This is an optimization exercise on Yosys and OpenROAD, whose aim is small area, a short achievable clock period and few clock cycles, not a production implementation.
RTL that was checked went through simulation tests only; none was proved equivalent to the original.
The series may have gaps, and a smaller design here may also do less where the tests do not look.
Function not checked in runs 6 to 9, 13 to 15 and 20: the RTL went through the layout flow alone.

Fig. 1: run 1, floorplan with the power grid
Pins as bars on the die edge. Tap cells in grey.
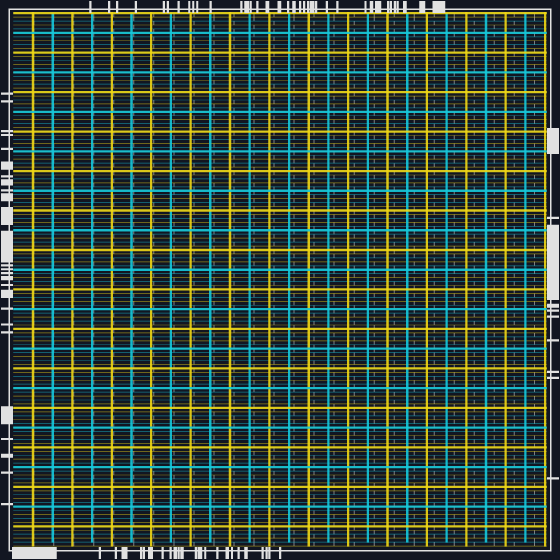
Fig. 2: run 1, cell classes on the final placement
Bar = 100 um.
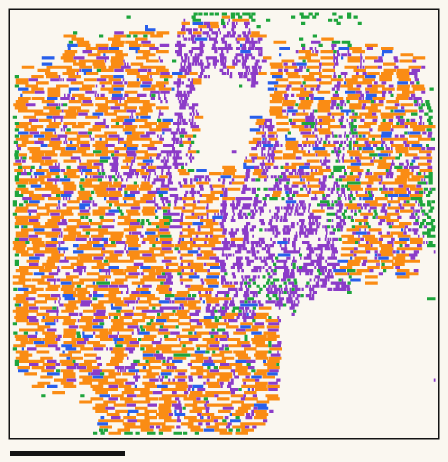
Fig. 3: run 1, clock wires, drivers and flops
Bar = 100 um.
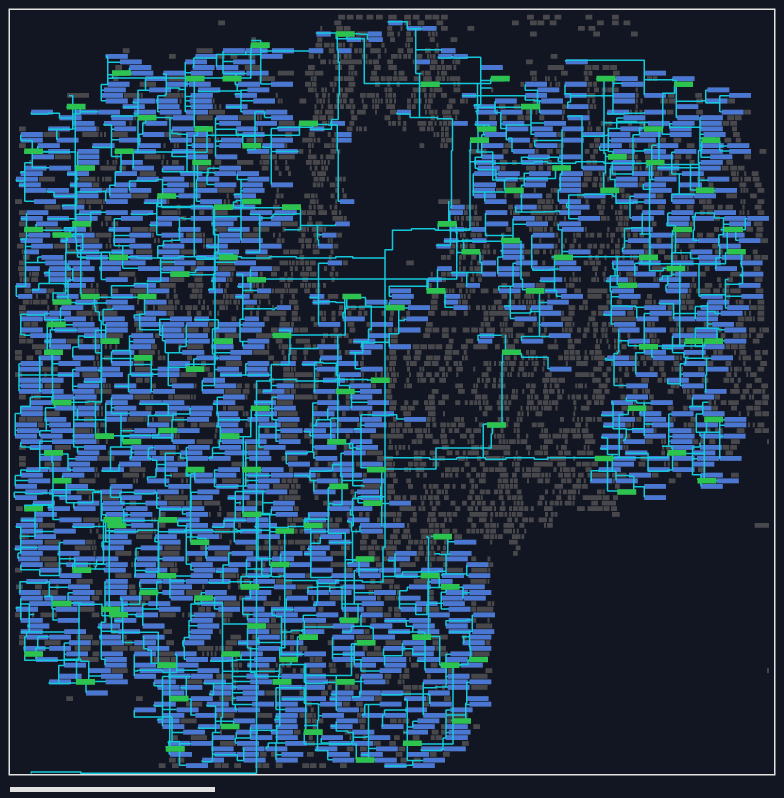
Fig. 4: run 1, routed metal, one colour a layer
Bar = 100 um. Only two layers are drawn.
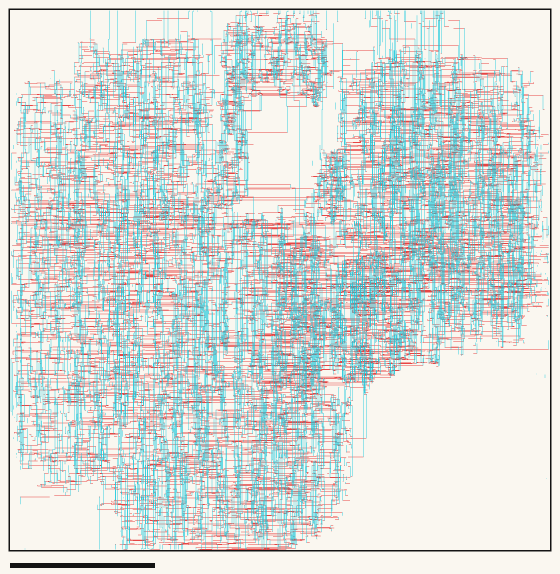
--- run.sh ---
#!/bin/bash
# synth_recipe.tcl (not shown) runs the flow's synth.tcl, then flattens the netlist and writes it again
# the make line also repeats each setting of config.mk as NAME=value (left out here)
make -C /OpenROAD-flow-scripts/flow DESIGN_CONFIG=/design/flow/config.mk WORK_HOME=/design/flow/orfs CLKGATE_MAP_FILE= SYNTH_SCRIPT=/design/flow/synth_recipe.tcl finish
--- config.mk ---
export PLATFORM = sky130hd
export DESIGN_NAME = cpu_system
export DESIGN_NICKNAME = cpu_system
export VERILOG_FILES = /design/flow/design.v
export SDC_FILE = /design/flow/constraint.sdc
export NUM_CORES = 4
export LEC_CHECK = 0
export CAP_MARGIN = 20
export CORE_MARGIN = 2
export CORE_UTILIZATION = 40
export SLEW_MARGIN = 20
--- constraint.sdc ---
create_clock -name core_clock -period 10.0 [get_ports {clk}]
set_input_delay 2.0000 -clock core_clock [delete_from_list [all_inputs] [get_ports {clk}]]
set_output_delay 2.0000 -clock core_clock [all_outputs]
set_load 0.01 [all_outputs]
--- design.v ---
`timescale 1ns/100ps
module ALU (OPERAND1, OPERAND2, ALU_OP, ALU_RESULT, COMPARATOR);
    input [7:0] OPERAND1, OPERAND2;              
    input [2:0] ALU_OP;                          
    output reg [7:0] ALU_RESULT;                 
    output wire COMPARATOR;                      
    wire [7:0] TEMP_FWD, TEMP_ADD, TEMP_AND, TEMP_OR;  
    assign TEMP_FWD = OPERAND2;  
    assign TEMP_ADD = OPERAND1 + OPERAND2;  
    assign TEMP_AND = OPERAND1 & OPERAND2;  
    assign TEMP_OR =  OPERAND1 | OPERAND2;  
    always @ (*) 
    begin
        case (ALU_OP)
            3'b000: begin ALU_RESULT = TEMP_FWD; end
            3'b001: begin ALU_RESULT = TEMP_ADD; end
            3'b010: begin ALU_RESULT = TEMP_OR; end
            3'b011: begin ALU_RESULT = TEMP_AND; end
            default ALU_RESULT = 8'b0;
        endcase
    end
    assign COMPARATOR = ~(ALU_RESULT[0] | ALU_RESULT[1] | ALU_RESULT[2] | ALU_RESULT[3] | ALU_RESULT[4] | ALU_RESULT[5] |ALU_RESULT[6] | ALU_RESULT[7]);
endmodule
`timescale 1ns/100ps
module REG_file(REGWRITE, REGOUT1, REGOUT2, WRITEREG, READREG1, READREG2, WRITEENABLE, CLK, RESET);
input CLK, RESET, WRITEENABLE;                               
input [7:0] REGWRITE;                                        
input [2:0] WRITEREG, READREG1, READREG2;                    
output wire [7:0] REGOUT1, REGOUT2;                          
integer i;                                                   
reg [7:0] register_array [0:7];
always @ (posedge CLK) begin
    if(RESET) begin
        for(i=0; i<8; i=i+1) begin
            register_array[i] <= 8'd0;
        end
    end
    else if(WRITEENABLE) begin
        register_array[WRITEREG] <= REGWRITE;
    end
end   
assign REGOUT1 =  register_array[READREG1];
assign REGOUT2 =  register_array[READREG2];
endmodule
`timescale 1ns/100ps
module Control_unit(
    INSTRCT_ARRAY, newPC, PC, 
    IM_INPUT, PC_offset, 
    READREG1, READREG2, WRITEREG, ALU_OP, SHIFT_AMOUNT, 
    WRITEENABLE,  ImMUX_SELECT, InvtMUX_SELECT, jump_SELECT, BEQ_SELECT, BNE_SELECT, SELECT_32x1, 
    READENABLE_CACHE, WRITEENABLE_CACHE, CACHE_BUSYWAIT, RegFileInMUX_SEL, INSTRUCT_CACHE_BUSYWAIT, 
    CLK, RESET
);
input CLK, RESET, CACHE_BUSYWAIT, INSTRUCT_CACHE_BUSYWAIT;         
input [31:0] INSTRCT_ARRAY, newPC;                                 
output reg [31:0] PC;            
output reg [2:0]  ALU_OP;        
output reg [2:0] SELECT_32x1;    
output reg ImMUX_SELECT, InvtMUX_SELECT, jump_SELECT, BEQ_SELECT, BNE_SELECT, RegFileInMUX_SEL; 
output wire READENABLE_CACHE, WRITEENABLE_CACHE;   
output wire [2:0] READREG1, READREG2, WRITEREG, SHIFT_AMOUNT;
output wire  [7:0] IM_INPUT, PC_offset;   
output wire WRITEENABLE;                 
reg REG_WRITE, MEM_READ, MEM_WRITE;      
always @ (posedge CLK) begin
  if(RESET) begin
    PC <= 32'd0;
  end
  else if(!(CACHE_BUSYWAIT | INSTRUCT_CACHE_BUSYWAIT)) begin
    PC <= newPC;
  end
end
assign WRITEREG = INSTRCT_ARRAY[18:16];      
assign READREG1 = INSTRCT_ARRAY[10:8];       
assign READREG2 = INSTRCT_ARRAY[2:0];        
assign IM_INPUT = INSTRCT_ARRAY[7:0];        
assign PC_offset = INSTRCT_ARRAY[23:16];     
assign SHIFT_AMOUNT = INSTRCT_ARRAY[2:0];    
assign READENABLE_CACHE = MEM_READ & !INSTRUCT_CACHE_BUSYWAIT;
assign WRITEENABLE_CACHE = MEM_WRITE & !INSTRUCT_CACHE_BUSYWAIT;
assign WRITEENABLE = REG_WRITE & !(CACHE_BUSYWAIT | INSTRUCT_CACHE_BUSYWAIT);
always @ (*) begin
  ALU_OP = 3'b111;
  BNE_SELECT = 1'b0;
  BEQ_SELECT = 1'b0;
  jump_SELECT = 1'b0;
  InvtMUX_SELECT = 1'b0;
  ImMUX_SELECT = 1'b0;
  SELECT_32x1 = 3'b000;
  MEM_READ = 1'b0;
  MEM_WRITE = 1'b0;
  RegFileInMUX_SEL = 1'b0;
  REG_WRITE = 1'b0;
  case(INSTRCT_ARRAY[28:24])
    5'b00000: begin ALU_OP = 3'b000; REG_WRITE = 1'b1; end                                   
    5'b00001: begin ALU_OP = 3'b000; ImMUX_SELECT = 1'b1; REG_WRITE = 1'b1; end              
    5'b00010: begin ALU_OP = 3'b001; REG_WRITE = 1'b1; end                                   
    5'b00011: begin ALU_OP = 3'b001; InvtMUX_SELECT = 1'b1; REG_WRITE = 1'b1; end            
    5'b00100: begin ALU_OP = 3'b010; REG_WRITE = 1'b1; end                                   
    5'b00101: begin ALU_OP = 3'b011; REG_WRITE = 1'b1; end                                   
    5'b00110: begin jump_SELECT = 1'b1; end                                                  
    5'b00111: begin ALU_OP = 3'b001; BEQ_SELECT = 1'b1; InvtMUX_SELECT = 1'b1; end           
    5'b01000: begin ALU_OP = 3'b001; BNE_SELECT = 1'b1; InvtMUX_SELECT = 1'b1; end           
    5'b01001: begin SELECT_32x1 = 3'b001; REG_WRITE = 1'b1; end                              
    5'b01010: begin SELECT_32x1 = 3'b010; REG_WRITE = 1'b1; end                              
    5'b01011: begin SELECT_32x1 = 3'b011; REG_WRITE = 1'b1; end                              
    5'b01100: begin SELECT_32x1 = 3'b100; REG_WRITE = 1'b1; end                              
    5'b01101: begin ALU_OP = 3'b000; ImMUX_SELECT = 1'b1; MEM_READ = 1'b1; RegFileInMUX_SEL = 1'b1; REG_WRITE = 1'b1; end   
    5'b01110: begin ALU_OP = 3'b000; MEM_READ = 1'b1; RegFileInMUX_SEL = 1'b1; REG_WRITE = 1'b1; end                        
    5'b01111: begin ALU_OP = 3'b000; ImMUX_SELECT = 1'b1; MEM_WRITE = 1'b1; RegFileInMUX_SEL = 1'b1; end                    
    5'b10000: begin ALU_OP = 3'b000; MEM_WRITE = 1'b1; RegFileInMUX_SEL = 1'b1; end                                         
    default ;                                                                                
  endcase
end
endmodule
`timescale 1ns/100ps
module Inverter(INPUT, COMPLIMENT);
  input [7:0] INPUT;               
  output reg [7:0] COMPLIMENT;     
  always @ (*) begin
    COMPLIMENT = ~INPUT + 8'b00000001;
  end
endmodule
module Inverter_MUX(INPUT, INVRTD_INPUT, OUTPUT, InvtMUX_SELECT);
  input [7:0] INPUT, INVRTD_INPUT;         
  input InvtMUX_SELECT;                    
  output reg [7:0] OUTPUT;                 
  always @ (*) begin 
    if(InvtMUX_SELECT) begin OUTPUT = INVRTD_INPUT; end
    else begin OUTPUT = INPUT; end
  end
endmodule
module Immediate_MUX(IM_INPUT, INPUT, OUTPUT, ImMUX_SELECT);
  input [7:0] IM_INPUT, INPUT;           
  input ImMUX_SELECT;                    
  output reg [7:0] OUTPUT;               
  always @ (*) begin
    if(ImMUX_SELECT) begin OUTPUT = IM_INPUT; end
    else begin OUTPUT = INPUT; end
  end
endmodule
module PC_incrementer(PC, updatedPC);
  input [31:0] PC;
  output reg [31:0] updatedPC;    
  always @ (*) begin
    updatedPC = PC + 32'd4;
  end
endmodule
module PC_updater(updatedPC, PC_offset, offsettedPC);
  input [31:0] updatedPC;            
  input [7:0] PC_offset;             
  output reg [31:0] offsettedPC;     
  always @ (*) begin
    offsettedPC = updatedPC + {{24{PC_offset[7]}}, PC_offset, 2'b00};
  end
endmodule
module PC_MUX(updatedPC, offsettedPC, PC_SELECT, newPC);
  input [31:0] updatedPC, offsettedPC;         
  input PC_SELECT;                             
  output reg [31:0] newPC;                     
  always @ (*) begin
    if(PC_SELECT) begin
      newPC = offsettedPC;
    end
    else begin newPC = updatedPC; end
  end
endmodule
module SELECT_32x8_MUX(ALU_RESULT, LSL_SHIFTER_OUT, LSR_SHIFTER_OUT, ASR_SHIFTER_OUT, ROR_SHIFTER_OUT, SELECT_32x1, SELECT_32x1_MUXOUT);
  input [7:0] ALU_RESULT, LSL_SHIFTER_OUT, LSR_SHIFTER_OUT, ASR_SHIFTER_OUT, ROR_SHIFTER_OUT;    
  input [2:0] SELECT_32x1;                   
  output reg [7:0] SELECT_32x1_MUXOUT;       
  always @ (*) begin
    if(SELECT_32x1 == 3'b000) begin SELECT_32x1_MUXOUT = ALU_RESULT; end
    else if(SELECT_32x1 == 3'b001) begin SELECT_32x1_MUXOUT = LSL_SHIFTER_OUT; end
    else if(SELECT_32x1 == 3'b010) begin SELECT_32x1_MUXOUT = LSR_SHIFTER_OUT; end
    else if(SELECT_32x1 == 3'b011) begin SELECT_32x1_MUXOUT = ASR_SHIFTER_OUT; end
    else if(SELECT_32x1 == 3'b100) begin SELECT_32x1_MUXOUT = ROR_SHIFTER_OUT; end
    else begin SELECT_32x1_MUXOUT = ALU_RESULT; end
  end
endmodule
module REGIN_MUX(SELECT_32x1_MUXOUT, DataMem_READDATA, RegFileInMUX_SEL, REGWRITE_FINAL);
  input [7:0] SELECT_32x1_MUXOUT, DataMem_READDATA;    
  input RegFileInMUX_SEL;                              
  output reg [7:0] REGWRITE_FINAL;                     
  always @ (*) begin
    if(RegFileInMUX_SEL) begin
      REGWRITE_FINAL = DataMem_READDATA;
    end
    else begin
      REGWRITE_FINAL = SELECT_32x1_MUXOUT;
    end
  end
endmodule
`timescale 1ns/100ps
module MUX_2x1 (INPUT1, INPUT2, OUTPUT, SELECT );
    input INPUT1, INPUT2, SELECT;
    output wire OUTPUT;
    assign OUTPUT = (SELECT) ? INPUT1 : INPUT2;
endmodule
module barrelShifter_LSL( INPUT, SHIFTED_OUTPUT, SHIFT_AMOUNT);        
  input  [7:0] INPUT;                    
  output  [7:0] SHIFTED_OUTPUT;          
  input [2:0] SHIFT_AMOUNT;              
  wire [7:0] INTERIM_1,INTERIM_2;        
  MUX_2x1 MUX_C0R0 (1'b0,  INPUT[0], INTERIM_1[0], SHIFT_AMOUNT[0]); 
  MUX_2x1 MUX_C0R1 (INPUT[0], INPUT[1], INTERIM_1[1], SHIFT_AMOUNT[0]); 
  MUX_2x1 MUX_C0R2 (INPUT[1], INPUT[2], INTERIM_1[2], SHIFT_AMOUNT[0]); 
  MUX_2x1 MUX_C0R3 (INPUT[2], INPUT[3], INTERIM_1[3], SHIFT_AMOUNT[0]); 
  MUX_2x1 MUX_C0R4 (INPUT[3], INPUT[4], INTERIM_1[4], SHIFT_AMOUNT[0]); 
  MUX_2x1 MUX_C0R5 (INPUT[4], INPUT[5], INTERIM_1[5], SHIFT_AMOUNT[0]); 
  MUX_2x1 MUX_C0R6 (INPUT[5], INPUT[6], INTERIM_1[6], SHIFT_AMOUNT[0]); 
  MUX_2x1 MUX_C0R7 (INPUT[6], INPUT[7], INTERIM_1[7], SHIFT_AMOUNT[0]); 
  MUX_2x1 MUX_C1R0 (1'b0  , INTERIM_1[0], INTERIM_2[0], SHIFT_AMOUNT[1]); 
  MUX_2x1 MUX_C1R1 (1'b0  , INTERIM_1[1], INTERIM_2[1], SHIFT_AMOUNT[1]); 
  MUX_2x1 MUX_C1R2 (INTERIM_1[0], INTERIM_1[2], INTERIM_2[2], SHIFT_AMOUNT[1]); 
  MUX_2x1 MUX_C1R3 (INTERIM_1[1], INTERIM_1[3], INTERIM_2[3], SHIFT_AMOUNT[1]); 
  MUX_2x1 MUX_C1R4 (INTERIM_1[2], INTERIM_1[4], INTERIM_2[4], SHIFT_AMOUNT[1]); 
  MUX_2x1 MUX_C1R5 (INTERIM_1[3], INTERIM_1[5], INTERIM_2[5], SHIFT_AMOUNT[1]); 
  MUX_2x1 MUX_C1R6 (INTERIM_1[4], INTERIM_1[6], INTERIM_2[6], SHIFT_AMOUNT[1]); 
  MUX_2x1 MUX_C1R7 (INTERIM_1[5], INTERIM_1[7], INTERIM_2[7], SHIFT_AMOUNT[1]); 
  MUX_2x1 MUX_C2R0 (1'b0  , INTERIM_2[0], SHIFTED_OUTPUT[0], SHIFT_AMOUNT[2]); 
  MUX_2x1 MUX_C2R1 (1'b0  , INTERIM_2[1], SHIFTED_OUTPUT[1], SHIFT_AMOUNT[2]); 
  MUX_2x1 MUX_C2R2 (1'b0  , INTERIM_2[2], SHIFTED_OUTPUT[2], SHIFT_AMOUNT[2]); 
  MUX_2x1 MUX_C2R3 (1'b0  , INTERIM_2[3], SHIFTED_OUTPUT[3], SHIFT_AMOUNT[2]); 
  MUX_2x1 MUX_C2R4 (INTERIM_2[0], INTERIM_2[4], SHIFTED_OUTPUT[4], SHIFT_AMOUNT[2]); 
  MUX_2x1 MUX_C2R5 (INTERIM_2[1], INTERIM_2[5], SHIFTED_OUTPUT[5], SHIFT_AMOUNT[2]); 
  MUX_2x1 MUX_C2R6 (INTERIM_2[2], INTERIM_2[6], SHIFTED_OUTPUT[6], SHIFT_AMOUNT[2]); 
  MUX_2x1 MUX_C2R7 (INTERIM_2[3], INTERIM_2[7], SHIFTED_OUTPUT[7], SHIFT_AMOUNT[2]); 
endmodule
module barrelShifter_LSR( INPUT, SHIFTED_OUTPUT, SHIFT_AMOUNT);        
  input  [7:0] INPUT;                    
  output  [7:0] SHIFTED_OUTPUT;          
  input [2:0] SHIFT_AMOUNT;              
  wire [7:0] INTERIM_1,INTERIM_2;        
  MUX_2x1 MUX_C0R0 (1'b0,  INPUT[7], INTERIM_1[0], SHIFT_AMOUNT[0]); 
  MUX_2x1 MUX_C0R1 (INPUT[7], INPUT[6], INTERIM_1[1], SHIFT_AMOUNT[0]); 
  MUX_2x1 MUX_C0R2 (INPUT[6], INPUT[5], INTERIM_1[2], SHIFT_AMOUNT[0]); 
  MUX_2x1 MUX_C0R3 (INPUT[5], INPUT[4], INTERIM_1[3], SHIFT_AMOUNT[0]); 
  MUX_2x1 MUX_C0R4 (INPUT[4], INPUT[3], INTERIM_1[4], SHIFT_AMOUNT[0]); 
  MUX_2x1 MUX_C0R5 (INPUT[3], INPUT[2], INTERIM_1[5], SHIFT_AMOUNT[0]); 
  MUX_2x1 MUX_C0R6 (INPUT[2], INPUT[1], INTERIM_1[6], SHIFT_AMOUNT[0]); 
  MUX_2x1 MUX_C0R7 (INPUT[1], INPUT[0], INTERIM_1[7], SHIFT_AMOUNT[0]); 
  MUX_2x1 MUX_C1R0 (1'b0  , INTERIM_1[0], INTERIM_2[0], SHIFT_AMOUNT[1]); 
  MUX_2x1 MUX_C1R1 (1'b0  , INTERIM_1[1], INTERIM_2[1], SHIFT_AMOUNT[1]); 
  MUX_2x1 MUX_C1R2 (INTERIM_1[0], INTERIM_1[2], INTERIM_2[2], SHIFT_AMOUNT[1]); 
  MUX_2x1 MUX_C1R3 (INTERIM_1[1], INTERIM_1[3], INTERIM_2[3], SHIFT_AMOUNT[1]); 
  MUX_2x1 MUX_C1R4 (INTERIM_1[2], INTERIM_1[4], INTERIM_2[4], SHIFT_AMOUNT[1]); 
  MUX_2x1 MUX_C1R5 (INTERIM_1[3], INTERIM_1[5], INTERIM_2[5], SHIFT_AMOUNT[1]); 
  MUX_2x1 MUX_C1R6 (INTERIM_1[4], INTERIM_1[6], INTERIM_2[6], SHIFT_AMOUNT[1]); 
  MUX_2x1 MUX_C1R7 (INTERIM_1[5], INTERIM_1[7], INTERIM_2[7], SHIFT_AMOUNT[1]); 
  MUX_2x1 MUX_C2R0 (1'b0  , INTERIM_2[0], SHIFTED_OUTPUT[7], SHIFT_AMOUNT[2]); 
  MUX_2x1 MUX_C2R1 (1'b0  , INTERIM_2[1], SHIFTED_OUTPUT[6], SHIFT_AMOUNT[2]); 
  MUX_2x1 MUX_C2R2 (1'b0  , INTERIM_2[2], SHIFTED_OUTPUT[5], SHIFT_AMOUNT[2]); 
  MUX_2x1 MUX_C2R3 (1'b0  , INTERIM_2[3], SHIFTED_OUTPUT[4], SHIFT_AMOUNT[2]); 
  MUX_2x1 MUX_C2R4 (INTERIM_2[0], INTERIM_2[4], SHIFTED_OUTPUT[3], SHIFT_AMOUNT[2]); 
  MUX_2x1 MUX_C2R5 (INTERIM_2[1], INTERIM_2[5], SHIFTED_OUTPUT[2], SHIFT_AMOUNT[2]); 
  MUX_2x1 MUX_C2R6 (INTERIM_2[2], INTERIM_2[6], SHIFTED_OUTPUT[1], SHIFT_AMOUNT[2]); 
  MUX_2x1 MUX_C2R7 (INTERIM_2[3], INTERIM_2[7], SHIFTED_OUTPUT[0], SHIFT_AMOUNT[2]); 
endmodule
module barrelShifter_ASR( INPUT, SHIFTED_OUTPUT, SHIFT_AMOUNT);        
  input  [7:0] INPUT;                    
  output  [7:0] SHIFTED_OUTPUT;          
  input [2:0] SHIFT_AMOUNT;              
  wire [7:0] INTERIM_1,INTERIM_2;        
  MUX_2x1 MUX_C0R0 (INPUT[7],  INPUT[7], INTERIM_1[0], SHIFT_AMOUNT[0]); 
  MUX_2x1 MUX_C0R1 (INPUT[7], INPUT[6], INTERIM_1[1], SHIFT_AMOUNT[0]); 
  MUX_2x1 MUX_C0R2 (INPUT[6], INPUT[5], INTERIM_1[2], SHIFT_AMOUNT[0]); 
  MUX_2x1 MUX_C0R3 (INPUT[5], INPUT[4], INTERIM_1[3], SHIFT_AMOUNT[0]); 
  MUX_2x1 MUX_C0R4 (INPUT[4], INPUT[3], INTERIM_1[4], SHIFT_AMOUNT[0]); 
  MUX_2x1 MUX_C0R5 (INPUT[3], INPUT[2], INTERIM_1[5], SHIFT_AMOUNT[0]); 
  MUX_2x1 MUX_C0R6 (INPUT[2], INPUT[1], INTERIM_1[6], SHIFT_AMOUNT[0]); 
  MUX_2x1 MUX_C0R7 (INPUT[1], INPUT[0], INTERIM_1[7], SHIFT_AMOUNT[0]); 
  MUX_2x1 MUX_C1R0 (INPUT[7], INTERIM_1[0], INTERIM_2[0], SHIFT_AMOUNT[1]); 
  MUX_2x1 MUX_C1R1 (INPUT[7], INTERIM_1[1], INTERIM_2[1], SHIFT_AMOUNT[1]); 
  MUX_2x1 MUX_C1R2 (INTERIM_1[0], INTERIM_1[2], INTERIM_2[2], SHIFT_AMOUNT[1]); 
  MUX_2x1 MUX_C1R3 (INTERIM_1[1], INTERIM_1[3], INTERIM_2[3], SHIFT_AMOUNT[1]); 
  MUX_2x1 MUX_C1R4 (INTERIM_1[2], INTERIM_1[4], INTERIM_2[4], SHIFT_AMOUNT[1]); 
  MUX_2x1 MUX_C1R5 (INTERIM_1[3], INTERIM_1[5], INTERIM_2[5], SHIFT_AMOUNT[1]); 
  MUX_2x1 MUX_C1R6 (INTERIM_1[4], INTERIM_1[6], INTERIM_2[6], SHIFT_AMOUNT[1]); 
  MUX_2x1 MUX_C1R7 (INTERIM_1[5], INTERIM_1[7], INTERIM_2[7], SHIFT_AMOUNT[1]); 
  MUX_2x1 MUX_C2R0 (INPUT[7], INTERIM_2[0], SHIFTED_OUTPUT[7], SHIFT_AMOUNT[2]); 
  MUX_2x1 MUX_C2R1 (INPUT[7], INTERIM_2[1], SHIFTED_OUTPUT[6], SHIFT_AMOUNT[2]); 
  MUX_2x1 MUX_C2R2 (INPUT[7], INTERIM_2[2], SHIFTED_OUTPUT[5], SHIFT_AMOUNT[2]); 
  MUX_2x1 MUX_C2R3 (INPUT[7], INTERIM_2[3], SHIFTED_OUTPUT[4], SHIFT_AMOUNT[2]); 
  MUX_2x1 MUX_C2R4 (INTERIM_2[0], INTERIM_2[4], SHIFTED_OUTPUT[3], SHIFT_AMOUNT[2]); 
  MUX_2x1 MUX_C2R5 (INTERIM_2[1], INTERIM_2[5], SHIFTED_OUTPUT[2], SHIFT_AMOUNT[2]); 
  MUX_2x1 MUX_C2R6 (INTERIM_2[2], INTERIM_2[6], SHIFTED_OUTPUT[1], SHIFT_AMOUNT[2]); 
  MUX_2x1 MUX_C2R7 (INTERIM_2[3], INTERIM_2[7], SHIFTED_OUTPUT[0], SHIFT_AMOUNT[2]); 
endmodule
`timescale 1ns/100ps
module Rotate_Right(INPUT, SHIFTED_OUTPUT, SHIFT_AMOUNT);
    input [7:0] INPUT;                   
    input [2:0] SHIFT_AMOUNT;            
    output reg [7:0] SHIFTED_OUTPUT;     
    always @ (*) begin
      case(SHIFT_AMOUNT)
        3'b000: begin SHIFTED_OUTPUT = INPUT; end
        3'b001: begin SHIFTED_OUTPUT = {INPUT[0], INPUT[7:1]}; end
        3'b010: begin SHIFTED_OUTPUT = {INPUT[1:0], INPUT[7:2]}; end
        3'b011: begin SHIFTED_OUTPUT = {INPUT[2:0], INPUT[7:3]}; end
        3'b100: begin SHIFTED_OUTPUT = {INPUT[3:0], INPUT[7:4]}; end
        3'b101: begin SHIFTED_OUTPUT = {INPUT[4:0], INPUT[7:5]}; end
        3'b110: begin SHIFTED_OUTPUT = {INPUT[5:0], INPUT[7:6]}; end
        3'b111: begin SHIFTED_OUTPUT = {INPUT[6:0], INPUT[7]}; end
      endcase
    end
endmodule
`timescale 1ns/100ps
module CPU(PC, INSTRCT_ARRAY, CLK, RESET, READENABLE_CACHE, WRITEENABLE_CACHE, ALU_RESULT, REGOUT1, CACHE_READDATA, CACHE_BUSYWAIT, INSTRUCT_CACHE_BUSYWAIT,
           RET_VALID, RF_WE, RF_WADDR, RF_WDATA);
    input [31:0] INSTRCT_ARRAY;                                          
    input CLK, RESET, CACHE_BUSYWAIT, INSTRUCT_CACHE_BUSYWAIT;           
    input [7:0] CACHE_READDATA;                                          
    output [31:0] PC;                    
    output wire READENABLE_CACHE, WRITEENABLE_CACHE;   
    output wire [7:0] ALU_RESULT, REGOUT1;             
    output wire RET_VALID, RF_WE;
    output wire [2:0] RF_WADDR;
    output wire [7:0] RF_WDATA;
    wire [7:0]   REGOUT2, OPERAND1, OPERAND2,   REGWRITE_FINAL;    
    wire [7:0] SHIFT_LSL, SHIFT_LSR, SHIFT_ASR, SHIFT_ROR, LSL_SHIFTER_OUT, LSR_SHIFTER_OUT, ASR_SHIFTER_OUT, ROR_SHIFTER_OUT;
    wire [7:0] COMPLIMENT, Inverter_MUX_OUT, IM_INPUT, PC_offset;
    wire [7:0] SELECT_32x1_MUXOUT;       
    wire [2:0] READREG1, READREG2, WRITEREG, ALU_OP, SHIFT_AMOUNT;
    wire [2:0] SELECT_32x1;                
    wire WRITEENABLE, bneAND_OUT, InvtMUX_SELECT, ImMUX_SELECT, PC_SELECT, COMPARATOR, beqAND_OUT, jump_SELECT, BEQ_SELECT, BNE_SELECT;
    wire RegFileInMUX_SEL;          
    wire [31:0] updatedPC, offsettedPC, newPC;     
    assign SHIFT_LSL = REGOUT1;   
    assign SHIFT_LSR = REGOUT1;   
    assign SHIFT_ASR = REGOUT1;   
    assign  SHIFT_ROR = REGOUT1;     
    PC_incrementer myPC_Incrementer(PC, updatedPC);
    PC_updater myPC_updater(updatedPC, PC_offset, offsettedPC);
    PC_MUX myPC_MUX(updatedPC, offsettedPC, PC_SELECT, newPC);
    Control_unit myControl_unit(
        INSTRCT_ARRAY, newPC, PC, 
        IM_INPUT, PC_offset, 
        READREG1, READREG2, WRITEREG, ALU_OP, SHIFT_AMOUNT, 
        WRITEENABLE,  ImMUX_SELECT, InvtMUX_SELECT, jump_SELECT, BEQ_SELECT, BNE_SELECT, SELECT_32x1, 
        READENABLE_CACHE, WRITEENABLE_CACHE, CACHE_BUSYWAIT, RegFileInMUX_SEL, INSTRUCT_CACHE_BUSYWAIT, 
        CLK, RESET );
    REG_file myREG_file(REGWRITE_FINAL, REGOUT1, REGOUT2, WRITEREG, READREG1, READREG2, WRITEENABLE, CLK, RESET);
    Inverter myInverter(REGOUT2, COMPLIMENT);
    Inverter_MUX myInverter_MUX(REGOUT2, COMPLIMENT, Inverter_MUX_OUT, InvtMUX_SELECT);
    Immediate_MUX myImmediate_MUX(IM_INPUT, Inverter_MUX_OUT, OPERAND2, ImMUX_SELECT); 
    barrelShifter_LSL myBarrelShifter_LSL(SHIFT_LSL, LSL_SHIFTER_OUT, SHIFT_AMOUNT);
    barrelShifter_LSR myBarrelShifter_LSR(SHIFT_LSR, LSR_SHIFTER_OUT, SHIFT_AMOUNT);
    barrelShifter_ASR myBarrelShifter_ASR(SHIFT_ASR, ASR_SHIFTER_OUT, SHIFT_AMOUNT);
    Rotate_Right myRotate_Right(SHIFT_ROR, ROR_SHIFTER_OUT, SHIFT_AMOUNT);
    ALU myALU(REGOUT1, OPERAND2, ALU_OP, ALU_RESULT, COMPARATOR);
    SELECT_32x8_MUX mySELECT_32x8_MUX(ALU_RESULT, LSL_SHIFTER_OUT, LSR_SHIFTER_OUT, ASR_SHIFTER_OUT, ROR_SHIFTER_OUT, SELECT_32x1, SELECT_32x1_MUXOUT);
    REGIN_MUX myREGIN_MUX(SELECT_32x1_MUXOUT, CACHE_READDATA, RegFileInMUX_SEL, REGWRITE_FINAL);
    and myAND_BEQ(beqAND_OUT, COMPARATOR, BEQ_SELECT);
    and myAND_BNE(bneAND_OUT, ~COMPARATOR, BNE_SELECT); 
    or myOR(PC_SELECT, beqAND_OUT, bneAND_OUT, jump_SELECT);
    assign RET_VALID = !(CACHE_BUSYWAIT | INSTRUCT_CACHE_BUSYWAIT);
    assign RF_WE = WRITEENABLE;
    assign RF_WADDR = WRITEREG;
    assign RF_WDATA = REGWRITE_FINAL;
endmodule
`timescale 1ns/100ps
module Cache_Controller(ADDRESS, CACHE_WRITEDATA, MEM_READDATA, MEM_BUSYWAIT, READENABLE_CACHE, WRITEENABLE_CACHE,
                        MEM_ADDRESS, MEM_WRITEDATA, READENABLE_MEM, WRITEENABLE_MEM, CACHE_BUSYWAIT, CACHE_READDATA,
                        CLK, RESET);
    input CLK, RESET;
    input READENABLE_CACHE, WRITEENABLE_CACHE, MEM_BUSYWAIT;
    input [7:0] CACHE_WRITEDATA, ADDRESS;
    input [31:0] MEM_READDATA;
    output wire CACHE_BUSYWAIT ; 
    output reg READENABLE_MEM, WRITEENABLE_MEM;
    output reg [7:0] CACHE_READDATA;
    output reg [31:0] MEM_WRITEDATA;
    output reg [5:0] MEM_ADDRESS;
    wire Cache_HIT;                      
    reg [31:0] Cache_table [7:0];        
    reg [2:0] Tag_array [7:0];           
    reg [7:0] ValidBit_array;            
    reg [7:0] DirtyBit_array;            
    wire [2:0] TAG;
    wire VALID, DIRTY;
    assign TAG = Tag_array[ADDRESS[4:2]];             
    assign VALID = ValidBit_array[ADDRESS[4:2]];      
    assign DIRTY = DirtyBit_array[ADDRESS[4:2]];      
    assign Cache_HIT = (TAG == ADDRESS[7:5] && VALID) ? 1'b1 : 1'b0;
    assign CACHE_BUSYWAIT = (READENABLE_CACHE || WRITEENABLE_CACHE) && !Cache_HIT;
    always @ (*) begin
        case(ADDRESS[1:0])
            2'b00: begin CACHE_READDATA = Cache_table[ADDRESS[4:2]][7:0]; end
            2'b01: begin CACHE_READDATA = Cache_table[ADDRESS[4:2]][15:8]; end
            2'b10: begin CACHE_READDATA = Cache_table[ADDRESS[4:2]][23:16]; end
            default: begin CACHE_READDATA = Cache_table[ADDRESS[4:2]][31:24]; end
        endcase
    end  
    parameter IDLE = 2'b00, MEM_READ = 2'b01, MEM_WRITEBACK = 2'b10;
    reg [1:0] state, next_state;
    always @ (*)
    begin
        case (state)
            IDLE:
                if((READENABLE_CACHE || WRITEENABLE_CACHE) && !DIRTY && !Cache_HIT)  
                    next_state = MEM_READ;
                else if((READENABLE_CACHE || WRITEENABLE_CACHE) && DIRTY && !Cache_HIT)
                    next_state = MEM_WRITEBACK;
                else
                    next_state = IDLE;
            MEM_READ:
                if (!MEM_BUSYWAIT)
                    next_state = IDLE;
                else  
                    next_state = MEM_READ;
            MEM_WRITEBACK:
                if(!MEM_BUSYWAIT)
                    next_state = MEM_READ;
                else
                    next_state = MEM_WRITEBACK;
            default:
                next_state = IDLE;
        endcase
    end
    always @ (*)
    begin
        case(state)
            MEM_READ: 
            begin
                READENABLE_MEM = 1'b1;                       
                WRITEENABLE_MEM = 1'b0;                      
                MEM_ADDRESS = ADDRESS[7:2];                  
                MEM_WRITEDATA = 32'd0;
            end
            MEM_WRITEBACK:
            begin
                READENABLE_MEM = 1'b0;                       
                WRITEENABLE_MEM = 1'b1;                      
                MEM_ADDRESS = {TAG, ADDRESS[4:2]};           
                MEM_WRITEDATA = Cache_table[ADDRESS[4:2]];   
            end
            default:
            begin
                READENABLE_MEM = 1'b0;                       
                WRITEENABLE_MEM = 1'b0;                      
                MEM_ADDRESS = 6'd0;
                MEM_WRITEDATA = 32'd0;
            end
        endcase
    end
    always @(posedge CLK)
    begin
        if(RESET) begin
            state <= IDLE;
            ValidBit_array <= 8'd0;
            DirtyBit_array <= 8'd0;
        end
        else begin
            state <= next_state;
            if(state == IDLE && Cache_HIT && WRITEENABLE_CACHE)
                DirtyBit_array[ADDRESS[4:2]] <= 1'b1;
            if(state == MEM_READ && !MEM_BUSYWAIT) begin
                DirtyBit_array[ADDRESS[4:2]] <= 1'b0;
                ValidBit_array[ADDRESS[4:2]] <= 1'b1;
            end
        end
    end
    always @(posedge CLK)
    begin
        if(!RESET) begin
            if(state == IDLE && Cache_HIT && WRITEENABLE_CACHE) begin
                case(ADDRESS[1:0])
                    2'b11: begin Cache_table[ADDRESS[4:2]][31:24] <= CACHE_WRITEDATA; end
                    2'b10: begin Cache_table[ADDRESS[4:2]][23:16] <= CACHE_WRITEDATA; end
                    2'b01: begin Cache_table[ADDRESS[4:2]][15:8] <= CACHE_WRITEDATA; end
                    default: begin Cache_table[ADDRESS[4:2]][7:0] <= CACHE_WRITEDATA; end
                endcase
            end
            if(state == MEM_READ && !MEM_BUSYWAIT) begin
                Cache_table[ADDRESS[4:2]] <= MEM_READDATA;
                Tag_array[ADDRESS[4:2]] <= ADDRESS[7:5];
            end
        end
    end
endmodule
`timescale 1ns/100ps
module Instruct_Cache_Controller(INSTRUCT_ADDRESS, INSTRUCT_MEM_BUSYWAIT, INSTRUCT_MEM_READDATA, INSTRUCT_CACHE_BUSYWAIT, INSTRUCT_MEM_READENABLE, INSTRUCTION, INSTRUCT_MEM_ADDRESS, CLK, RESET);
    input CLK, RESET;
    input INSTRUCT_MEM_BUSYWAIT; 
    input [9:0] INSTRUCT_ADDRESS;
    input [127:0] INSTRUCT_MEM_READDATA;
    output wire INSTRUCT_CACHE_BUSYWAIT;
    output reg INSTRUCT_MEM_READENABLE;
    output reg [31:0] INSTRUCTION;
    output reg [5:0] INSTRUCT_MEM_ADDRESS;
    wire Cache_HIT;                     
    reg [127:0] Cache_table [7:0];        
    reg [2:0] Tag_array [7:0];           
    reg [7:0] ValidBit_array;            
    wire [2:0] TAG;
    wire VALID;
    assign TAG = Tag_array[INSTRUCT_ADDRESS[6:4]];             
    assign VALID = ValidBit_array[INSTRUCT_ADDRESS[6:4]];      
    assign Cache_HIT = (TAG == INSTRUCT_ADDRESS[9:7] && VALID) ? 1'b1 : 1'b0;
    assign INSTRUCT_CACHE_BUSYWAIT = !Cache_HIT;
    always @ (*) begin
        case(INSTRUCT_ADDRESS[3:2])
            2'b00: begin INSTRUCTION = Cache_table[INSTRUCT_ADDRESS[6:4]][31:0]; end
            2'b01: begin INSTRUCTION = Cache_table[INSTRUCT_ADDRESS[6:4]][63:32]; end
            2'b10: begin INSTRUCTION = Cache_table[INSTRUCT_ADDRESS[6:4]][95:64]; end
            default: begin INSTRUCTION = Cache_table[INSTRUCT_ADDRESS[6:4]][127:96]; end
        endcase
    end  
    always @ (posedge CLK) begin
        if(RESET) begin
            ValidBit_array <= 8'd0;
            INSTRUCT_MEM_READENABLE <= 1'b0;
            INSTRUCT_MEM_ADDRESS <= 6'd0;
        end
        else if(INSTRUCT_MEM_READENABLE) begin
            if(!INSTRUCT_MEM_BUSYWAIT) begin
                ValidBit_array[INSTRUCT_ADDRESS[6:4]] <= 1'b1;                   
                INSTRUCT_MEM_READENABLE <= 1'b0;                                 
            end
        end
        else if(!Cache_HIT) begin
            INSTRUCT_MEM_READENABLE <= 1'b1;
            INSTRUCT_MEM_ADDRESS <= INSTRUCT_ADDRESS[9:4];
        end
    end
    always @ (posedge CLK) begin
        if(!RESET && INSTRUCT_MEM_READENABLE && !INSTRUCT_MEM_BUSYWAIT) begin
            Cache_table[INSTRUCT_ADDRESS[6:4]] <= INSTRUCT_MEM_READDATA;    
            Tag_array[INSTRUCT_ADDRESS[6:4]] <= INSTRUCT_ADDRESS[9:7];      
        end
    end
endmodule
`timescale 1ns/100ps
module cpu_system(
    input          clk,
    input          reset,
    output         imem_read,
    output [5:0]   imem_addr,
    input  [127:0] imem_rdata,
    input          imem_busywait,
    output         dmem_read,
    output         dmem_write,
    output [5:0]   dmem_addr,
    output [31:0]  dmem_wdata,
    input  [31:0]  dmem_rdata,
    input          dmem_busywait,
    output         ret_valid,
    output [31:0]  ret_pc,
    output         ret_rf_we,
    output [2:0]   ret_rf_waddr,
    output [7:0]   ret_rf_wdata
);
    wire [31:0] PC, INSTRUCTION;
    wire [7:0] ALU_RESULT, REGOUT1, CACHE_READDATA;
    wire READENABLE_CACHE, WRITEENABLE_CACHE, CACHE_BUSYWAIT, INSTRUCT_CACHE_BUSYWAIT;
    CPU myCPU(PC, INSTRUCTION, clk, reset, READENABLE_CACHE, WRITEENABLE_CACHE, ALU_RESULT, REGOUT1, CACHE_READDATA, CACHE_BUSYWAIT, INSTRUCT_CACHE_BUSYWAIT,
              ret_valid, ret_rf_we, ret_rf_waddr, ret_rf_wdata);
    Instruct_Cache_Controller myInstruct_Cache_Controller(PC[9:0], imem_busywait, imem_rdata, INSTRUCT_CACHE_BUSYWAIT, imem_read, INSTRUCTION, imem_addr, clk, reset);
    Cache_Controller myCache_Controller(ALU_RESULT, REGOUT1, dmem_rdata, dmem_busywait, READENABLE_CACHE, WRITEENABLE_CACHE,
                                        dmem_addr, dmem_wdata, dmem_read, dmem_write, CACHE_BUSYWAIT, CACHE_READDATA,
                                        clk, reset);
    assign ret_pc = PC;
endmodule
==> results.yml, run 1 <==
clocking:
  htreeDepth: 4
  root_buffer: "clkbuf_16"
  cts-buffers-inserted: 133
synth:
  ys_warn_count: 14
  postSynthAreaPerCell_um2: 14.9
  syn_inst: 3647
  synthFlopType: "edfxtp_1"
  ys_async_sr_fraction_pct: 0
  synth_top_family_by_area: "multiplexers"
  syn_area_um2: 54200
min_path:
  min_path_cells: 2
  worstHoldStart: "myCache_Controller.ValidBit_array[6]"
sta:
  maxSlewHeadroom_pct: 22.7
  fin_crit_sh_pct: 98.8
  setup_violations: 0
  slew_viol_final: 0
  min_period_ns: 9.88
die:
  rows: 135
  dieHeight_um: 372
setup_path:
  cp_num_cells: 33
  max_stage_delay_ns: 0.55
  cp-endpoint: "ret_rf_wdata[5]"
placement:
  dpl_cell_area_um2: 59600
  port_buffers: 221
routing:
  drtAntennaViolNets: 0
  drc: 0
  drt-total-wl_um: 152000
final_layout:
  final_cell_area_um2: 64800
outcome:
  outcome: "no timing/DRC/antenna violations"
global_routing:
  gr-usage-all-layers_pct: 21.9
Testbench counts for the RTL of run 1, summed over its fixed seeds: cycles 183,873.
-- Fig. 1 (at the start) --
[yellow] VSS
[cyan] VDD
met4 straps: 27
signal pins: 256
tap cells: 1781

-- Fig. 2 (at the start) --
[purple] combinational and other logic | cells: 2246 | share of their area: 29%
[green] remaining buffers and delay cells | cells: 497 | share of their area: 7.4%
[orange] sequential cells | cells: 1202 | share of their area: 57%
[blue] clock drivers and dummy loads | cells: 234 | share of their area: 6.7%

-- Fig. 3 (at the start) --
[cyan] clock wires | length: 14700 um
[green] clock drivers | count: 133
[blue] flip-flops | count: 1202
flops lie: all over the die
routed clock nets: 134

-- Fig. 4 (at the start) --
[red] metal 1 | wire length: 61.7 mm
[cyan] metal 2 | wire length: 72.5 mm

## run 1: cells in the mapped netlist, types with 50 or more instances
master	count	area [um^2]
dfxtp_1	66	1320
mux4_2	186	4190
mux2i_1	214	2140
and3_1	53	332
clkbuf_1	77	289
buf_2	68	340
o21ai_0	69	345
nand3_1	92	460
nand2_1	373	1400
a21oi_1	116	581
nor2_1	203	762
xnor2_1	50	438
ha_1	68	851
inv_1	74	278
mux2_2	56	631
and2_1	84	526
edfxtp_1	1136	34100
## run 1: layer usage
| layer | up-vias | wire [um] | global-route usage [%] |
|---|---|---|---|
| li1 | 15200 | - | - |
| met1 | 17300 | 61700 | 28.7 |
| met2 | 1310 | 72500 | 35.4 |
| met3 | 287 | 12400 | 5.07 |
| met4 | 14 | 5140 | 7.92 |
| met5 | - | 105 | 0 |
## run 1: area by class of cell
class / count / area, um^2 / area share, %
Tap cell: 1781 / 2230 / 3.44
Timing Repair Buffer: 497 / 4610 / 7.12
Sequential cell: 1202 / 35400 / 54.7
Inverter: 75 / 287 / 0.442
Multi-Input combinational cell: 2171 / 18000 / 27.8
Clock inverter: 71 / 614 / 0.948
Clock buffer: 163 / 3580 / 5.52
Antenna cell: 6 / 15.0 / 0.0232
## run 1: kinds of logic (layout without fill, tap and decap cells)
group,after synthesis,in the layout
XOR/XNOR,67,67
other,1,8
buffers and inverters,275,806
adder cells (fa/ha/maj),70,70
flip-flops,1202,1202
AND/OR/NAND/NOR,971,971
multiplexers,459,459
AO/OA/AOI/OAI,602,602
## run 1: per-stage QoR
step	worst slack (ns)	std cells	hold WS (ns)	setup TNS [ns]
floorplan	0.189	3648	0.431	0
finish	0.123	5966	0.467	0
global route	-0.107	5961	0.497	-0.211
global placement	-0.168	5672	0.446	-0.397
detailed placement	-0.163	5672	0.459	-0.454
CTS	0.0264	5949	0.472	0
## run 1: what timing repair did
action	CTS	global route
hold endpoints to repair	0	0
endpoints found under the setup margin	45	31
gates cloned	3	0
setup buffers	40	11
hold buffers	0	0
resized for setup	84	41
pin swaps	23	19
==> run 2: a larger rewrite; changed files in full <==
==> design.v <==
`timescale 1ns/100ps
module cpu_system(
    input          clk,
    input          reset,
    output         imem_read,
    output [5:0]   imem_addr,
    input  [127:0] imem_rdata,
    input          imem_busywait,
    output         dmem_read,
    output         dmem_write,
    output [5:0]   dmem_addr,
    output [31:0]  dmem_wdata,
    input  [31:0]  dmem_rdata,
    input          dmem_busywait,
    output         ret_valid,
    output [31:0]  ret_pc,
    output         ret_rf_we,
    output [2:0]   ret_rf_waddr,
    output [7:0]   ret_rf_wdata
);
    localparam OP_LOADI = 4'd0,  OP_ADD = 4'd1,  OP_SUB = 4'd2,  OP_OR  = 4'd3,
               OP_AND   = 4'd4,  OP_J   = 4'd5,  OP_BEQ = 4'd6,  OP_BNE = 4'd7,
               OP_LSL   = 4'd8,  OP_LSR = 4'd9,  OP_ASR = 4'd10, OP_ROR = 4'd11,
               OP_LWI   = 4'd12, OP_LWD = 4'd13, OP_SWI = 4'd14, OP_SWD = 4'd15;
    function [15:0] compress(input [31:0] ins, input [7:0] pclo);
        reg [4:0] op;
        reg [2:0] rd, rs, rt, hi, lo;
        reg [7:0] tgt;
        begin
            op  = ins[28:24];
            rd  = ins[18:16];
            rs  = ins[10:8];
            rt  = ins[2:0];
            tgt = pclo + 8'd1 + ins[23:16];
            hi  = (rs > rt) ? rs : rt;
            lo  = (rs > rt) ? rt : rs;
            case (op)
                5'd0:  compress = {1'b0, OP_OR,  rd, 2'b00, rt, rt};
                5'd1:  compress = {1'b0, OP_LOADI, rd, ins[7:0]};
                5'd2:  compress = {1'b0, OP_ADD, rd, 2'b00, rs, rt};
                5'd3:  compress = {1'b0, OP_SUB, rd, 2'b00, rs, rt};
                5'd4:  compress = {1'b0, OP_OR,  rd, 2'b00, rs, rt};
                5'd5:  compress = {1'b0, OP_AND, rd, 2'b00, rs, rt};
                5'd6:  compress = {1'b0, OP_J,   3'b000, tgt};
                5'd7:  compress = (rs == rt) ? {1'b0, OP_J, 3'b000, tgt}
                                             : (ins[23] ? {2'b10, hi, lo, tgt} : {2'b10, lo, hi, tgt});
                5'd8:  compress = (rs == rt) ? 16'hC000
                                             : (ins[23] ? {2'b11, hi, lo, tgt} : {2'b11, lo, hi, tgt});
                5'd9:  compress = {1'b0, OP_LSL, rd, 2'b00, rs, rt};
                5'd10: compress = {1'b0, OP_LSR, rd, 2'b00, rs, rt};
                5'd11: compress = {1'b0, OP_ASR, rd, 2'b00, rs, rt};
                5'd12: compress = {1'b0, OP_ROR, rd, 2'b00, rs, rt};
                5'd13: compress = {1'b0, OP_LWI, rd, ins[7:0]};
                5'd14: compress = {1'b0, OP_LWD, rd, 5'b00000, rt};
                5'd15: compress = {1'b0, OP_SWI, rs, ins[7:0]};
                5'd16: compress = {1'b0, OP_SWD, rs, 5'b00000, rt};
                default: compress = 16'hC000;    
            endcase
        end
    endfunction
    reg  [7:0]  pcf;                  
    reg  [63:0] ic_blk [0:7];
    reg  [2:0]  ic_tag [0:7];
    reg  [7:0]  ic_valid;
    reg         ireq;
    reg  [5:0]  iaddr;
    wire [2:0]  fidx = pcf[4:2];
    wire        fhit = ic_valid[fidx] && (ic_tag[fidx] == pcf[7:5]);
    wire [63:0] fblk = ic_blk[fidx];
    reg  [15:0] C;
    always @(*) begin
        case (pcf[1:0])
            2'd0: C = fblk[15:0];
            2'd1: C = fblk[31:16];
            2'd2: C = fblk[47:32];
            default: C = fblk[63:48];
        endcase
    end
    wire        c_br  = C[15];
    wire [3:0]  c_op  = c_br ? {3'b011, C[14]} : C[14:11];
    wire        c_st  = !c_br && (C[14:12] == 3'b111);
    wire [2:0]  c_ra  = c_br ? C[13:11] : (c_st ? C[10:8] : C[5:3]);
    wire [2:0]  c_rb  = c_br ? C[10:8] : C[2:0];
    wire        c_pt  = c_br ? (C[13:11] > C[10:8]) : (C[14:11] == OP_J);
    reg         xv, xpt;
    reg  [3:0]  xop;
    reg  [2:0]  xra, xrb, xwa;
    reg  [7:0]  ximm, xpc;
    reg  [7:0]  rf [0:7];
    reg         wv, wwe;
    reg  [2:0]  wwa;
    reg  [7:0]  wwd, wpc;
    reg  [21:0] whi;
    reg         wdinc, wddec;
    wire [7:0]  ra_v = (wwe && wwa == xra) ? wwd : rf[xra];
    wire [7:0]  rb_v = (wwe && wwa == xrb) ? wwd : rf[xrb];
    wire        x_mem   = (xop[3:2] == 2'b11);
    wire        x_store = (xop[3:1] == 3'b111);
    wire        x_we    = (xop <= OP_AND) || (xop[3] && !x_store);
    wire        x_sub   = (xop == OP_SUB);
    wire [7:0]  sum   = ra_v + (x_sub ? ~rb_v : rb_v) + {7'd0, x_sub};
    wire [2:0]  sh    = xrb;
    wire [7:0]  lsl   = ra_v << sh;
    wire [7:0]  lsr   = ra_v >> sh;
    wire [15:0] sx    = {{8{ra_v[7]}}, ra_v} >> sh;
    wire [7:0]  asr   = sx[7:0];
    wire [15:0] rr    = {ra_v, ra_v} >> sh;
    wire [7:0]  ror   = rr[7:0];
    reg  [31:0] dd [0:7];
    reg  [5:0]  dt [0:7];
    reg  [7:0]  dv, ddirty;
    reg  [1:0]  dstate;               
    reg  [5:0]  maddr;
    wire [7:0]  daddr = xop[0] ? rb_v : ximm;    
    wire [7:0]  hitv;
    genvar gi;
    generate for (gi = 0; gi < 8; gi = gi + 1) begin : g_hit
        assign hitv[gi] = dv[gi] && (dt[gi] == daddr[7:2]);
    end endgenerate
    wire        dhit = |hitv;
    reg  [31:0] hdata;
    integer k;
    always @(*) begin
        hdata = 32'd0;
        for (k = 0; k < 8; k = k + 1)
            hdata = hdata | (hitv[k] ? dd[k] : 32'd0);
    end
    wire        hdirty = |(hitv & ddirty);
    reg  [7:0]  ldb;
    reg  [31:0] merged;
    always @(*) begin
        case (daddr[1:0])
            2'd0: ldb = hdata[7:0];
            2'd1: ldb = hdata[15:8];
            2'd2: ldb = hdata[23:16];
            default: ldb = hdata[31:24];
        endcase
        merged = hdata;
        case (daddr[1:0])
            2'd0: merged[7:0]   = ra_v;
            2'd1: merged[15:8]  = ra_v;
            2'd2: merged[23:16] = ra_v;
            default: merged[31:24] = ra_v;
        endcase
    end
    wire        xhold     = xv && x_mem && !dhit;
    wire        xcomplete = xv && !(x_mem && !dhit);
    reg  [7:0]  result;
    always @(*) begin
        case (xop)
            OP_LOADI: result = ximm;
            OP_ADD, OP_SUB: result = sum;
            OP_OR:    result = ra_v | rb_v;
            OP_AND:   result = ra_v & rb_v;
            OP_LSL:   result = lsl;
            OP_LSR:   result = lsr;
            OP_ASR:   result = asr;
            OP_ROR:   result = ror;
            default:  result = ldb;
        endcase
    end
    wire        eq      = (ra_v == rb_v);
    wire        x_taken = (xop == OP_J) || (xop == OP_BEQ && eq) || (xop == OP_BNE && !eq);
    wire        mispred = xv && (x_taken != xpt);
    wire [7:0]  xpc1    = xpc + 8'd1;
    wire [7:0]  redir   = x_taken ? ximm : xpc1;
    wire [7:0]  off     = ximm - xpc1;
    wire        d_inc   = x_taken ? (!off[7] && (ximm <= xpc)) : (xpc == 8'hFF);
    wire        d_dec   = x_taken && off[7] && (ximm > xpc);
    always @(posedge clk) begin
        if (reset) begin
            xv  <= 1'b0;
            pcf <= 8'd0;
        end else if (mispred) begin
            xv  <= 1'b0;
            pcf <= redir;
        end else if (!xhold) begin
            xv <= fhit;
            if (fhit) begin
                xop  <= c_op;
                xpt  <= c_pt;
                xra  <= c_ra;
                xrb  <= c_rb;
                xwa  <= C[10:8];
                ximm <= C[7:0];
                xpc  <= pcf;
                pcf  <= c_pt ? C[7:0] : pcf + 8'd1;
            end
        end
    end
    integer wi;
    always @(posedge clk) begin
        if (reset) begin
            ireq     <= 1'b0;
            ic_valid <= 8'd0;
        end else if (ireq) begin
            if (!imem_busywait) begin
                ireq <= 1'b0;
                ic_valid[iaddr[2:0]] <= 1'b1;
            end
        end else if (!fhit && !mispred) begin
            ireq  <= 1'b1;
            iaddr <= pcf[7:2];
        end
    end
    always @(posedge clk) begin
        if (ireq && !imem_busywait) begin
            ic_tag[iaddr[2:0]] <= iaddr[5:3];
            ic_blk[iaddr[2:0]] <= {compress(imem_rdata[127:96], {iaddr, 2'd3}),
                                   compress(imem_rdata[95:64],  {iaddr, 2'd2}),
                                   compress(imem_rdata[63:32],  {iaddr, 2'd1}),
                                   compress(imem_rdata[31:0],   {iaddr, 2'd0})};
        end
    end
    wire        dupd  = xv && x_mem && dhit;
    wire        dfill = (dstate == 2'd1) && !dmem_busywait;
    integer j;
    always @(posedge clk) begin
        if (reset) begin
            dv     <= 8'd0;
            dstate <= 2'd0;
        end else begin
            if (dupd) begin
                for (j = 1; j < 8; j = j + 1)
                    if (|(hitv >> j)) begin
                        dv[j]     <= dv[j-1];
                        ddirty[j] <= ddirty[j-1];
                    end
                dv[0]     <= 1'b1;
                ddirty[0] <= hdirty | x_store;
            end
            if (dfill) begin
                dv[7]     <= 1'b1;
                ddirty[7] <= 1'b0;
            end
            case (dstate)
                2'd0: if (xhold) begin
                          dstate <= (dv[7] && ddirty[7]) ? 2'd2 : 2'd1;
                          maddr  <= daddr[7:2];
                      end
                2'd1: if (!dmem_busywait) dstate <= 2'd0;
                2'd2: if (!dmem_busywait) dstate <= 2'd1;
                default: dstate <= 2'd0;
            endcase
        end
    end
    always @(posedge clk) begin
        if (dupd) begin
            for (j = 1; j < 8; j = j + 1)
                if (|(hitv >> j)) begin
                    dd[j] <= dd[j-1];
                    dt[j] <= dt[j-1];
                end
            dd[0] <= x_store ? merged : hdata;
            dt[0] <= daddr[7:2];
        end
        if (dfill) begin
            dd[7] <= dmem_rdata;
            dt[7] <= maddr;
        end
    end
    assign dmem_read  = (dstate == 2'd1);
    assign dmem_write = (dstate == 2'd2);
    assign dmem_addr  = (dstate == 2'd2) ? dt[7] : maddr;
    assign dmem_wdata = dd[7];
    assign imem_read  = ireq;
    assign imem_addr  = iaddr;
    always @(posedge clk) begin
        if (reset) begin
            wv    <= 1'b0;
            wwe   <= 1'b0;
            whi   <= 22'd0;
            wdinc <= 1'b0;
            wddec <= 1'b0;
        end else begin
            wv  <= xcomplete;
            wwe <= xcomplete && x_we;
            if (xcomplete) begin
                wwa   <= xwa;
                wwd   <= result;
                wpc   <= xpc;
                whi   <= whi + {{21{wddec}}, wdinc | wddec};
                wdinc <= d_inc;
                wddec <= d_dec;
            end
        end
    end
    integer r;
    always @(posedge clk) begin
        if (reset) begin
            for (r = 0; r < 8; r = r + 1) rf[r] <= 8'd0;
        end else if (wwe) begin
            rf[wwa] <= wwd;
        end
    end
    assign ret_valid    = wv;
    assign ret_pc       = {whi, wpc, 2'b00};
    assign ret_rf_we    = wwe;
    assign ret_rf_waddr = wwa;
    assign ret_rf_wdata = wwd;
endmodule
==> config.mk <==
export PLATFORM = sky130hd
export DESIGN_NAME = cpu_system
export DESIGN_NICKNAME = cpu_system
export VERILOG_FILES = /design/flow/design.v
export SDC_FILE = /design/flow/constraint.sdc
export NUM_CORES = 4
export LEC_CHECK = 0
export CAP_MARGIN = 20
export CORE_MARGIN = 2
export CORE_UTILIZATION = 40
export SETUP_SLACK_MARGIN = 5
export SLEW_MARGIN = 20
==> run 2 against run 1 <==
Maximum frequency grew 100%. Register-to-register slack gained 3.7 ns. Critical path depth shrank 19. Global-route usage grew 0.85 points. Critical path type is now flop to flop. Final cell count shrank 7.5%. Clock skew shrank 0.013 ns.
==> results.yml, run 2 <==
clocking:
  cts_max_path_buffers: 3
  htreeDepth: 3
  cts-buffers-inserted: 109
  root_buffer: "clkbuf_16"
outcome:
  outcome: "no timing/DRC/antenna violations"
setup_path:
  max_stage_delay_ns: 0.62
  cp_cell_sequence: "buf_6, xor2_2, nor4_4, buf_6, nor3_2, a21oi_2, inv_2, and2_1, o41ai_4, and2_1, buf_6, nor4_2, nor2_4, buf_4"
  cp-start-kind: "flop"
  worst-path-max-fanout: 39
sta:
  fin_ws_ns: 5.05
  maxSlewHeadroom_pct: 24.3
  min_period_ns: 4.95
  slew_viol_final: 0
  rsz0062_at_grt: "false"
  setup_violations: 0
  setup_tns_ns: 0
  tightest_slew_ns: 1.14
  fin_crit_sh_pct: 49.5
synth:
  synth_top_area_share_pct: 58.7
  yosysTopAreaCell: "edfxtp_1"
  syn_inst: 3536
  ys_async_sr_fraction_pct: 0
  syn_area_um2: 49800
  synth_most_common_cell: "edfxtp_1"
  synthFlopType: "edfxtp_1"
  ys_warn_count: 3
  yosys-top-cells-count: "973 x edfxtp_1, 182 x nor2_1, 178 x nand2_1"
  postSynthAreaPerCell_um2: 14.1
  synthTopCellsByArea: "edfxtp_1 59%, mux4_2 7.3%, ha_1 2.6%, dfxtp_1 2.5%, mux2i_1 2.4%"
  synth_edf_count: 973
placement:
  pre_cts_ws_ns: 3.25
  placed_cells: 5289
  port_buffers: 221
  hpwl_um: 94900
routing:
  routed-wl-met2_um: 68700
  highest_layer: "met4"
  wl_met1_um: 60400
  drc: 0
  drtAntennaViolNets: 0
  drt-total-wl_um: 146000
  wl_met3_um: 11900
global_routing:
  grt_overflow: 0
  gr-usage-all-layers_pct: 22.7
final_layout:
  syn_to_final_growth_pct: 17.4
  instances_no_fill: 5519
  largest_reg_flops: 512
  mostFrequentLayoutCells: "973 x edfxtp_1, 220 x clkdlybuf4s50_1, 176 x nand2_1"
  multiInputGateArea_um2: 18300
  diodes: 0
  ff_latch_area_um2: 30500
die:
  dieHeight_um: 357
  rows: 129
  die_width_um: 357
Testbench counts for the RTL of run 2, summed over its fixed seeds: cycles 139,270.
run 2: worst paths after layout:
path	from	endpoint	slack, ns	cells after the start
worst max-delay path	wwa[1]	dt[4][1]	5.05	14
worst min-delay path	xwa[0]	wwa[0]	0.42	0
worst max register to register	wwa[1]	dt[4][1]	5.05	14
worst min register to register	xwa[0]	wwa[0]	0.42	0
run 2: area by class of cell:
| class | count | share of cell area (%) |
|---|---|---|
| sequential | 1036 | 52.1 |
| inverter | 133 | 0.869 |
| clock buffer | 131 | 4.89 |
| timing repair buffer | 345 | 5.63 |
| clock inverter | 71 | 1.64 |
| tap | 1637 | 3.50 |
| multi-input combinational | 2165 | 31.3 |
| timing repair inverter | 1 | 0.0128 |
run 2: kinds of logic (layout without fill, tap and decap cells):
| group | Yosys count | after routing | synth area share [%] |
|---|---|---|---|
| mux | 380 | 380 | 12.0 |
| other cells | 1 | 2 | 0.00753 |
| compound gates | 678 | 678 | 9.74 |
| flops | 1036 | 1036 | 61.2 |
| xor+xnor | 143 | 143 | 2.57 |
| fa+ha+maj | 108 | 108 | 2.77 |
| buf+inv | 336 | 681 | 2.84 |
| simple gates | 854 | 854 | 8.93 |
run 2: metrics by stage:
step | hold WS, ns | cell area (um^2)
after floorplan | 0.400 | 49900
after global placement | 0.409 | 54000
after detailed placement | 0.411 | 54100
after CTS | 0.422 | 58300
after global routing | 0.431 | 58500
final | 0.422 | 58500
run 2: timing repair:
item                       4_1_cts  5_1_grt
hold buffers                     0        0
pin swaps                        7        2
buffers inserted                21        5
resized for setup               33       38
gates cloned                     1        0
setup endpoints to repair      466      323
run 2: routing by layer:
| metal | vias up | global-route usage (%) |
|---|---|---|
| met4 | 0 | 7.87 |
| met5 | - | 0 |
| met3 | 304 | 4.04 |
| li1 | 14600 | - |
| met1 | 16700 | 31.3 |
| met2 | 1598 | 36.3 |
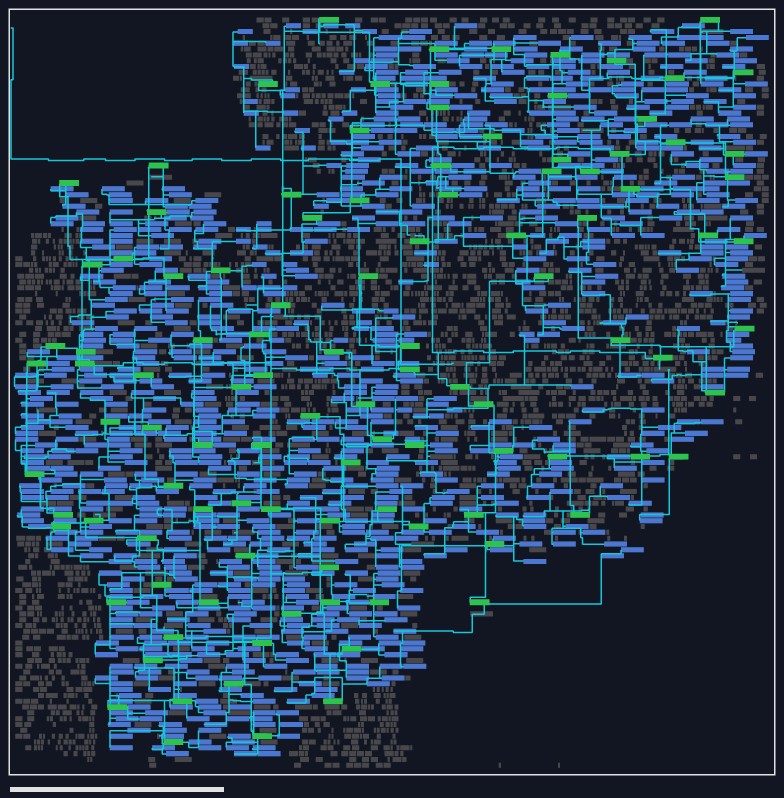
Fig. 5. Clock wires, drivers and flops (run 2).
Bar = 100 um.
[blue] flip-flops | count: 1036
[green] clock drivers | count: 109
[cyan] clock wires | length: 13400 um
flops lie: all over the die
routed clock nets: 110

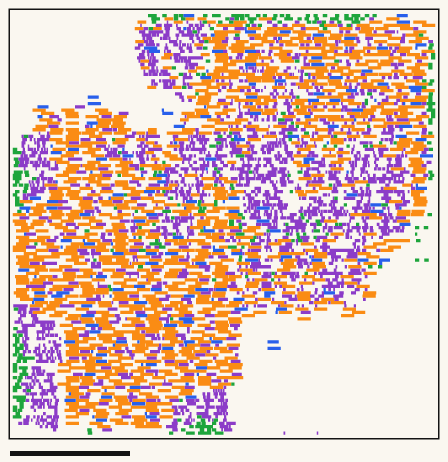
Fig. 6. Cell classes on the final placement (run 2).
Bar = 100 um.
[blue] clock drivers and dummy loads | cells: 202 | share of their area: 6.8%
[purple] combinational and other logic | cells: 2299 | share of their area: 33%
[green] remaining buffers and delay cells | cells: 345 | share of their area: 5.8%
[orange] sequential cells | cells: 1036 | share of their area: 54%

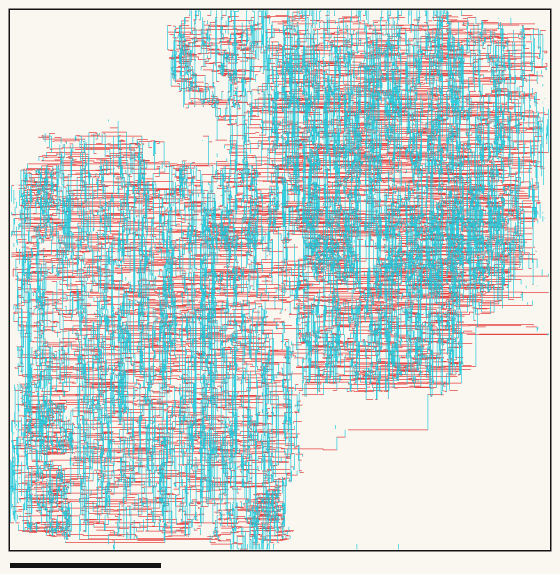
Fig. 7. Routed metal, one colour a layer (run 2).
Bar = 100 um. Only two layers are drawn.
[cyan] metal 2 | wire length: 68.7 mm
[red] metal 1 | wire length: 60.4 mm

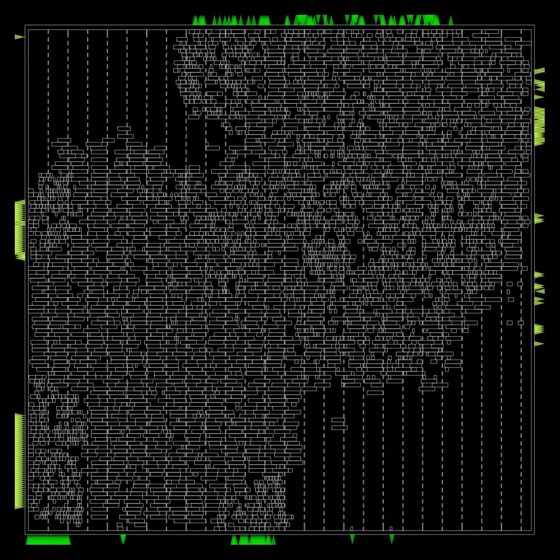
Fig. 8. Cell placement (run 2).
# fillers: 10800
Core Area: 124000 um^2
# Taps: 1637

==> run 2 -> run 3 <==
--- a/config.mk
+++ b/config.mk
@@ -5,6 +5,7 @@
 export SDC_FILE = /design/flow/constraint.sdc
 export NUM_CORES = 4
 export LEC_CHECK = 0
+export ABC_CLOCK_PERIOD_IN_PS = 4000
 export CAP_MARGIN = 20
 export CORE_MARGIN = 2
 export CORE_UTILIZATION = 40
==> run 3 against run 2 <==
Still clean on timing, DRC and antenna. Final cell count stayed put. Routed wire length stayed put. Clock-buffer cell count stayed put. Die area stayed put. Worst hold slack stayed put. Final area stayed put. Clock skew stayed put. Area after synthesis stayed put. Worst setup slack stayed put. Sequential share of layout area stayed put. Critical path type unchanged.
==> results.yml, run 3 <==
die:
  rows: 129
  dieHeight_um: 357
  die_width_um: 357
  core-area_um2: 124000
synth:
  synth_edf_count: 973
  yosysTopAreaCell: "edfxtp_1"
  synth_most_common_cell: "edfxtp_1"
  synthTopCellsByArea: "edfxtp_1 59%, mux4_2 7.3%, ha_1 2.6%, dfxtp_1 2.5%, mux2i_1 2.4%"
  ys_async_sr_fraction_pct: 0
  syn_area_um2: 49800
  syn_inst: 3536
  synth_top_area_share_pct: 58.7
  synthFlopType: "edfxtp_1"
  ys_warn_count: 3
setup_path:
  worst-path-max-fanout: 39
sta:
  slew_viol_final: 0
  fin_crit_sh_pct: 49.5
  fin_ws_ns: 5.05
  setup_tns_ns: 0
  timing.hold.ws_ns: 0.422
final_layout:
  syn_to_final_growth_pct: 17.4
  ff_latch_area_um2: 30500
  mostFrequentLayoutCells: "973 x edfxtp_1, 220 x clkdlybuf4s50_1, 176 x nand2_1"
  largest_reg_flops: 512
placement:
  dpl_cell_area_um2: 54100
  pre_cts_ws_ns: 3.25
  hpwl_um: 94900
routing:
  drc: 0
  drt-total-wl_um: 146000
  drtAntennaViolNets: 0
outcome:
  outcome: "no timing/DRC/antenna violations"
clocking:
  cts_hold_buf: 0
  root_buffer: "clkbuf_16"
global_routing:
  gr-usage-all-layers_pct: 22.7
==> run 3: cell counts after synthesis <==
Identical to the previous run, type by type.
==> run 3: timing repair <==
action                     in CTS  in global routing
pin swaps                       7                  2
buffers inserted               21                  5
hold endpoints to repair        0                  0
setup endpoints to repair     466                323
gates cloned                    1                  0
resized for setup              33                 38
==> run 3: layout make-up <==
type | instances | share of cell area [%]
clock buffer | 131 | 4.89
clock inverter | 71 | 1.64
inverter | 133 | 0.869
multi-input combinational | 2165 | 31.3
sequential | 1036 | 52.1
tap | 1637 | 3.50
timing repair buffer | 345 | 5.63
timing repair inverter | 1 | 0.0128
==> run 3: cell families after synthesis <==
| family | Yosys count | synth area share, % |
|---|---|---|
| AO/OA/AOI/OAI | 678 | 9.74 |
| XOR/XNOR | 143 | 2.57 |
| adder cells (fa/ha/maj) | 108 | 2.77 |
| buffers and inverters | 336 | 2.84 |
| flip-flops | 1036 | 61.2 |
| multiplexers | 380 | 12.0 |
| other | 1 | 0.00753 |
| AND/OR/NAND/NOR | 854 | 8.93 |
==> run 3: metrics by stage <==
stage / cells / utilization [%]
final: 5519 / 47.3
after global routing: 5519 / 47.3
after CTS: 5513 / 47.1
after detailed placement: 5289 / 43.7
after global placement: 5287 / 43.7
after floorplan: 3537 / -
==> run 3: worst max-delay path, cell delays in order (launching register included) <==
cell and delay [ns]:
edfxtp_1 0.37, buf_6 0.21, xor2_2 0.24, nor4_4 0.30, buf_6 0.31, nor3_2 0.11, a21oi_2 0.28, inv_2 0.21
and2_1 0.24, o41ai_4 0.59, and2_1 0.31, buf_6 0.37, nor4_2 0.20, nor2_4 0.12, buf_4 0.62
==> run 3: worst paths after layout <==
path	end	depth (start not counted)	slack (ns)	start
max	dt[4][1]	14	5.05	wwa[1]
min reg2reg	wwa[0]	0	0.42	xwa[0]
min	wwa[0]	0	0.42	xwa[0]
max reg2reg	dt[4][1]	14	5.05	wwa[1]
==> run 3: layer usage <==
layer | share of wire (%) | up-vias | GRT usage [%]
met5 | 0 | - | 0
met4 | 3.7 | 0 | 7.87
met3 | 8.2 | 304 | 4.04
met2 | 47 | 1598 | 36.3
met1 | 41 | 16700 | 31.3
li1 | - | 14600 | -
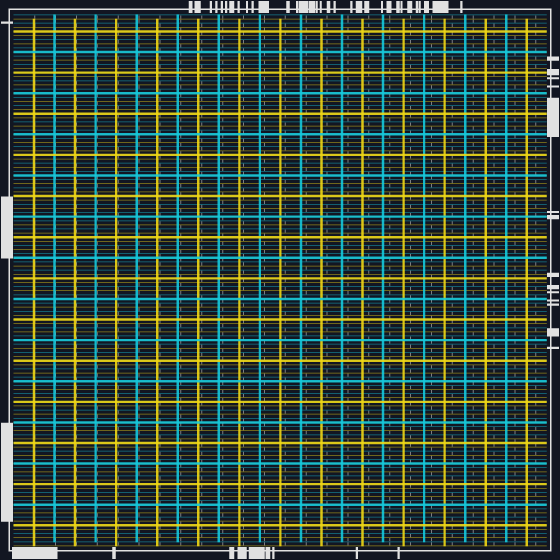
Fig. 9. Floorplan with the power grid (run 3).
Pins as bars on the die edge. Tap cells in grey.
[yellow] VSS
[cyan] VDD
met4 straps: 25
met1 rails: 130
signal pins: 256

==> run 3 -> run 4 <==
--- a/config.mk
+++ b/config.mk
@@ -5,9 +5,7 @@
 export SDC_FILE = /design/flow/constraint.sdc
 export NUM_CORES = 4
 export LEC_CHECK = 0
-export ABC_CLOCK_PERIOD_IN_PS = 4000
 export CAP_MARGIN = 20
 export CORE_MARGIN = 2
 export CORE_UTILIZATION = 40
-export SETUP_SLACK_MARGIN = 5
 export SLEW_MARGIN = 20
==> run 4 against run 3 <==
Still clean on timing, DRC and antenna. Area after synthesis did not move. Global-route usage barely moved. Clock-buffer cell count rose by 5. Via count fell by 0.44%. Final area fell by 1.0%. Worst setup slack got worse by 1.6 ns. Highest routed layer unchanged. Worst hold slack got worse by 0.0056 ns. Clock skew fell by 0.0048 ns. Critical endpoint is now dt[3][3]. Register-to-register slack got worse by 1.6 ns. Maximum frequency fell by 25%. Synthesized cell count did not move.
==> results.yml, run 4 <==
final_layout:
  largest_reg_flops: 512
  syn_to_final_growth_pct: 16.2
  postLayoutCoreUtil_pct: 46.8
synth:
  synthTopCellsByArea: "edfxtp_1 59%, mux4_2 7.3%, ha_1 2.6%, dfxtp_1 2.5%, mux2i_1 2.4%"
  ys_async_sr_fraction_pct: 0
  ys_warn_count: 3
  syn_inst: 3536
  synthFlopType: "edfxtp_1"
  synth_edf_count: 973
  synth_most_common_cell: "edfxtp_1"
sta:
  setup_tns_ns: 0
  slew_viol_final: 0
  fin_crit_sh_pct: 65.8
routing:
  drc: 0
  drtAntennaViolNets: 0
  first_pass_iters: 7
  drt-total-wl_um: 147000
clocking:
  cts_hold_buf: 0
  root_buffer: "clkbuf_16"
  clkLatencyLatePin_ns: 0.74
  postCtsSetupBuffers: 0
  cts_resized: 0
outcome:
  outcome: "no timing/DRC/antenna violations"
setup_path:
  r2r_slack_ns: 3.42
  critPathKind: "flop to flop"
die:
  dieHeight_um: 357
  core-area_um2: 124000
placement:
  hpwl_um: 95500
==> run 4: path summary, 6_finish.rpt <==
check / startpoint / endpoint / depth (start not counted)
min reg2reg: dd[0][30] / dd[1][30] / 0
max reg2reg: wwa[1] / dt[3][3] / 13
max: wwa[1] / dt[3][3] / 13
min: dd[0][30] / dd[1][30] / 0
==> run 4: critical path, cell delays in order (launching register included) <==
cell	delay, ns
edfxtp_1	0.36
buf_4	0.26
xnor2_1	0.68
nand4_1	0.78
o311ai_0	0.52
nand4b_1	0.18
nor4_2	0.07
buf_4	0.19
and2_1	0.15
buf_4	0.29
or4_1	0.70
o21ai_0	0.66
clkinv_1	0.81
buf_4	0.54
==> run 4: per-stage QoR <==
step | worst slack (ns) | hold slack [ns] | instance area (um^2) | cells
floorplan | 2.34 | 0.400 | 49800 | 3537
global placement | 3.79 | 0.403 | 54100 | 5287
detailed placement | 3.64 | 0.405 | 54100 | 5288
CTS | 3.59 | 0.412 | 57800 | 5497
global route | 3.20 | 0.426 | 57900 | 5502
finish | 3.42 | 0.417 | 57900 | 5502
==> run 4: layout make-up <==
cell class	count	area (um^2)
fill	10900	65800
sequential	1036	30500
multi-input combinational	2165	18100
timing repair buffer	322	3030
clock buffer	136	2930
tap	1637	2050
clock inverter	73	795
inverter	133	499
==> run 4: metal layers <==
layer	global-route usage, %	wire [um]	up-vias
met3	3.54	12000	237
met1	32.0	61800	16700
met5	0	0	-
li1	-	-	14500
met2	36.5	69200	1587
met4	6.84	4200	0
==> run 4: cells by family after synthesis <==
family	count (synthesis)	synth area share (%)
AO/OA/AOI/OAI	678	9.74
XOR/XNOR	143	2.57
adder cells (fa/ha/maj)	108	2.77
buffers and inverters	336	2.84
flip-flops	1036	61.2
multiplexers	380	12.0
other	1	0.00753
AND/OR/NAND/NOR	854	8.93
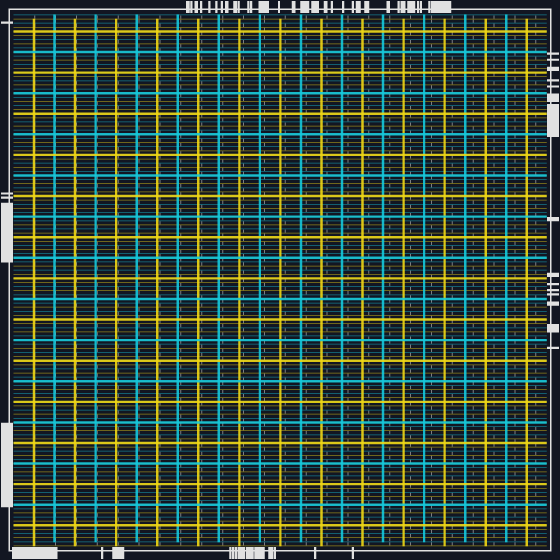
Fig. 10. Floorplan with the power grid (run 4).
Pins as bars on the die edge. Tap cells in grey.
[yellow] VSS
[cyan] VDD
tap cells: 1637
met1 rails: 130

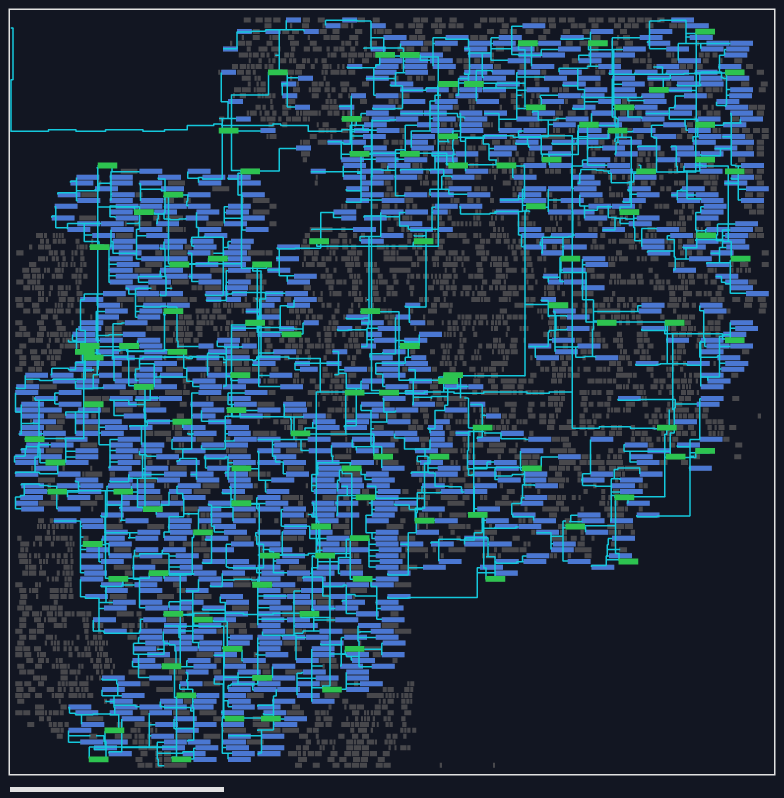
Fig. 11. Clock wires, drivers and flops (run 4).
Bar = 100 um.
[cyan] clock wires | length: 13200 um
[blue] flip-flops | count: 1036
[green] clock drivers | count: 111
flops lie: all over the die

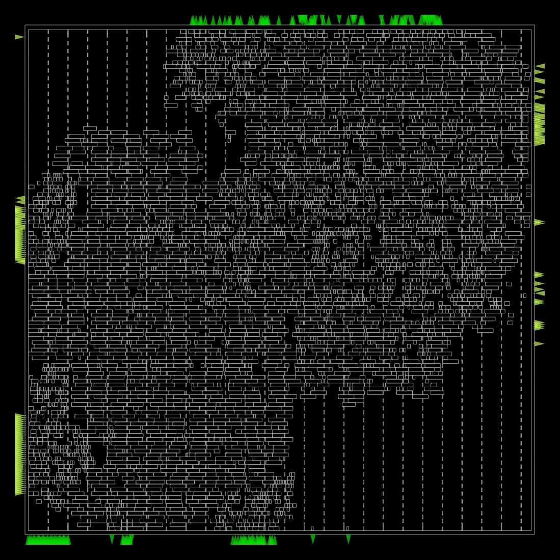
Fig. 12. Cell placement (run 4).
Cell Count, Final, Fillers Out: 5502
# fillers: 10900
Rows: 129

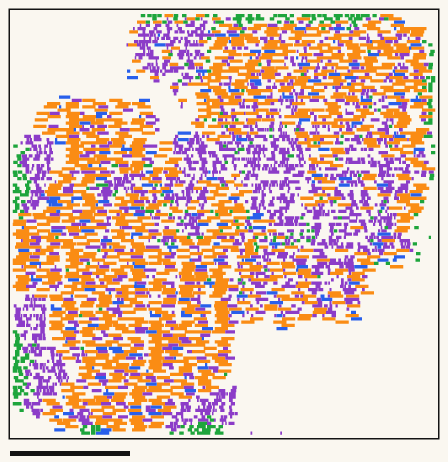
Fig. 13. Cell classes on the final placement (run 4).
Bar = 100 um.
[purple] combinational and other logic | cells: 2298 | share of their area: 33%
[blue] clock drivers and dummy loads | cells: 209 | share of their area: 6.7%
[green] remaining buffers and delay cells | cells: 322 | share of their area: 5.4%
[orange] sequential cells | cells: 1036 | share of their area: 55%

==> run 4 -> run 5 <==
==> flow/run.sh (new file) <==
#!/bin/bash
# Standard layout, with timing repair aiming further below the clock period.
set -euo pipefail
bash standard.sh SETUP_SLACK_MARGIN=7 finish > standard_flow.log 2>&1
==> standard.sh (new file) <==
#!/bin/bash
# synth_recipe.tcl (not shown) runs the flow's synth.tcl, then flattens the netlist and writes it again
# the make line also repeats each setting of config.mk as NAME=value (left out here)
make -C /OpenROAD-flow-scripts/flow DESIGN_CONFIG=/design/flow/config.mk WORK_HOME=/design/flow/orfs CLKGATE_MAP_FILE= SYNTH_SCRIPT=/design/flow/synth_recipe.tcl "${@:-finish}"
removed: run.sh
==> run 5 against run 4 <==
Register-to-register slack better by 2.1 ns. Routed wire length is 24% higher. Worst setup slack better by 2.1 ns. Core utilization is 11 points higher. Non-clock buffer count is 663 higher. Critical path depth is 7 higher. Synthesized cell count stayed put. Clock-buffer cell count is 4 higher. Critical path type unchanged.
==> results.yml, run 5 <==
outcome:
  outcome: "no timing/DRC/antenna violations"
synth:
  synth_top_family_by_area: "multiplexers"
  ys_async_sr_fraction_pct: 0
  ys_warn_count: 3
  synth_fa_ha_area_share_pct: 2.77
  synth_xor_area_share_pct: 2.57
  synth_edf_count: 973
  synthFlopType: "edfxtp_1"
setup_path:
  critPathKind: "flop to flop"
  reg2reg_to: "wwd[0]"
  ff2ff_path_depth: 20
routing:
  drc: 0
  first_pass_iters: 12
placement:
  hpwl_um: 95600
  dpl_cell_area_um2: 55800
min_path:
  whs_endpoint: "wwa[0]"
final_layout:
  ff_latch_area_um2: 30500
  syn_to_final_growth_pct: 42.8
  multiInputGateArea_um2: 22700
sta:
  slew_viol_final: 0
  setup_tns_ns: 0
  fin_crit_sh_pct: 44.9
clocking:
  clkLatencyLatePin_ns: 0.75
die:
  dieHeight_um: 357
[run 5: cell type report]
class	count	area share, %
repair buffers	985	15.9
well taps	1637	2.88
inverters	133	0.924
diodes	1	0.00352
multi-input cells	2177	31.9
clock inverters	63	1.10
clock buffers	140	4.26
flip-flops and latches	1036	43.0
repair inverters	1	0.0106
[run 5: repair_timing]
action | in CTS | in global routing
setup buffers | 505 | 129
pin swaps | 249 | 160
endpoints found under the setup margin | 1683 | 1116
cloned | 67 | 7
resized for setup | 1423 | 289
hold buffers | 0 | 0
[run 5: worst max-delay path by stage]
stage	start	end	slack [ns]	depth (start not counted)
6_report	xrb[0]	wwd[0]	5.51	20
5_1_grt	xrb[0]	wwd[0]	5.55	20
4_1_cts	flop	flop	5.88	18
3_5_place_dp	wwa[0]	xpc[3]	3.84	15
3_3_place_gp	wwa[1]	flop	3.82	16
2_1_floorplan	imem_busywait	ic_blk[0][0]	5.55	4
[run 5: cell families after synthesis]
kind of cell | Yosys count
adders and majority gates | 108
DFF | 1036
AOI/OAI and AO/OA | 678
other | 1
and+or+nand+nor | 854
buffers and inverters | 336
xor gates and xnor gates | 143
muxes | 380
[run 5: through the flow]
stage          hold slack, ns  setup WS, ns  utilization (%)  instances
2_1_floorplan           0.400          5.55                -       3537
3_3_place_gp            0.407          3.82             45.1       5261
3_5_place_dp            0.406          3.84             45.1       5261
4_1_cts                 0.420          5.88             55.6       6036
5_1_grt                 0.436          5.55             57.5       6172
6_report                0.422          5.51             57.5       6173
[run 5: critical path: stages (launching register included)]
cell	delay, ns
edfxtp_1	0.48
buf_6	0.18
xor2_4	0.19
buf_6	0.12
buf_6	0.11
nor4_4	0.29
buf_4	0.18
buf_6	0.10
buf_4	0.13
a2111oi_4	0.04
a21oi_2	0.21
nand4_1	0.23
nor4_4	0.22
buf_6	0.15
buf_12	0.12
buf_4	0.11
buf_6	0.13
a22o_1	0.18
a221oi_2	0.05
and3_1	0.20
o211ai_1	0.73
[run 5: layer usage]
layer,up-vias,global-route usage (%),wire (um)
li1,16000,-,-
met1,19000,35.7,68000
met2,2517,41.4,82600
met3,719,5.97,20200
met4,10,14.3,11900
met5,-,0,159
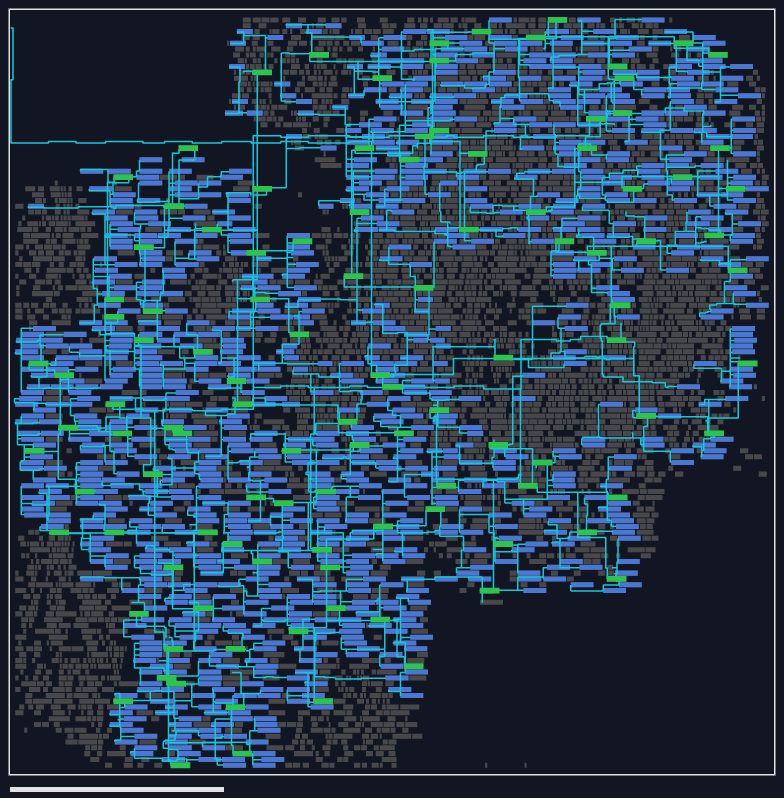
Fig. 14. Clock wires, drivers and flops (run 5).
Bar = 100 um.
[cyan] clock wires | length: 13400 um
[blue] flip-flops | count: 1036
[green] clock drivers | count: 111
flops lie: all over the die
routed clock nets: 112

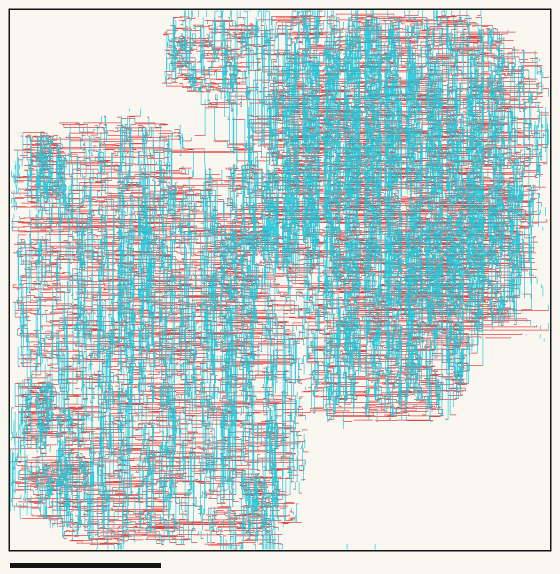
Fig. 15. Routed metal, one colour a layer (run 5).
Bar = 100 um. Only two layers are drawn.
[cyan] metal 2 | wire length: 82.6 mm
[red] metal 1 | wire length: 68.0 mm

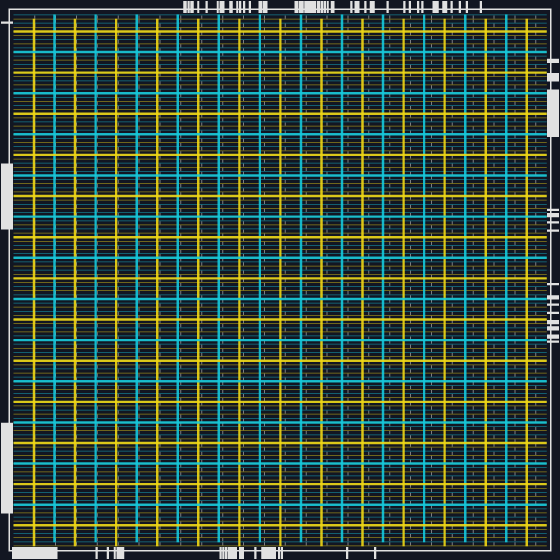
Fig. 16. Floorplan with the power grid (run 5).
Pins as bars on the die edge. Tap cells in grey.
[cyan] VDD
[yellow] VSS
tap cells: 1637
met5 straps: 25
met1 rails: 130
rows: 129
signal pins: 256

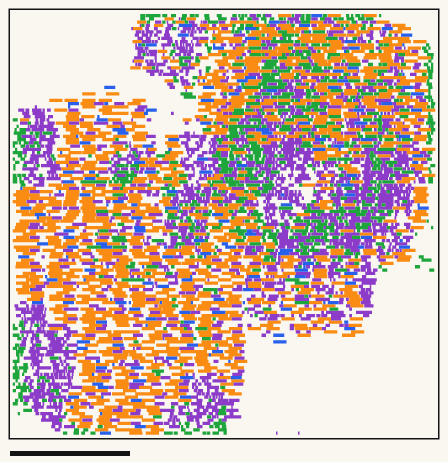
Fig. 17. Cell classes on the final placement (run 5).
Bar = 100 um.
[green] remaining buffers and delay cells | cells: 985 | share of their area: 16%
[blue] clock drivers and dummy loads | cells: 203 | share of their area: 5.5%
[orange] sequential cells | cells: 1036 | share of their area: 44%
[purple] combinational and other logic | cells: 2311 | share of their area: 34%

==> run 6: a larger rewrite; changed files in full <==
==> design.v <==
`timescale 1ns/100ps
module cpu_system(
    input          clk,
    input          reset,
    output         imem_read,
    output [5:0]   imem_addr,
    input  [127:0] imem_rdata,
    input          imem_busywait,
    output         dmem_read,
    output         dmem_write,
    output [5:0]   dmem_addr,
    output [31:0]  dmem_wdata,
    input  [31:0]  dmem_rdata,
    input          dmem_busywait,
    output         ret_valid,
    output [31:0]  ret_pc,
    output         ret_rf_we,
    output [2:0]   ret_rf_waddr,
    output [7:0]   ret_rf_wdata
);
    localparam OP_LOADI = 4'd0,  OP_ADD = 4'd1,  OP_SUB = 4'd2,  OP_OR  = 4'd3,
               OP_AND   = 4'd4,  OP_NOP = 4'd5,  OP_BEQ = 4'd6,  OP_BNE = 4'd7,
               OP_LSL   = 4'd8,  OP_LSR = 4'd9,  OP_ASR = 4'd10, OP_ROR = 4'd11,
               OP_LWI   = 4'd12, OP_LWD = 4'd13, OP_SWI = 4'd14, OP_SWD = 4'd15;
    function [15:0] compress(input [31:0] ins, input [7:0] pclo);
        reg [4:0] op;
        reg [2:0] rd, rs, rt;
        reg [5:0] ab;
        reg [7:0] tgt;
        begin
            op  = ins[28:24];
            rd  = ins[18:16];
            rs  = ins[10:8];
            rt  = ins[2:0];
            tgt = pclo + 8'd1 + ins[23:16];
            if ((rs > rt) == ins[23]) ab = {rs, rt};
            else                      ab = {rt, rs};
            case (op)
                5'd0:  compress = {1'b0, OP_OR,  rd, 2'b00, rt, rt};
                5'd1:  compress = {1'b0, OP_LOADI, rd, ins[7:0]};
                5'd2:  compress = {1'b0, OP_ADD, rd, 2'b00, rs, rt};
                5'd3:  compress = {1'b0, OP_SUB, rd, 2'b00, rs, rt};
                5'd4:  compress = {1'b0, OP_OR,  rd, 2'b00, rs, rt};
                5'd5:  compress = {1'b0, OP_AND, rd, 2'b00, rs, rt};
                5'd6:  compress = {2'b10, tgt, 6'd0};
                5'd7:  compress = (rs == rt) ? {2'b10, tgt, 6'd0} : {2'b10, tgt, ab};
                5'd8:  compress = (rs == rt) ? {1'b0, OP_NOP, 11'd0} : {2'b11, tgt, ab};
                5'd9:  compress = {1'b0, OP_LSL, rd, 2'b00, rs, rt};
                5'd10: compress = {1'b0, OP_LSR, rd, 2'b00, rs, rt};
                5'd11: compress = {1'b0, OP_ASR, rd, 2'b00, rs, rt};
                5'd12: compress = {1'b0, OP_ROR, rd, 2'b00, rs, rt};
                5'd13: compress = {1'b0, OP_LWI, rd, ins[7:0]};
                5'd14: compress = {1'b0, OP_LWD, rd, 2'b00, rt, 3'd0};
                5'd15: compress = {1'b0, OP_SWI, ins[7:0], rs};
                5'd16: compress = {1'b0, OP_SWD, 5'd0, rt, rs};
                default: compress = {1'b0, OP_NOP, 11'd0};
            endcase
        end
    endfunction
    reg  [7:0]  pcf;                  
    reg  [63:0] ic_blk [0:7];
    reg  [2:0]  ic_tag [0:7];
    reg  [7:0]  ic_valid;
    reg  [31:0] bflip;                
    reg         ireq;
    reg  [5:0]  iaddr;
    reg         xv, xpt, xiaddr;
    reg  [3:0]  xop;
    reg  [2:0]  xwa, xsh;
    reg  [7:0]  ximm, xpc, xa, xb;
    reg  [7:0]  rf [0:7];
    reg         wv, wwe;
    reg  [2:0]  wwa;
    reg  [7:0]  wwd, wpc;
    reg  [21:0] whi;
    reg         wdinc, wddec;
    reg  [31:0] dd [0:7];
    reg  [5:0]  dt [0:7];
    reg  [7:0]  dv, ddirty;
    reg         drd, dwr;             
    reg  [5:0]  maddr, dma;           
    wire [2:0]  fidx = pcf[4:2];
    wire        fhit = ic_valid[fidx] && (ic_tag[fidx] == pcf[7:5]);
    wire [63:0] fblk = ic_blk[fidx];
    reg  [15:0] C;
    always @(*) begin
        case (pcf[1:0])
            2'd0: C = fblk[15:0];
            2'd1: C = fblk[31:16];
            2'd2: C = fblk[47:32];
            default: C = fblk[63:48];
        endcase
    end
    wire        c_br  = C[15];
    wire [3:0]  c_op  = c_br ? {3'b011, C[14]} : C[14:11];
    wire        c_pt  = c_br && ((C[5:3] >= C[2:0]) ^ bflip[pcf[4:0]]);
    wire [7:0]  c_imm = c_br ? C[13:6] : ((C[14:11] == OP_SWI) ? C[10:3] : C[7:0]);
    wire        c_iaddr = !c_br && (C[14:11] == OP_LWI || C[14:11] == OP_SWI);
    wire        x_mem   = (xop[3:2] == 2'b11);
    wire        x_store = (xop[3:1] == 3'b111);
    wire        x_we    = (xop <= OP_AND) || (xop[3] && !x_store);
    wire        x_sub   = (xop == OP_SUB);
    wire [7:0]  sum   = xa + (x_sub ? ~xb : xb) + {7'd0, x_sub};
    wire [7:0]  lsl   = xa << xsh;
    wire [7:0]  lsr   = xa >> xsh;
    wire [15:0] sx    = {{8{xa[7]}}, xa} >> xsh;
    wire [7:0]  asr   = sx[7:0];
    wire [15:0] rr    = {xa, xa} >> xsh;
    wire [7:0]  ror   = rr[7:0];
    wire [7:0]  daddr = xiaddr ? ximm : xa;
    wire [7:0]  hitv;
    genvar gi;
    generate for (gi = 0; gi < 8; gi = gi + 1) begin : g_hit
        assign hitv[gi] = dv[gi] && (dt[gi] == daddr[7:2]);
    end endgenerate
    wire        dhit = |hitv;
    reg  [31:0] hdata;
    integer k;
    always @(*) begin
        hdata = 32'd0;
        for (k = 0; k < 8; k = k + 1)
            hdata = hdata | (hitv[k] ? dd[k] : 32'd0);
    end
    wire        hdirty = |(hitv & ddirty);
    reg  [7:0]  ldb;
    reg  [31:0] merged;
    always @(*) begin
        case (daddr[1:0])
            2'd0: ldb = hdata[7:0];
            2'd1: ldb = hdata[15:8];
            2'd2: ldb = hdata[23:16];
            default: ldb = hdata[31:24];
        endcase
        merged = hdata;
        case (daddr[1:0])
            2'd0: merged[7:0]   = xb;
            2'd1: merged[15:8]  = xb;
            2'd2: merged[23:16] = xb;
            default: merged[31:24] = xb;
        endcase
    end
    wire        xhold     = xv && x_mem && !dhit;
    wire        xcomplete = xv && !(x_mem && !dhit);
    reg  [7:0]  result;
    always @(*) begin
        case (xop)
            OP_LOADI: result = ximm;
            OP_ADD, OP_SUB: result = sum;
            OP_OR:    result = xa | xb;
            OP_AND:   result = xa & xb;
            OP_LSL:   result = lsl;
            OP_LSR:   result = lsr;
            OP_ASR:   result = asr;
            OP_ROR:   result = ror;
            default:  result = ldb;
        endcase
    end
    wire        eq      = (xa == xb);
    wire        x_taken = (xop == OP_BEQ && eq) || (xop == OP_BNE && !eq);
    wire        mispred = xv && (x_taken != xpt);
    wire [7:0]  xpc1    = xpc + 8'd1;
    wire [7:0]  redir   = x_taken ? ximm : xpc1;
    wire [7:0]  off     = ximm - xpc1;
    wire        d_inc   = x_taken ? (!off[7] && (ximm <= xpc)) : (xpc == 8'hFF);
    wire        d_dec   = x_taken && off[7] && (ximm > xpc);
    wire [2:0]  c_a = C[5:3];
    wire [2:0]  c_b = C[2:0];
    wire        xfw = xv && x_we;
    wire [7:0]  fa  = (xfw && xwa == c_a) ? result : (wwe && wwa == c_a) ? wwd : rf[c_a];
    wire [7:0]  fb  = (xfw && xwa == c_b) ? result : (wwe && wwa == c_b) ? wwd : rf[c_b];
    always @(posedge clk) begin
        if (reset) begin
            xv  <= 1'b0;
            pcf <= 8'd0;
        end else if (mispred) begin
            xv  <= 1'b0;
            pcf <= redir;
        end else if (!xhold) begin
            xv <= fhit;
            if (fhit)
                pcf <= c_pt ? C[13:6] : pcf + 8'd1;
        end
    end
    always @(posedge clk) begin
        if (!xhold) begin
            xop    <= c_op;
            xpt    <= c_pt;
            xiaddr <= c_iaddr;
            xwa    <= C[10:8];
            xsh    <= C[2:0];
            ximm   <= c_imm;
            xpc    <= pcf;
            xa     <= fa;
            xb     <= fb;
        end
    end
    always @(posedge clk) begin
        if (reset) begin
            ireq     <= 1'b0;
            ic_valid <= 8'd0;
        end else if (ireq) begin
            if (!imem_busywait) begin
                ireq <= 1'b0;
                ic_valid[iaddr[2:0]] <= 1'b1;
            end
        end else if (!fhit && !mispred) begin
            ireq  <= 1'b1;
            iaddr <= pcf[7:2];
        end
    end
    always @(posedge clk) begin
        if (mispred)
            bflip[xpc[4:0]] <= !bflip[xpc[4:0]];
        if (ireq && !imem_busywait)
            bflip[{iaddr[2:0], 2'd0} +: 4] <= 4'd0;
    end
    always @(posedge clk) begin
        if (ireq && !imem_busywait) begin
            ic_tag[iaddr[2:0]] <= iaddr[5:3];
            ic_blk[iaddr[2:0]] <= {compress(imem_rdata[127:96], {iaddr, 2'd3}),
                                   compress(imem_rdata[95:64],  {iaddr, 2'd2}),
                                   compress(imem_rdata[63:32],  {iaddr, 2'd1}),
                                   compress(imem_rdata[31:0],   {iaddr, 2'd0})};
        end
    end
    wire        dupd  = xv && x_mem && dhit;
    wire        dfill = drd && !dmem_busywait;
    integer j;
    always @(posedge clk) begin
        if (reset) begin
            dv  <= 8'd0;
            drd <= 1'b0;
            dwr <= 1'b0;
        end else begin
            if (dupd) begin
                for (j = 1; j < 8; j = j + 1)
                    if (|(hitv >> j)) begin
                        dv[j]     <= dv[j-1];
                        ddirty[j] <= ddirty[j-1];
                    end
                dv[0]     <= 1'b1;
                ddirty[0] <= hdirty | x_store;
            end
            if (dfill) begin
                dv[7]     <= 1'b1;
                ddirty[7] <= 1'b0;
            end
            if (drd) begin
                if (!dmem_busywait) drd <= 1'b0;
            end else if (dwr) begin
                if (!dmem_busywait) begin
                    dwr <= 1'b0;
                    drd <= 1'b1;
                    dma <= maddr;
                end
            end else if (xhold) begin
                if (dv[7] && ddirty[7]) begin
                    dwr <= 1'b1;
                    dma <= dt[7];
                end else begin
                    drd <= 1'b1;
                    dma <= daddr[7:2];
                end
                maddr <= daddr[7:2];
            end
        end
    end
    always @(posedge clk) begin
        if (dupd) begin
            for (j = 1; j < 8; j = j + 1)
                if (|(hitv >> j)) begin
                    dd[j] <= dd[j-1];
                    dt[j] <= dt[j-1];
                end
            dd[0] <= x_store ? merged : hdata;
            dt[0] <= daddr[7:2];
        end
        if (dfill) begin
            dd[7] <= dmem_rdata;
            dt[7] <= maddr;
        end
    end
    assign dmem_read  = drd;
    assign dmem_write = dwr;
    assign dmem_addr  = dma;
    assign dmem_wdata = dd[7];
    assign imem_read  = ireq;
    assign imem_addr  = iaddr;
    always @(posedge clk) begin
        if (reset) begin
            wv    <= 1'b0;
            wwe   <= 1'b0;
            whi   <= 22'd0;
            wdinc <= 1'b0;
            wddec <= 1'b0;
        end else begin
            wv  <= xcomplete;
            wwe <= xcomplete && x_we;
            if (xcomplete) begin
                wwa   <= xwa;
                wwd   <= result;
                wpc   <= xpc;
                whi   <= whi + {{21{wddec}}, wdinc | wddec};
                wdinc <= d_inc;
                wddec <= d_dec;
            end
        end
    end
    integer r;
    always @(posedge clk) begin
        if (reset) begin
            for (r = 0; r < 8; r = r + 1) rf[r] <= 8'd0;
        end else if (wwe) begin
            rf[wwa] <= wwd;
        end
    end
    assign ret_valid    = wv;
    assign ret_pc       = {whi, wpc, 2'b00};
    assign ret_rf_we    = wwe;
    assign ret_rf_waddr = wwa;
    assign ret_rf_wdata = wwd;
endmodule
==> flow/run.sh <==
#!/bin/bash
# The standard layout (standard.sh), with timing repair aiming below
# the clock period. The whole make output goes to standard_flow.log here; each
# tool's own log is under orfs/logs/.
set -euo pipefail
bash standard.sh SETUP_SLACK_MARGIN=6.5 finish > standard_flow.log 2>&1
==> run 6 against run 5 <==
Register-to-register slack improved by 0.62 ns. Synthesized cell count rose by 2.3%. Routed wire length decreased by 16%. Critical endpoint is now pcf[5]. Largest cell class unchanged. Worst setup slack improved by 0.62 ns. Final area decreased by 9.6%. Worst hold slack got worse by 0.013 ns.
==> results.yml, run 6 <==
synth:
  syn_area_um2: 50800
  synth_edf_count: 993
  ys_async_sr_fraction_pct: 0
  synthFlopType: "edfxtp_1"
  postSynthAreaPerCell_um2: 14.0
  synthDistinctLibCells: 91
  ys_seq_area_share_pct: 62.2
  synth_top_area_share_pct: 58.7
  ys_seq_elements: 1082
  ys_warn_count: 3
routing:
  wl_met1_um: 64200
  routed-wl-met2_um: 72500
  first_pass_iters: 6
  viasPerCell: 5.83
  highest_layer: "met5"
  wire_per_inst_um: 26.0
  drc: 0
  wl_met3_um: 13200
  drt-total-wl_um: 154000
clocking:
  root_buffer: "clkbuf_16"
  clkLatencyLatePin_ns: 0.76
  cts_hold_buf: 0
  clk_pin_slew_ns: 0.07
  cts_max_path_buffers: 3
final_layout:
  drive_gt1_share_pct: 29.2
  largest_reg_flops: 512
  multiInputGateArea_um2: 19800
  postLayoutCoreUtil_pct: 51.1
  instances_no_fill: 5943
  syn_to_final_growth_pct: 26.6
  ff_latch_area_um2: 31600
placement:
  gp_congestion: 0.920
  hpwl_um: 90800
  pre_cts_ws_ns: 4.44
  placed_cells: 5360
outcome:
  outcome: "no timing/DRC/antenna violations"
setup_path:
  cp-start-kind: "flop"
  required_ns: 10.63
  critPathKind: "flop to flop"
die:
  pin_count: 256
  dieHeight_um: 360
sta:
  min_period_ns: 3.87
  setup_tns_ns: 0
  tightest_slew_ns: 1.06
  fin_crit_sh_pct: 38.7
  timing.fmax_mhz: 258
  fin_ws_ns: 6.13
  setup_violations: 0
  slew_viol_final: 0
global_routing:
  antenna_found_initial: 8
  grt_pass1_wl_um: 221000
min_path:
  hold_class: "flop to flop"
run 6: cell count changes after synthesis, moves of 19 or more:
cell      before  now
a21oi_1      134  180
a22oi_1       50  116
and2_1        20   71
clkbuf_1     125  101
dfxtp_1       63   89
edfxtp_1     973  993
nand2_1      178  271
nand3_1       68   87
nand4_1       47   13
nor3_1        95   57
o22ai_1       26    7
run 6: cell families after synthesis:
logic type / count (synthesis) / synth area share (%)
muxes: 363 / 11.3
other: 1 / 0.00738
xor gates and xnor gates: 138 / 2.38
AOI/OAI and AO/OA: 704 / 9.52
DFF: 1082 / 62.2
buffers and inverters: 320 / 2.91
and+or+nand+nor: 897 / 8.83
adders and majority gates: 112 / 2.82
run 6: worst max-delay path, cell delays in order (launching register included):
cell and delay [ns]:
dfxtp_4 0.43, buf_12 0.14, buf_6 0.10, mux4_2 0.49
a222oi_1 0.44, a21oi_2 0.13, o31ai_4 0.25, buf_12 0.17
inv_8 0.05, ha_4 0.20, nand2b_4 0.13, a21o_1 0.16
a21oi_2 0.18, xnor2_2 0.19, nor2_4 0.11, buf_4 0.19
nand2_1 0.07, o211ai_1 0.10, a311oi_1 0.22
run 6: path summary, 6_finish.rpt:
check,start,endpoint,cells after the start
worst max-delay path,flop,pcf[5],18
worst min-delay path,dd[4][15],dd[5][15],0
worst max register to register,flop,pcf[5],18
worst min register to register,dd[4][15],dd[5][15],0
run 6: final cells by class:
type,instances,share of cell area [%]
repair inverters,5,0.0661
clock inverters,63,0.875
diodes,4,0.0156
clock buffers,145,4.66
multi-input cells,2221,30.7
repair buffers,642,10.3
well taps,1650,3.21
flip-flops and latches,1082,49.2
inverters,131,0.934
run 6: per-stage QoR:
step / area [um^2] / hold WS (ns)
4_1_cts: 62000 / 0.412
3_3_place_gp: 55200 / 0.427
3_5_place_dp: 55200 / 0.432
5_1_grt: 64300 / 0.415
6_report: 64300 / 0.408
2_1_floorplan: 51400 / 0.424
run 6: timing repair:
item	in CTS	in global routing
cloned	19	12
pin swaps	76	102
gates resized for setup	590	323
setup buffers	221	119
endpoints found under the setup margin	1416	919
run 6: layer usage:
metal  vias to the layer above  global-route usage, %
li1                      15300                      -
met1                     17500                   31.8
met2                      1537                   36.5
met3                       273                   4.00
met4                        10                   6.30
met5                         -                      0
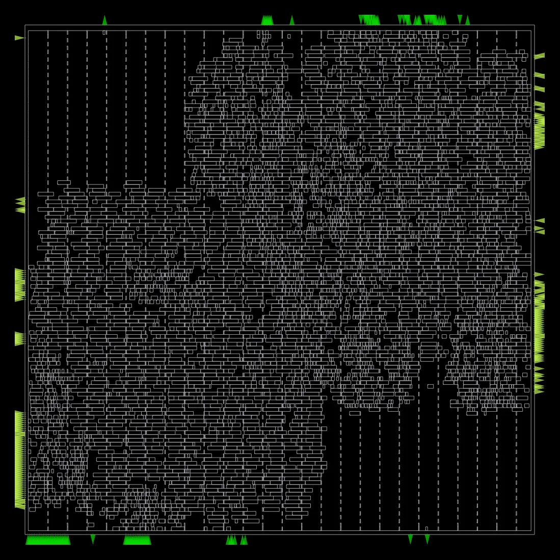
Fig. 18. Cell placement (run 6).
Core Area: 126000 um^2
Seq Cell Count: 1082
# fillers: 10500
sequential cell area share: 49.2%
Rows: 130

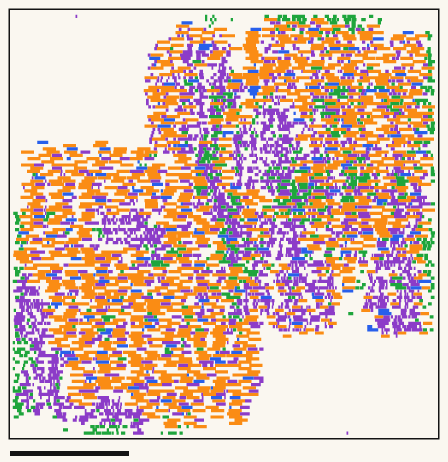
Fig. 19. Cell classes on the final placement (run 6).
Bar = 100 um.
[purple] combinational and other logic | cells: 2357 | share of their area: 33%
[orange] sequential cells | cells: 1082 | share of their area: 51%
[green] remaining buffers and delay cells | cells: 642 | share of their area: 11%
[blue] clock drivers and dummy loads | cells: 208 | share of their area: 5.7%

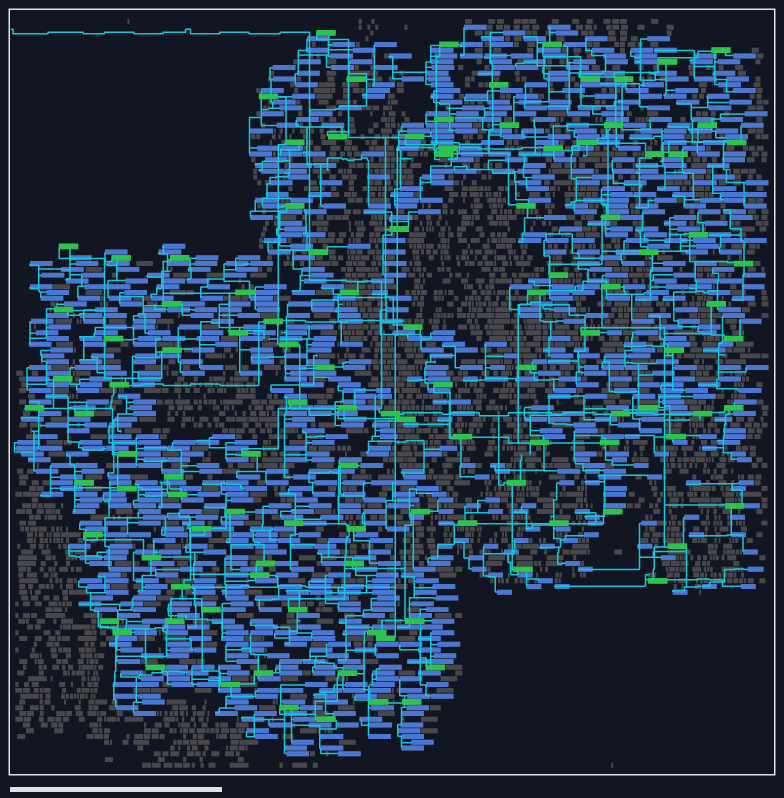
Fig. 20. Clock wires, drivers and flops (run 6).
Bar = 100 um.
[blue] flip-flops | count: 1082
[cyan] clock wires | length: 13400 um
[green] clock drivers | count: 114
routed clock nets: 115
flops lie: all over the die

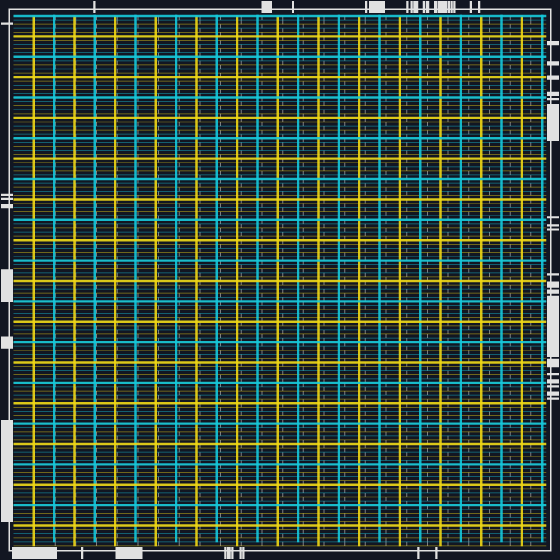
Fig. 21. Floorplan with the power grid (run 6).
Pins as bars on the die edge. Tap cells in grey.
[cyan] VDD
[yellow] VSS
signal pins: 256
met4 straps: 26
met1 rails: 131
met5 straps: 26

==> run 6 -> run 7 <==
==> flow/run.sh (replaced) <==
#!/bin/bash
# The standard layout (standard.sh), with timing repair aiming below
# the clock period. The whole make output goes to standard_flow.log here; each
# tool's own log is under orfs/logs/.
set -euo pipefail
bash standard.sh SETUP_SLACK_MARGIN=6.5 TNS_END_PERCENT=0 finish > standard_flow.log 2>&1
==> run 7 against run 6 <==
Die area is the same. Core utilization fell by 3.3 points. Final area is 6.4% lower. Register-to-register slack got worse by 0.21 ns. Routed wire length is 8.2% lower. Maximum frequency decreased by 5.1%. Sequential cell count stayed put. Non-clock buffer count shrank 245. Critical path type unchanged.
==> results.yml, run 7 <==
die:
  dieHeight_um: 360
  initial_core_util_pct: 40.4
  core-area_um2: 126000
  die_area_um2: 130000
  rows: 130
final_layout:
  ff_latch_area_um2: 31600
  drive_gt1_share_pct: 17.8
  multiInputGateArea_um2: 18200
  syn_to_final_growth_pct: 18.6
setup_path:
  cp_num_cells: 13
  cp_top_family: "multiplexers"
  max_stage_delay_ns: 0.86
  cp_cell_sequence: "buf_12, buf_12, buf_16, buf_8, mux4_2, mux2_4, a222oi_1, mux2_4, nand2b_4, or3_4, mux2_1, nand2_1, o21ai_0"
  cp-start-kind: "flop"
  ff2ff_path_depth: 13
  required_ns: 10.48
  slowest_stage: "a222oi_1"
routing:
  wl_met1_um: 60500
  viasPerCell: 5.71
  highest_layer: "met5"
  drt-total-wl_um: 142000
  wl_met3_um: 10800
  drc: 0
  wire_per_inst_um: 24.9
clocking:
  clk_pin_slew_ns: 0.06
  cts_max_path_buffers: 3
  cts_hold_buf: 0
  cts_tree: "built"
  clkLatencyLatePin_ns: 0.78
  root_buffer: "clkbuf_16"
outcome:
  outcome: "no timing/DRC/antenna violations"
synth:
  ys_async_sr_fraction_pct: 0
  postSynthAreaPerCell_um2: 14.0
  synthFlopType: "edfxtp_1"
  synth_top_area_share_pct: 58.7
  ys_seq_area_share_pct: 62.2
  syn_area_um2: 50800
  synth_edf_count: 993
  synthDistinctLibCells: 91
sta:
  slew_viol_final: 0
  tightest_slew_ns: 1.11
  fin_crit_sh_pct: 40.8
  timing.fmax_mhz: 245
  min_period_ns: 4.08
  fin_ws_ns: 5.92
  setup_violations: 0
global_routing:
  antenna_found_initial: 4
  grt_max_degree: 55
placement:
  pre_cts_ws_ns: 3.94
  hpwl_um: 90300
min_path:
  hold_class: "flop to flop"
  min_path_cells: 0
[run 7: cell counts after synthesis]
No cell type changed its count.
[run 7: metal layers]
layer / GRT usage [%] / vias to the layer above
met3: 4.62 / 216
met5: 0 / -
met1: 29.5 / 16300
li1: - / 14800
met4: 7.16 / 6
met2: 34.1 / 1235
[run 7: final cells by class]
cell class / count / area share, %
inverters: 131 / 0.864
flip-flops and latches: 1082 / 52.5
repair buffers: 397 / 6.78
well taps: 1650 / 3.43
diodes: 1 / 0.00416
clock buffers: 143 / 4.95
multi-input cells: 2217 / 30.3
clock inverters: 71 / 1.21
[run 7: final timing paths]
| kind | end | slack [ns] | startpoint |
|---|---|---|---|
| max | ximm[6] | 5.92 | flop |
| max reg2reg | ximm[6] | 5.92 | flop |
| min reg2reg | dd[3][25] | 0.40 | dd[2][25] |
| min | dd[3][25] | 0.40 | dd[2][25] |
[run 7: stage by stage]
stage	std cells	area [um^2]	hold slack, ns	util [%]
floorplan	3618	50900	0.424	-
global placement	5367	54700	0.427	43.5
detailed placement	5367	54800	0.434	43.5
CTS	5689	60200	0.408	47.8
global route	5691	60200	0.416	47.9
finish	5692	60200	0.403	47.9
[run 7: repair_timing]
| action | 4_1_cts | 5_1_grt |
|---|---|---|
| gates cloned | 8 | 0 |
| gates resized for setup | 157 | 6 |
| setup buffers | 100 | 2 |
| endpoints found under the setup margin | 1428 | 1426 |
| pin swaps | 37 | 12 |
[run 7: worst reg2reg max path: stages (launching register included)]
cell	delay (ns)
dfxtp_4	0.37
buf_12	0.12
buf_12	0.10
buf_16	0.12
buf_8	0.13
mux4_2	0.50
mux2_4	0.28
a222oi_1	0.86
mux2_4	0.36
nand2b_4	0.06
or3_4	0.42
mux2_1	0.32
nand2_1	0.07
o21ai_0	0.07
[run 7: cell families after synthesis]
| logic type | after synthesis | share of synthesized area [%] |
|---|---|---|
| other | 1 | 0.00738 |
| xor gates and xnor gates | 138 | 2.38 |
| DFF | 1082 | 62.2 |
| and+or+nand+nor | 897 | 8.83 |
| buffers and inverters | 320 | 2.91 |
| adders and majority gates | 112 | 2.82 |
| muxes | 363 | 11.3 |
| AOI/OAI and AO/OA | 704 | 9.52 |
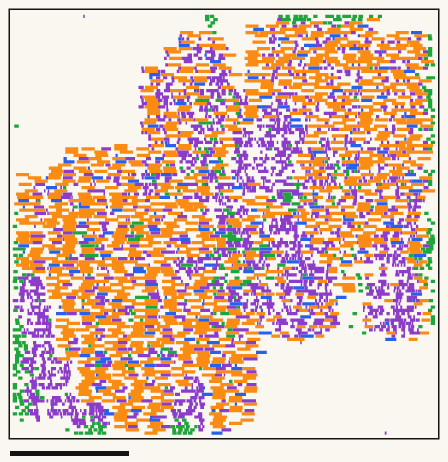
Fig. 22. Cell classes on the final placement (run 7).
Bar = 100 um.
[green] remaining buffers and delay cells | cells: 397 | share of their area: 7.0%
[orange] sequential cells | cells: 1082 | share of their area: 54%
[blue] clock drivers and dummy loads | cells: 214 | share of their area: 6.4%
[purple] combinational and other logic | cells: 2348 | share of their area: 32%

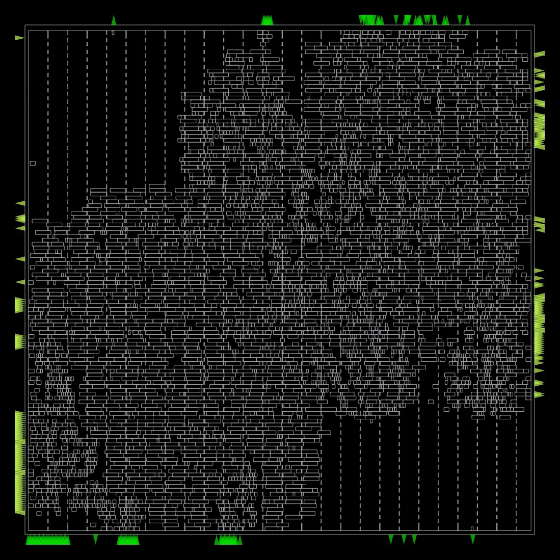
Fig. 23. Cell placement (run 7).
# fillers: 10800
sequential cell area share: 52.5%
# Taps: 1650

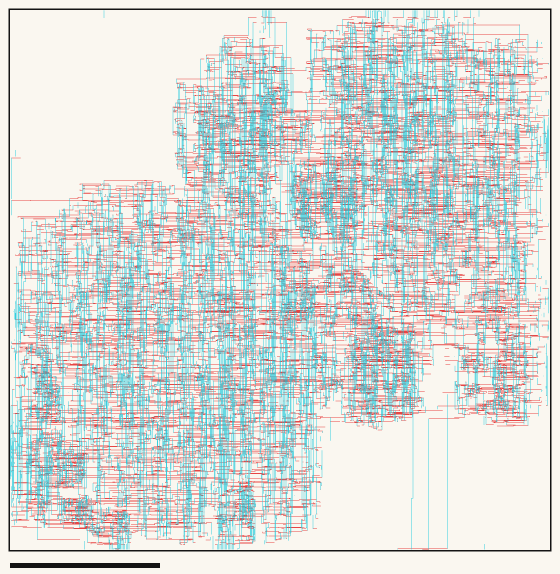
Fig. 24. Routed metal, one colour a layer (run 7).
Bar = 100 um. Only two layers are drawn.
[cyan] metal 2 | wire length: 65.8 mm
[red] metal 1 | wire length: 60.5 mm

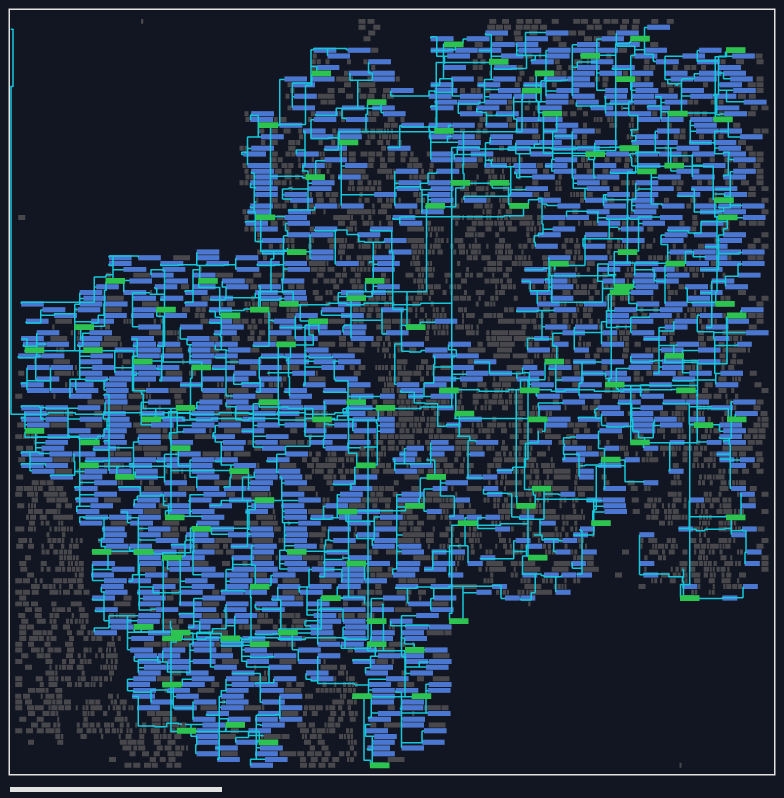
Fig. 25. Clock wires, drivers and flops (run 7).
Bar = 100 um.
[green] clock drivers | count: 114
[blue] flip-flops | count: 1082
[cyan] clock wires | length: 13400 um
flops lie: all over the die
routed clock nets: 115

==> run 7 -> run 8 <==
==> run.sh (new file) <==
#!/bin/bash
# synth_recipe.tcl (not shown) runs the flow's synth.tcl, then flattens the netlist and writes it again
# the make line also repeats each setting of config.mk as NAME=value (left out here)
make -C /OpenROAD-flow-scripts/flow DESIGN_CONFIG=/design/flow/config.mk WORK_HOME=/design/flow/orfs CLKGATE_MAP_FILE= SYNTH_SCRIPT=/design/flow/synth_recipe.tcl finish
--- a/config.mk
+++ b/config.mk
@@ -7,5 +7,8 @@
 export LEC_CHECK = 0
 export CAP_MARGIN = 20
 export CORE_MARGIN = 2
-export CORE_UTILIZATION = 40
+export CORE_UTILIZATION = 55
+export CTS_BUF_LIST = sky130_fd_sc_hd__clkbuf_8
+export SETUP_SLACK_MARGIN = 5
 export SLEW_MARGIN = 20
+export TNS_END_PERCENT = 0
removed: flow/run.sh
removed: standard.sh
==> run 8 against run 7 <==
Clock-buffer cell count up 35. Clock skew shrank 0.040 ns. Core utilization grew 15 points. Final area decreased by 4.5%. Final cell count shrank 8.3%. Still clean.
==> results.yml, run 8 <==
outcome:
  outcome: "no timing/DRC/antenna violations"
sta:
  fin_ws_ns: 5.09
  timing.fmax_mhz: 204
  min_period_ns: 4.91
  slew_viol_final: 0
  timing.hold.ws_ns: 0.441
  tightest_slew_ns: 1.14
  hold_viol: 0
  fin_crit_sh_pct: 49.1
  skew_ns: 0.0322
  setup_violations: 0
synth:
  syn_area_um2: 50800
  synth_top_area_share_pct: 58.7
  ys_async_sr_fraction_pct: 0
  postSynthAreaPerCell_um2: 14.0
  ys_seq_area_share_pct: 62.2
  synthDistinctLibCells: 91
  synthFlopType: "edfxtp_1"
  synth_edf_count: 993
setup_path:
  r2r_slack_ns: 5.09
  max_stage_delay_ns: 0.78
  cp-start-kind: "primary input"
  cp_cell_sequence: "clkdlybuf4s50_1, inv_1, ha_1, and3_1, or3_1, or2_2, a21oi_1, inv_1, o21ai_0"
  slowest_stage: "a21oi_1"
  cp.arrival_ns: 5.43
  required_ns: 10.52
  ff2ff_path_depth: 16
global_routing:
  antenna_found_initial: 3
  grt_max_degree: 65
  gr-usage-all-layers_pct: 29.1
  grt_pass1_wl_um: 206000
clocking:
  cts_hold_buf: 0
  cts_max_path_buffers: 3
  root_buffer: "clkbuf_8"
  clkLatencyLatePin_ns: 0.87
  cts_tree: "built"
  clk_pin_slew_ns: 0.06
routing:
  drc: 0
  drt-total-wl_um: 137000
  viasPerCell: 6.29
  first_pass_iters: 7
  wire_per_inst_um: 26.3
final_layout:
  mostFrequentLayoutCells: "993 x edfxtp_1, 271 x nand2_1, 220 x clkdlybuf4s50_1"
  syn_to_final_growth_pct: 13.2
  final_cell_area_um2: 57500
  drive_gt1_share_pct: 15.2
  largest_reg_flops: 512
die:
  core-area_um2: 91500
  die_area_um2: 94800
  dieHeight_um: 308
  initial_core_util_pct: 55.5
placement:
  dpl_cell_area_um2: 54100
  placed_cells: 4893
  pre_cts_ws_ns: 4.01
  hpwl_um: 91200
min_path:
  min_path_cells: 0
  hold_class: "flop to flop"
[run 8: cell counts after synthesis]
No cell type changed its count.
[run 8: final timing paths]
check / startpoint / to
max: imem_rdata[34] / ic_blk[6][23]
min: dd[1][2] / dd[2][2]
max reg2reg: flop / pcf[1]
min reg2reg: dd[1][2] / dd[2][2]
[run 8: repair_timing]
action | 4_1_cts | 5_1_grt
gates resized for setup | 11 | 7
endpoints found under the hold margin | 0 | 0
endpoints found under the setup margin | 209 | 399
cloned | 0 | 0
buffers inserted | 2 | 2
[run 8: cell type report]
class	count	area, um^2
Fill cell	6896	34000
Sequential cell	1082	31600
Multi-Input combinational cell	2216	17900
Clock buffer	178	2450
Antenna cell	4	10.0
Inverter	131	493
Timing Repair Buffer	283	2730
Clock inverter	142	812
Tap cell	1186	1480
[run 8: logic make-up (layout without fill, tap and decap cells)]
family,Yosys count,in the layout,synth area share (%)
AO/OA/AOI/OAI,704,704,9.52
XOR/XNOR,138,138,2.38
adder cells (fa/ha/maj),112,112,2.82
flip-flops,1082,1082,62.2
AND/OR/NAND/NOR,897,897,8.83
buffers and inverters,320,734,2.91
other,1,6,0.00738
multiplexers,363,363,11.3
[run 8: routing by layer]
layer  global-route usage [%]  up-vias  routed length (um)
li1                         -    14700                   -
met1                     36.2    16500               53000
met2                     51.1     1381               70700
met3                     5.22      275                9170
met4                     10.5        0                4340
met5                        0        -                   0
[run 8: worst max-delay path, delay by kind of cell]
kind	cells	cell delay, ns
simple gates	3	0.84
compound gates	2	1.53
buf+inv	3	0.73
fa+ha+maj	1	0.33
[run 8: stage by stage]
stage	util, %
floorplan	-
global placement	59.1
detailed placement	59.1
CTS	62.7
global route	62.8
finish	62.8
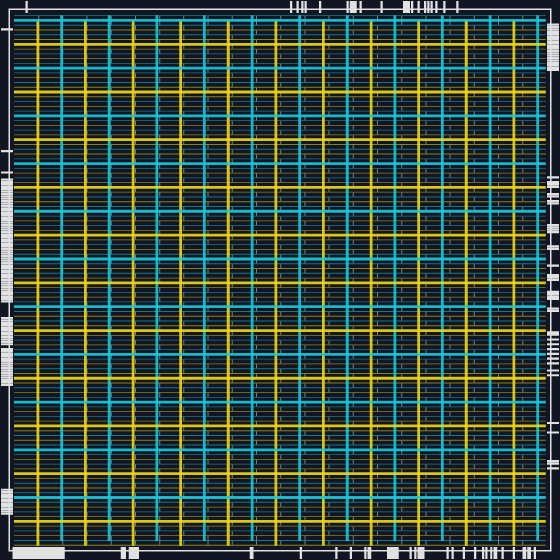
Fig. 26. Floorplan with the power grid (run 8).
Pins as bars on the die edge. Tap cells in grey.
[cyan] VDD
[yellow] VSS
met1 rails: 112
tap cells: 1186
rows: 111
signal pins: 256
met4 straps: 22

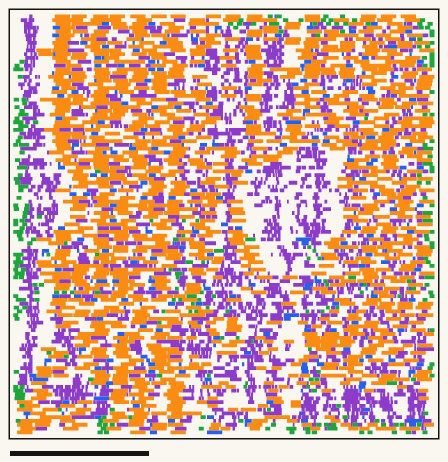
Fig. 27. Cell classes on the final placement (run 8).
Bar = 100 um.
[blue] clock drivers and dummy loads | cells: 320 | share of their area: 5.8%
[green] remaining buffers and delay cells | cells: 283 | share of their area: 4.9%
[purple] combinational and other logic | cells: 2347 | share of their area: 33%
[orange] sequential cells | cells: 1082 | share of their area: 56%

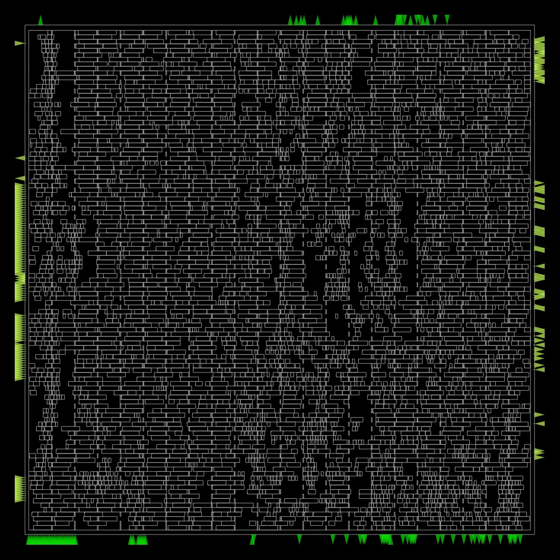
Fig. 28. Cell placement (run 8).
Rows: 111
# Taps: 1186
Cell Count, Final, Fillers Out: 5222
sequential cell area share: 55.0%
final core occ: 62.8%

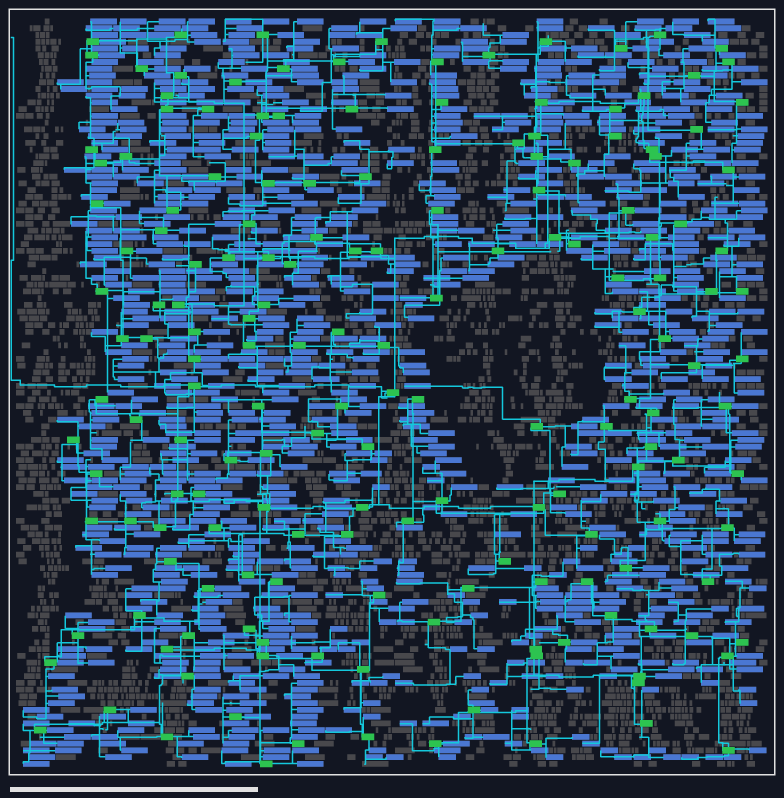
Fig. 29. Clock wires, drivers and flops (run 8).
Bar = 100 um.
[cyan] clock wires | length: 13500 um
[blue] flip-flops | count: 1082
[green] clock drivers | count: 175
routed clock nets: 176

==> run 8 -> run 9 <==
==> flow/run.sh (new file) <==
#!/bin/bash
# The standard layout (standard.sh), with timing repair aiming below
# the clock period, and plain buffers on the ports. The whole make output goes
# to standard_flow.log here; each tool's own log is under orfs/logs/.
set -euo pipefail
bash standard.sh SETUP_SLACK_MARGIN=6.5 TNS_END_PERCENT=0 "BUFFER_PORTS_ARGS=-buffer_cell sky130_fd_sc_hd__buf_2" finish > standard_flow.log 2>&1
==> standard.sh (new file) <==
#!/bin/bash
# synth_recipe.tcl (not shown) runs the flow's synth.tcl, then flattens the netlist and writes it again
# the make line also repeats each setting of config.mk as NAME=value (left out here)
make -C /OpenROAD-flow-scripts/flow DESIGN_CONFIG=/design/flow/config.mk WORK_HOME=/design/flow/orfs CLKGATE_MAP_FILE= SYNTH_SCRIPT=/design/flow/synth_recipe.tcl "${@:-finish}"
--- a/config.mk
+++ b/config.mk
@@ -9,6 +9,4 @@
 export CORE_MARGIN = 2
 export CORE_UTILIZATION = 55
 export CTS_BUF_LIST = sky130_fd_sc_hd__clkbuf_8
-export SETUP_SLACK_MARGIN = 5
 export SLEW_MARGIN = 20
-export TNS_END_PERCENT = 0
removed: run.sh
==> run 9 against run 8 <==
Clock skew up 0.0031 ns. Non-clock buffer count up 82. Global-route usage up 0.55 points. Via count up 1.2%. Critical path depth up 3.
==> results.yml, run 9 <==
setup_path:
  r2r_start: "xiaddr"
  cp_num_cells: 12
  critPathLaunch: "xiaddr"
  cp_top_family: "simple AND/OR/NAND/NOR gates"
  ff2ff_path_depth: 12
  max_stage_delay_ns: 0.72
  cp-start-kind: "flop"
  cp_cell_sequence: "buf_12, mux2i_4, buf_12, buf_4, xor2_1, and4_1, and2_4, or4_1, o31ai_4, buf_6, nor2_2, buf_4"
synth:
  synth_edf_count: 993
  postSynthAreaPerCell_um2: 14.0
  ys_seq_area_share_pct: 62.2
  synth_top_area_share_pct: 58.7
clocking:
  cts_tree: "built"
  root_buffer: "clkbuf_8"
placement:
  hpwl_um: 90100
  placed_cells: 4893
sta:
  slew_viol_final: 0
  setup_violations: 0
  fin_crit_sh_pct: 39.6
routing:
  viasPerCell: 6.27
  first_pass_iters: 6
  drt-total-wl_um: 140000
  drc: 0
  wire_per_inst_um: 26.4
die:
  dieHeight_um: 308
  initial_core_util_pct: 55.5
final_layout:
  largest_reg_flops: 512
  postLayoutCoreUtil_pct: 63.1
  nFillCells: 6847
global_routing:
  grt_pass1_wl_um: 209000
  gr-usage-all-layers_pct: 29.7
outcome:
  outcome: "no timing/DRC/antenna violations"
min_path:
  hold_class: "flop to flop"
[run 9: changes by cell type in the layout (fill, tap and decap cells not counted), sizes merged]
cell / previous run / this run
buf: 62 / 358
clkinvlp: 6 / 7
clkinv: 74 / 53
and2: 72 / 73
nor2: 178 / 179
bufbuf: 0 / 5
clkbuf: 179 / 188
clkdlybuf4s50: 220 / 0
inv: 186 / 201
bufinv: 7 / 4
[run 9: timing repair]
item | 4_1_cts | 5_1_grt
setup buffers | 51 | 29
hold buffers | 0 | 0
resized for setup | 70 | 23
gates cloned | 7 | 1
pin swaps | 12 | 16
setup endpoints to repair | 937 | 1004
[run 9: how the worst min path moves through the flow]
stage	cells past startpoint	endpoint	slack, ns	start
after global placement	0	dd[6][26]	0.43	dd[5][26]
after CTS	0	dd[4][13]	0.43	dd[3][13]
final	0	dd[1][9]	0.44	dd[0][9]
after floorplan	0	iaddr[0]	0.42	pcf[2]
after detailed placement	0	dd[3][26]	0.43	dd[2][26]
after global routing	0	dd[2][24]	0.45	dd[1][24]
[run 9: cell type report]
cell class,instances,share of cell area (%)
Antenna cell,4,0.0173
Clock buffer,186,4.44
Clock inverter,134,1.21
Inverter,131,0.880
Multi-Input combinational cell,2218,31.5
Sequential cell,1082,54.8
Tap cell,1186,2.57
Timing Repair Buffer,365,4.61
[run 9: logic make-up after synthesis]
group,Yosys count,share of synthesized area (%)
compound gates,704,9.52
xor+xnor,138,2.38
fa+ha+maj,112,2.82
buf+inv,320,2.91
flops,1082,62.2
mux,363,11.3
other cells,1,0.00738
simple gates,897,8.83
[run 9: routing by layer]
layer,GRT usage (%),wire [um],share of wire (%),vias to the layer above
met5,0,20,0.014,-
met4,10.2,3920,2.8,4
met3,4.58,9310,6.6,226
met2,52.5,72500,52,1385
met1,37.1,54600,39,16800
li1,-,-,-,14800
[run 9: worst reg2reg max path, stage by stage, from the launching register on]
cell	delay, ns
edfxtp_1	0.41
buf_12	0.18
mux2i_4	0.20
buf_12	0.17
buf_4	0.15
xor2_1	0.13
and4_1	0.36
and2_4	0.31
or4_1	0.73
o31ai_4	0.30
buf_6	0.29
nor2_2	0.16
buf_4	0.28
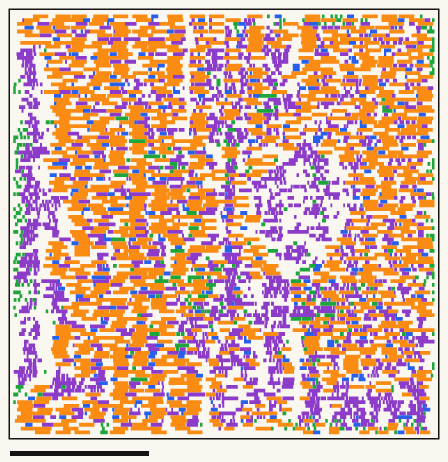
Fig. 30. Cell classes on the final placement (run 9).
Bar = 100 um.
[green] remaining buffers and delay cells | cells: 365 | share of their area: 4.7%
[purple] combinational and other logic | cells: 2349 | share of their area: 33%
[blue] clock drivers and dummy loads | cells: 320 | share of their area: 5.8%
[orange] sequential cells | cells: 1082 | share of their area: 56%

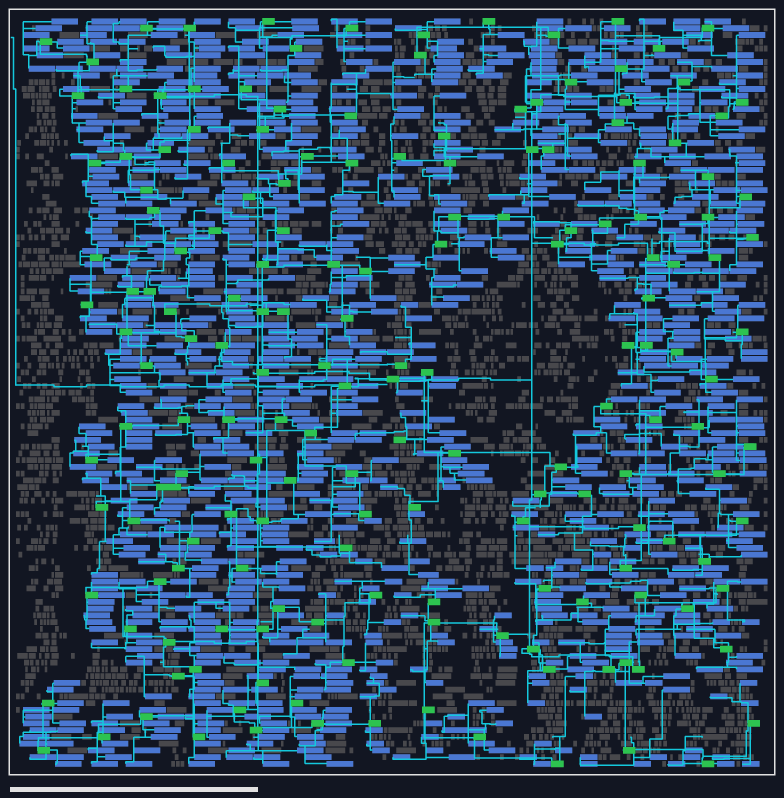
Fig. 31. Clock wires, drivers and flops (run 9).
Bar = 100 um.
[blue] flip-flops | count: 1082
[cyan] clock wires | length: 13500 um
[green] clock drivers | count: 176
flops lie: all over the die

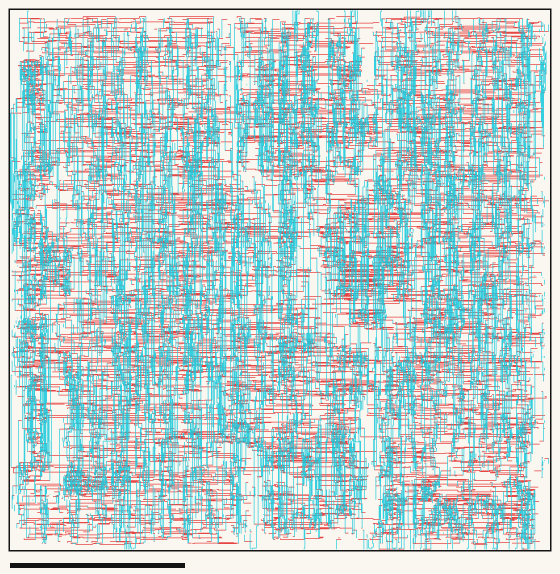
Fig. 32. Routed metal, one colour a layer (run 9).
Bar = 100 um. Only two layers are drawn.
[red] metal 1 | wire length: 54.6 mm
[cyan] metal 2 | wire length: 72.5 mm

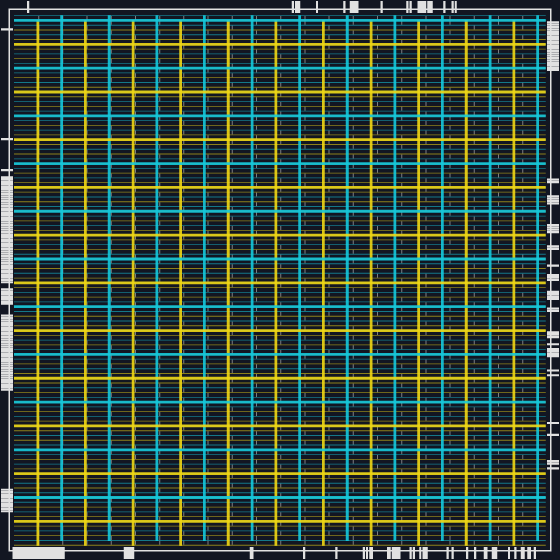
Fig. 33. Floorplan with the power grid (run 9).
Pins as bars on the die edge. Tap cells in grey.
[cyan] VDD
[yellow] VSS
met5 straps: 22
signal pins: 256
met1 rails: 112

==> run 9 -> run 10 <==
--- a/design.v
+++ b/design.v
@@ -61,7 +61,6 @@
     reg  [63:0] ic_blk [0:7];
     reg  [2:0]  ic_tag [0:7];
     reg  [7:0]  ic_valid;
-    reg  [31:0] bflip;                
     reg         ireq;
     reg  [5:0]  iaddr;
     reg         xv, xpt, xiaddr;
@@ -77,8 +76,8 @@
     reg  [31:0] dd [0:7];
     reg  [5:0]  dt [0:7];
     reg  [7:0]  dv, ddirty;
-    reg         drd, dwr;             
-    reg  [5:0]  maddr, dma;           
+    reg  [1:0]  dstate;               
+    reg  [5:0]  maddr;
     wire [2:0]  fidx = pcf[4:2];
     wire        fhit = ic_valid[fidx] && (ic_tag[fidx] == pcf[7:5]);
     wire [63:0] fblk = ic_blk[fidx];
@@ -93,7 +92,7 @@
     end
     wire        c_br  = C[15];
     wire [3:0]  c_op  = c_br ? {3'b011, C[14]} : C[14:11];
-    wire        c_pt  = c_br && ((C[5:3] >= C[2:0]) ^ bflip[pcf[4:0]]);
+    wire        c_pt  = c_br && (C[5:3] >= C[2:0]);
     wire [7:0]  c_imm = c_br ? C[13:6] : ((C[14:11] == OP_SWI) ? C[10:3] : C[7:0]);
     wire        c_iaddr = !c_br && (C[14:11] == OP_LWI || C[14:11] == OP_SWI);
     wire        x_mem   = (xop[3:2] == 2'b11);
@@ -209,12 +208,6 @@
         end
     end
     always @(posedge clk) begin
-        if (mispred)
-            bflip[xpc[4:0]] <= !bflip[xpc[4:0]];
-        if (ireq && !imem_busywait)
-            bflip[{iaddr[2:0], 2'd0} +: 4] <= 4'd0;
-    end
-    always @(posedge clk) begin
         if (ireq && !imem_busywait) begin
             ic_tag[iaddr[2:0]] <= iaddr[5:3];
             ic_blk[iaddr[2:0]] <= {compress(imem_rdata[127:96], {iaddr, 2'd3}),
@@ -224,13 +217,12 @@
         end
     end
     wire        dupd  = xv && x_mem && dhit;
-    wire        dfill = drd && !dmem_busywait;
+    wire        dfill = (dstate == 2'd1) && !dmem_busywait;
     integer j;
     always @(posedge clk) begin
         if (reset) begin
-            dv  <= 8'd0;
-            drd <= 1'b0;
-            dwr <= 1'b0;
+            dv     <= 8'd0;
+            dstate <= 2'd0;
         end else begin
             if (dupd) begin
                 for (j = 1; j < 8; j = j + 1)
@@ -245,24 +237,15 @@
                 dv[7]     <= 1'b1;
                 ddirty[7] <= 1'b0;
             end
-            if (drd) begin
-                if (!dmem_busywait) drd <= 1'b0;
-            end else if (dwr) begin
-                if (!dmem_busywait) begin
-                    dwr <= 1'b0;
-                    drd <= 1'b1;
-                    dma <= maddr;
-                end
-            end else if (xhold) begin
-                if (dv[7] && ddirty[7]) begin
-                    dwr <= 1'b1;
-                    dma <= dt[7];
-                end else begin
-                    drd <= 1'b1;
-                    dma <= daddr[7:2];
-                end
-                maddr <= daddr[7:2];
-            end
+            case (dstate)
+                2'd0: if (xhold) begin
+                          dstate <= (dv[7] && ddirty[7]) ? 2'd2 : 2'd1;
+                          maddr  <= daddr[7:2];
+                      end
+                2'd1: if (!dmem_busywait) dstate <= 2'd0;
+                2'd2: if (!dmem_busywait) dstate <= 2'd1;
+                default: dstate <= 2'd0;
+            endcase
         end
     end
     always @(posedge clk) begin
@@ -280,9 +263,9 @@
             dt[7] <= maddr;
         end
     end
-    assign dmem_read  = drd;
-    assign dmem_write = dwr;
-    assign dmem_addr  = dma;
+    assign dmem_read  = (dstate == 2'd1);
+    assign dmem_write = (dstate == 2'd2);
+    assign dmem_addr  = (dstate == 2'd2) ? dt[7] : maddr;
     assign dmem_wdata = dd[7];
     assign imem_read  = ireq;
     assign imem_addr  = iaddr;
==> run.sh (new file) <==
#!/bin/bash
# synth_recipe.tcl (not shown) runs the flow's synth.tcl, then flattens the netlist and writes it again
# the make line also repeats each setting of config.mk as NAME=value (left out here)
make -C /OpenROAD-flow-scripts/flow DESIGN_CONFIG=/design/flow/config.mk WORK_HOME=/design/flow/orfs CLKGATE_MAP_FILE= SYNTH_SCRIPT=/design/flow/synth_recipe.tcl finish
--- a/config.mk
+++ b/config.mk
@@ -7,6 +7,6 @@
 export LEC_CHECK = 0
 export CAP_MARGIN = 20
 export CORE_MARGIN = 2
-export CORE_UTILIZATION = 55
-export CTS_BUF_LIST = sky130_fd_sc_hd__clkbuf_8
+export CORE_UTILIZATION = 40
+export SETUP_SLACK_MARGIN = 5
 export SLEW_MARGIN = 20
removed: flow/run.sh
removed: standard.sh
==> run 10 against run 9 <==
Die area rose by 30%. Final cell count fell by 0.38%. Sequential cell count fell by 38. Worst setup slack got worse by 0.73 ns. Core utilization fell by 16 points.
==> results.yml, run 10 <==
outcome:
  outcome: "no timing/DRC/antenna violations"
synth:
  synth_edf_count: 987
  postSynthAreaPerCell_um2: 14.4
  ys_seq_area_share_pct: 63.8
  synth_top_area_share_pct: 61.4
clocking:
  cts_tree: "built"
  root_buffer: "clkbuf_16"
routing:
  viasPerCell: 5.63
  drt-total-wl_um: 127000
  routed-wl-met2_um: 60800
  wire_per_inst_um: 24.1
  first_pass_iters: 6
  drc: 0
  highest_layer: "met5"
final_layout:
  largest_reg_flops: 512
setup_path:
  slowest_stage: "buf_4"
  ff2ff_path_depth: 16
  cp_cell_sequence: "buf_4, mux2i_1, o22ai_1, nor4_1, o21ai_0, o21ai_4, buf_4, ha_1, nand2b_1, a21o_1, a21oi_1, nor2_4, mux2_2, o21ai_0, mux2i_1, nor2_1"
placement:
  placed_cells: 5074
  hpwl_um: 83200
die:
  dieHeight_um: 351
sta:
  slew_viol_final: 0
  setup_violations: 0
global_routing:
  gr-usage-all-layers_pct: 20.5
min_path:
  hold_class: "flop to flop"
  min_path_cells: 0
Testbench counts for the RTL of run 10, summed over its fixed seeds: cycles 139,270.
[run 10: cell count changes after synthesis, moves of 24 or more]
cell / change
buf_2: -24
nand3_1: -25
nand2_1: -45
dfxtp_1: -32
a21oi_1: -57
mux2i_1: +40
a22oi_1: +28
[run 10: through the flow]
step	util [%]	hold slack, ns
final	46.8	0.432
after global routing	46.8	0.446
after CTS	46.7	0.425
after detailed placement	43.7	0.432
after global placement	43.7	0.427
after floorplan	-	0.424
[run 10: critical path: cells and delay by family (launching register included)]
family / cells / cell delay [ns]
AO/OA/AOI/OAI: 6 / 1.36
AND/OR/NAND/NOR: 4 / 0.66
multiplexers: 3 / 0.66
buffers and inverters: 2 / 1.06
flip-flops: 1 / 0.52
adder cells (fa/ha/maj): 1 / 0.33
[run 10: final timing paths]
kind	from	end	slack [ns]
max	flop	pcf[6]	5.31
min reg2reg	dd[0][23]	dd[1][23]	0.43
min	dd[0][23]	dd[1][23]	0.43
max reg2reg	flop	pcf[6]	5.31
[run 10: cells by family (layout without fill, tap and decap cells)]
group           count (synthesis)  after routing  synth area share [%]
compound gates                620            620                  8.94
xor+xnor                      142            142                  2.58
fa+ha+maj                     107            107                  2.84
buf+inv                       288            614                  2.52
flops                        1044           1044                  63.8
mux                           360            360                  11.2
other cells                     1              4               0.00777
simple gates                  783            783                  8.19
[run 10: layout make-up]
cell class,instances,area (um^2)
fill,10600,63700
sequential,1044,30800
multi-input combinational,2014,16500
clock buffer,137,2870
timing repair buffer,294,2850
tap,1612,2020
clock inverter,67,628
inverter,116,435
antenna,2,5.00
[run 10: layer usage]
| metal | vias to the layer above | GRT usage, % |
|---|---|---|
| met3 | 206 | 3.64 |
| met4 | 2 | 7.37 |
| met1 | 14900 | 27.3 |
| met5 | - | 0 |
| li1 | 13500 | - |
| met2 | 1053 | 33.6 |
[run 10: timing repair]
| item | 4_1_cts | 5_1_grt |
|---|---|---|
| cloned | 1 | 0 |
| gates resized for setup | 3 | 3 |
| buffers inserted | 0 | 4 |
| endpoints found under the setup margin | 31 | 59 |
| hold buffers | 0 | 0 |
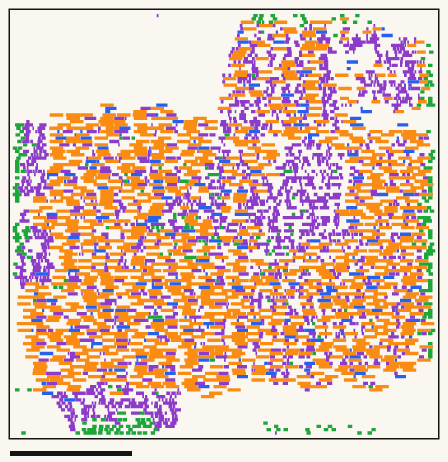
Fig. 34. Cell classes on the final placement (run 10).
Bar = 100 um.
[green] remaining buffers and delay cells | cells: 294 | share of their area: 5.3%
[purple] combinational and other logic | cells: 2130 | share of their area: 31%
[blue] clock drivers and dummy loads | cells: 204 | share of their area: 6.5%
[orange] sequential cells | cells: 1044 | share of their area: 57%

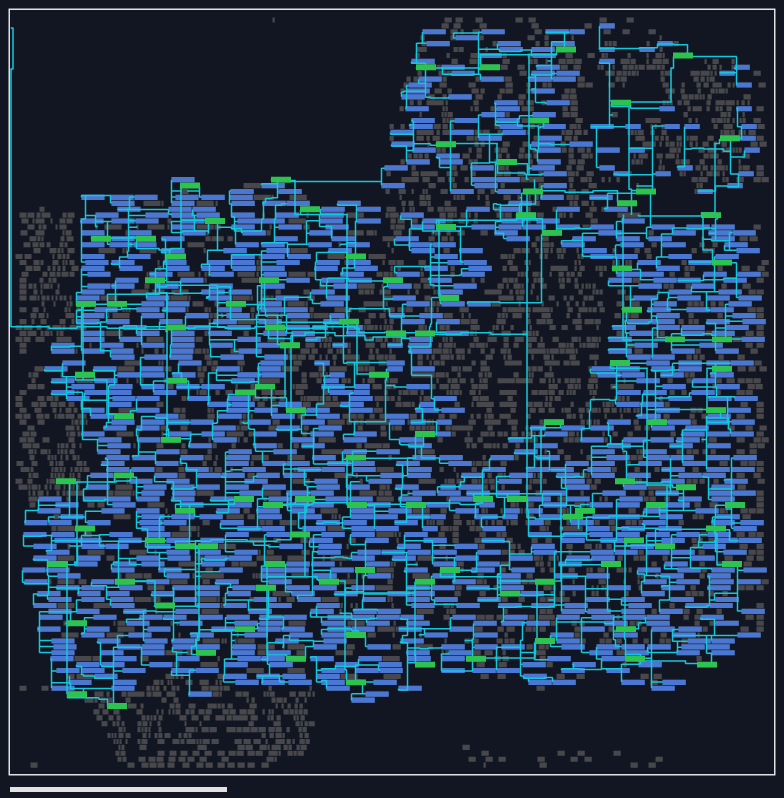
Fig. 35. Clock wires, drivers and flops (run 10).
Bar = 100 um.
[blue] flip-flops | count: 1044
[green] clock drivers | count: 108
[cyan] clock wires | length: 12900 um
routed clock nets: 109

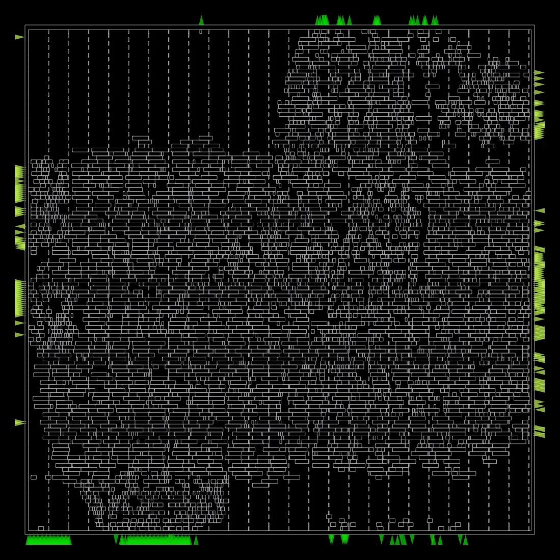
Fig. 36. Cell placement (run 10).
Seq Cell Count: 1044
sequential cell area share: 54.9%
Rows: 127
Core Area: 120000 um^2
Cell Count, Final, Fillers Out: 5286

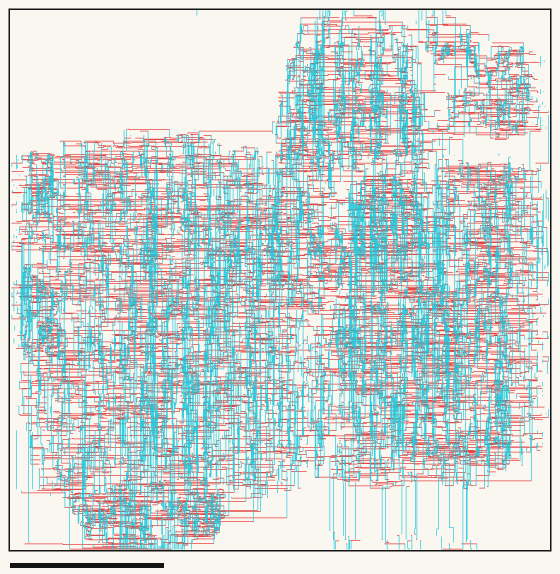
Fig. 37. Routed metal, one colour a layer (run 10).
Bar = 100 um. Only two layers are drawn.
[red] metal 1 | wire length: 53.6 mm
[cyan] metal 2 | wire length: 60.8 mm

==> run 11: a larger rewrite; changed files in full <==
removed: run.sh
==> design.v <==
`timescale 1ns/100ps
module cpu_system(
    input          clk,
    input          reset,
    output         imem_read,
    output [5:0]   imem_addr,
    input  [127:0] imem_rdata,
    input          imem_busywait,
    output         dmem_read,
    output         dmem_write,
    output [5:0]   dmem_addr,
    output [31:0]  dmem_wdata,
    input  [31:0]  dmem_rdata,
    input          dmem_busywait,
    output         ret_valid,
    output [31:0]  ret_pc,
    output         ret_rf_we,
    output [2:0]   ret_rf_waddr,
    output [7:0]   ret_rf_wdata
);
    localparam OP_LOADI = 4'd0,  OP_ADD = 4'd1,  OP_SUB = 4'd2,  OP_OR  = 4'd3,
               OP_AND   = 4'd4,  OP_NOP = 4'd5,  OP_BEQ = 4'd6,  OP_BNE = 4'd7,
               OP_LSL   = 4'd8,  OP_LSR = 4'd9,  OP_ASR = 4'd10, OP_ROR = 4'd11,
               OP_LWI   = 4'd12, OP_LWD = 4'd13, OP_SWI = 4'd14, OP_SWD = 4'd15;
    function [15:0] compress(input [31:0] ins, input [7:0] pclo);
        reg [4:0]  op;
        reg [2:0]  rd, rs, rt;
        reg [7:0]  tgt;
        reg [14:0] nb;
        begin
            op  = ins[28:24];
            rd  = ins[18:16];
            rs  = ins[10:8];
            rt  = ins[2:0];
            tgt = pclo + 8'd1 + ins[23:16];
            case (op)
                5'd0:  nb = {OP_OR,  rd, 2'b00, rt, rt};
                5'd1:  nb = {OP_LOADI, rd, ins[7:0]};
                5'd2:  nb = {OP_ADD, rd, 2'b00, rs, rt};
                5'd3:  nb = {OP_SUB, rd, 2'b00, rs, rt};
                5'd4:  nb = {OP_OR,  rd, 2'b00, rs, rt};
                5'd5:  nb = {OP_AND, rd, 2'b00, rs, rt};
                5'd9:  nb = {OP_LSL, rd, 2'b00, rs, rt};
                5'd10: nb = {OP_LSR, rd, 2'b00, rs, rt};
                5'd11: nb = {OP_ASR, rd, 2'b00, rs, rt};
                5'd12: nb = {OP_ROR, rd, 2'b00, rs, rt};
                5'd13: nb = {OP_LWI, rd, ins[7:0]};
                5'd14: nb = {OP_LWD, rd, 2'b00, rt, 3'd0};
                5'd15: nb = {OP_SWI, ins[7:0], rs};
                5'd16: nb = {OP_SWD, 5'd0, rt, rs};
                default: nb = {OP_NOP, 11'd0};
            endcase
            if (op == 5'd6 || op == 5'd7 || op == 5'd8)
                compress = {1'b1, op == 5'd8, tgt, (op == 5'd6) ? rt : rs, rt};
            else
                compress = {1'b0, nb};
        end
    endfunction
    function predict(input [31:0] ins);
        reg [4:0] op;
        reg       same;
        begin
            op   = ins[28:24];
            same = (ins[10:8] == ins[2:0]);
            predict = (op == 5'd6) || (op == 5'd7 && (same || ins[23])) ||
                      (op == 5'd8 && !same && ins[23]);
        end
    endfunction
    reg  [7:0]  pcf;                  
    reg  [63:0] ic_blk [0:7];
    reg  [2:0]  ic_tag [0:7];
    reg  [7:0]  ic_valid;
    reg  [31:0] pbit;                 
    reg         ireq;
    reg  [5:0]  iaddr;
    reg         xv, xpt, xiaddr;
    reg  [3:0]  xop;
    reg  [2:0]  xwa, xsh;
    reg  [7:0]  ximm, xpc, xa, xb;
    reg  [7:0]  rf [0:7];
    reg         wv, wwe;
    reg  [2:0]  wwa;
    reg  [7:0]  wwd, wpc;
    reg  [21:0] whi;
    reg         wdinc, wddec;
    reg  [31:0] dd [0:7];
    reg  [5:0]  dt [0:7];
    reg  [7:0]  dv, ddirty;
    reg         drd, dwr;             
    reg  [5:0]  dma;                  
    wire [2:0]  fidx = pcf[4:2];
    wire        fhit = ic_valid[fidx] && (ic_tag[fidx] == pcf[7:5]);
    wire [63:0] fblk = ic_blk[fidx];
    reg  [15:0] C;
    always @(*) begin
        case (pcf[1:0])
            2'd0: C = fblk[15:0];
            2'd1: C = fblk[31:16];
            2'd2: C = fblk[47:32];
            default: C = fblk[63:48];
        endcase
    end
    wire        c_br  = C[15];
    wire [3:0]  c_op  = c_br ? {3'b011, C[14]} : C[14:11];
    wire        c_pt  = c_br && pbit[pcf[4:0]];
    wire [7:0]  c_imm = c_br ? C[13:6] : ((C[14:11] == OP_SWI) ? C[10:3] : C[7:0]);
    wire        c_iaddr = !c_br && (C[14:11] == OP_LWI || C[14:11] == OP_SWI);
    wire        x_mem   = (xop[3:2] == 2'b11);
    wire        x_store = (xop[3:1] == 3'b111);
    wire        x_we    = (xop <= OP_AND) || (xop[3] && !x_store);
    wire        x_sub   = (xop == OP_SUB);
    wire [7:0]  sum   = xa + (x_sub ? ~xb : xb) + {7'd0, x_sub};
    wire [7:0]  lsl   = xa << xsh;
    wire [7:0]  lsr   = xa >> xsh;
    wire [15:0] sx    = {{8{xa[7]}}, xa} >> xsh;
    wire [7:0]  asr   = sx[7:0];
    wire [15:0] rr    = {xa, xa} >> xsh;
    wire [7:0]  ror   = rr[7:0];
    wire [7:0]  daddr = xiaddr ? ximm : xa;
    wire [7:0]  hitv;
    genvar gi;
    generate for (gi = 0; gi < 8; gi = gi + 1) begin : g_hit
        assign hitv[gi] = dv[gi] && (dt[gi] == daddr[7:2]);
    end endgenerate
    wire        dhit = |hitv;
    reg  [31:0] hdata;
    integer k;
    always @(*) begin
        hdata = 32'd0;
        for (k = 0; k < 8; k = k + 1)
            hdata = hdata | (hitv[k] ? dd[k] : 32'd0);
    end
    wire        hdirty = |(hitv & ddirty);
    reg  [7:0]  ldb;
    reg  [31:0] merged;
    always @(*) begin
        case (daddr[1:0])
            2'd0: ldb = hdata[7:0];
            2'd1: ldb = hdata[15:8];
            2'd2: ldb = hdata[23:16];
            default: ldb = hdata[31:24];
        endcase
        merged = hdata;
        case (daddr[1:0])
            2'd0: merged[7:0]   = xb;
            2'd1: merged[15:8]  = xb;
            2'd2: merged[23:16] = xb;
            default: merged[31:24] = xb;
        endcase
    end
    wire        xhold     = xv && x_mem && !dhit;
    wire        xcomplete = xv && !(x_mem && !dhit);
    reg  [7:0]  result;
    always @(*) begin
        case (xop)
            OP_LOADI: result = ximm;
            OP_ADD, OP_SUB: result = sum;
            OP_OR:    result = xa | xb;
            OP_AND:   result = xa & xb;
            OP_LSL:   result = lsl;
            OP_LSR:   result = lsr;
            OP_ASR:   result = asr;
            OP_ROR:   result = ror;
            default:  result = ldb;
        endcase
    end
    wire        eq      = (xa == xb);
    wire        x_taken = (xop == OP_BEQ && eq) || (xop == OP_BNE && !eq);
    wire        mispred = xv && (x_taken != xpt);
    wire [7:0]  xpc1    = xpc + 8'd1;
    wire [7:0]  redir   = x_taken ? ximm : xpc1;
    wire [7:0]  off     = ximm - xpc1;
    wire        d_inc   = x_taken ? (!off[7] && (ximm <= xpc)) : (xpc == 8'hFF);
    wire        d_dec   = x_taken && off[7] && (ximm > xpc);
    wire [2:0]  c_a = C[5:3];
    wire [2:0]  c_b = C[2:0];
    wire        xfw = xv && x_we;
    wire [7:0]  fa  = (xfw && xwa == c_a) ? result : (wwe && wwa == c_a) ? wwd : rf[c_a];
    wire [7:0]  fb  = (xfw && xwa == c_b) ? result : (wwe && wwa == c_b) ? wwd : rf[c_b];
    always @(posedge clk) begin
        if (reset) begin
            xv  <= 1'b0;
            pcf <= 8'd0;
        end else if (mispred) begin
            xv  <= 1'b0;
            pcf <= redir;
        end else if (!xhold) begin
            xv <= fhit;
            if (fhit)
                pcf <= c_pt ? C[13:6] : pcf + 8'd1;
        end
    end
    always @(posedge clk) begin
        if (!xhold) begin
            xop    <= c_op;
            xpt    <= c_pt;
            xiaddr <= c_iaddr;
            xwa    <= C[10:8];
            xsh    <= C[2:0];
            ximm   <= c_imm;
            xpc    <= pcf;
            xa     <= fa;
            xb     <= fb;
        end
    end
    always @(posedge clk) begin
        if (reset) begin
            ireq     <= 1'b0;
            ic_valid <= 8'd0;
        end else if (ireq) begin
            if (!imem_busywait) begin
                ireq <= 1'b0;
                ic_valid[iaddr[2:0]] <= 1'b1;
            end
        end else if (!fhit && !mispred) begin
            ireq  <= 1'b1;
            iaddr <= pcf[7:2];
        end
    end
    always @(posedge clk) begin
        if (mispred)
            pbit[xpc[4:0]] <= x_taken;
        if (ireq && !imem_busywait)
            pbit[{iaddr[2:0], 2'd0} +: 4] <= {predict(imem_rdata[127:96]), predict(imem_rdata[95:64]),
                                              predict(imem_rdata[63:32]),  predict(imem_rdata[31:0])};
    end
    always @(posedge clk) begin
        if (ireq && !imem_busywait) begin
            ic_tag[iaddr[2:0]] <= iaddr[5:3];
            ic_blk[iaddr[2:0]] <= {compress(imem_rdata[127:96], {iaddr, 2'd3}),
                                   compress(imem_rdata[95:64],  {iaddr, 2'd2}),
                                   compress(imem_rdata[63:32],  {iaddr, 2'd1}),
                                   compress(imem_rdata[31:0],   {iaddr, 2'd0})};
        end
    end
    wire        dupd  = xv && x_mem && dhit;
    wire        dfill = drd && !dmem_busywait;
    integer j;
    always @(posedge clk) begin
        if (reset) begin
            dv  <= 8'd0;
            drd <= 1'b0;
            dwr <= 1'b0;
        end else begin
            if (dupd) begin
                for (j = 1; j < 8; j = j + 1)
                    if (|(hitv >> j)) begin
                        dv[j]     <= dv[j-1];
                        ddirty[j] <= ddirty[j-1];
                    end
                dv[0]     <= 1'b1;
                ddirty[0] <= hdirty | x_store;
            end
            if (dfill) begin
                dv[7]     <= 1'b1;
                ddirty[7] <= 1'b0;
            end
            if (drd) begin
                if (!dmem_busywait) drd <= 1'b0;
            end else if (dwr) begin
                if (!dmem_busywait) begin
                    dwr <= 1'b0;
                    drd <= 1'b1;
                    dma <= daddr[7:2];
                end
            end else if (xhold) begin
                if (dv[7] && ddirty[7]) begin
                    dwr <= 1'b1;
                    dma <= dt[7];
                end else begin
                    drd <= 1'b1;
                    dma <= daddr[7:2];
                end
            end
        end
    end
    always @(posedge clk) begin
        if (dupd) begin
            for (j = 1; j < 8; j = j + 1)
                if (|(hitv >> j)) begin
                    dd[j] <= dd[j-1];
                    dt[j] <= dt[j-1];
                end
            dd[0] <= x_store ? merged : hdata;
            dt[0] <= daddr[7:2];
        end
        if (dfill) begin
            dd[7] <= dmem_rdata;
            dt[7] <= dma;
        end
    end
    assign dmem_read  = drd;
    assign dmem_write = dwr;
    assign dmem_addr  = dma;
    assign dmem_wdata = dd[7];
    assign imem_read  = ireq;
    assign imem_addr  = iaddr;
    always @(posedge clk) begin
        if (reset) begin
            wv    <= 1'b0;
            wwe   <= 1'b0;
            whi   <= 22'd0;
            wdinc <= 1'b0;
            wddec <= 1'b0;
        end else begin
            wv  <= xcomplete;
            wwe <= xcomplete && x_we;
            if (xcomplete) begin
                wwa   <= xwa;
                wwd   <= result;
                wpc   <= xpc;
                whi   <= whi + {{21{wddec}}, wdinc | wddec};
                wdinc <= d_inc;
                wddec <= d_dec;
            end
        end
    end
    integer r;
    always @(posedge clk) begin
        if (reset) begin
            for (r = 0; r < 8; r = r + 1) rf[r] <= 8'd0;
        end else if (wwe) begin
            rf[wwa] <= wwd;
        end
    end
    assign ret_valid    = wv;
    assign ret_pc       = {whi, wpc, 2'b00};
    assign ret_rf_we    = wwe;
    assign ret_rf_waddr = wwa;
    assign ret_rf_wdata = wwd;
endmodule
==> flow/run.sh <==
#!/bin/bash
# The standard layout (standard.sh), with timing repair aiming below
# the clock period, and plain buffers on the ports. The whole make output goes
# to standard_flow.log here; each tool's own log is under orfs/logs/.
set -euo pipefail
bash standard.sh SETUP_SLACK_MARGIN=6.5 TNS_END_PERCENT=0 "BUFFER_PORTS_ARGS=-buffer_cell sky130_fd_sc_hd__buf_2" finish > standard_flow.log 2>&1
==> standard.sh <==
#!/bin/bash
# synth_recipe.tcl (not shown) runs the flow's synth.tcl, then flattens the netlist and writes it again
# the make line also repeats each setting of config.mk as NAME=value (left out here)
make -C /OpenROAD-flow-scripts/flow DESIGN_CONFIG=/design/flow/config.mk WORK_HOME=/design/flow/orfs CLKGATE_MAP_FILE= SYNTH_SCRIPT=/design/flow/synth_recipe.tcl "${@:-finish}"
==> config.mk <==
export PLATFORM = sky130hd
export DESIGN_NAME = cpu_system
export DESIGN_NICKNAME = cpu_system
export VERILOG_FILES = /design/flow/design.v
export SDC_FILE = /design/flow/constraint.sdc
export NUM_CORES = 4
export LEC_CHECK = 0
export CAP_MARGIN = 20
export CORE_MARGIN = 2
export CORE_UTILIZATION = 55
export CTS_BUF_LIST = sky130_fd_sc_hd__clkbuf_8
export SLEW_MARGIN = 20
==> run 11 against run 10 <==
Maximum frequency up 25%. Worst hold slack improved by 0.0072 ns. Clock-buffer cell count up 44. Critical path type unchanged. Critical endpoint is now xb[7].
==> results.yml, run 11 <==
sta:
  setup_violations: 0
  min_period_ns: 3.77
  maxSlewHeadroom_pct: 25.9
  fin_crit_sh_pct: 37.7
  skew_ns: 0.0361
  timing.fmax_mhz: 266
  slew_viol_final: 0
clocking:
  clock-sinks: 1076
  cts_hold_buf: 0
  clk_pin_slew_ns: 0.06
  root_buffer: "clkbuf_8"
  cts_tree: "built"
setup_path:
  cp_cell_sequence: "buf_12, buf_12, mux2i_4, buf_12, xor2_1, and4_2, and2_1, buf_12, a2111o_1, nor4_2, a211oi_1, nor3_2, o22ai_1"
  slowest_stage: "a2111o_1"
  cp.arrival_ns: 4.36
  cp_top_family: "simple AND/OR/NAND/NOR gates"
  cp_num_cells: 13
  cp-start-kind: "flop"
  crit_buf_inv: 4
  required_ns: 10.60
  ff2ff_path_depth: 13
  critPathKind: "flop to flop"
  endpoint_kind: "flop"
routing:
  wire_per_inst_um: 26.9
  drc: 0
  drt-total-wl_um: 141000
  first_pass_iters: 7
  drtAntennaViolNets: 0
  viasPerCell: 6.28
  via_count: 33000
synth:
  synthFlopType: "edfxtp_1"
  synth_top_area_share_pct: 59.1
  syn_area_um2: 50200
  synth_edf_count: 987
  ys_seq_elements: 1076
  yosys-top-cells-count: "987 x edfxtp_1, 307 x nand2_1, 179 x nor2_1"
  postSynthAreaPerCell_um2: 14.1
  ys_seq_area_share_pct: 62.6
die:
  dieHeight_um: 306
  die_area_um2: 93600
global_routing:
  gr-usage-all-layers_pct: 30.2
  antenna_found_initial: 6
  grt_pass1_wl_um: 211000
  grt_overflow: 0
  grt_max_degree: 50
outcome:
  outcome: "no timing/DRC/antenna violations"
final_layout:
  largest_reg_flops: 512
  nFillCells: 6757
  syn_to_final_growth_pct: 14.6
placement:
  placed_cells: 4812
  hpwl_um: 89900
  gp_congestion: 0.910
min_path:
  hold_class: "flop to flop"
  min_path_cells: 0
Testbench counts for the RTL of run 11, summed over its fixed seeds: cycles 133,427.
[run 11: final timing paths]
kind | from | to | slack [ns]
min reg2reg | dd[1][5] | dd[2][5] | 0.44
min | dd[1][5] | dd[2][5] | 0.44
max reg2reg | xiaddr | xb[7] | 6.23
max | xiaddr | xb[7] | 6.23
[run 11: logic make-up after synthesis]
logic type | share of synthesized area, %
AND/OR/NAND/NOR | 8.83
XOR/XNOR | 2.60
AO/OA/AOI/OAI | 9.24
multiplexers | 11.5
flip-flops | 62.6
buffers and inverters | 2.71
adder cells (fa/ha/maj) | 2.50
other | 0.00748
[run 11: final cells by class]
type | count | area, um^2 | area share (%)
multi-input cells | 2175 | 18000 | 31.3
clock inverters | 126 | 661 | 1.15
well taps | 1176 | 1470 | 2.56
inverters | 110 | 423 | 0.736
repair buffers | 406 | 2970 | 5.16
clock buffers | 181 | 2490 | 4.33
flip-flops and latches | 1076 | 31400 | 54.7
diodes | 5 | 12.5 | 0.0218
[run 11: layer usage]
layer / GRT usage [%] / share of wire [%] / vias up
li1: - / - / 14700
met1: 37.7 / 39 / 16700
met4: 11.1 / 3.4 / 0
met2: 53.6 / 52 / 1351
met5: 0 / 0 / -
met3: 4.26 / 6.1 / 282
[run 11: stage by stage]
stage               hold WS, ns  instance area, um^2  util, %
finish                    0.439                57500     63.8
global route              0.453                57500     63.8
CTS                       0.424                57000     63.3
detailed placement        0.429                52400     58.1
global placement          0.424                52400     58.1
floorplan                 0.417                50300        -
[run 11: timing repair]
| item | 4_1_cts | 5_1_grt |
|---|---|---|
| pin swaps | 18 | 18 |
| resized for setup | 126 | 32 |
| endpoints found under the setup margin | 741 | 755 |
| setup buffers | 94 | 32 |
| cloned | 4 | 1 |
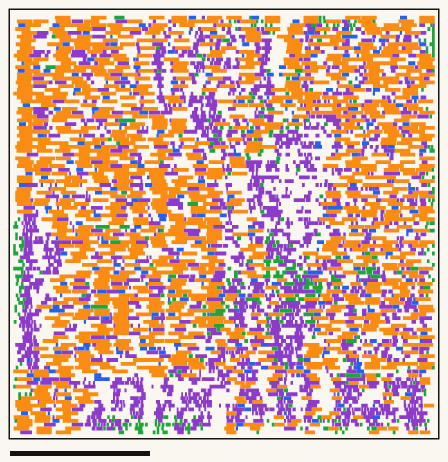
Fig. 38. Cell classes on the final placement (run 11).
Bar = 100 um.
[blue] clock drivers and dummy loads | cells: 307 | share of their area: 5.6%
[purple] combinational and other logic | cells: 2285 | share of their area: 33%
[green] remaining buffers and delay cells | cells: 406 | share of their area: 5.3%
[orange] sequential cells | cells: 1076 | share of their area: 56%

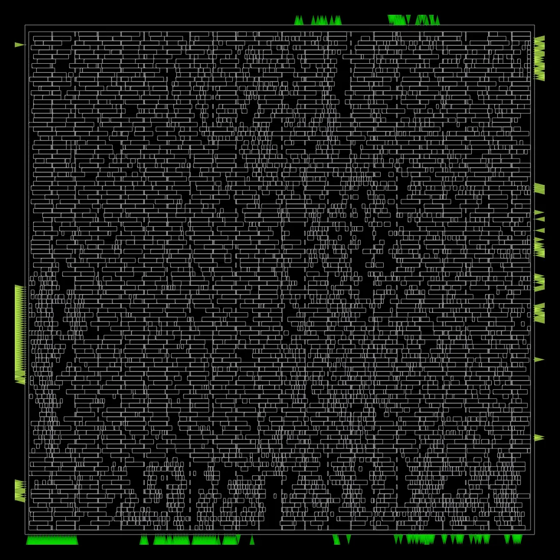
Fig. 39. Cell placement (run 11).
Core Area: 90100 um^2
Rows: 110
sequential cell area share: 54.7%
Cell Count, Final, Fillers Out: 5255
Seq Cell Count: 1076

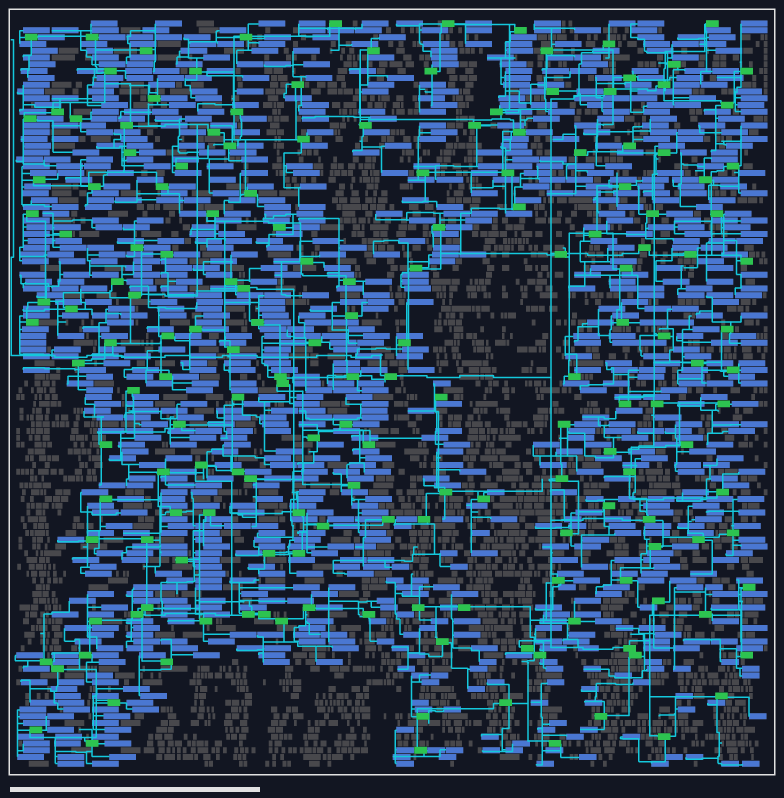
Fig. 40. Clock wires, drivers and flops (run 11).
Bar = 100 um.
[green] clock drivers | count: 174
[cyan] clock wires | length: 13700 um
[blue] flip-flops | count: 1076
routed clock nets: 175
flops lie: all over the die

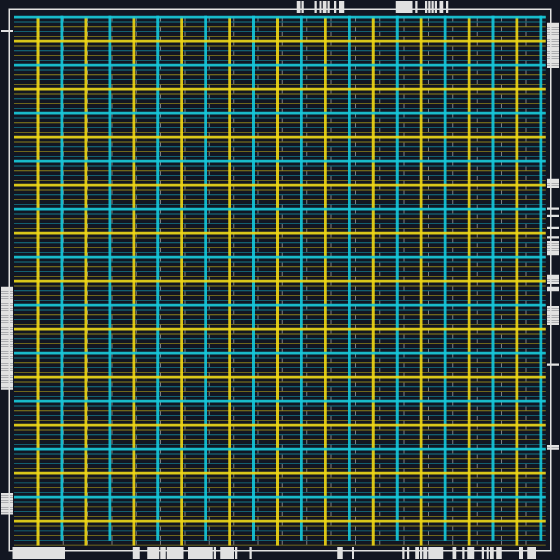
Fig. 41. Floorplan with the power grid (run 11).
Pins as bars on the die edge. Tap cells in grey.
[yellow] VSS
[cyan] VDD
met1 rails: 111
met5 straps: 22

==> run 11 -> run 12 <==
==> flow/run.sh (replaced) <==
#!/bin/bash
# The standard layout (standard.sh), with timing repair aiming below
# the clock period, and plain buffers on the ports. The whole make output goes
# to standard_flow.log here; each tool's own log is under orfs/logs/.
set -euo pipefail
bash standard.sh SETUP_SLACK_MARGIN=7 TNS_END_PERCENT=0 "BUFFER_PORTS_ARGS=-buffer_cell sky130_fd_sc_hd__buf_2" finish > standard_flow.log 2>&1
--- a/config.mk
+++ b/config.mk
@@ -7,6 +7,6 @@
 export LEC_CHECK = 0
 export CAP_MARGIN = 20
 export CORE_MARGIN = 2
-export CORE_UTILIZATION = 55
+export CORE_UTILIZATION = 65
 export CTS_BUF_LIST = sky130_fd_sc_hd__clkbuf_8
 export SLEW_MARGIN = 20
==> run 12 against run 11 <==
Still clean. Worst setup slack gained 0.13 ns. Clock skew grew 0.019 ns. Global-route usage grew 4.8 points. Core utilization grew 12 points. Final area grew 0.60%. Via count grew 2.9%. First-iteration DRC count grew 5.8%. Critical path type unchanged. Highest routed layer is now met5.
==> results.yml, run 12 <==
die:
  die_area_um2: 79400
  rows: 101
  dieHeight_um: 282
clocking:
  cts_tree: "built"
  root_buffer: "clkbuf_8"
sta:
  skew_ns: 0.0556
  setup_violations: 0
  slew_viol_final: 0
  min_period_ns: 3.64
  timing.hold.ws_ns: 0.417
  fin_crit_sh_pct: 36.4
  maxSlewHeadroom_pct: 23.8
  timing.fmax_mhz: 275
synth:
  syn_area_um2: 50200
  ys_seq_elements: 1076
  synth_xor_area_share_pct: 2.60
  synth_edf_count: 987
  synth_top_area_share_pct: 59.1
  synth_top_family_by_area: "multiplexers"
  yosys-top-cells-count: "987 x edfxtp_1, 307 x nand2_1, 179 x nor2_1"
  muxShareOfSynthArea_pct: 11.5
  synth_fa_ha_area_share_pct: 2.50
  yosys.area_share.simple_pct: 8.83
  synth_compound_area_share_pct: 9.24
  ys_seq_area_share_pct: 62.6
  postSynthAreaPerCell_um2: 14.1
setup_path:
  endpoint_kind: "flop"
  required_ns: 10.67
  cp.arrival_ns: 4.31
  r2r_start: "xa[6]"
  worst-path-max-fanout: 5
  critPathKind: "flop to flop"
  cp-start-kind: "flop"
routing:
  wl_met3_um: 11800
  drc: 0
  via_count: 34000
  routed-wl-met2_um: 70400
  drtAntennaViolNets: 0
  viasPerCell: 6.61
  drt-total-wl_um: 140000
  wl_met1_um: 50400
  first_pass_iters: 8
  wire_per_inst_um: 27.3
global_routing:
  grt_max_degree: 68
  antenna_found_initial: 8
  gr-usage-all-layers_pct: 35.0
  grt_pass1_wl_um: 205000
  grt_overflow: 0
placement:
  hpwl_um: 86100
  gp_congestion: 0.934
  placed_cells: 4662
final_layout:
  postLayoutCoreUtil_pct: 75.9
  largest_reg_flops: 512
  instances_no_fill: 5136
  syn_to_final_growth_pct: 15.3
min_path:
  min_path_cells: 0
  hold_class: "flop to flop"
  worstHoldStart: "dd[4][6]"
outcome:
  outcome: "no timing/DRC/antenna violations"
==> run 12: repair_timing <==
action                     4_1_cts  5_1_grt
hold buffers                     0        0
setup buffers                   95       44
setup endpoints to repair     1330     1410
gates cloned                    11        8
pin swaps                       27       29
gates resized for setup        139       88
==> run 12: layout make-up <==
| class | instances | area [um^2] |
|---|---|---|
| tap | 1030 | 1290 |
| timing repair buffer | 424 | 3250 |
| fill | 4700 | 18400 |
| clock buffer | 173 | 2380 |
| clock inverter | 136 | 734 |
| sequential | 1076 | 31400 |
| multi-input combinational | 2180 | 18300 |
| antenna | 7 | 17.5 |
| inverter | 110 | 420 |
==> run 12: cells by family after synthesis <==
kind of cell,after synthesis
DFF,1076
and+or+nand+nor,896
AOI/OAI and AO/OA,666
muxes,363
buffers and inverters,304
xor gates and xnor gates,148
adders and majority gates,98
other,1
==> run 12: routing by layer <==
metal,track usage [%],vias to the layer above
met5,0,-
li1,-,14700
met2,59.4,1960
met4,18.1,6
met3,5.88,403
met1,43.4,16900
==> run 12: worst max-delay path: stages (launching register included) <==
cell,delay [ns]
edfxtp_1,0.52
inv_2,0.12
ha_4,0.20
or4_4,0.53
or3_4,0.39
a211o_4,0.38
xnor2_4,0.21
buf_6,0.13
nand3_4,0.11
buf_4,0.21
nor4_2,0.28
mux2i_1,0.31
o22ai_1,0.11
==> run 12: worst paths after layout <==
kind                    to  slack, ns
setup / recovery  pbit[28]       6.36
hold / removal    dd[5][6]       0.42
setup reg to reg  pbit[28]       6.36
hold reg to reg   dd[5][6]       0.42
==> run 12: metrics by stage <==
step	setup slack, ns	area [um^2]
detailed placement	4.98	52200
finish	6.36	57800
floorplan	5.62	50300
global placement	5.08	52200
global route	6.28	57800
CTS	6.39	56900
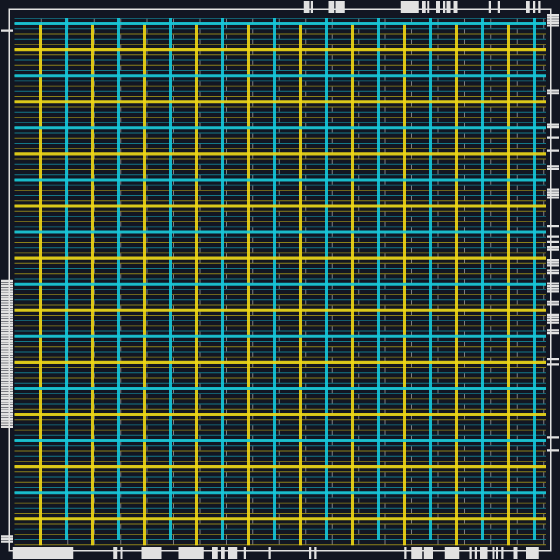
Fig. 42. Floorplan with the power grid (run 12).
Pins as bars on the die edge. Tap cells in grey.
[yellow] VSS
[cyan] VDD
tap cells: 1030
met4 straps: 20
rows: 101
met1 rails: 102
met5 straps: 20

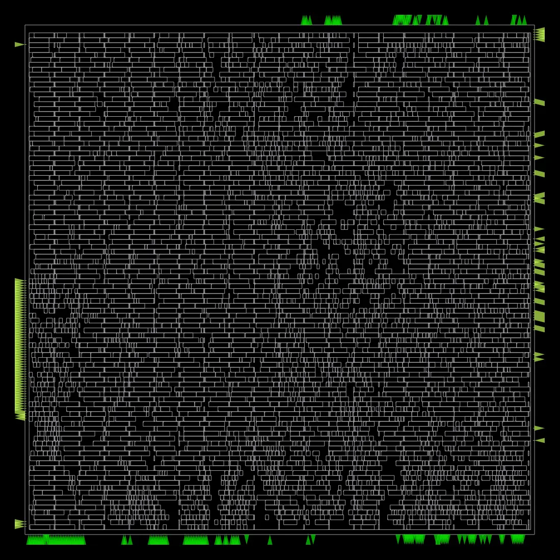
Fig. 43. Cell placement (run 12).
# Taps: 1030
sequential cell area share: 54.4%
Core Area: 76200 um^2

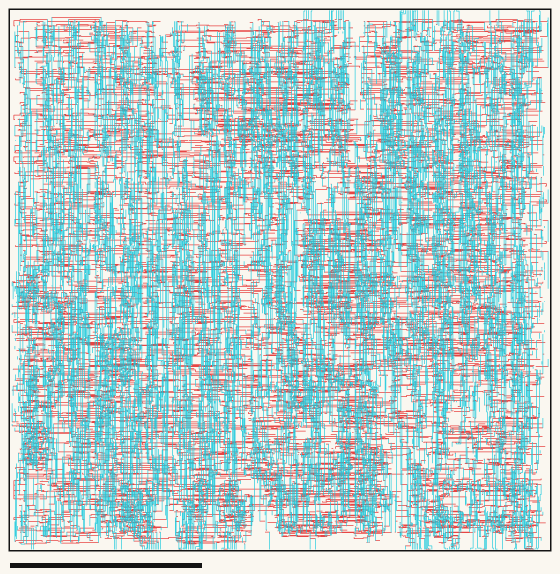
Fig. 44. Routed metal, one colour a layer (run 12).
Bar = 100 um. Only two layers are drawn.
[cyan] metal 2 | wire length: 70.4 mm
[red] metal 1 | wire length: 50.4 mm

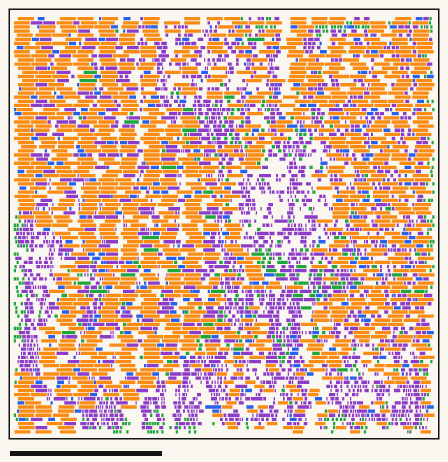
Fig. 45. Cell classes on the final placement (run 12).
Bar = 100 um.
[purple] combinational and other logic | cells: 2290 | share of their area: 33%
[green] remaining buffers and delay cells | cells: 424 | share of their area: 5.8%
[orange] sequential cells | cells: 1076 | share of their area: 56%
[blue] clock drivers and dummy loads | cells: 309 | share of their area: 5.5%

==> run 12 -> run 13 <==
--- a/design.v
+++ b/design.v
@@ -306,15 +306,17 @@
             wv  <= xcomplete;
             wwe <= xcomplete && x_we;
             if (xcomplete) begin
-                wwa   <= xwa;
-                wwd   <= result;
-                wpc   <= xpc;
                 whi   <= whi + {{21{wddec}}, wdinc | wddec};
                 wdinc <= d_inc;
                 wddec <= d_dec;
             end
         end
     end
+    always @(posedge clk) begin
+        wwa <= xwa;
+        wwd <= result;
+        wpc <= xpc;
+    end
     integer r;
     always @(posedge clk) begin
         if (reset) begin
==> flow/run.sh (replaced) <==
#!/bin/bash
# The standard layout (standard.sh), with timing repair aiming below
# the clock period, and plain buffers on the ports. The whole make output goes
# to standard_flow.log here; each tool's own log is under orfs/logs/.
set -euo pipefail
bash standard.sh SETUP_SLACK_MARGIN=8 TNS_END_PERCENT=0 "BUFFER_PORTS_ARGS=-buffer_cell sky130_fd_sc_hd__buf_2" finish > standard_flow.log 2>&1
--- a/config.mk
+++ b/config.mk
@@ -7,6 +7,6 @@
 export LEC_CHECK = 0
 export CAP_MARGIN = 20
 export CORE_MARGIN = 2
-export CORE_UTILIZATION = 65
+export CORE_UTILIZATION = 70
 export CTS_BUF_LIST = sky130_fd_sc_hd__clkbuf_8
 export SLEW_MARGIN = 20
==> run 13 against run 12 <==
Still clean. Die area decreased by 8.0%. Area after synthesis fell by 0.99%. Worst hold slack worse by 0.019 ns. Final area decreased by 2.2%. Global-route usage grew 2.4 points. Sequential share of layout area grew 0.92 points.
==> results.yml, run 13 <==
final_layout:
  syn_to_final_growth_pct: 13.9
  multiInputGateArea_um2: 17700
  largest_reg_flops: 512
  postLayoutCoreUtil_pct: 80.6
  ff_latch_area_um2: 31300
routing:
  first_pass_iters: 7
  via_count: 33700
  wl_met1_um: 48300
  wl_met3_um: 15000
  routed-wl-met2_um: 69300
  drc: 0
setup_path:
  critPathKind: "flop to flop"
  cp-start-kind: "flop"
  required_ns: 10.69
  cp.arrival_ns: 4.42
  worst-path-max-fanout: 12
  cp_cell_sequence: "buf_4, buf_12, mux4_2, nand2_1, nand2_1, a222oi_1, mux2i_1, mux2i_1, o21ai_0, mux2i_1, nor2_2"
  timing.critical_path.mode_cell: "mux2i_1"
  slowest_stage: "a222oi_1"
  max_stage_delay_ns: 0.86
  endpoint_kind: "flop"
global_routing:
  grt_use_met2_pct: 61.8
  gr-usage-all-layers_pct: 37.3
  grt_max_degree: 51
  grt_busiest_layer: "met2"
  antenna_found_initial: 8
  grt_overflow: 0
  grtUsageMet3_pct: 8.05
synth:
  synth_edf_count: 968
  synth_top_area_share_pct: 58.5
  postSynthAreaPerCell_um2: 14.5
  yosys-top-cells-count: "968 x edfxtp_1, 252 x nand2_1, 176 x a22oi_1"
placement:
  pre_cts_ws_ns: 4.95
  dpl_cell_area_um2: 51700
  hpwl_um: 84500
  gp_congestion: 0.963
min_path:
  hold_class: "flop to flop"
  worstHoldStart: "xpc[5]"
clocking:
  root_buffer: "clkbuf_8"
  cts_tree: "built"
sta:
  skew_ns: 0.0606
  min_period_ns: 3.72
  maxSlewHeadroom_pct: 21.4
  setup_violations: 0
  fin_ws_ns: 6.28
  timing.fmax_mhz: 269
  fin_crit_sh_pct: 37.2
outcome:
  outcome: "no timing/DRC/antenna violations"
die:
  rows: 97
  dieHeight_um: 270
  die_area_um2: 73100
-- run 13: changes by cell type after synthesis, sizes merged, moves of 11 or more --
| cell | before | now |
|---|---|---|
| a22oi | 143 | 179 |
| a32oi | 14 | 3 |
| and3 | 24 | 12 |
| clkbuf | 104 | 88 |
| dfxtp | 89 | 108 |
| edfxtp | 987 | 968 |
| mux2 | 95 | 122 |
| nand2 | 308 | 252 |
| nand3 | 75 | 44 |
| nand4 | 23 | 42 |
| nor2 | 179 | 165 |
| nor3 | 58 | 45 |
-- run 13: what timing repair did --
action / CTS / global route
hold endpoints to repair: 0 / 0
buffers inserted: 56 / 42
pin swaps: 8 / 18
endpoints found under the setup margin: 1841 / 1839
cloned: 5 / 4
gates resized for setup: 103 / 66
-- run 13: area by class of cell --
type                            count  area share (%)
Timing Repair Buffer              378            5.04
Inverter                          101           0.706
Tap cell                          940            2.08
Clock buffer                      174            4.24
Clock inverter                    125            1.24
Sequential cell                  1076            55.3
Multi-Input combinational cell   2079            31.4
Antenna cell                        3          0.0133
-- run 13: critical path, delay by kind of cell (launching register included) --
family / cells / cell delay, ns
and+or+nand+nor: 3 / 0.26
DFF: 1 / 0.44
muxes: 4 / 1.56
buffers and inverters: 2 / 0.32
AOI/OAI and AO/OA: 2 / 0.99
-- run 13: logic make-up (layout without fill, tap and decap cells) --
family          after synthesis  count (layout)  share of synthesized area, %
simple gates                766             767                          7.84
xor+xnor                    151             151                          2.66
other cells                   1               5                       0.00755
compound gates              658             660                          9.22
mux                         401             401                          12.4
fa+ha+maj                    98              98                          2.53
flops                      1076            1076                          62.9
buf+inv                     269             778                          2.48
-- run 13: stage by stage --
step                      hold slack [ns]  std cells
after floorplan                     0.346       3421
after global placement              0.387       4466
after detailed placement            0.389       4467
after CTS                           0.402       4827
after global routing                0.413       4875
final                               0.398       4876
-- run 13: worst paths after layout --
path / end / slack (ns) / depth (start not counted)
hold reg to reg: wpc[5] / 0.40 / 0
setup reg to reg: pcf[4] / 6.28 / 11
hold / removal: wpc[5] / 0.40 / 0
setup / recovery: pcf[4] / 6.28 / 11
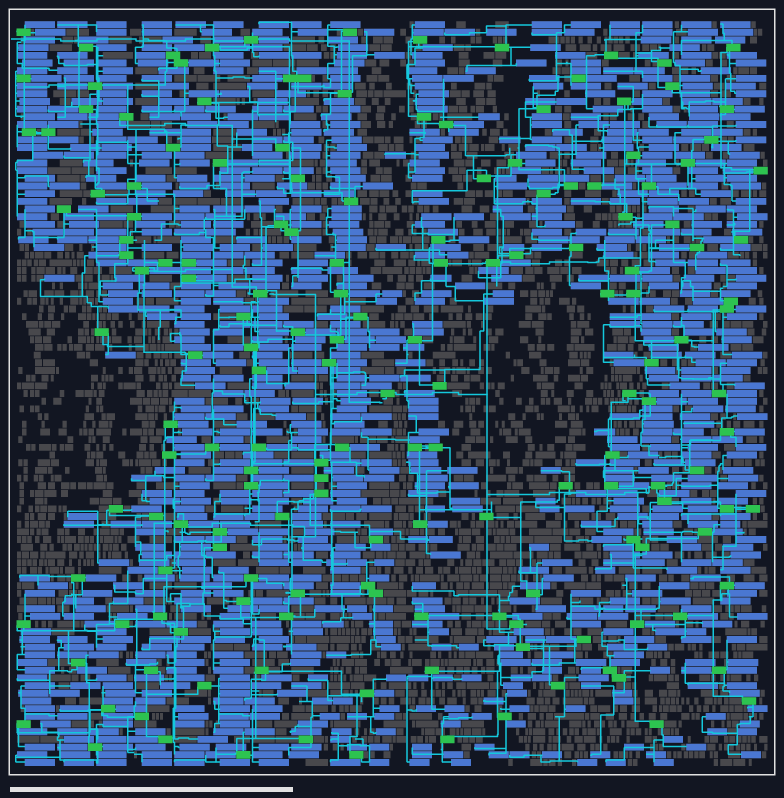
Fig. 46. Clock wires, drivers and flops (run 13).
Bar = 100 um.
[cyan] clock wires | length: 12600 um
[green] clock drivers | count: 166
[blue] flip-flops | count: 1076
routed clock nets: 167

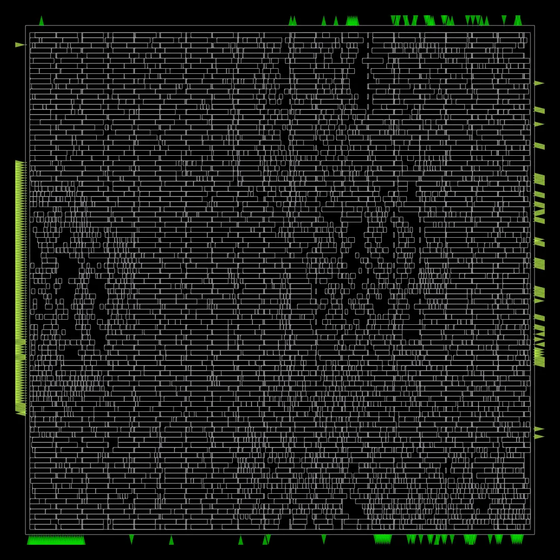
Fig. 47. Cell placement (run 13).
# fillers: 3690
sequential cell area share: 55.3%
# Taps: 940

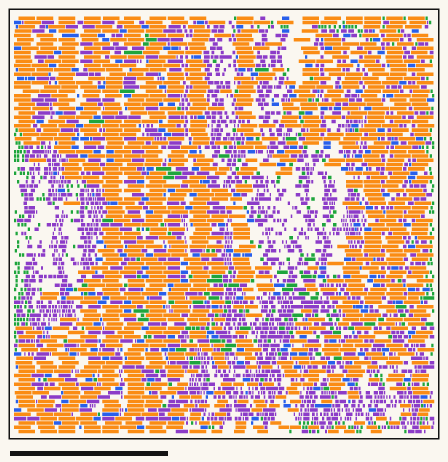
Fig. 48. Cell classes on the final placement (run 13).
Bar = 100 um.
[orange] sequential cells | cells: 1076 | share of their area: 56%
[purple] combinational and other logic | cells: 2180 | share of their area: 33%
[green] remaining buffers and delay cells | cells: 378 | share of their area: 5.1%
[blue] clock drivers and dummy loads | cells: 299 | share of their area: 5.6%

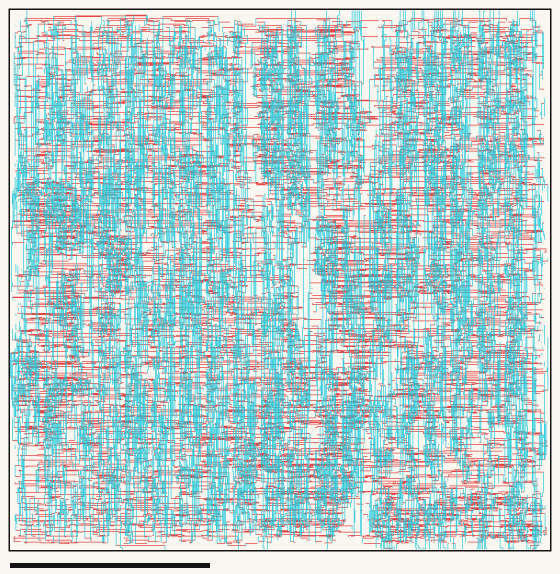
Fig. 49. Routed metal, one colour a layer (run 13).
Bar = 100 um. Only two layers are drawn.
[cyan] metal 2 | wire length: 69.3 mm
[red] metal 1 | wire length: 48.3 mm

==> run 13 -> run 14 <==
--- a/design.v
+++ b/design.v
@@ -203,6 +203,9 @@
             xb     <= fb;
         end
     end
+    wire [5:0]  nblk      = pcf[7:2] + 6'd1;
+    wire        nhit      = ic_valid[nblk[2:0]] && (ic_tag[nblk[2:0]] == nblk[5:3]);
+    wire        fseq_miss = fhit && !c_pt && (pcf[1:0] == 2'd3) && !nhit && !xhold && !mispred;
     always @(posedge clk) begin
         if (reset) begin
             ireq     <= 1'b0;
@@ -215,6 +218,9 @@
         end else if (!fhit && !mispred) begin
             ireq  <= 1'b1;
             iaddr <= pcf[7:2];
+        end else if (fseq_miss) begin
+            ireq  <= 1'b1;
+            iaddr <= nblk;
         end
     end
     always @(posedge clk) begin
==> run 14 against run 13 <==
First-iteration DRC count barely moved. Clock skew fell by 0.0038 ns. Final cell count up 2.7%. Largest cell class unchanged.
==> results.yml, run 14 <==
placement:
  gp_congestion: 0.891
  hpwl_um: 86700
sta:
  timing.fmax_mhz: 259
  setup_violations: 0
  maxSlewHeadroom_pct: 22.9
  fin_crit_sh_pct: 38.6
  skew_ns: 0.0568
  min_period_ns: 3.86
clocking:
  root_buffer: "clkbuf_8"
  cts_tree: "built"
synth:
  synth_top_area_share_pct: 58.1
  synth_edf_count: 968
  yosys-top-cells-count: "968 x edfxtp_1, 295 x nand2_1, 191 x nor2_1"
min_path:
  worstHoldStart: "xpc[5]"
  min_path_cells: 0
  hold_class: "flop to flop"
global_routing:
  antenna_found_initial: 2
  grt_use_met2_pct: 63.7
  grt_busiest_layer: "met2"
  gr-usage-all-layers_pct: 37.8
  grt_max_degree: 60
  grtUsageMet3_pct: 6.77
outcome:
  outcome: "no timing/DRC/antenna violations"
setup_path:
  reg2reg_to: "pbit[14]"
  slowest_stage: "or4_4"
  required_ns: 10.68
  worst-path-max-fanout: 8
  ff2ff_path_depth: 13
  r2r_slack_ns: 6.14
  timing.critical_path.mode_cell: "or4_4"
  cp_cell_sequence: "inv_1, ha_1, or4_4, or3_4, a211oi_4, buf_12, xnor2_1, nand2b_4, or2_4, or4_4, nor2_2, mux2i_1, o22ai_1"
  cp.arrival_ns: 4.54
  max_stage_delay_ns: 0.56
  endpoint_kind: "flop"
final_layout:
  largest_reg_flops: 512
  nFillCells: 3870
  syn_to_final_growth_pct: 13.5
die:
  die_area_um2: 73700
  dieHeight_um: 271
routing:
  first_pass_iters: 9
  via_count: 34400
[run 14: how the worst max path moves through the flow]
stage,to,slack (ns),cells after the start
detailed placement,iaddr[1],4.17,8
floorplan,ic_blk[2][0],5.67,3
global route,pbit[14],6.06,13
global placement,iaddr[4],4.35,8
finish,pbit[14],6.14,13
CTS,pbit[6],6.23,14
[run 14: metrics by stage]
| step | hold WS [ns] | setup WS (ns) | cells | cell area, um^2 |
|---|---|---|---|---|
| floorplan | 0.346 | 5.67 | 3566 | 50200 |
| detailed placement | 0.370 | 4.17 | 4606 | 52200 |
| global placement | 0.366 | 4.35 | 4606 | 52200 |
| finish | 0.379 | 6.14 | 5007 | 56800 |
| global route | 0.400 | 6.06 | 5007 | 56800 |
| CTS | 0.385 | 6.23 | 5000 | 56700 |
[run 14: layout make-up]
class	count	area [um^2]	share of cell area, %
sequential	1076	31300	55.0
multi-input combinational	2193	18200	32.0
timing repair buffer	358	2460	4.32
clock buffer	177	2440	4.29
tap	950	1190	2.09
clock inverter	138	877	1.54
inverter	113	429	0.755
antenna	2	5.00	0.00881
[run 14: worst max-delay path: cells and delay by family (launching register included)]
kind | cells | cell delay (ns)
compound gates | 2 | 0.37
xor+xnor | 1 | 0.07
fa+ha+maj | 1 | 0.24
buf+inv | 2 | 0.29
flops | 1 | 0.50
mux | 1 | 0.20
simple gates | 6 | 2.04
[run 14: logic make-up after synthesis]
kind of cell | count (synthesis) | synth area share, %
AOI/OAI and AO/OA | 721 | 10.0
xor gates and xnor gates | 160 | 2.80
adders and majority gates | 99 | 2.53
buffers and inverters | 301 | 2.47
DFF | 1076 | 62.4
muxes | 362 | 11.5
other | 1 | 0.00749
and+or+nand+nor | 845 | 8.31
[run 14: timing repair]
item / CTS / global route
cloned: 6 / 0
gates resized for setup: 89 / 14
endpoints found under the setup margin: 1848 / 1845
buffers inserted: 73 / 5
pin swaps: 11 / 3
[run 14: routing by layer]
metal / vias up / routed length, um
met3: 464 / 13300
li1: 14700 / -
met2: 2484 / 69400
met1: 16800 / 48300
met4: 0 / 8310
met5: - / 0
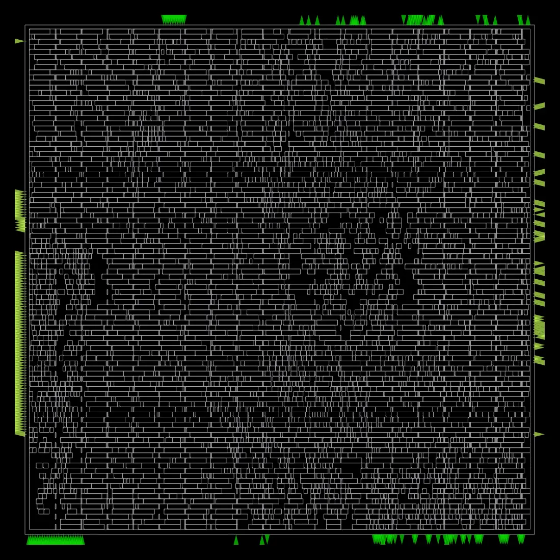
Fig. 50. Cell placement (run 14).
Rows: 98
final core occ: 79.9%

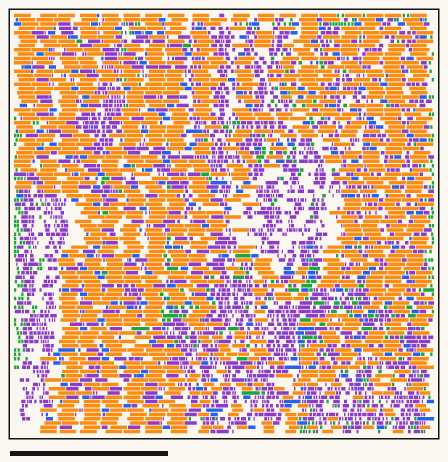
Fig. 51. Cell classes on the final placement (run 14).
Bar = 100 um.
[green] remaining buffers and delay cells | cells: 358 | share of their area: 4.4%
[purple] combinational and other logic | cells: 2306 | share of their area: 33%
[orange] sequential cells | cells: 1076 | share of their area: 56%
[blue] clock drivers and dummy loads | cells: 315 | share of their area: 6.0%

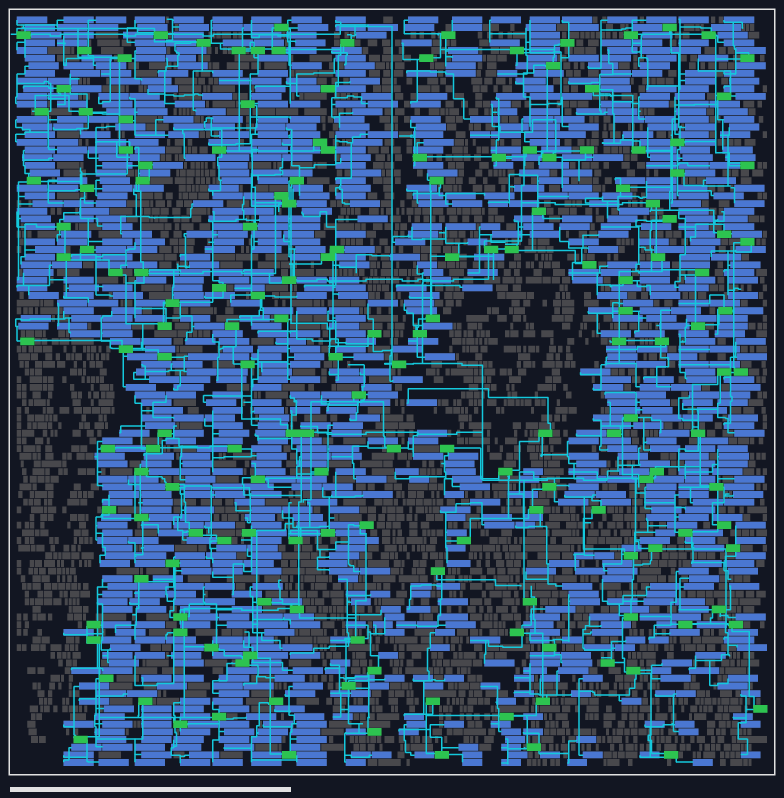
Fig. 52. Clock wires, drivers and flops (run 14).
Bar = 100 um.
[green] clock drivers | count: 169
[cyan] clock wires | length: 12600 um
[blue] flip-flops | count: 1076
routed clock nets: 170
flops lie: all over the die

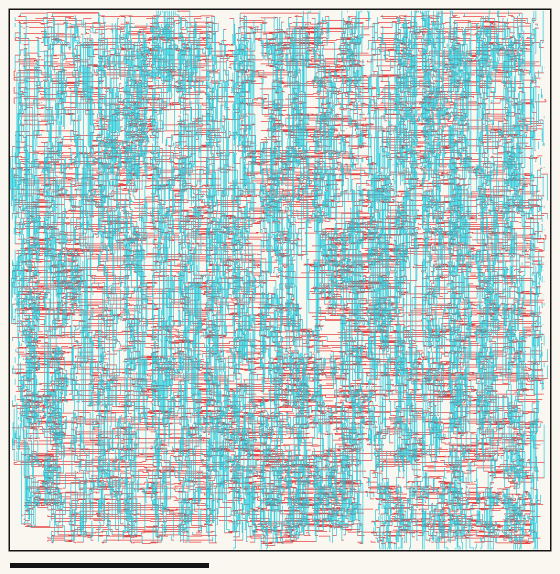
Fig. 53. Routed metal, one colour a layer (run 14).
Bar = 100 um. Only two layers are drawn.
[red] metal 1 | wire length: 48.3 mm
[cyan] metal 2 | wire length: 69.4 mm

==> run 14 -> run 15 <==
--- a/config.mk
+++ b/config.mk
@@ -5,6 +5,7 @@
 export SDC_FILE = /design/flow/constraint.sdc
 export NUM_CORES = 4
 export LEC_CHECK = 0
+export ABC_AREA = 1
 export CAP_MARGIN = 20
 export CORE_MARGIN = 2
 export CORE_UTILIZATION = 70
==> run 15 against run 14 <==
Core utilization down 0.74 points. Global-route usage increased by 2.3 points. Critical path depth fell by 12. Non-clock buffer count up 4. Clock skew is 0.013 ns lower. Sequential cell count unchanged. Final cell count up 46%. Die area grew 7.5%.
==> results.yml, run 15 <==
outcome:
  outcome: "no timing/DRC/antenna violations"
die:
  die_area_um2: 79200
  dieHeight_um: 281
  core-area_um2: 76100
placement:
  hpwl_um: 101000
  pre_cts_ws_ns: 4.35
  gp_congestion: 0.978
setup_path:
  crit_buf_inv: 1
  slowest_stage: "edfxtp_1"
  worst-path-max-fanout: 3
  cp_top_family: "flip-flops"
  r2r_slack_ns: 6.45
  cp_cell_sequence: "buf_2"
  reg2reg_to: "ddirty[2]"
  max_stage_delay_ns: 0.55
  required_ns: 8.00
  cp.arrival_ns: 1.61
  endpoint_kind: "primary output"
routing:
  first_pass_iters: 6
  via_count: 45800
final_layout:
  syn_to_final_growth_pct: 11.8
  nNetsFinal: 6394
  largest_reg_flops: 512
min_path:
  worstHoldStart: "xwa[0]"
  hold_class: "flop to flop"
  min_path_cells: 0
synth:
  synth_top_area_share_pct: 54.0
  yosys-top-cells-count: "1486 x nand2_1, 968 x edfxtp_1, 656 x nor2_1"
  synth_edf_count: 968
sta:
  min_period_ns: 3.61
  fin_ws_ns: 6.39
  maxSlewHeadroom_pct: 22.0
  skew_ns: 0.0441
  timing.hold.ws_ns: 0.413
  fin_crit_sh_pct: 36.1
  slew_viol_final: 0
  setup_violations: 0
  timing.fmax_mhz: 277
clocking:
  cts_tree: "built"
  root_buffer: "clkbuf_8"
global_routing:
  grt_max_degree: 81
  grt_overflow: 0
  gr-usage-all-layers_pct: 40.0
-- run 15: cell count changes after synthesis, sizes merged, moves of 62 or more --
cell | before | now
a22oi | 138 | 7
buf | 72 | 134
mux2 | 87 | 0
nand2 | 295 | 1517
nor2 | 192 | 673
o21ai | 105 | 505
inv | 110 | 514
mux2i | 121 | 3
and2 | 74 | 6
nand3 | 50 | 598
xnor2 | 116 | 27
mux4 | 154 | 0
-- run 15: timing repair --
| item | CTS | global route |
|---|---|---|
| setup buffers | 30 | 44 |
| pin swaps | 9 | 6 |
| endpoints found under the setup margin | 1845 | 1845 |
| endpoints found under the hold margin | 0 | 0 |
| gates cloned | 8 | 7 |
| gates resized for setup | 80 | 87 |
| hold buffers | 0 | 0 |
-- run 15: how the worst max path moves through the flow --
stage	startpoint	end	slack (ns)	depth (start not counted)
2_1_floorplan	imem_busywait	ic_blk[2][0]	6.18	5
3_3_place_gp	xiaddr	dd[4][24]	4.36	14
3_5_place_dp	xiaddr	dd[4][25]	4.35	14
4_1_cts	iaddr[1]	imem_addr[1]	6.37	1
5_1_grt	xiaddr	ddirty[2]	6.32	17
6_report	iaddr[2]	imem_addr[2]	6.39	1
-- run 15: cells by family (layout without fill, tap and decap cells) --
group                    after synthesis  after routing  share of synthesized area (%)
AO/OA/AOI/OAI                        874            874                           9.35
XOR/XNOR                              71             71                           1.15
adder cells (fa/ha/maj)               99             99                           2.35
buffers and inverters                767           1205                           6.12
flip-flops                          1076           1076                           58.0
multiplexers                           3              3                         0.0557
other                                  1              6                        0.00696
AND/OR/NAND/NOR                     2933           2937                           23.0
-- run 15: per-stage QoR --
stage	area (um^2)	std cells
after detailed placement	55600	6901
after floorplan	54000	5825
after global routing	60200	7298
final	60200	7301
after CTS	59400	7245
after global placement	55600	6901
-- run 15: cell type report --
cell class / count / area [um^2]
multi-input cells: 3986 / 19800
repair inverters: 6 / 42.5
clock buffers: 180 / 2480
repair buffers: 362 / 2540
well taps: 1030 / 1290
clock inverters: 126 / 723
fillers: 5070 / 15900
inverters: 531 / 2090
flip-flops and latches: 1076 / 31200
diodes: 4 / 10.0
-- run 15: per-layer routing --
metal / global-route usage [%] / wire length (um) / part of all wire, %
met1: 54.3 / 59200 / 37
met2: 62.4 / 73100 / 45
met3: 8.92 / 21800 / 13
met4: 18.1 / 7570 / 4.7
met5: 0 / 23 / 0.014
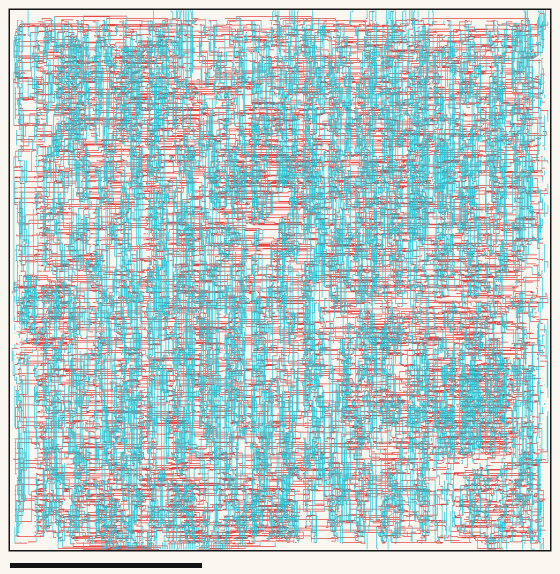
Fig. 54. Routed metal, one colour a layer (run 15).
Bar = 100 um. Only two layers are drawn.
[red] metal 1 | wire length: 59.2 mm
[cyan] metal 2 | wire length: 73.1 mm

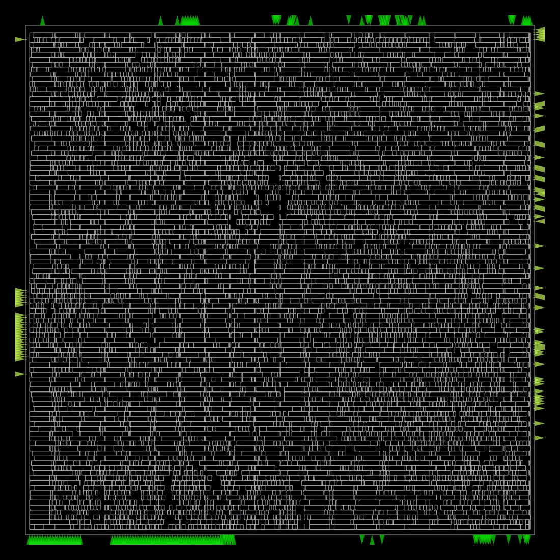
Fig. 55. Cell placement (run 15).
Rows: 101
final core occ: 79.2%

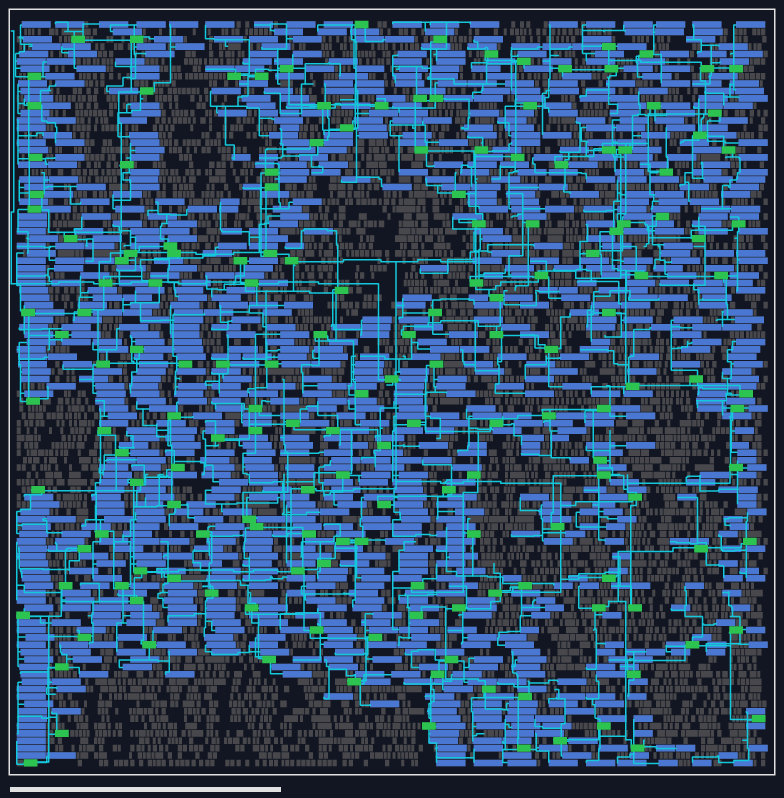
Fig. 56. Clock wires, drivers and flops (run 15).
Bar = 100 um.
[blue] flip-flops | count: 1076
[cyan] clock wires | length: 12700 um
[green] clock drivers | count: 168
routed clock nets: 169

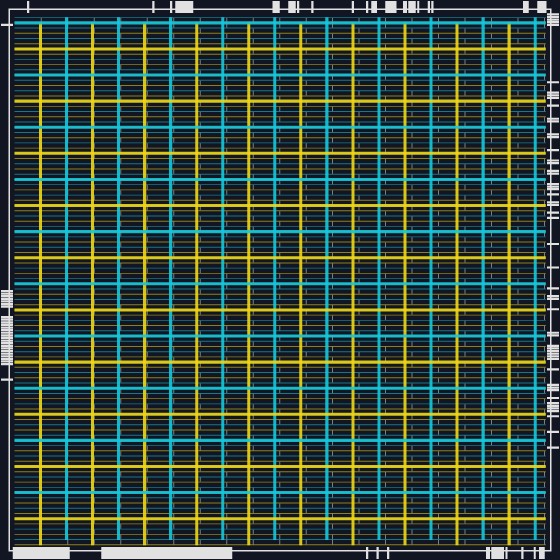
Fig. 57. Floorplan with the power grid (run 15).
Pins as bars on the die edge. Tap cells in grey.
[cyan] VDD
[yellow] VSS
met4 straps: 20
tap cells: 1030
rows: 101

==> run 15 -> run 16 <==
--- a/design.v
+++ b/design.v
@@ -223,9 +223,16 @@
             iaddr <= nblk;
         end
     end
+    reg         pupd, ptaken;
+    reg  [4:0]  pidx;
     always @(posedge clk) begin
-        if (mispred)
-            pbit[xpc[4:0]] <= x_taken;
+        pupd   <= mispred && !reset;
+        ptaken <= x_taken;
+        pidx   <= xpc[4:0];
+    end
+    always @(posedge clk) begin
+        if (pupd)
+            pbit[pidx] <= ptaken;
         if (ireq && !imem_busywait)
             pbit[{iaddr[2:0], 2'd0} +: 4] <= {predict(imem_rdata[127:96]), predict(imem_rdata[95:64]),
                                               predict(imem_rdata[63:32]),  predict(imem_rdata[31:0])};
--- a/config.mk
+++ b/config.mk
@@ -5,7 +5,6 @@
 export SDC_FILE = /design/flow/constraint.sdc
 export NUM_CORES = 4
 export LEC_CHECK = 0
-export ABC_AREA = 1
 export CAP_MARGIN = 20
 export CORE_MARGIN = 2
 export CORE_UTILIZATION = 70
==> run 16 against run 15 <==
Worst hold slack worse by 0.013 ns. Final area down 4.7%. Clock skew up 0.010 ns. Routed wire length down 16%.
==> results.yml, run 16 <==
routing:
  highest_layer: "met5"
  via_count: 34100
die:
  die_area_um2: 74500
  core-area_um2: 71600
synth:
  yosys-top-cells-count: "968 x edfxtp_1, 250 x nand2_1, 176 x nor2_1"
  synth_top_area_share_pct: 57.4
  synth_edf_count: 968
sta:
  maxSlewHeadroom_pct: 25.5
  fin_crit_sh_pct: 36.5
  setup_violations: 0
  min_period_ns: 3.65
setup_path:
  worst-path-max-fanout: 40
  endpoint_kind: "flop"
  slowest_stage: "dfxtp_4"
  cp.arrival_ns: 4.30
  cp_top_family: "multiplexers"
  cp_cell_sequence: "buf_12, mux4_2, and3_1, a31oi_1, o2111ai_4, nand2_4, buf_12, mux2_2, o22ai_1, mux2i_1, mux2i_1"
min_path:
  min_path_cells: 0
  hold_class: "flop to flop"
final_layout:
  nFillCells: 3875
  ff_latch_area_um2: 31300
  syn_to_final_growth_pct: 13.3
  largest_reg_flops: 512
  final_cell_area_um2: 57400
  nNetsFinal: 4182
  postLayoutCoreUtil_pct: 80.1
  multiInputGateArea_um2: 18500
placement:
  hpwl_um: 84800
  gp_congestion: 0.907
global_routing:
  gr-usage-all-layers_pct: 35.9
outcome:
  outcome: "no timing/DRC/antenna violations"
Testbench counts for the RTL of run 16, summed over its fixed seeds: cycles 132,922.
==> run 16: cell types whose count changed after synthesis, moves of 34 or more <==
cell and delta:
a22oi_1 +155, and2_1 +82, inv_1 -393, mux2_2 +104, mux2i_1 +129, mux4_2 +141, nand2_1 -1236, nand3_1 -526
nand4_1 -34, nor2_1 -480, o211ai_1 -45, o21ai_0 -386, o221ai_1 -40, xnor2_1 +64
==> run 16: what timing repair did <==
| action | 4_1_cts | 5_1_grt |
|---|---|---|
| gates resized for setup | 95 | 73 |
| cloned | 2 | 3 |
| pin swaps | 10 | 20 |
| endpoints found under the setup margin | 1847 | 1847 |
| hold buffers | 0 | 0 |
| setup buffers | 70 | 38 |
==> run 16: worst paths after layout <==
| kind | slack (ns) | to |
|---|---|---|
| worst min register to register | 0.40 | wpc[4] |
| worst min-delay path | 0.40 | wpc[4] |
| worst max register to register | 6.35 | xa[4] |
| worst max-delay path | 6.35 | xa[4] |
==> run 16: cell type report <==
| type | count | area share (%) |
|---|---|---|
| diodes | 3 | 0.0131 |
| flip-flops and latches | 1078 | 54.5 |
| inverters | 113 | 0.746 |
| clock inverters | 123 | 1.20 |
| well taps | 950 | 2.07 |
| multi-input cells | 2176 | 32.3 |
| clock buffers | 172 | 4.12 |
| repair buffers | 385 | 5.05 |
==> run 16: metal layers <==
metal,GRT usage [%],vias up
li1,-,14600
met1,45.9,16700
met2,59.2,2390
met3,7.01,404
met4,18.3,2
met5,0,-
==> run 16: worst register-to-register path, stage by stage, from the launching register on <==
cell and delay (ns):
dfxtp_4 0.57, buf_12 0.33, mux4_2 0.37, and3_1 0.20
a31oi_1 0.38, o2111ai_4 0.35, nand2_4 0.22, buf_12 0.15
mux2_2 0.36, o22ai_1 0.25, mux2i_1 0.14, mux2i_1 0.14
==> run 16: stage by stage <==
step	setup slack (ns)	hold WS, ns
after floorplan	5.67	0.348
after global placement	4.78	0.367
after detailed placement	4.70	0.371
after CTS	6.41	0.402
after global routing	6.29	0.422
final	6.35	0.401
==> run 16: logic make-up (layout without fill, tap and decap cells) <==
kind of cell    count (synthesis)  count (layout)  synth area share [%]
xor+xnor                      150             150                  2.59
simple gates                  839             840                  8.43
mux                           398             398                  12.2
fa+ha+maj                      99              99                  2.51
buf+inv                       300             793                  2.95
compound gates                687             687                  9.52
other cells                     1               5               0.00741
flops                        1078            1078                  61.8
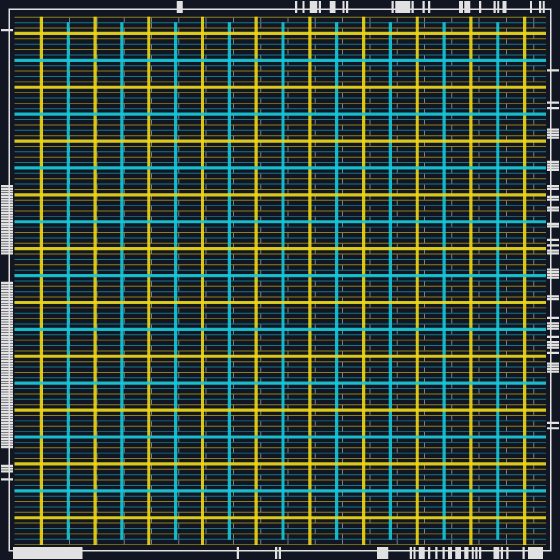
Fig. 58. Floorplan with the power grid (run 16).
Pins as bars on the die edge. Tap cells in grey.
[yellow] VSS
[cyan] VDD
signal pins: 256
met4 straps: 19
met5 straps: 19

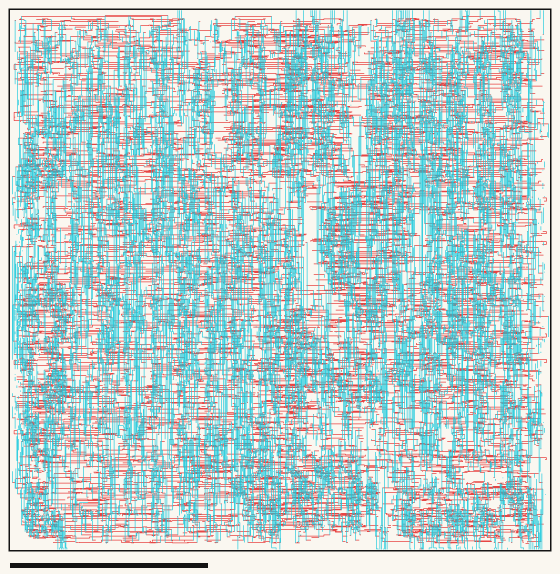
Fig. 59. Routed metal, one colour a layer (run 16).
Bar = 100 um. Only two layers are drawn.
[cyan] metal 2 | wire length: 67.1 mm
[red] metal 1 | wire length: 48.2 mm

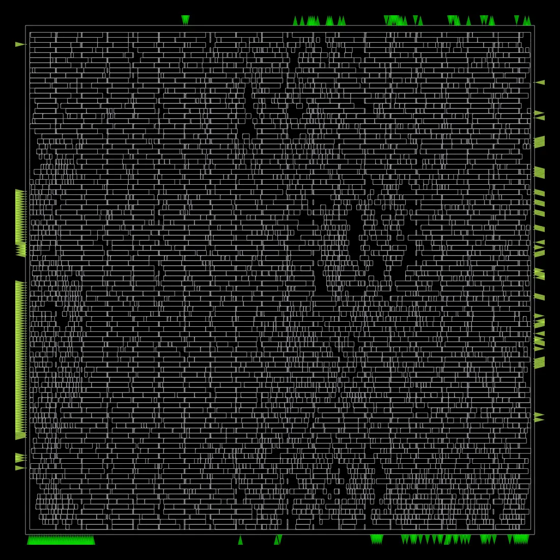
Fig. 60. Cell placement (run 16).
Rows: 98
Seq Cell Count: 1078
Cell Count, Final, Fillers Out: 5000

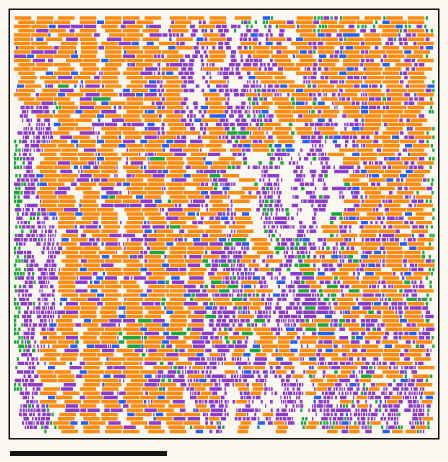
Fig. 61. Cell classes on the final placement (run 16).
Bar = 100 um.
[green] remaining buffers and delay cells | cells: 385 | share of their area: 5.2%
[purple] combinational and other logic | cells: 2289 | share of their area: 34%
[orange] sequential cells | cells: 1078 | share of their area: 56%
[blue] clock drivers and dummy loads | cells: 295 | share of their area: 5.4%

==> run 16 -> run 17 <==
--- a/config.mk
+++ b/config.mk
@@ -9,4 +9,6 @@
 export CORE_MARGIN = 2
 export CORE_UTILIZATION = 70
 export CTS_BUF_LIST = sky130_fd_sc_hd__clkbuf_8
+export CTS_CLUSTER_DIAMETER = 45
+export CTS_CLUSTER_SIZE = 14
 export SLEW_MARGIN = 20
==> run 17 against run 16 <==
Still clean on timing, DRC and antenna. Area after synthesis did not move. Final cell count fell by 1.7%. Worst hold slack got worse by 0.013 ns. Core utilization fell by 0.43 points. Critical path type unchanged. Largest cell class unchanged.
==> results.yml, run 17 <==
clocking:
  cts_hold_buf: 0
  clock-sinks: 1078
  cts_tree: "built"
routing:
  drt-total-wl_um: 136000
  via_count: 33900
  first_pass_iters: 6
  drc: 0
  drtAntennaViolNets: 0
die:
  die_width_um: 273
  rows: 98
  initial_core_util_pct: 70.7
  core-area_um2: 71600
  pin_count: 256
  die_area_um2: 74500
  dieHeight_um: 273
synth:
  synth_most_common_cell: "edfxtp_1"
  postSynthAreaPerCell_um2: 14.3
  synth_xor_area_share_pct: 2.59
  ys_seq_elements: 1078
  yosys-top-cells-count: "968 x edfxtp_1, 250 x nand2_1, 176 x nor2_1"
  synthTopCellsByArea: "edfxtp_1 57%, mux4_2 6.3%, dfxtp_1 4.3%, mux2i_1 2.6%, a22oi_1 2.4%"
  synth_top_area_share_pct: 57.4
  synth_fa_ha_area_share_pct: 2.51
  syn_area_um2: 50600
  synth_edf_count: 968
  ys_seq_area_share_pct: 61.8
  syn_inst: 3552
  yosys.area_share.simple_pct: 8.43
  synth_compound_area_share_pct: 9.52
  muxShareOfSynthArea_pct: 12.2
  synth_top_family_by_area: "multiplexers"
sta:
  setup_violations: 0
  timing.hold.ws_ns: 0.388
  fin_ws_ns: 6.43
  skew_ns: 0.0468
  slew_viol_final: 0
  min_period_ns: 3.57
  fin_crit_sh_pct: 35.7
  hold_viol: 0
  maxSlewHeadroom_pct: 27.0
placement:
  hpwl_um: 84800
  pre_cts_ws_ns: 4.70
  gp_congestion: 0.907
setup_path:
  worst-path-max-fanout: 13
  cp.arrival_ns: 4.07
  endpoint_kind: "flop"
final_layout:
  multiInputGateArea_um2: 18700
  nNetsFinal: 4145
  largest_reg_flops: 512
  ff_latch_area_um2: 31300
  syn_to_final_growth_pct: 12.7
global_routing:
  grt_pass1_wl_um: 199000
  grt_overflow: 0
  gr-usage-all-layers_pct: 35.5
outcome:
  outcome: "no timing/DRC/antenna violations"
min_path:
  hold_class: "flop to flop"
## run 17: per-layer routing
metal	track usage [%]	wire (um)	vias up
li1	-	-	14500
met5	0	23	-
met3	6.55	13600	388
met2	59.7	68000	2251
met1	45.4	48400	16700
met4	15.8	6420	4
## run 17: per-stage QoR
step                      util [%]  instance area (um^2)  instances
final                         79.7                 57100       4917
after global routing          79.7                 57100       4915
after detailed placement      73.2                 52400       4588
after CTS                     78.3                 56100       4858
after global placement        73.2                 52400       4587
after floorplan                  -                 50700       3553
## run 17: worst max-delay path: stages (launching register included)
cell	delay, ns
edfxtp_1	0.42
buf_12	0.18
buf_6	0.12
mux2i_4	0.21
buf_12	0.18
buf_4	0.15
xnor2_4	0.21
nor3_4	0.10
buf_12	0.15
and2_4	0.23
buf_4	0.18
a22oi_1	0.27
nand4_1	0.25
a311oi_4	0.34
buf_4	0.20
o21bai_1	0.09
## run 17: path summary, 6_finish.rpt
| check | endpoint | slack [ns] | from | depth (start not counted) |
|---|---|---|---|---|
| worst max-delay path | xb[4] | 6.43 | xiaddr | 15 |
| worst min register to register | wpc[5] | 0.39 | xpc[5] | 0 |
| worst min-delay path | wpc[5] | 0.39 | xpc[5] | 0 |
| worst max register to register | xb[4] | 6.43 | xiaddr | 15 |
## run 17: what timing repair did
action / in CTS / in global routing
resized for setup: 114 / 99
cloned: 3 / 11
buffers inserted: 73 / 44
pin swaps: 18 / 32
endpoints found under the setup margin: 1849 / 1847
## run 17: area by class of cell
type / instances / share of cell area (%)
sequential: 1078 / 54.8
multi-input combinational: 2179 / 32.7
timing repair buffer: 399 / 5.51
clock buffer: 114 / 2.75
tap: 950 / 2.08
clock inverter: 80 / 1.33
inverter: 113 / 0.754
antenna: 4 / 0.0175
## run 17: kinds of logic after synthesis
family,count (synthesis)
compound gates,687
other cells,1
xor+xnor,150
buf+inv,300
mux,398
simple gates,839
fa+ha+maj,99
flops,1078
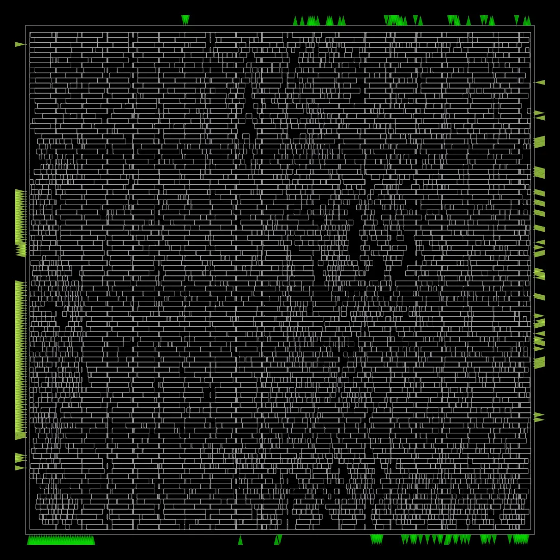
Fig. 62. Cell placement (run 17).
sequential cell area share: 54.8%
# fillers: 3881

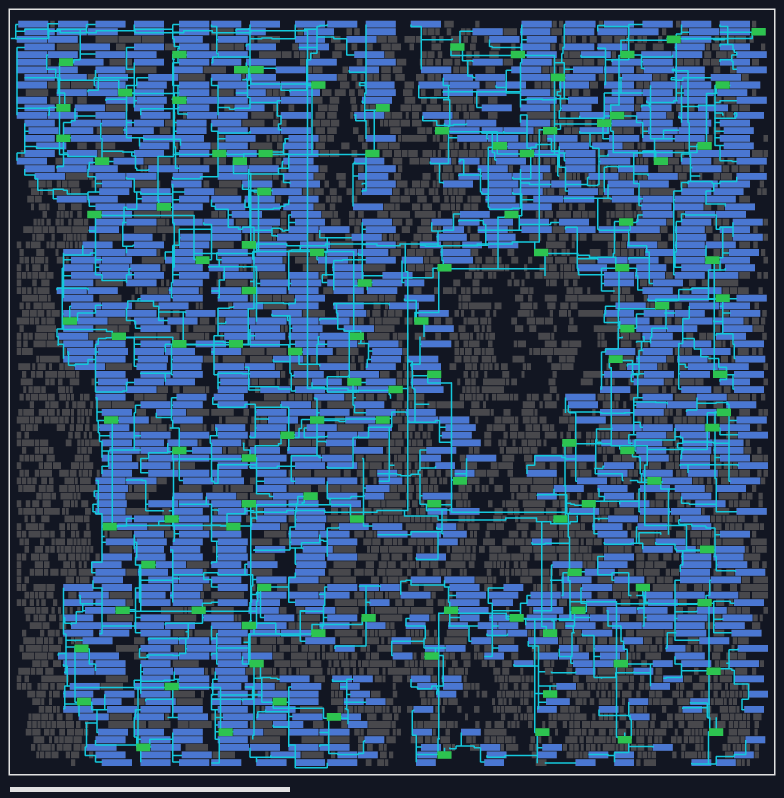
Fig. 63. Clock wires, drivers and flops (run 17).
Bar = 100 um.
[green] clock drivers | count: 111
[blue] flip-flops | count: 1078
[cyan] clock wires | length: 11100 um
routed clock nets: 112
flops lie: all over the die

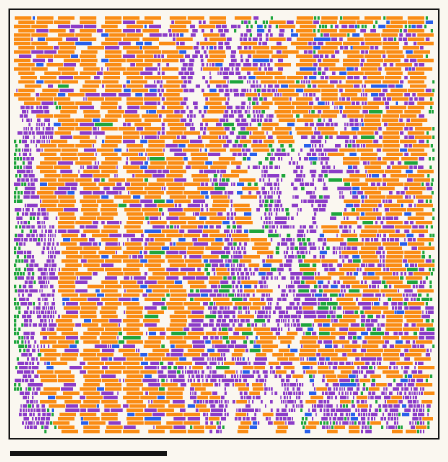
Fig. 64. Cell classes on the final placement (run 17).
Bar = 100 um.
[green] remaining buffers and delay cells | cells: 399 | share of their area: 5.6%
[purple] combinational and other logic | cells: 2292 | share of their area: 34%
[orange] sequential cells | cells: 1078 | share of their area: 56%
[blue] clock drivers and dummy loads | cells: 194 | share of their area: 4.2%

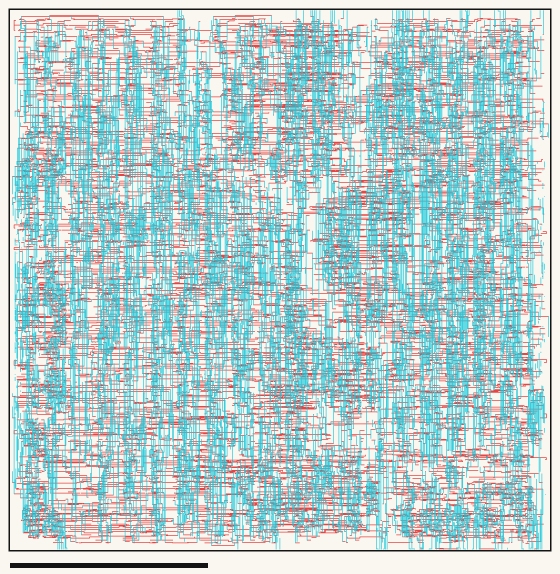
Fig. 65. Routed metal, one colour a layer (run 17).
Bar = 100 um. Only two layers are drawn.
[red] metal 1 | wire length: 48.4 mm
[cyan] metal 2 | wire length: 68.0 mm

==> run 17 -> run 18 <==
--- a/config.mk
+++ b/config.mk
@@ -7,7 +7,7 @@
 export LEC_CHECK = 0
 export CAP_MARGIN = 20
 export CORE_MARGIN = 2
-export CORE_UTILIZATION = 70
+export CORE_UTILIZATION = 75
 export CTS_BUF_LIST = sky130_fd_sc_hd__clkbuf_8
 export CTS_CLUSTER_DIAMETER = 45
 export CTS_CLUSTER_SIZE = 14
==> run 18 against run 17 <==
Synthesized cell count unchanged. Largest cell class unchanged. Still clean. Maximum frequency down 0.56%. Sequential cell count unchanged. Clock-buffer cell count down 4. Highest routed layer unchanged. Critical path type unchanged.
==> results.yml, run 18 <==
outcome:
  outcome: "no timing/DRC/antenna violations"
global_routing:
  grt_pass1_wl_um: 212000
  gr-usage-all-layers_pct: 41.0
die:
  die_area_um2: 69600
  initial_core_util_pct: 75.5
  die_width_um: 264
  core-area_um2: 67000
setup_path:
  cp_top_family: "compound AO/OA/AOI/OAI gates"
  timing.critical_path.mode_cell: "buf_16"
  r2r_slack_ns: 6.41
  reg2reg_to: "xb[7]"
  endpoint_kind: "flop"
  cp-endpoint: "xb[7]"
  cp_cell_sequence: "buf_16, buf_16, mux4_1, mux2_2, a22oi_2, a32oi_4, buf_4, nor2_4, a22oi_1, nand2_1, a21oi_1, o21bai_1"
  max_stage_delay_ns: 0.59
  crit_buf_inv: 3
synth:
  ys_seq_elements: 1078
  synth_edf_count: 968
  synth_most_common_cell: "edfxtp_1"
  synthTopCellsByArea: "edfxtp_1 57%, mux4_2 6.3%, dfxtp_1 4.3%, mux2i_1 2.6%, a22oi_1 2.4%"
final_layout:
  largest_reg_flops: 512
sta:
  maxSlewHeadroom_pct: 23.0
  setup_violations: 0
  slew_viol_final: 0
routing:
  routed-wl-met2_um: 72700
  drt-total-wl_um: 151000
  wl_met3_um: 18400
clocking:
  cts_hold_buf: 0
  cts_tree: "built"
-- run 18: worst min path at each step --
stage               cells past startpoint  endpoint    from  slack [ns]
CTS                                     0    wpc[4]  xpc[4]        0.37
finish                                  0    wpc[4]  xpc[4]        0.37
detailed placement                      0    wpc[4]  xpc[4]        0.35
floorplan                               0    wpc[4]  xpc[4]        0.35
global route                            0    wpc[4]  xpc[4]        0.39
global placement                        0    wpc[4]  xpc[4]        0.37
-- run 18: logic make-up after synthesis --
logic type | Yosys count | share of synthesized area, %
DFF | 1078 | 61.8
and+or+nand+nor | 839 | 8.43
AOI/OAI and AO/OA | 687 | 9.52
muxes | 398 | 12.2
buffers and inverters | 300 | 2.95
xor gates and xnor gates | 150 | 2.59
adders and majority gates | 99 | 2.51
other | 1 | 0.00741
-- run 18: final cells by class --
class	count	area (um^2)	area share [%]
diodes	2	5.00	0.00875
clock buffers	110	1510	2.65
clock inverters	67	624	1.09
inverters	113	439	0.768
multi-input cells	2181	18700	32.7
flip-flops and latches	1078	31300	54.7
well taps	873	1090	1.91
repair buffers	431	3500	6.12
-- run 18: layer usage --
metal  global-route usage (%)  up-vias
met2                     68.5     3337
met3                     8.14      788
met4                     24.9        2
met1                     50.0    17100
li1                         -    14500
met5                        0        -
-- run 18: what timing repair did --
| action | CTS | global route |
|---|---|---|
| setup buffers | 88 | 59 |
| setup endpoints to repair | 1851 | 1847 |
| gates resized for setup | 155 | 87 |
| gates cloned | 9 | 7 |
| pin swaps | 25 | 34 |
-- run 18: stage by stage --
step	area (um^2)	worst slack, ns	util (%)
3_5_place_dp	52300	4.65	78.1
3_3_place_gp	52300	4.76	78.1
4_1_cts	56200	6.50	83.8
6_report	57200	6.41	85.4
5_1_grt	57200	6.36	85.4
2_1_floorplan	50700	5.67	-
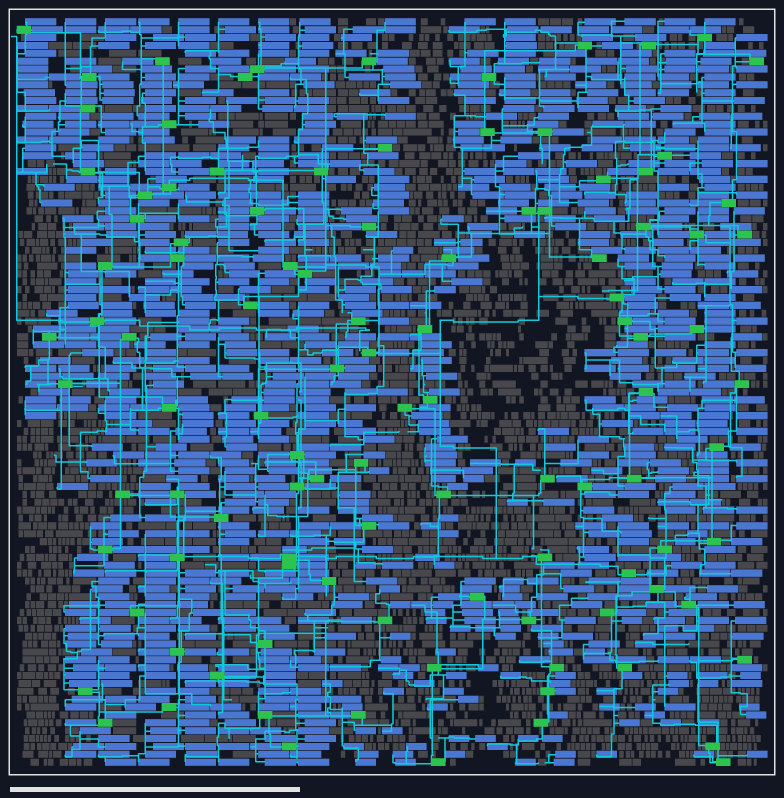
Fig. 66. Clock wires, drivers and flops (run 18).
Bar = 100 um.
[blue] flip-flops | count: 1078
[cyan] clock wires | length: 12000 um
[green] clock drivers | count: 106
flops lie: all over the die

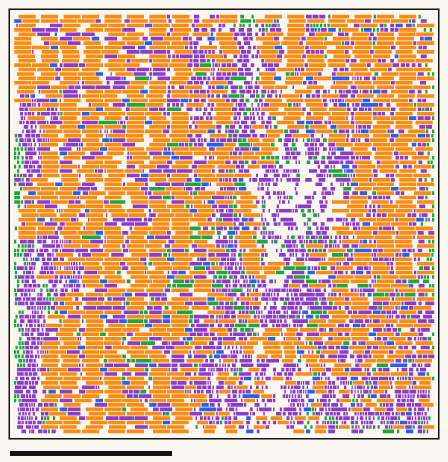
Fig. 67. Cell classes on the final placement (run 18).
Bar = 100 um.
[green] remaining buffers and delay cells | cells: 431 | share of their area: 6.2%
[purple] combinational and other logic | cells: 2294 | share of their area: 34%
[blue] clock drivers and dummy loads | cells: 177 | share of their area: 3.8%
[orange] sequential cells | cells: 1078 | share of their area: 56%

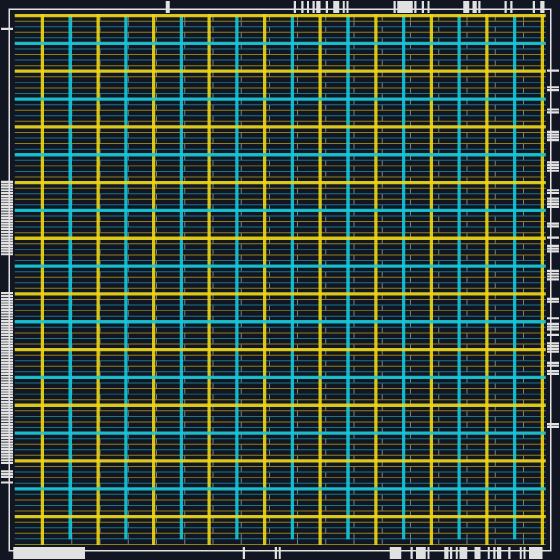
Fig. 68. Floorplan with the power grid (run 18).
Pins as bars on the die edge. Tap cells in grey.
[yellow] VSS
[cyan] VDD
met1 rails: 96
tap cells: 873
rows: 95
met5 straps: 19
signal pins: 256

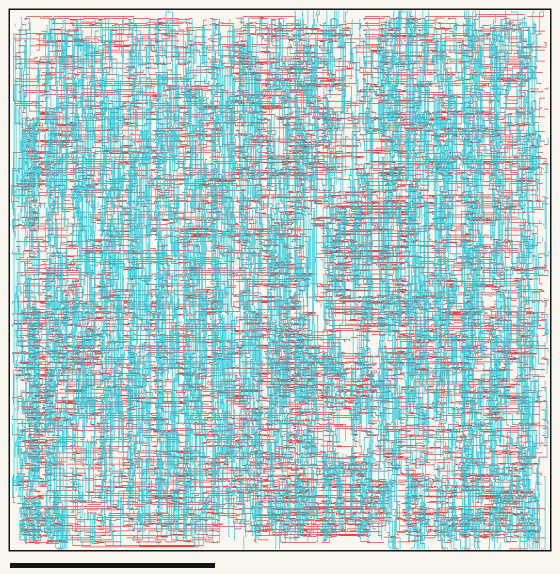
Fig. 69. Routed metal, one colour a layer (run 18).
Bar = 100 um. Only two layers are drawn.
[red] metal 1 | wire length: 47.8 mm
[cyan] metal 2 | wire length: 72.7 mm

==> run 18 -> run 19 <==
--- a/config.mk
+++ b/config.mk
@@ -7,8 +7,8 @@
 export LEC_CHECK = 0
 export CAP_MARGIN = 20
 export CORE_MARGIN = 2
-export CORE_UTILIZATION = 75
-export CTS_BUF_LIST = sky130_fd_sc_hd__clkbuf_8
-export CTS_CLUSTER_DIAMETER = 45
-export CTS_CLUSTER_SIZE = 14
+export CORE_UTILIZATION = 70
+export CTS_BUF_LIST = sky130_fd_sc_hd__clkbuf_16
+export CTS_CLUSTER_DIAMETER = 60
+export CTS_CLUSTER_SIZE = 25
 export SLEW_MARGIN = 20
==> run 19 against run 18 <==
Still clean. Core utilization shrank 4.9 points. Critical path depth up 2. Register-to-register slack better by 0.02 ns. Clock-buffer cell count down 38. Worst hold slack better by 0.027 ns. Critical endpoint is now xa[5].
==> results.yml, run 19 <==
setup_path:
  reg2reg_to: "xa[5]"
  r2r_start: "xiaddr"
  critPathLaunch: "xiaddr"
  endpoint_kind: "flop"
  required_ns: 10.47
  cp-endpoint: "xa[5]"
  r2r_slack_ns: 6.42
  cp.arrival_ns: 4.05
sta:
  setup_tns_ns: 0
  slew_viol_final: 0
  tightest_slew_ns: 1.10
  fin_ws_ns: 6.42
  hold_viol: 0
  maxSlewHeadroom_pct: 26.7
  setup_violations: 0
die:
  dieHeight_um: 273
  initial_core_util_pct: 70.7
  die_area_um2: 74500
  rows: 98
  die_width_um: 273
synth:
  synth_edf_count: 968
  syn_inst: 3552
  synthDistinctLibCells: 97
  synth_top_area_share_pct: 57.4
  synth_most_common_cell: "edfxtp_1"
  ys_seq_elements: 1078
  synthFlopType: "edfxtp_1"
  postSynthAreaPerCell_um2: 14.3
  synthTopCellsByArea: "edfxtp_1 57%, mux4_2 6.3%, dfxtp_1 4.3%, mux2i_1 2.6%, a22oi_1 2.4%"
  syn_area_um2: 50600
clocking:
  cts-buffers-inserted: 67
  root_buffer: "clkbuf_16"
  cts_tree: "built"
  cts_hold_buf: 0
final_layout:
  syn_to_final_growth_pct: 13.7
  mostFrequentLayoutCells: "968 x edfxtp_1, 249 x nand2_1, 220 x buf_2"
  final_cell_area_um2: 57600
  largest_reg_flops: 512
  nNetsFinal: 4116
  postLayoutCoreUtil_pct: 80.4
routing:
  viasPerCell: 7.08
  drc: 0
  drt-total-wl_um: 142000
  first_pass_iters: 10
  drt_iter0_markers: 5039
global_routing:
  gr-usage-all-layers_pct: 38.1
  antenna_found_initial: 4
  grt_pass1_wl_um: 211000
  grt_max_degree: 61
min_path:
  hold_class: "flop to flop"
placement:
  pre_cts_ws_ns: 4.70
  port_buffers: 221
  placed_cells: 4588
  dpl_cell_area_um2: 52400
  hpwl_um: 84800
outcome:
  outcome: "no timing/DRC/antenna violations"
-- run 19: what timing repair did --
action,CTS,global route
pin swaps,59,11
setup buffers,107,24
resized for setup,245,8
gates cloned,14,1
endpoints found under the setup margin,1850,1847
-- run 19: kinds of logic (layout without fill, tap and decap cells) --
logic type      after synthesis  after routing  synth area share, %
xor+xnor                    150            150                 2.59
flops                      1078           1078                 61.8
compound gates              687            688                 9.52
fa+ha+maj                    99             99                 2.51
other cells                   1              3              0.00741
simple gates                839            843                 8.43
mux                         398            398                 12.2
buf+inv                     300            642                 2.95
-- run 19: per-layer routing --
layer  vias to the layer above  part of all wire [%]  wire, um  global-route usage [%]
met4                         4                   6.2      8780                    20.3
li1                      14400                     -         -                       -
met5                         -                 0.018        26                       0
met1                     16900                    34     48700                    47.7
met2                      2522                    49     70300                    63.9
met3                       506                    10     14600                    6.83
-- run 19: area by class of cell --
cell class | count | area (um^2)
diodes | 1 | 2.50
clock buffers | 72 | 1800
clock inverters | 44 | 587
fillers | 3776 | 14000
inverters | 113 | 429
multi-input cells | 2180 | 18900
flip-flops and latches | 1078 | 31300
well taps | 950 | 1190
repair buffers | 413 | 3380
-- run 19: worst max-delay path, cell delays in order, from the launching register on --
cell and delay [ns]:
edfxtp_1 0.42, buf_12 0.18, buf_4 0.15, mux2i_4 0.20
buf_12 0.18, buf_4 0.15, xnor2_4 0.12, nor3_4 0.57
and2_4 0.33, buf_12 0.13, a22oi_1 0.08, and4_1 0.20
a22oi_1 0.27, nand3_1 0.20, mux2i_1 0.23
-- run 19: how the worst min path moves through the flow --
stage / start / end / slack (ns) / depth (start not counted)
floorplan: xpc[4] / wpc[4] / 0.35 / 0
global placement: xpc[4] / wpc[4] / 0.37 / 0
detailed placement: xpc[5] / wpc[5] / 0.37 / 0
CTS: xpc[4] / wpc[4] / 0.40 / 0
global route: xpc[4] / wpc[4] / 0.42 / 0
finish: xpc[4] / wpc[4] / 0.40 / 0
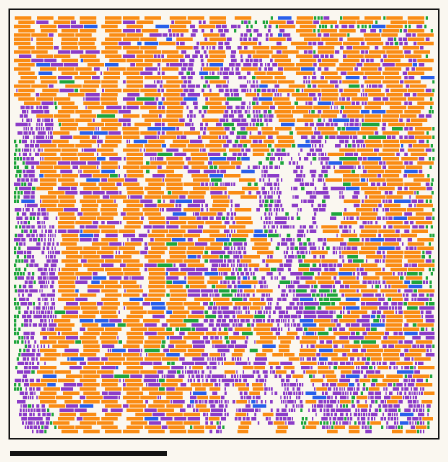
Fig. 70. Cell classes on the final placement (run 19).
Bar = 100 um.
[green] remaining buffers and delay cells | cells: 413 | share of their area: 6.0%
[purple] combinational and other logic | cells: 2293 | share of their area: 34%
[orange] sequential cells | cells: 1078 | share of their area: 55%
[blue] clock drivers and dummy loads | cells: 116 | share of their area: 4.2%

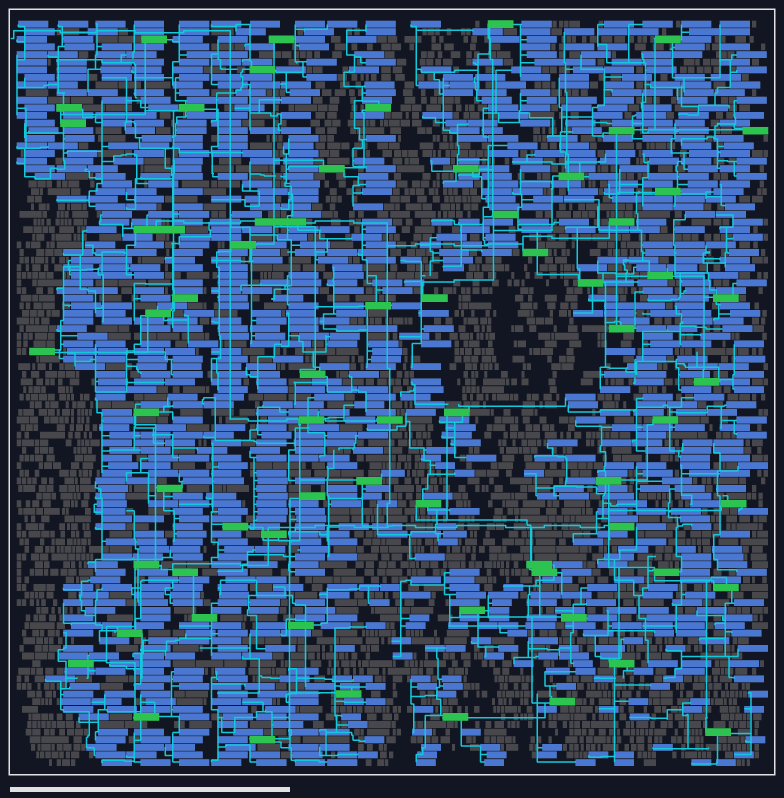
Fig. 71. Clock wires, drivers and flops (run 19).
Bar = 100 um.
[blue] flip-flops | count: 1078
[green] clock drivers | count: 67
[cyan] clock wires | length: 10700 um
flops lie: all over the die

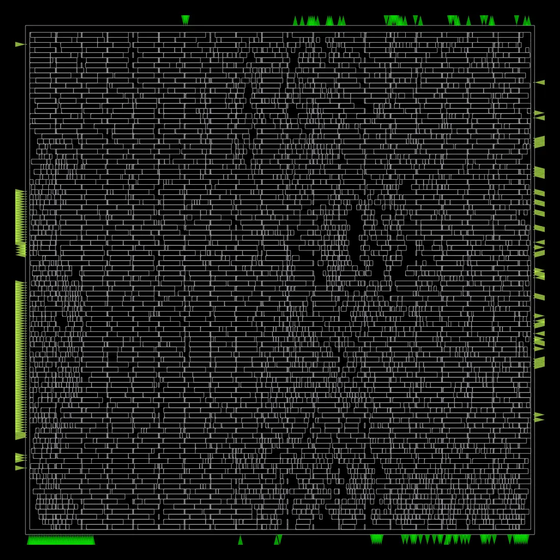
Fig. 72. Cell placement (run 19).
Cell Count, Final, Fillers Out: 4851
Core Area: 71600 um^2
# Taps: 950

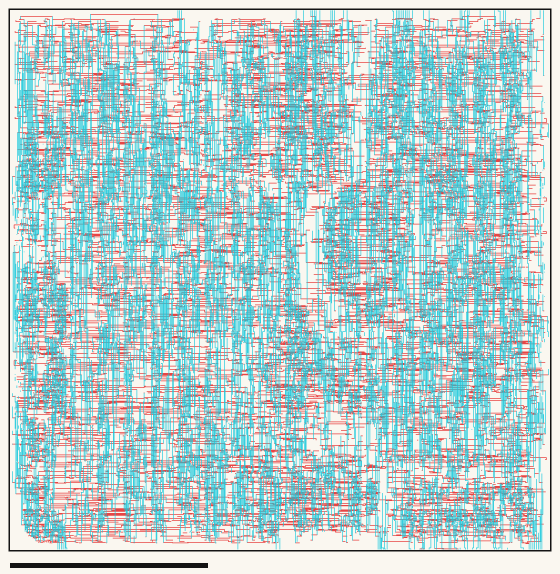
Fig. 73. Routed metal, one colour a layer (run 19).
Bar = 100 um. Only two layers are drawn.
[cyan] metal 2 | wire length: 70.3 mm
[red] metal 1 | wire length: 48.7 mm

==> run 19 -> run 20 <==
--- a/design.v
+++ b/design.v
@@ -110,12 +110,17 @@
     wire        x_we    = (xop <= OP_AND) || (xop[3] && !x_store);
     wire        x_sub   = (xop == OP_SUB);
     wire [7:0]  sum   = xa + (x_sub ? ~xb : xb) + {7'd0, x_sub};
-    wire [7:0]  lsl   = xa << xsh;
-    wire [7:0]  lsr   = xa >> xsh;
-    wire [15:0] sx    = {{8{xa[7]}}, xa} >> xsh;
-    wire [7:0]  asr   = sx[7:0];
     wire [15:0] rr    = {xa, xa} >> xsh;
-    wire [7:0]  ror   = rr[7:0];
+    wire [7:0]  rot   = rr[7:0];
+    reg  [7:0]  keep_r;               
+    integer m;
+    always @(*)
+        for (m = 0; m < 8; m = m + 1)
+            keep_r[m] = ({1'b0, xsh} <= 4'd7 - m);
+    wire [7:0]  keep  = (xop[1:0] == 2'b00) ? ((xsh == 3'd0) ? 8'hFF : ~keep_r) :
+                        (xop[1:0] == 2'b11) ? 8'hFF : keep_r;
+    wire        fill  = (xop[1:0] == 2'b10) && xa[7];
+    wire [7:0]  shres = (rot & keep) | ({8{fill}} & ~keep);
     wire [7:0]  daddr = xiaddr ? ximm : xa;
     wire [7:0]  hitv;
     genvar gi;
@@ -157,10 +162,7 @@
             OP_ADD, OP_SUB: result = sum;
             OP_OR:    result = xa | xb;
             OP_AND:   result = xa & xb;
-            OP_LSL:   result = lsl;
-            OP_LSR:   result = lsr;
-            OP_ASR:   result = asr;
-            OP_ROR:   result = ror;
+            OP_LSL, OP_LSR, OP_ASR, OP_ROR: result = shres;
             default:  result = ldb;
         endcase
     end
@@ -196,7 +198,7 @@
             xpt    <= c_pt;
             xiaddr <= c_iaddr;
             xwa    <= C[10:8];
-            xsh    <= C[2:0];
+            xsh    <= (!c_br && C[14:11] == OP_LSL) ? 3'd0 - C[2:0] : C[2:0];
             ximm   <= c_imm;
             xpc    <= pcf;
             xa     <= fa;
--- a/config.mk
+++ b/config.mk
@@ -8,7 +8,7 @@
 export CAP_MARGIN = 20
 export CORE_MARGIN = 2
 export CORE_UTILIZATION = 70
-export CTS_BUF_LIST = sky130_fd_sc_hd__clkbuf_16
-export CTS_CLUSTER_DIAMETER = 60
-export CTS_CLUSTER_SIZE = 25
+export CTS_BUF_LIST = sky130_fd_sc_hd__clkbuf_8
+export CTS_CLUSTER_DIAMETER = 45
+export CTS_CLUSTER_SIZE = 14
 export SLEW_MARGIN = 20
==> run 20 against run 19 <==
Still clean. Global-route usage is 1.1 points lower. Worst hold slack worse by 0.016 ns. Critical path type unchanged. Highest routed layer unchanged.
==> results.yml, run 20 <==
synth:
  ys_seq_elements: 1078
  synth_edf_count: 968
  synth_top_area_share_pct: 57.5
  synthDistinctLibCells: 86
  synthTopCellsByArea: "edfxtp_1 58%, mux4_2 5.8%, dfxtp_1 4.4%, mux2_2 2.5%, ha_1 2.4%"
  synth_most_common_cell: "edfxtp_1"
  synthFlopType: "edfxtp_1"
routing:
  viasPerCell: 6.96
  drc: 0
  drt_iter0_markers: 4900
  first_pass_iters: 7
clocking:
  cts-buffers-inserted: 112
  root_buffer: "clkbuf_8"
  cts_tree: "built"
die:
  die_area_um2: 74400
  dieHeight_um: 273
  rows: 98
final_layout:
  mostFrequentLayoutCells: "968 x edfxtp_1, 259 x nand2_1, 223 x buf_2"
  largest_reg_flops: 512
  multiInputGateArea_um2: 18600
  ff_latch_area_um2: 31300
sta:
  maxSlewHeadroom_pct: 33.2
  hold_viol: 0
  slew_viol_final: 0
  tightest_slew_ns: 0.994
  setup_violations: 0
global_routing:
  antenna_found_initial: 10
  gr-usage-all-layers_pct: 37.0
  grt_max_degree: 68
setup_path:
  max_stage_delay_ns: 0.43
  slowest_stage: "edfxtp_1"
  cp_cell_sequence: "buf_6, mux2i_4, buf_6, buf_4, xnor2_1, nor3_2, and2_4, buf_12, or4_4, or3_4, buf_12, mux2_4, nor3_4, buf_12"
  cp_top_family: "simple AND/OR/NAND/NOR gates"
outcome:
  outcome: "no timing/DRC/antenna violations"
placement:
  pre_cts_ws_ns: 4.58
  port_buffers: 221
  hpwl_um: 85600
-- run 20: changes by cell type after synthesis, sizes merged, moves of 14 or more --
cell	previous run	this run
nor3	76	55
o22ai	39	75
a22oi	164	128
o21ai	95	109
a21oi	147	132
nand3	69	90
nor2	177	191
-- run 20: path summary, 6_finish.rpt --
check	from	endpoint	slack [ns]	depth (start not counted)
worst min-delay path	xpc[4]	wpc[4]	0.38	0
worst min register to register	xpc[4]	wpc[4]	0.38	0
worst max register to register	xiaddr	dma[4]	6.42	14
worst max-delay path	xiaddr	dma[4]	6.42	14
-- run 20: worst register-to-register path: cells and delay by family (launching register included) --
family	cells	cell delay (ns)
XOR/XNOR	1	0.13
buffers and inverters	6	0.92
multiplexers	2	0.57
AND/OR/NAND/NOR	5	1.28
flip-flops	1	0.43
-- run 20: layout make-up --
| type | instances | area share, % |
|---|---|---|
| antenna | 3 | 0.0132 |
| clock buffer | 116 | 2.80 |
| clock inverter | 76 | 1.36 |
| inverter | 114 | 0.770 |
| multi-input combinational | 2235 | 32.7 |
| sequential | 1078 | 54.9 |
| tap | 950 | 2.08 |
| timing repair buffer | 389 | 5.43 |
-- run 20: kinds of logic (layout without fill, tap and decap cells) --
family,after synthesis,after routing,share of synthesized area [%]
and+or+nand+nor,890,892,8.70
muxes,390,390,12.0
DFF,1078,1078,61.9
adders and majority gates,101,101,2.56
buffers and inverters,301,695,2.80
xor gates and xnor gates,154,154,2.67
AOI/OAI and AO/OA,696,696,9.40
other,1,5,0.00742
-- run 20: per-layer routing --
layer | GRT usage (%) | vias to the layer above | share of wire [%]
met5 | 0 | - | 0.068
met4 | 18.3 | 14 | 5.6
met3 | 6.45 | 512 | 10
met2 | 62.9 | 2433 | 49
met1 | 46.4 | 16900 | 35
li1 | - | 14700 | -
-- run 20: per-stage QoR --
stage               cells  cell area [um^2]  utilization [%]
floorplan            3612             50600                -
global placement     4656             52500             73.4
detailed placement   4656             52500             73.4
CTS                  4934             56600             79.1
global route         4959             57000             79.8
finish               4961             57000             79.8
-- run 20: timing repair --
item | 4_1_cts | 5_1_grt
buffers inserted | 75 | 20
hold endpoints to repair | 0 | 0
endpoints found under the setup margin | 1849 | 1847
cloned | 11 | 4
gates resized for setup | 161 | 56
pin swaps | 22 | 13
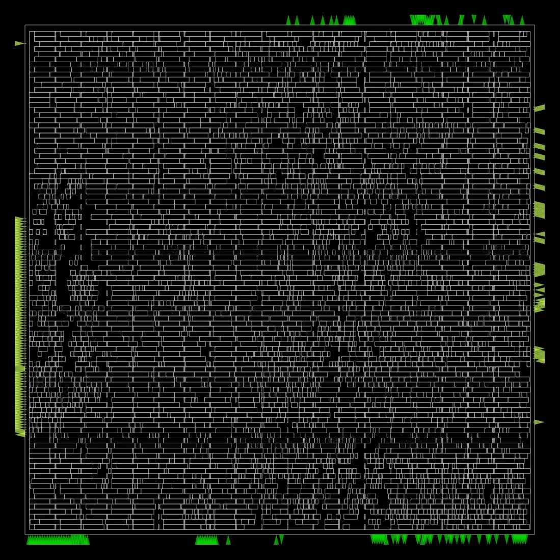
Fig. 74. Cell placement (run 20).
Core Area: 71500 um^2
final core occ: 79.8%
sequential cell area share: 54.9%
# fillers: 3832
Cell Count, Final, Fillers Out: 4961

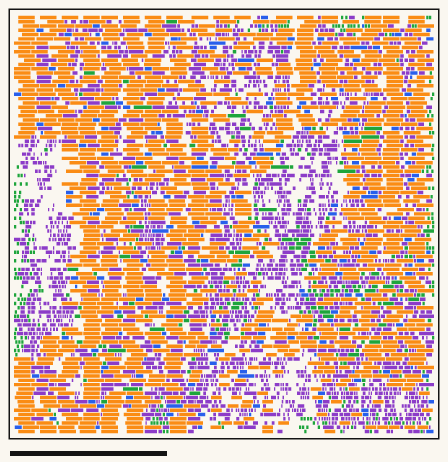
Fig. 75. Cell classes on the final placement (run 20).
Bar = 100 um.
[purple] combinational and other logic | cells: 2349 | share of their area: 34%
[green] remaining buffers and delay cells | cells: 389 | share of their area: 5.5%
[blue] clock drivers and dummy loads | cells: 192 | share of their area: 4.3%
[orange] sequential cells | cells: 1078 | share of their area: 56%

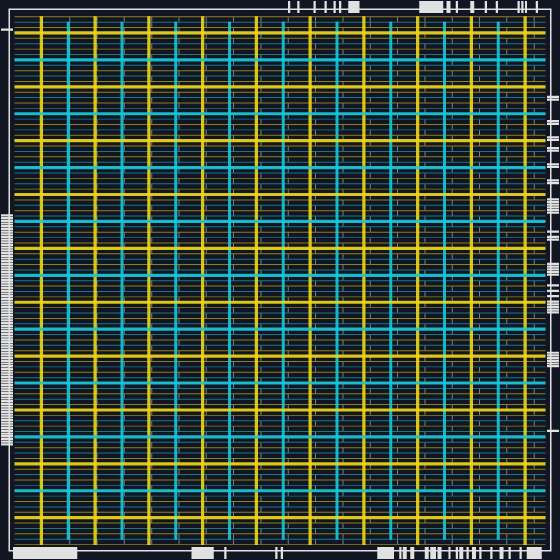
Fig. 76. Floorplan with the power grid (run 20).
Pins as bars on the die edge. Tap cells in grey.
[cyan] VDD
[yellow] VSS
met5 straps: 19
met1 rails: 99
tap cells: 950

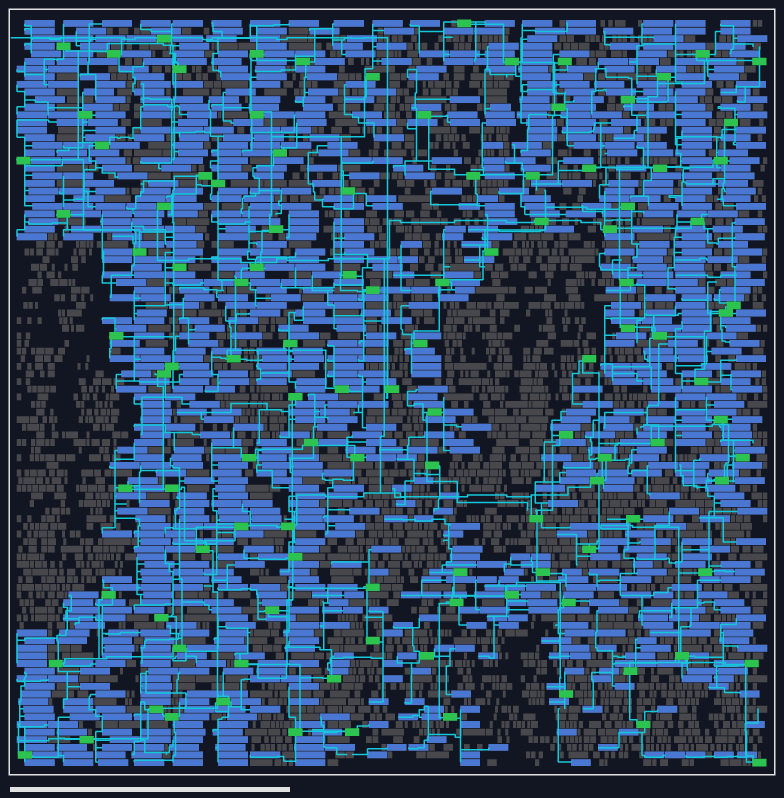
Fig. 77. Clock wires, drivers and flops (run 20).
Bar = 100 um.
[cyan] clock wires | length: 11300 um
[green] clock drivers | count: 112
[blue] flip-flops | count: 1078
flops lie: all over the die

re-timing with driven ports:
How much do the figures lean on ideal ports? The routed layouts below were timed once more, with nothing changed but the port constraints. Step 1 sets driving cells, clkbuf_16 on the clock port and buf_2 on the other inputs (assumed; they add their load-dependent delay and slew). Step 2, shift: input delay + t, output delay - t, t = (earliest + latest rising clock arrival at the registers) / 2. This alone moves slack from input paths to output paths. Slacks: ideal / step 1 / step 2; pairs: ideal / step 1.
| run | shift t [ns] | setup slack, ns | worst data-port slew with drivers (ns) | pins driven straight from the clock port |
|---|---|---|---|---|
| run 1 | 0.824 | 0.123 / 0.046 / 0.869 | 0.23 | 1 |
| run 2 | 0.784 | 5.052 / 5.052 / 4.525 | 0.06 | 1 |
| run 3 | 0.784 | 5.052 / 5.052 / 4.525 | 0.06 | 1 |
| run 4 | 0.793 | 3.423 / 3.423 / 3.423 | 0.06 | 1 |
| run 5 | 0.799 | 5.507 / 5.507 / 5.507 | 0.08 | 1 |
| run 6 | 0.818 | 6.127 / 6.127 / 5.696 | 0.23 | 1 |
| run 7 | 0.818 | 5.919 / 5.919 / 5.197 | 0.20 | 1 |
| run 8 | 0.919 | 5.088 / 5.094 / 4.215 | 0.13 | 1 |
| run 9 | 0.929 | 6.039 / 6.039 / 5.163 | 0.10 | 1 |
| run 10 | 0.761 | 5.307 / 5.269 / 4.508 | 0.17 | 1 |
| run 11 | 0.903 | 6.234 / 6.234 / 5.404 | 0.06 | 1 |
| run 12 | 0.885 | 6.362 / 6.362 / 5.579 | 0.11 | 1 |
| run 13 | 0.893 | 6.276 / 6.276 / 5.567 | 0.10 | 1 |
| run 14 | 0.893 | 6.144 / 6.144 / 5.388 | 0.08 | 1 |
| run 15 | 0.895 | 6.389 / 6.323 / 5.601 | 0.06 | 1 |
| run 16 | 0.888 | 6.349 / 6.349 / 5.664 | 0.12 | 1 |
| run 17 | 0.825 | 6.426 / 6.408 / 5.655 | 0.12 | 1 |
| run 18 | 0.841 | 6.405 / 6.388 / 5.631 | 0.11 | 1 |
| run 19 | 0.703 | 6.422 / 6.422 / 5.851 | 0.14 | 1 |
| run 20 | 0.817 | 6.422 / 6.422 / 5.659 | 0.10 | 1 |
After both steps setup and hold are still met in every run listed. The setup slack of run 9, which loses most, moves by 0.000 ns with the drivers and by -0.876 ns with both steps.
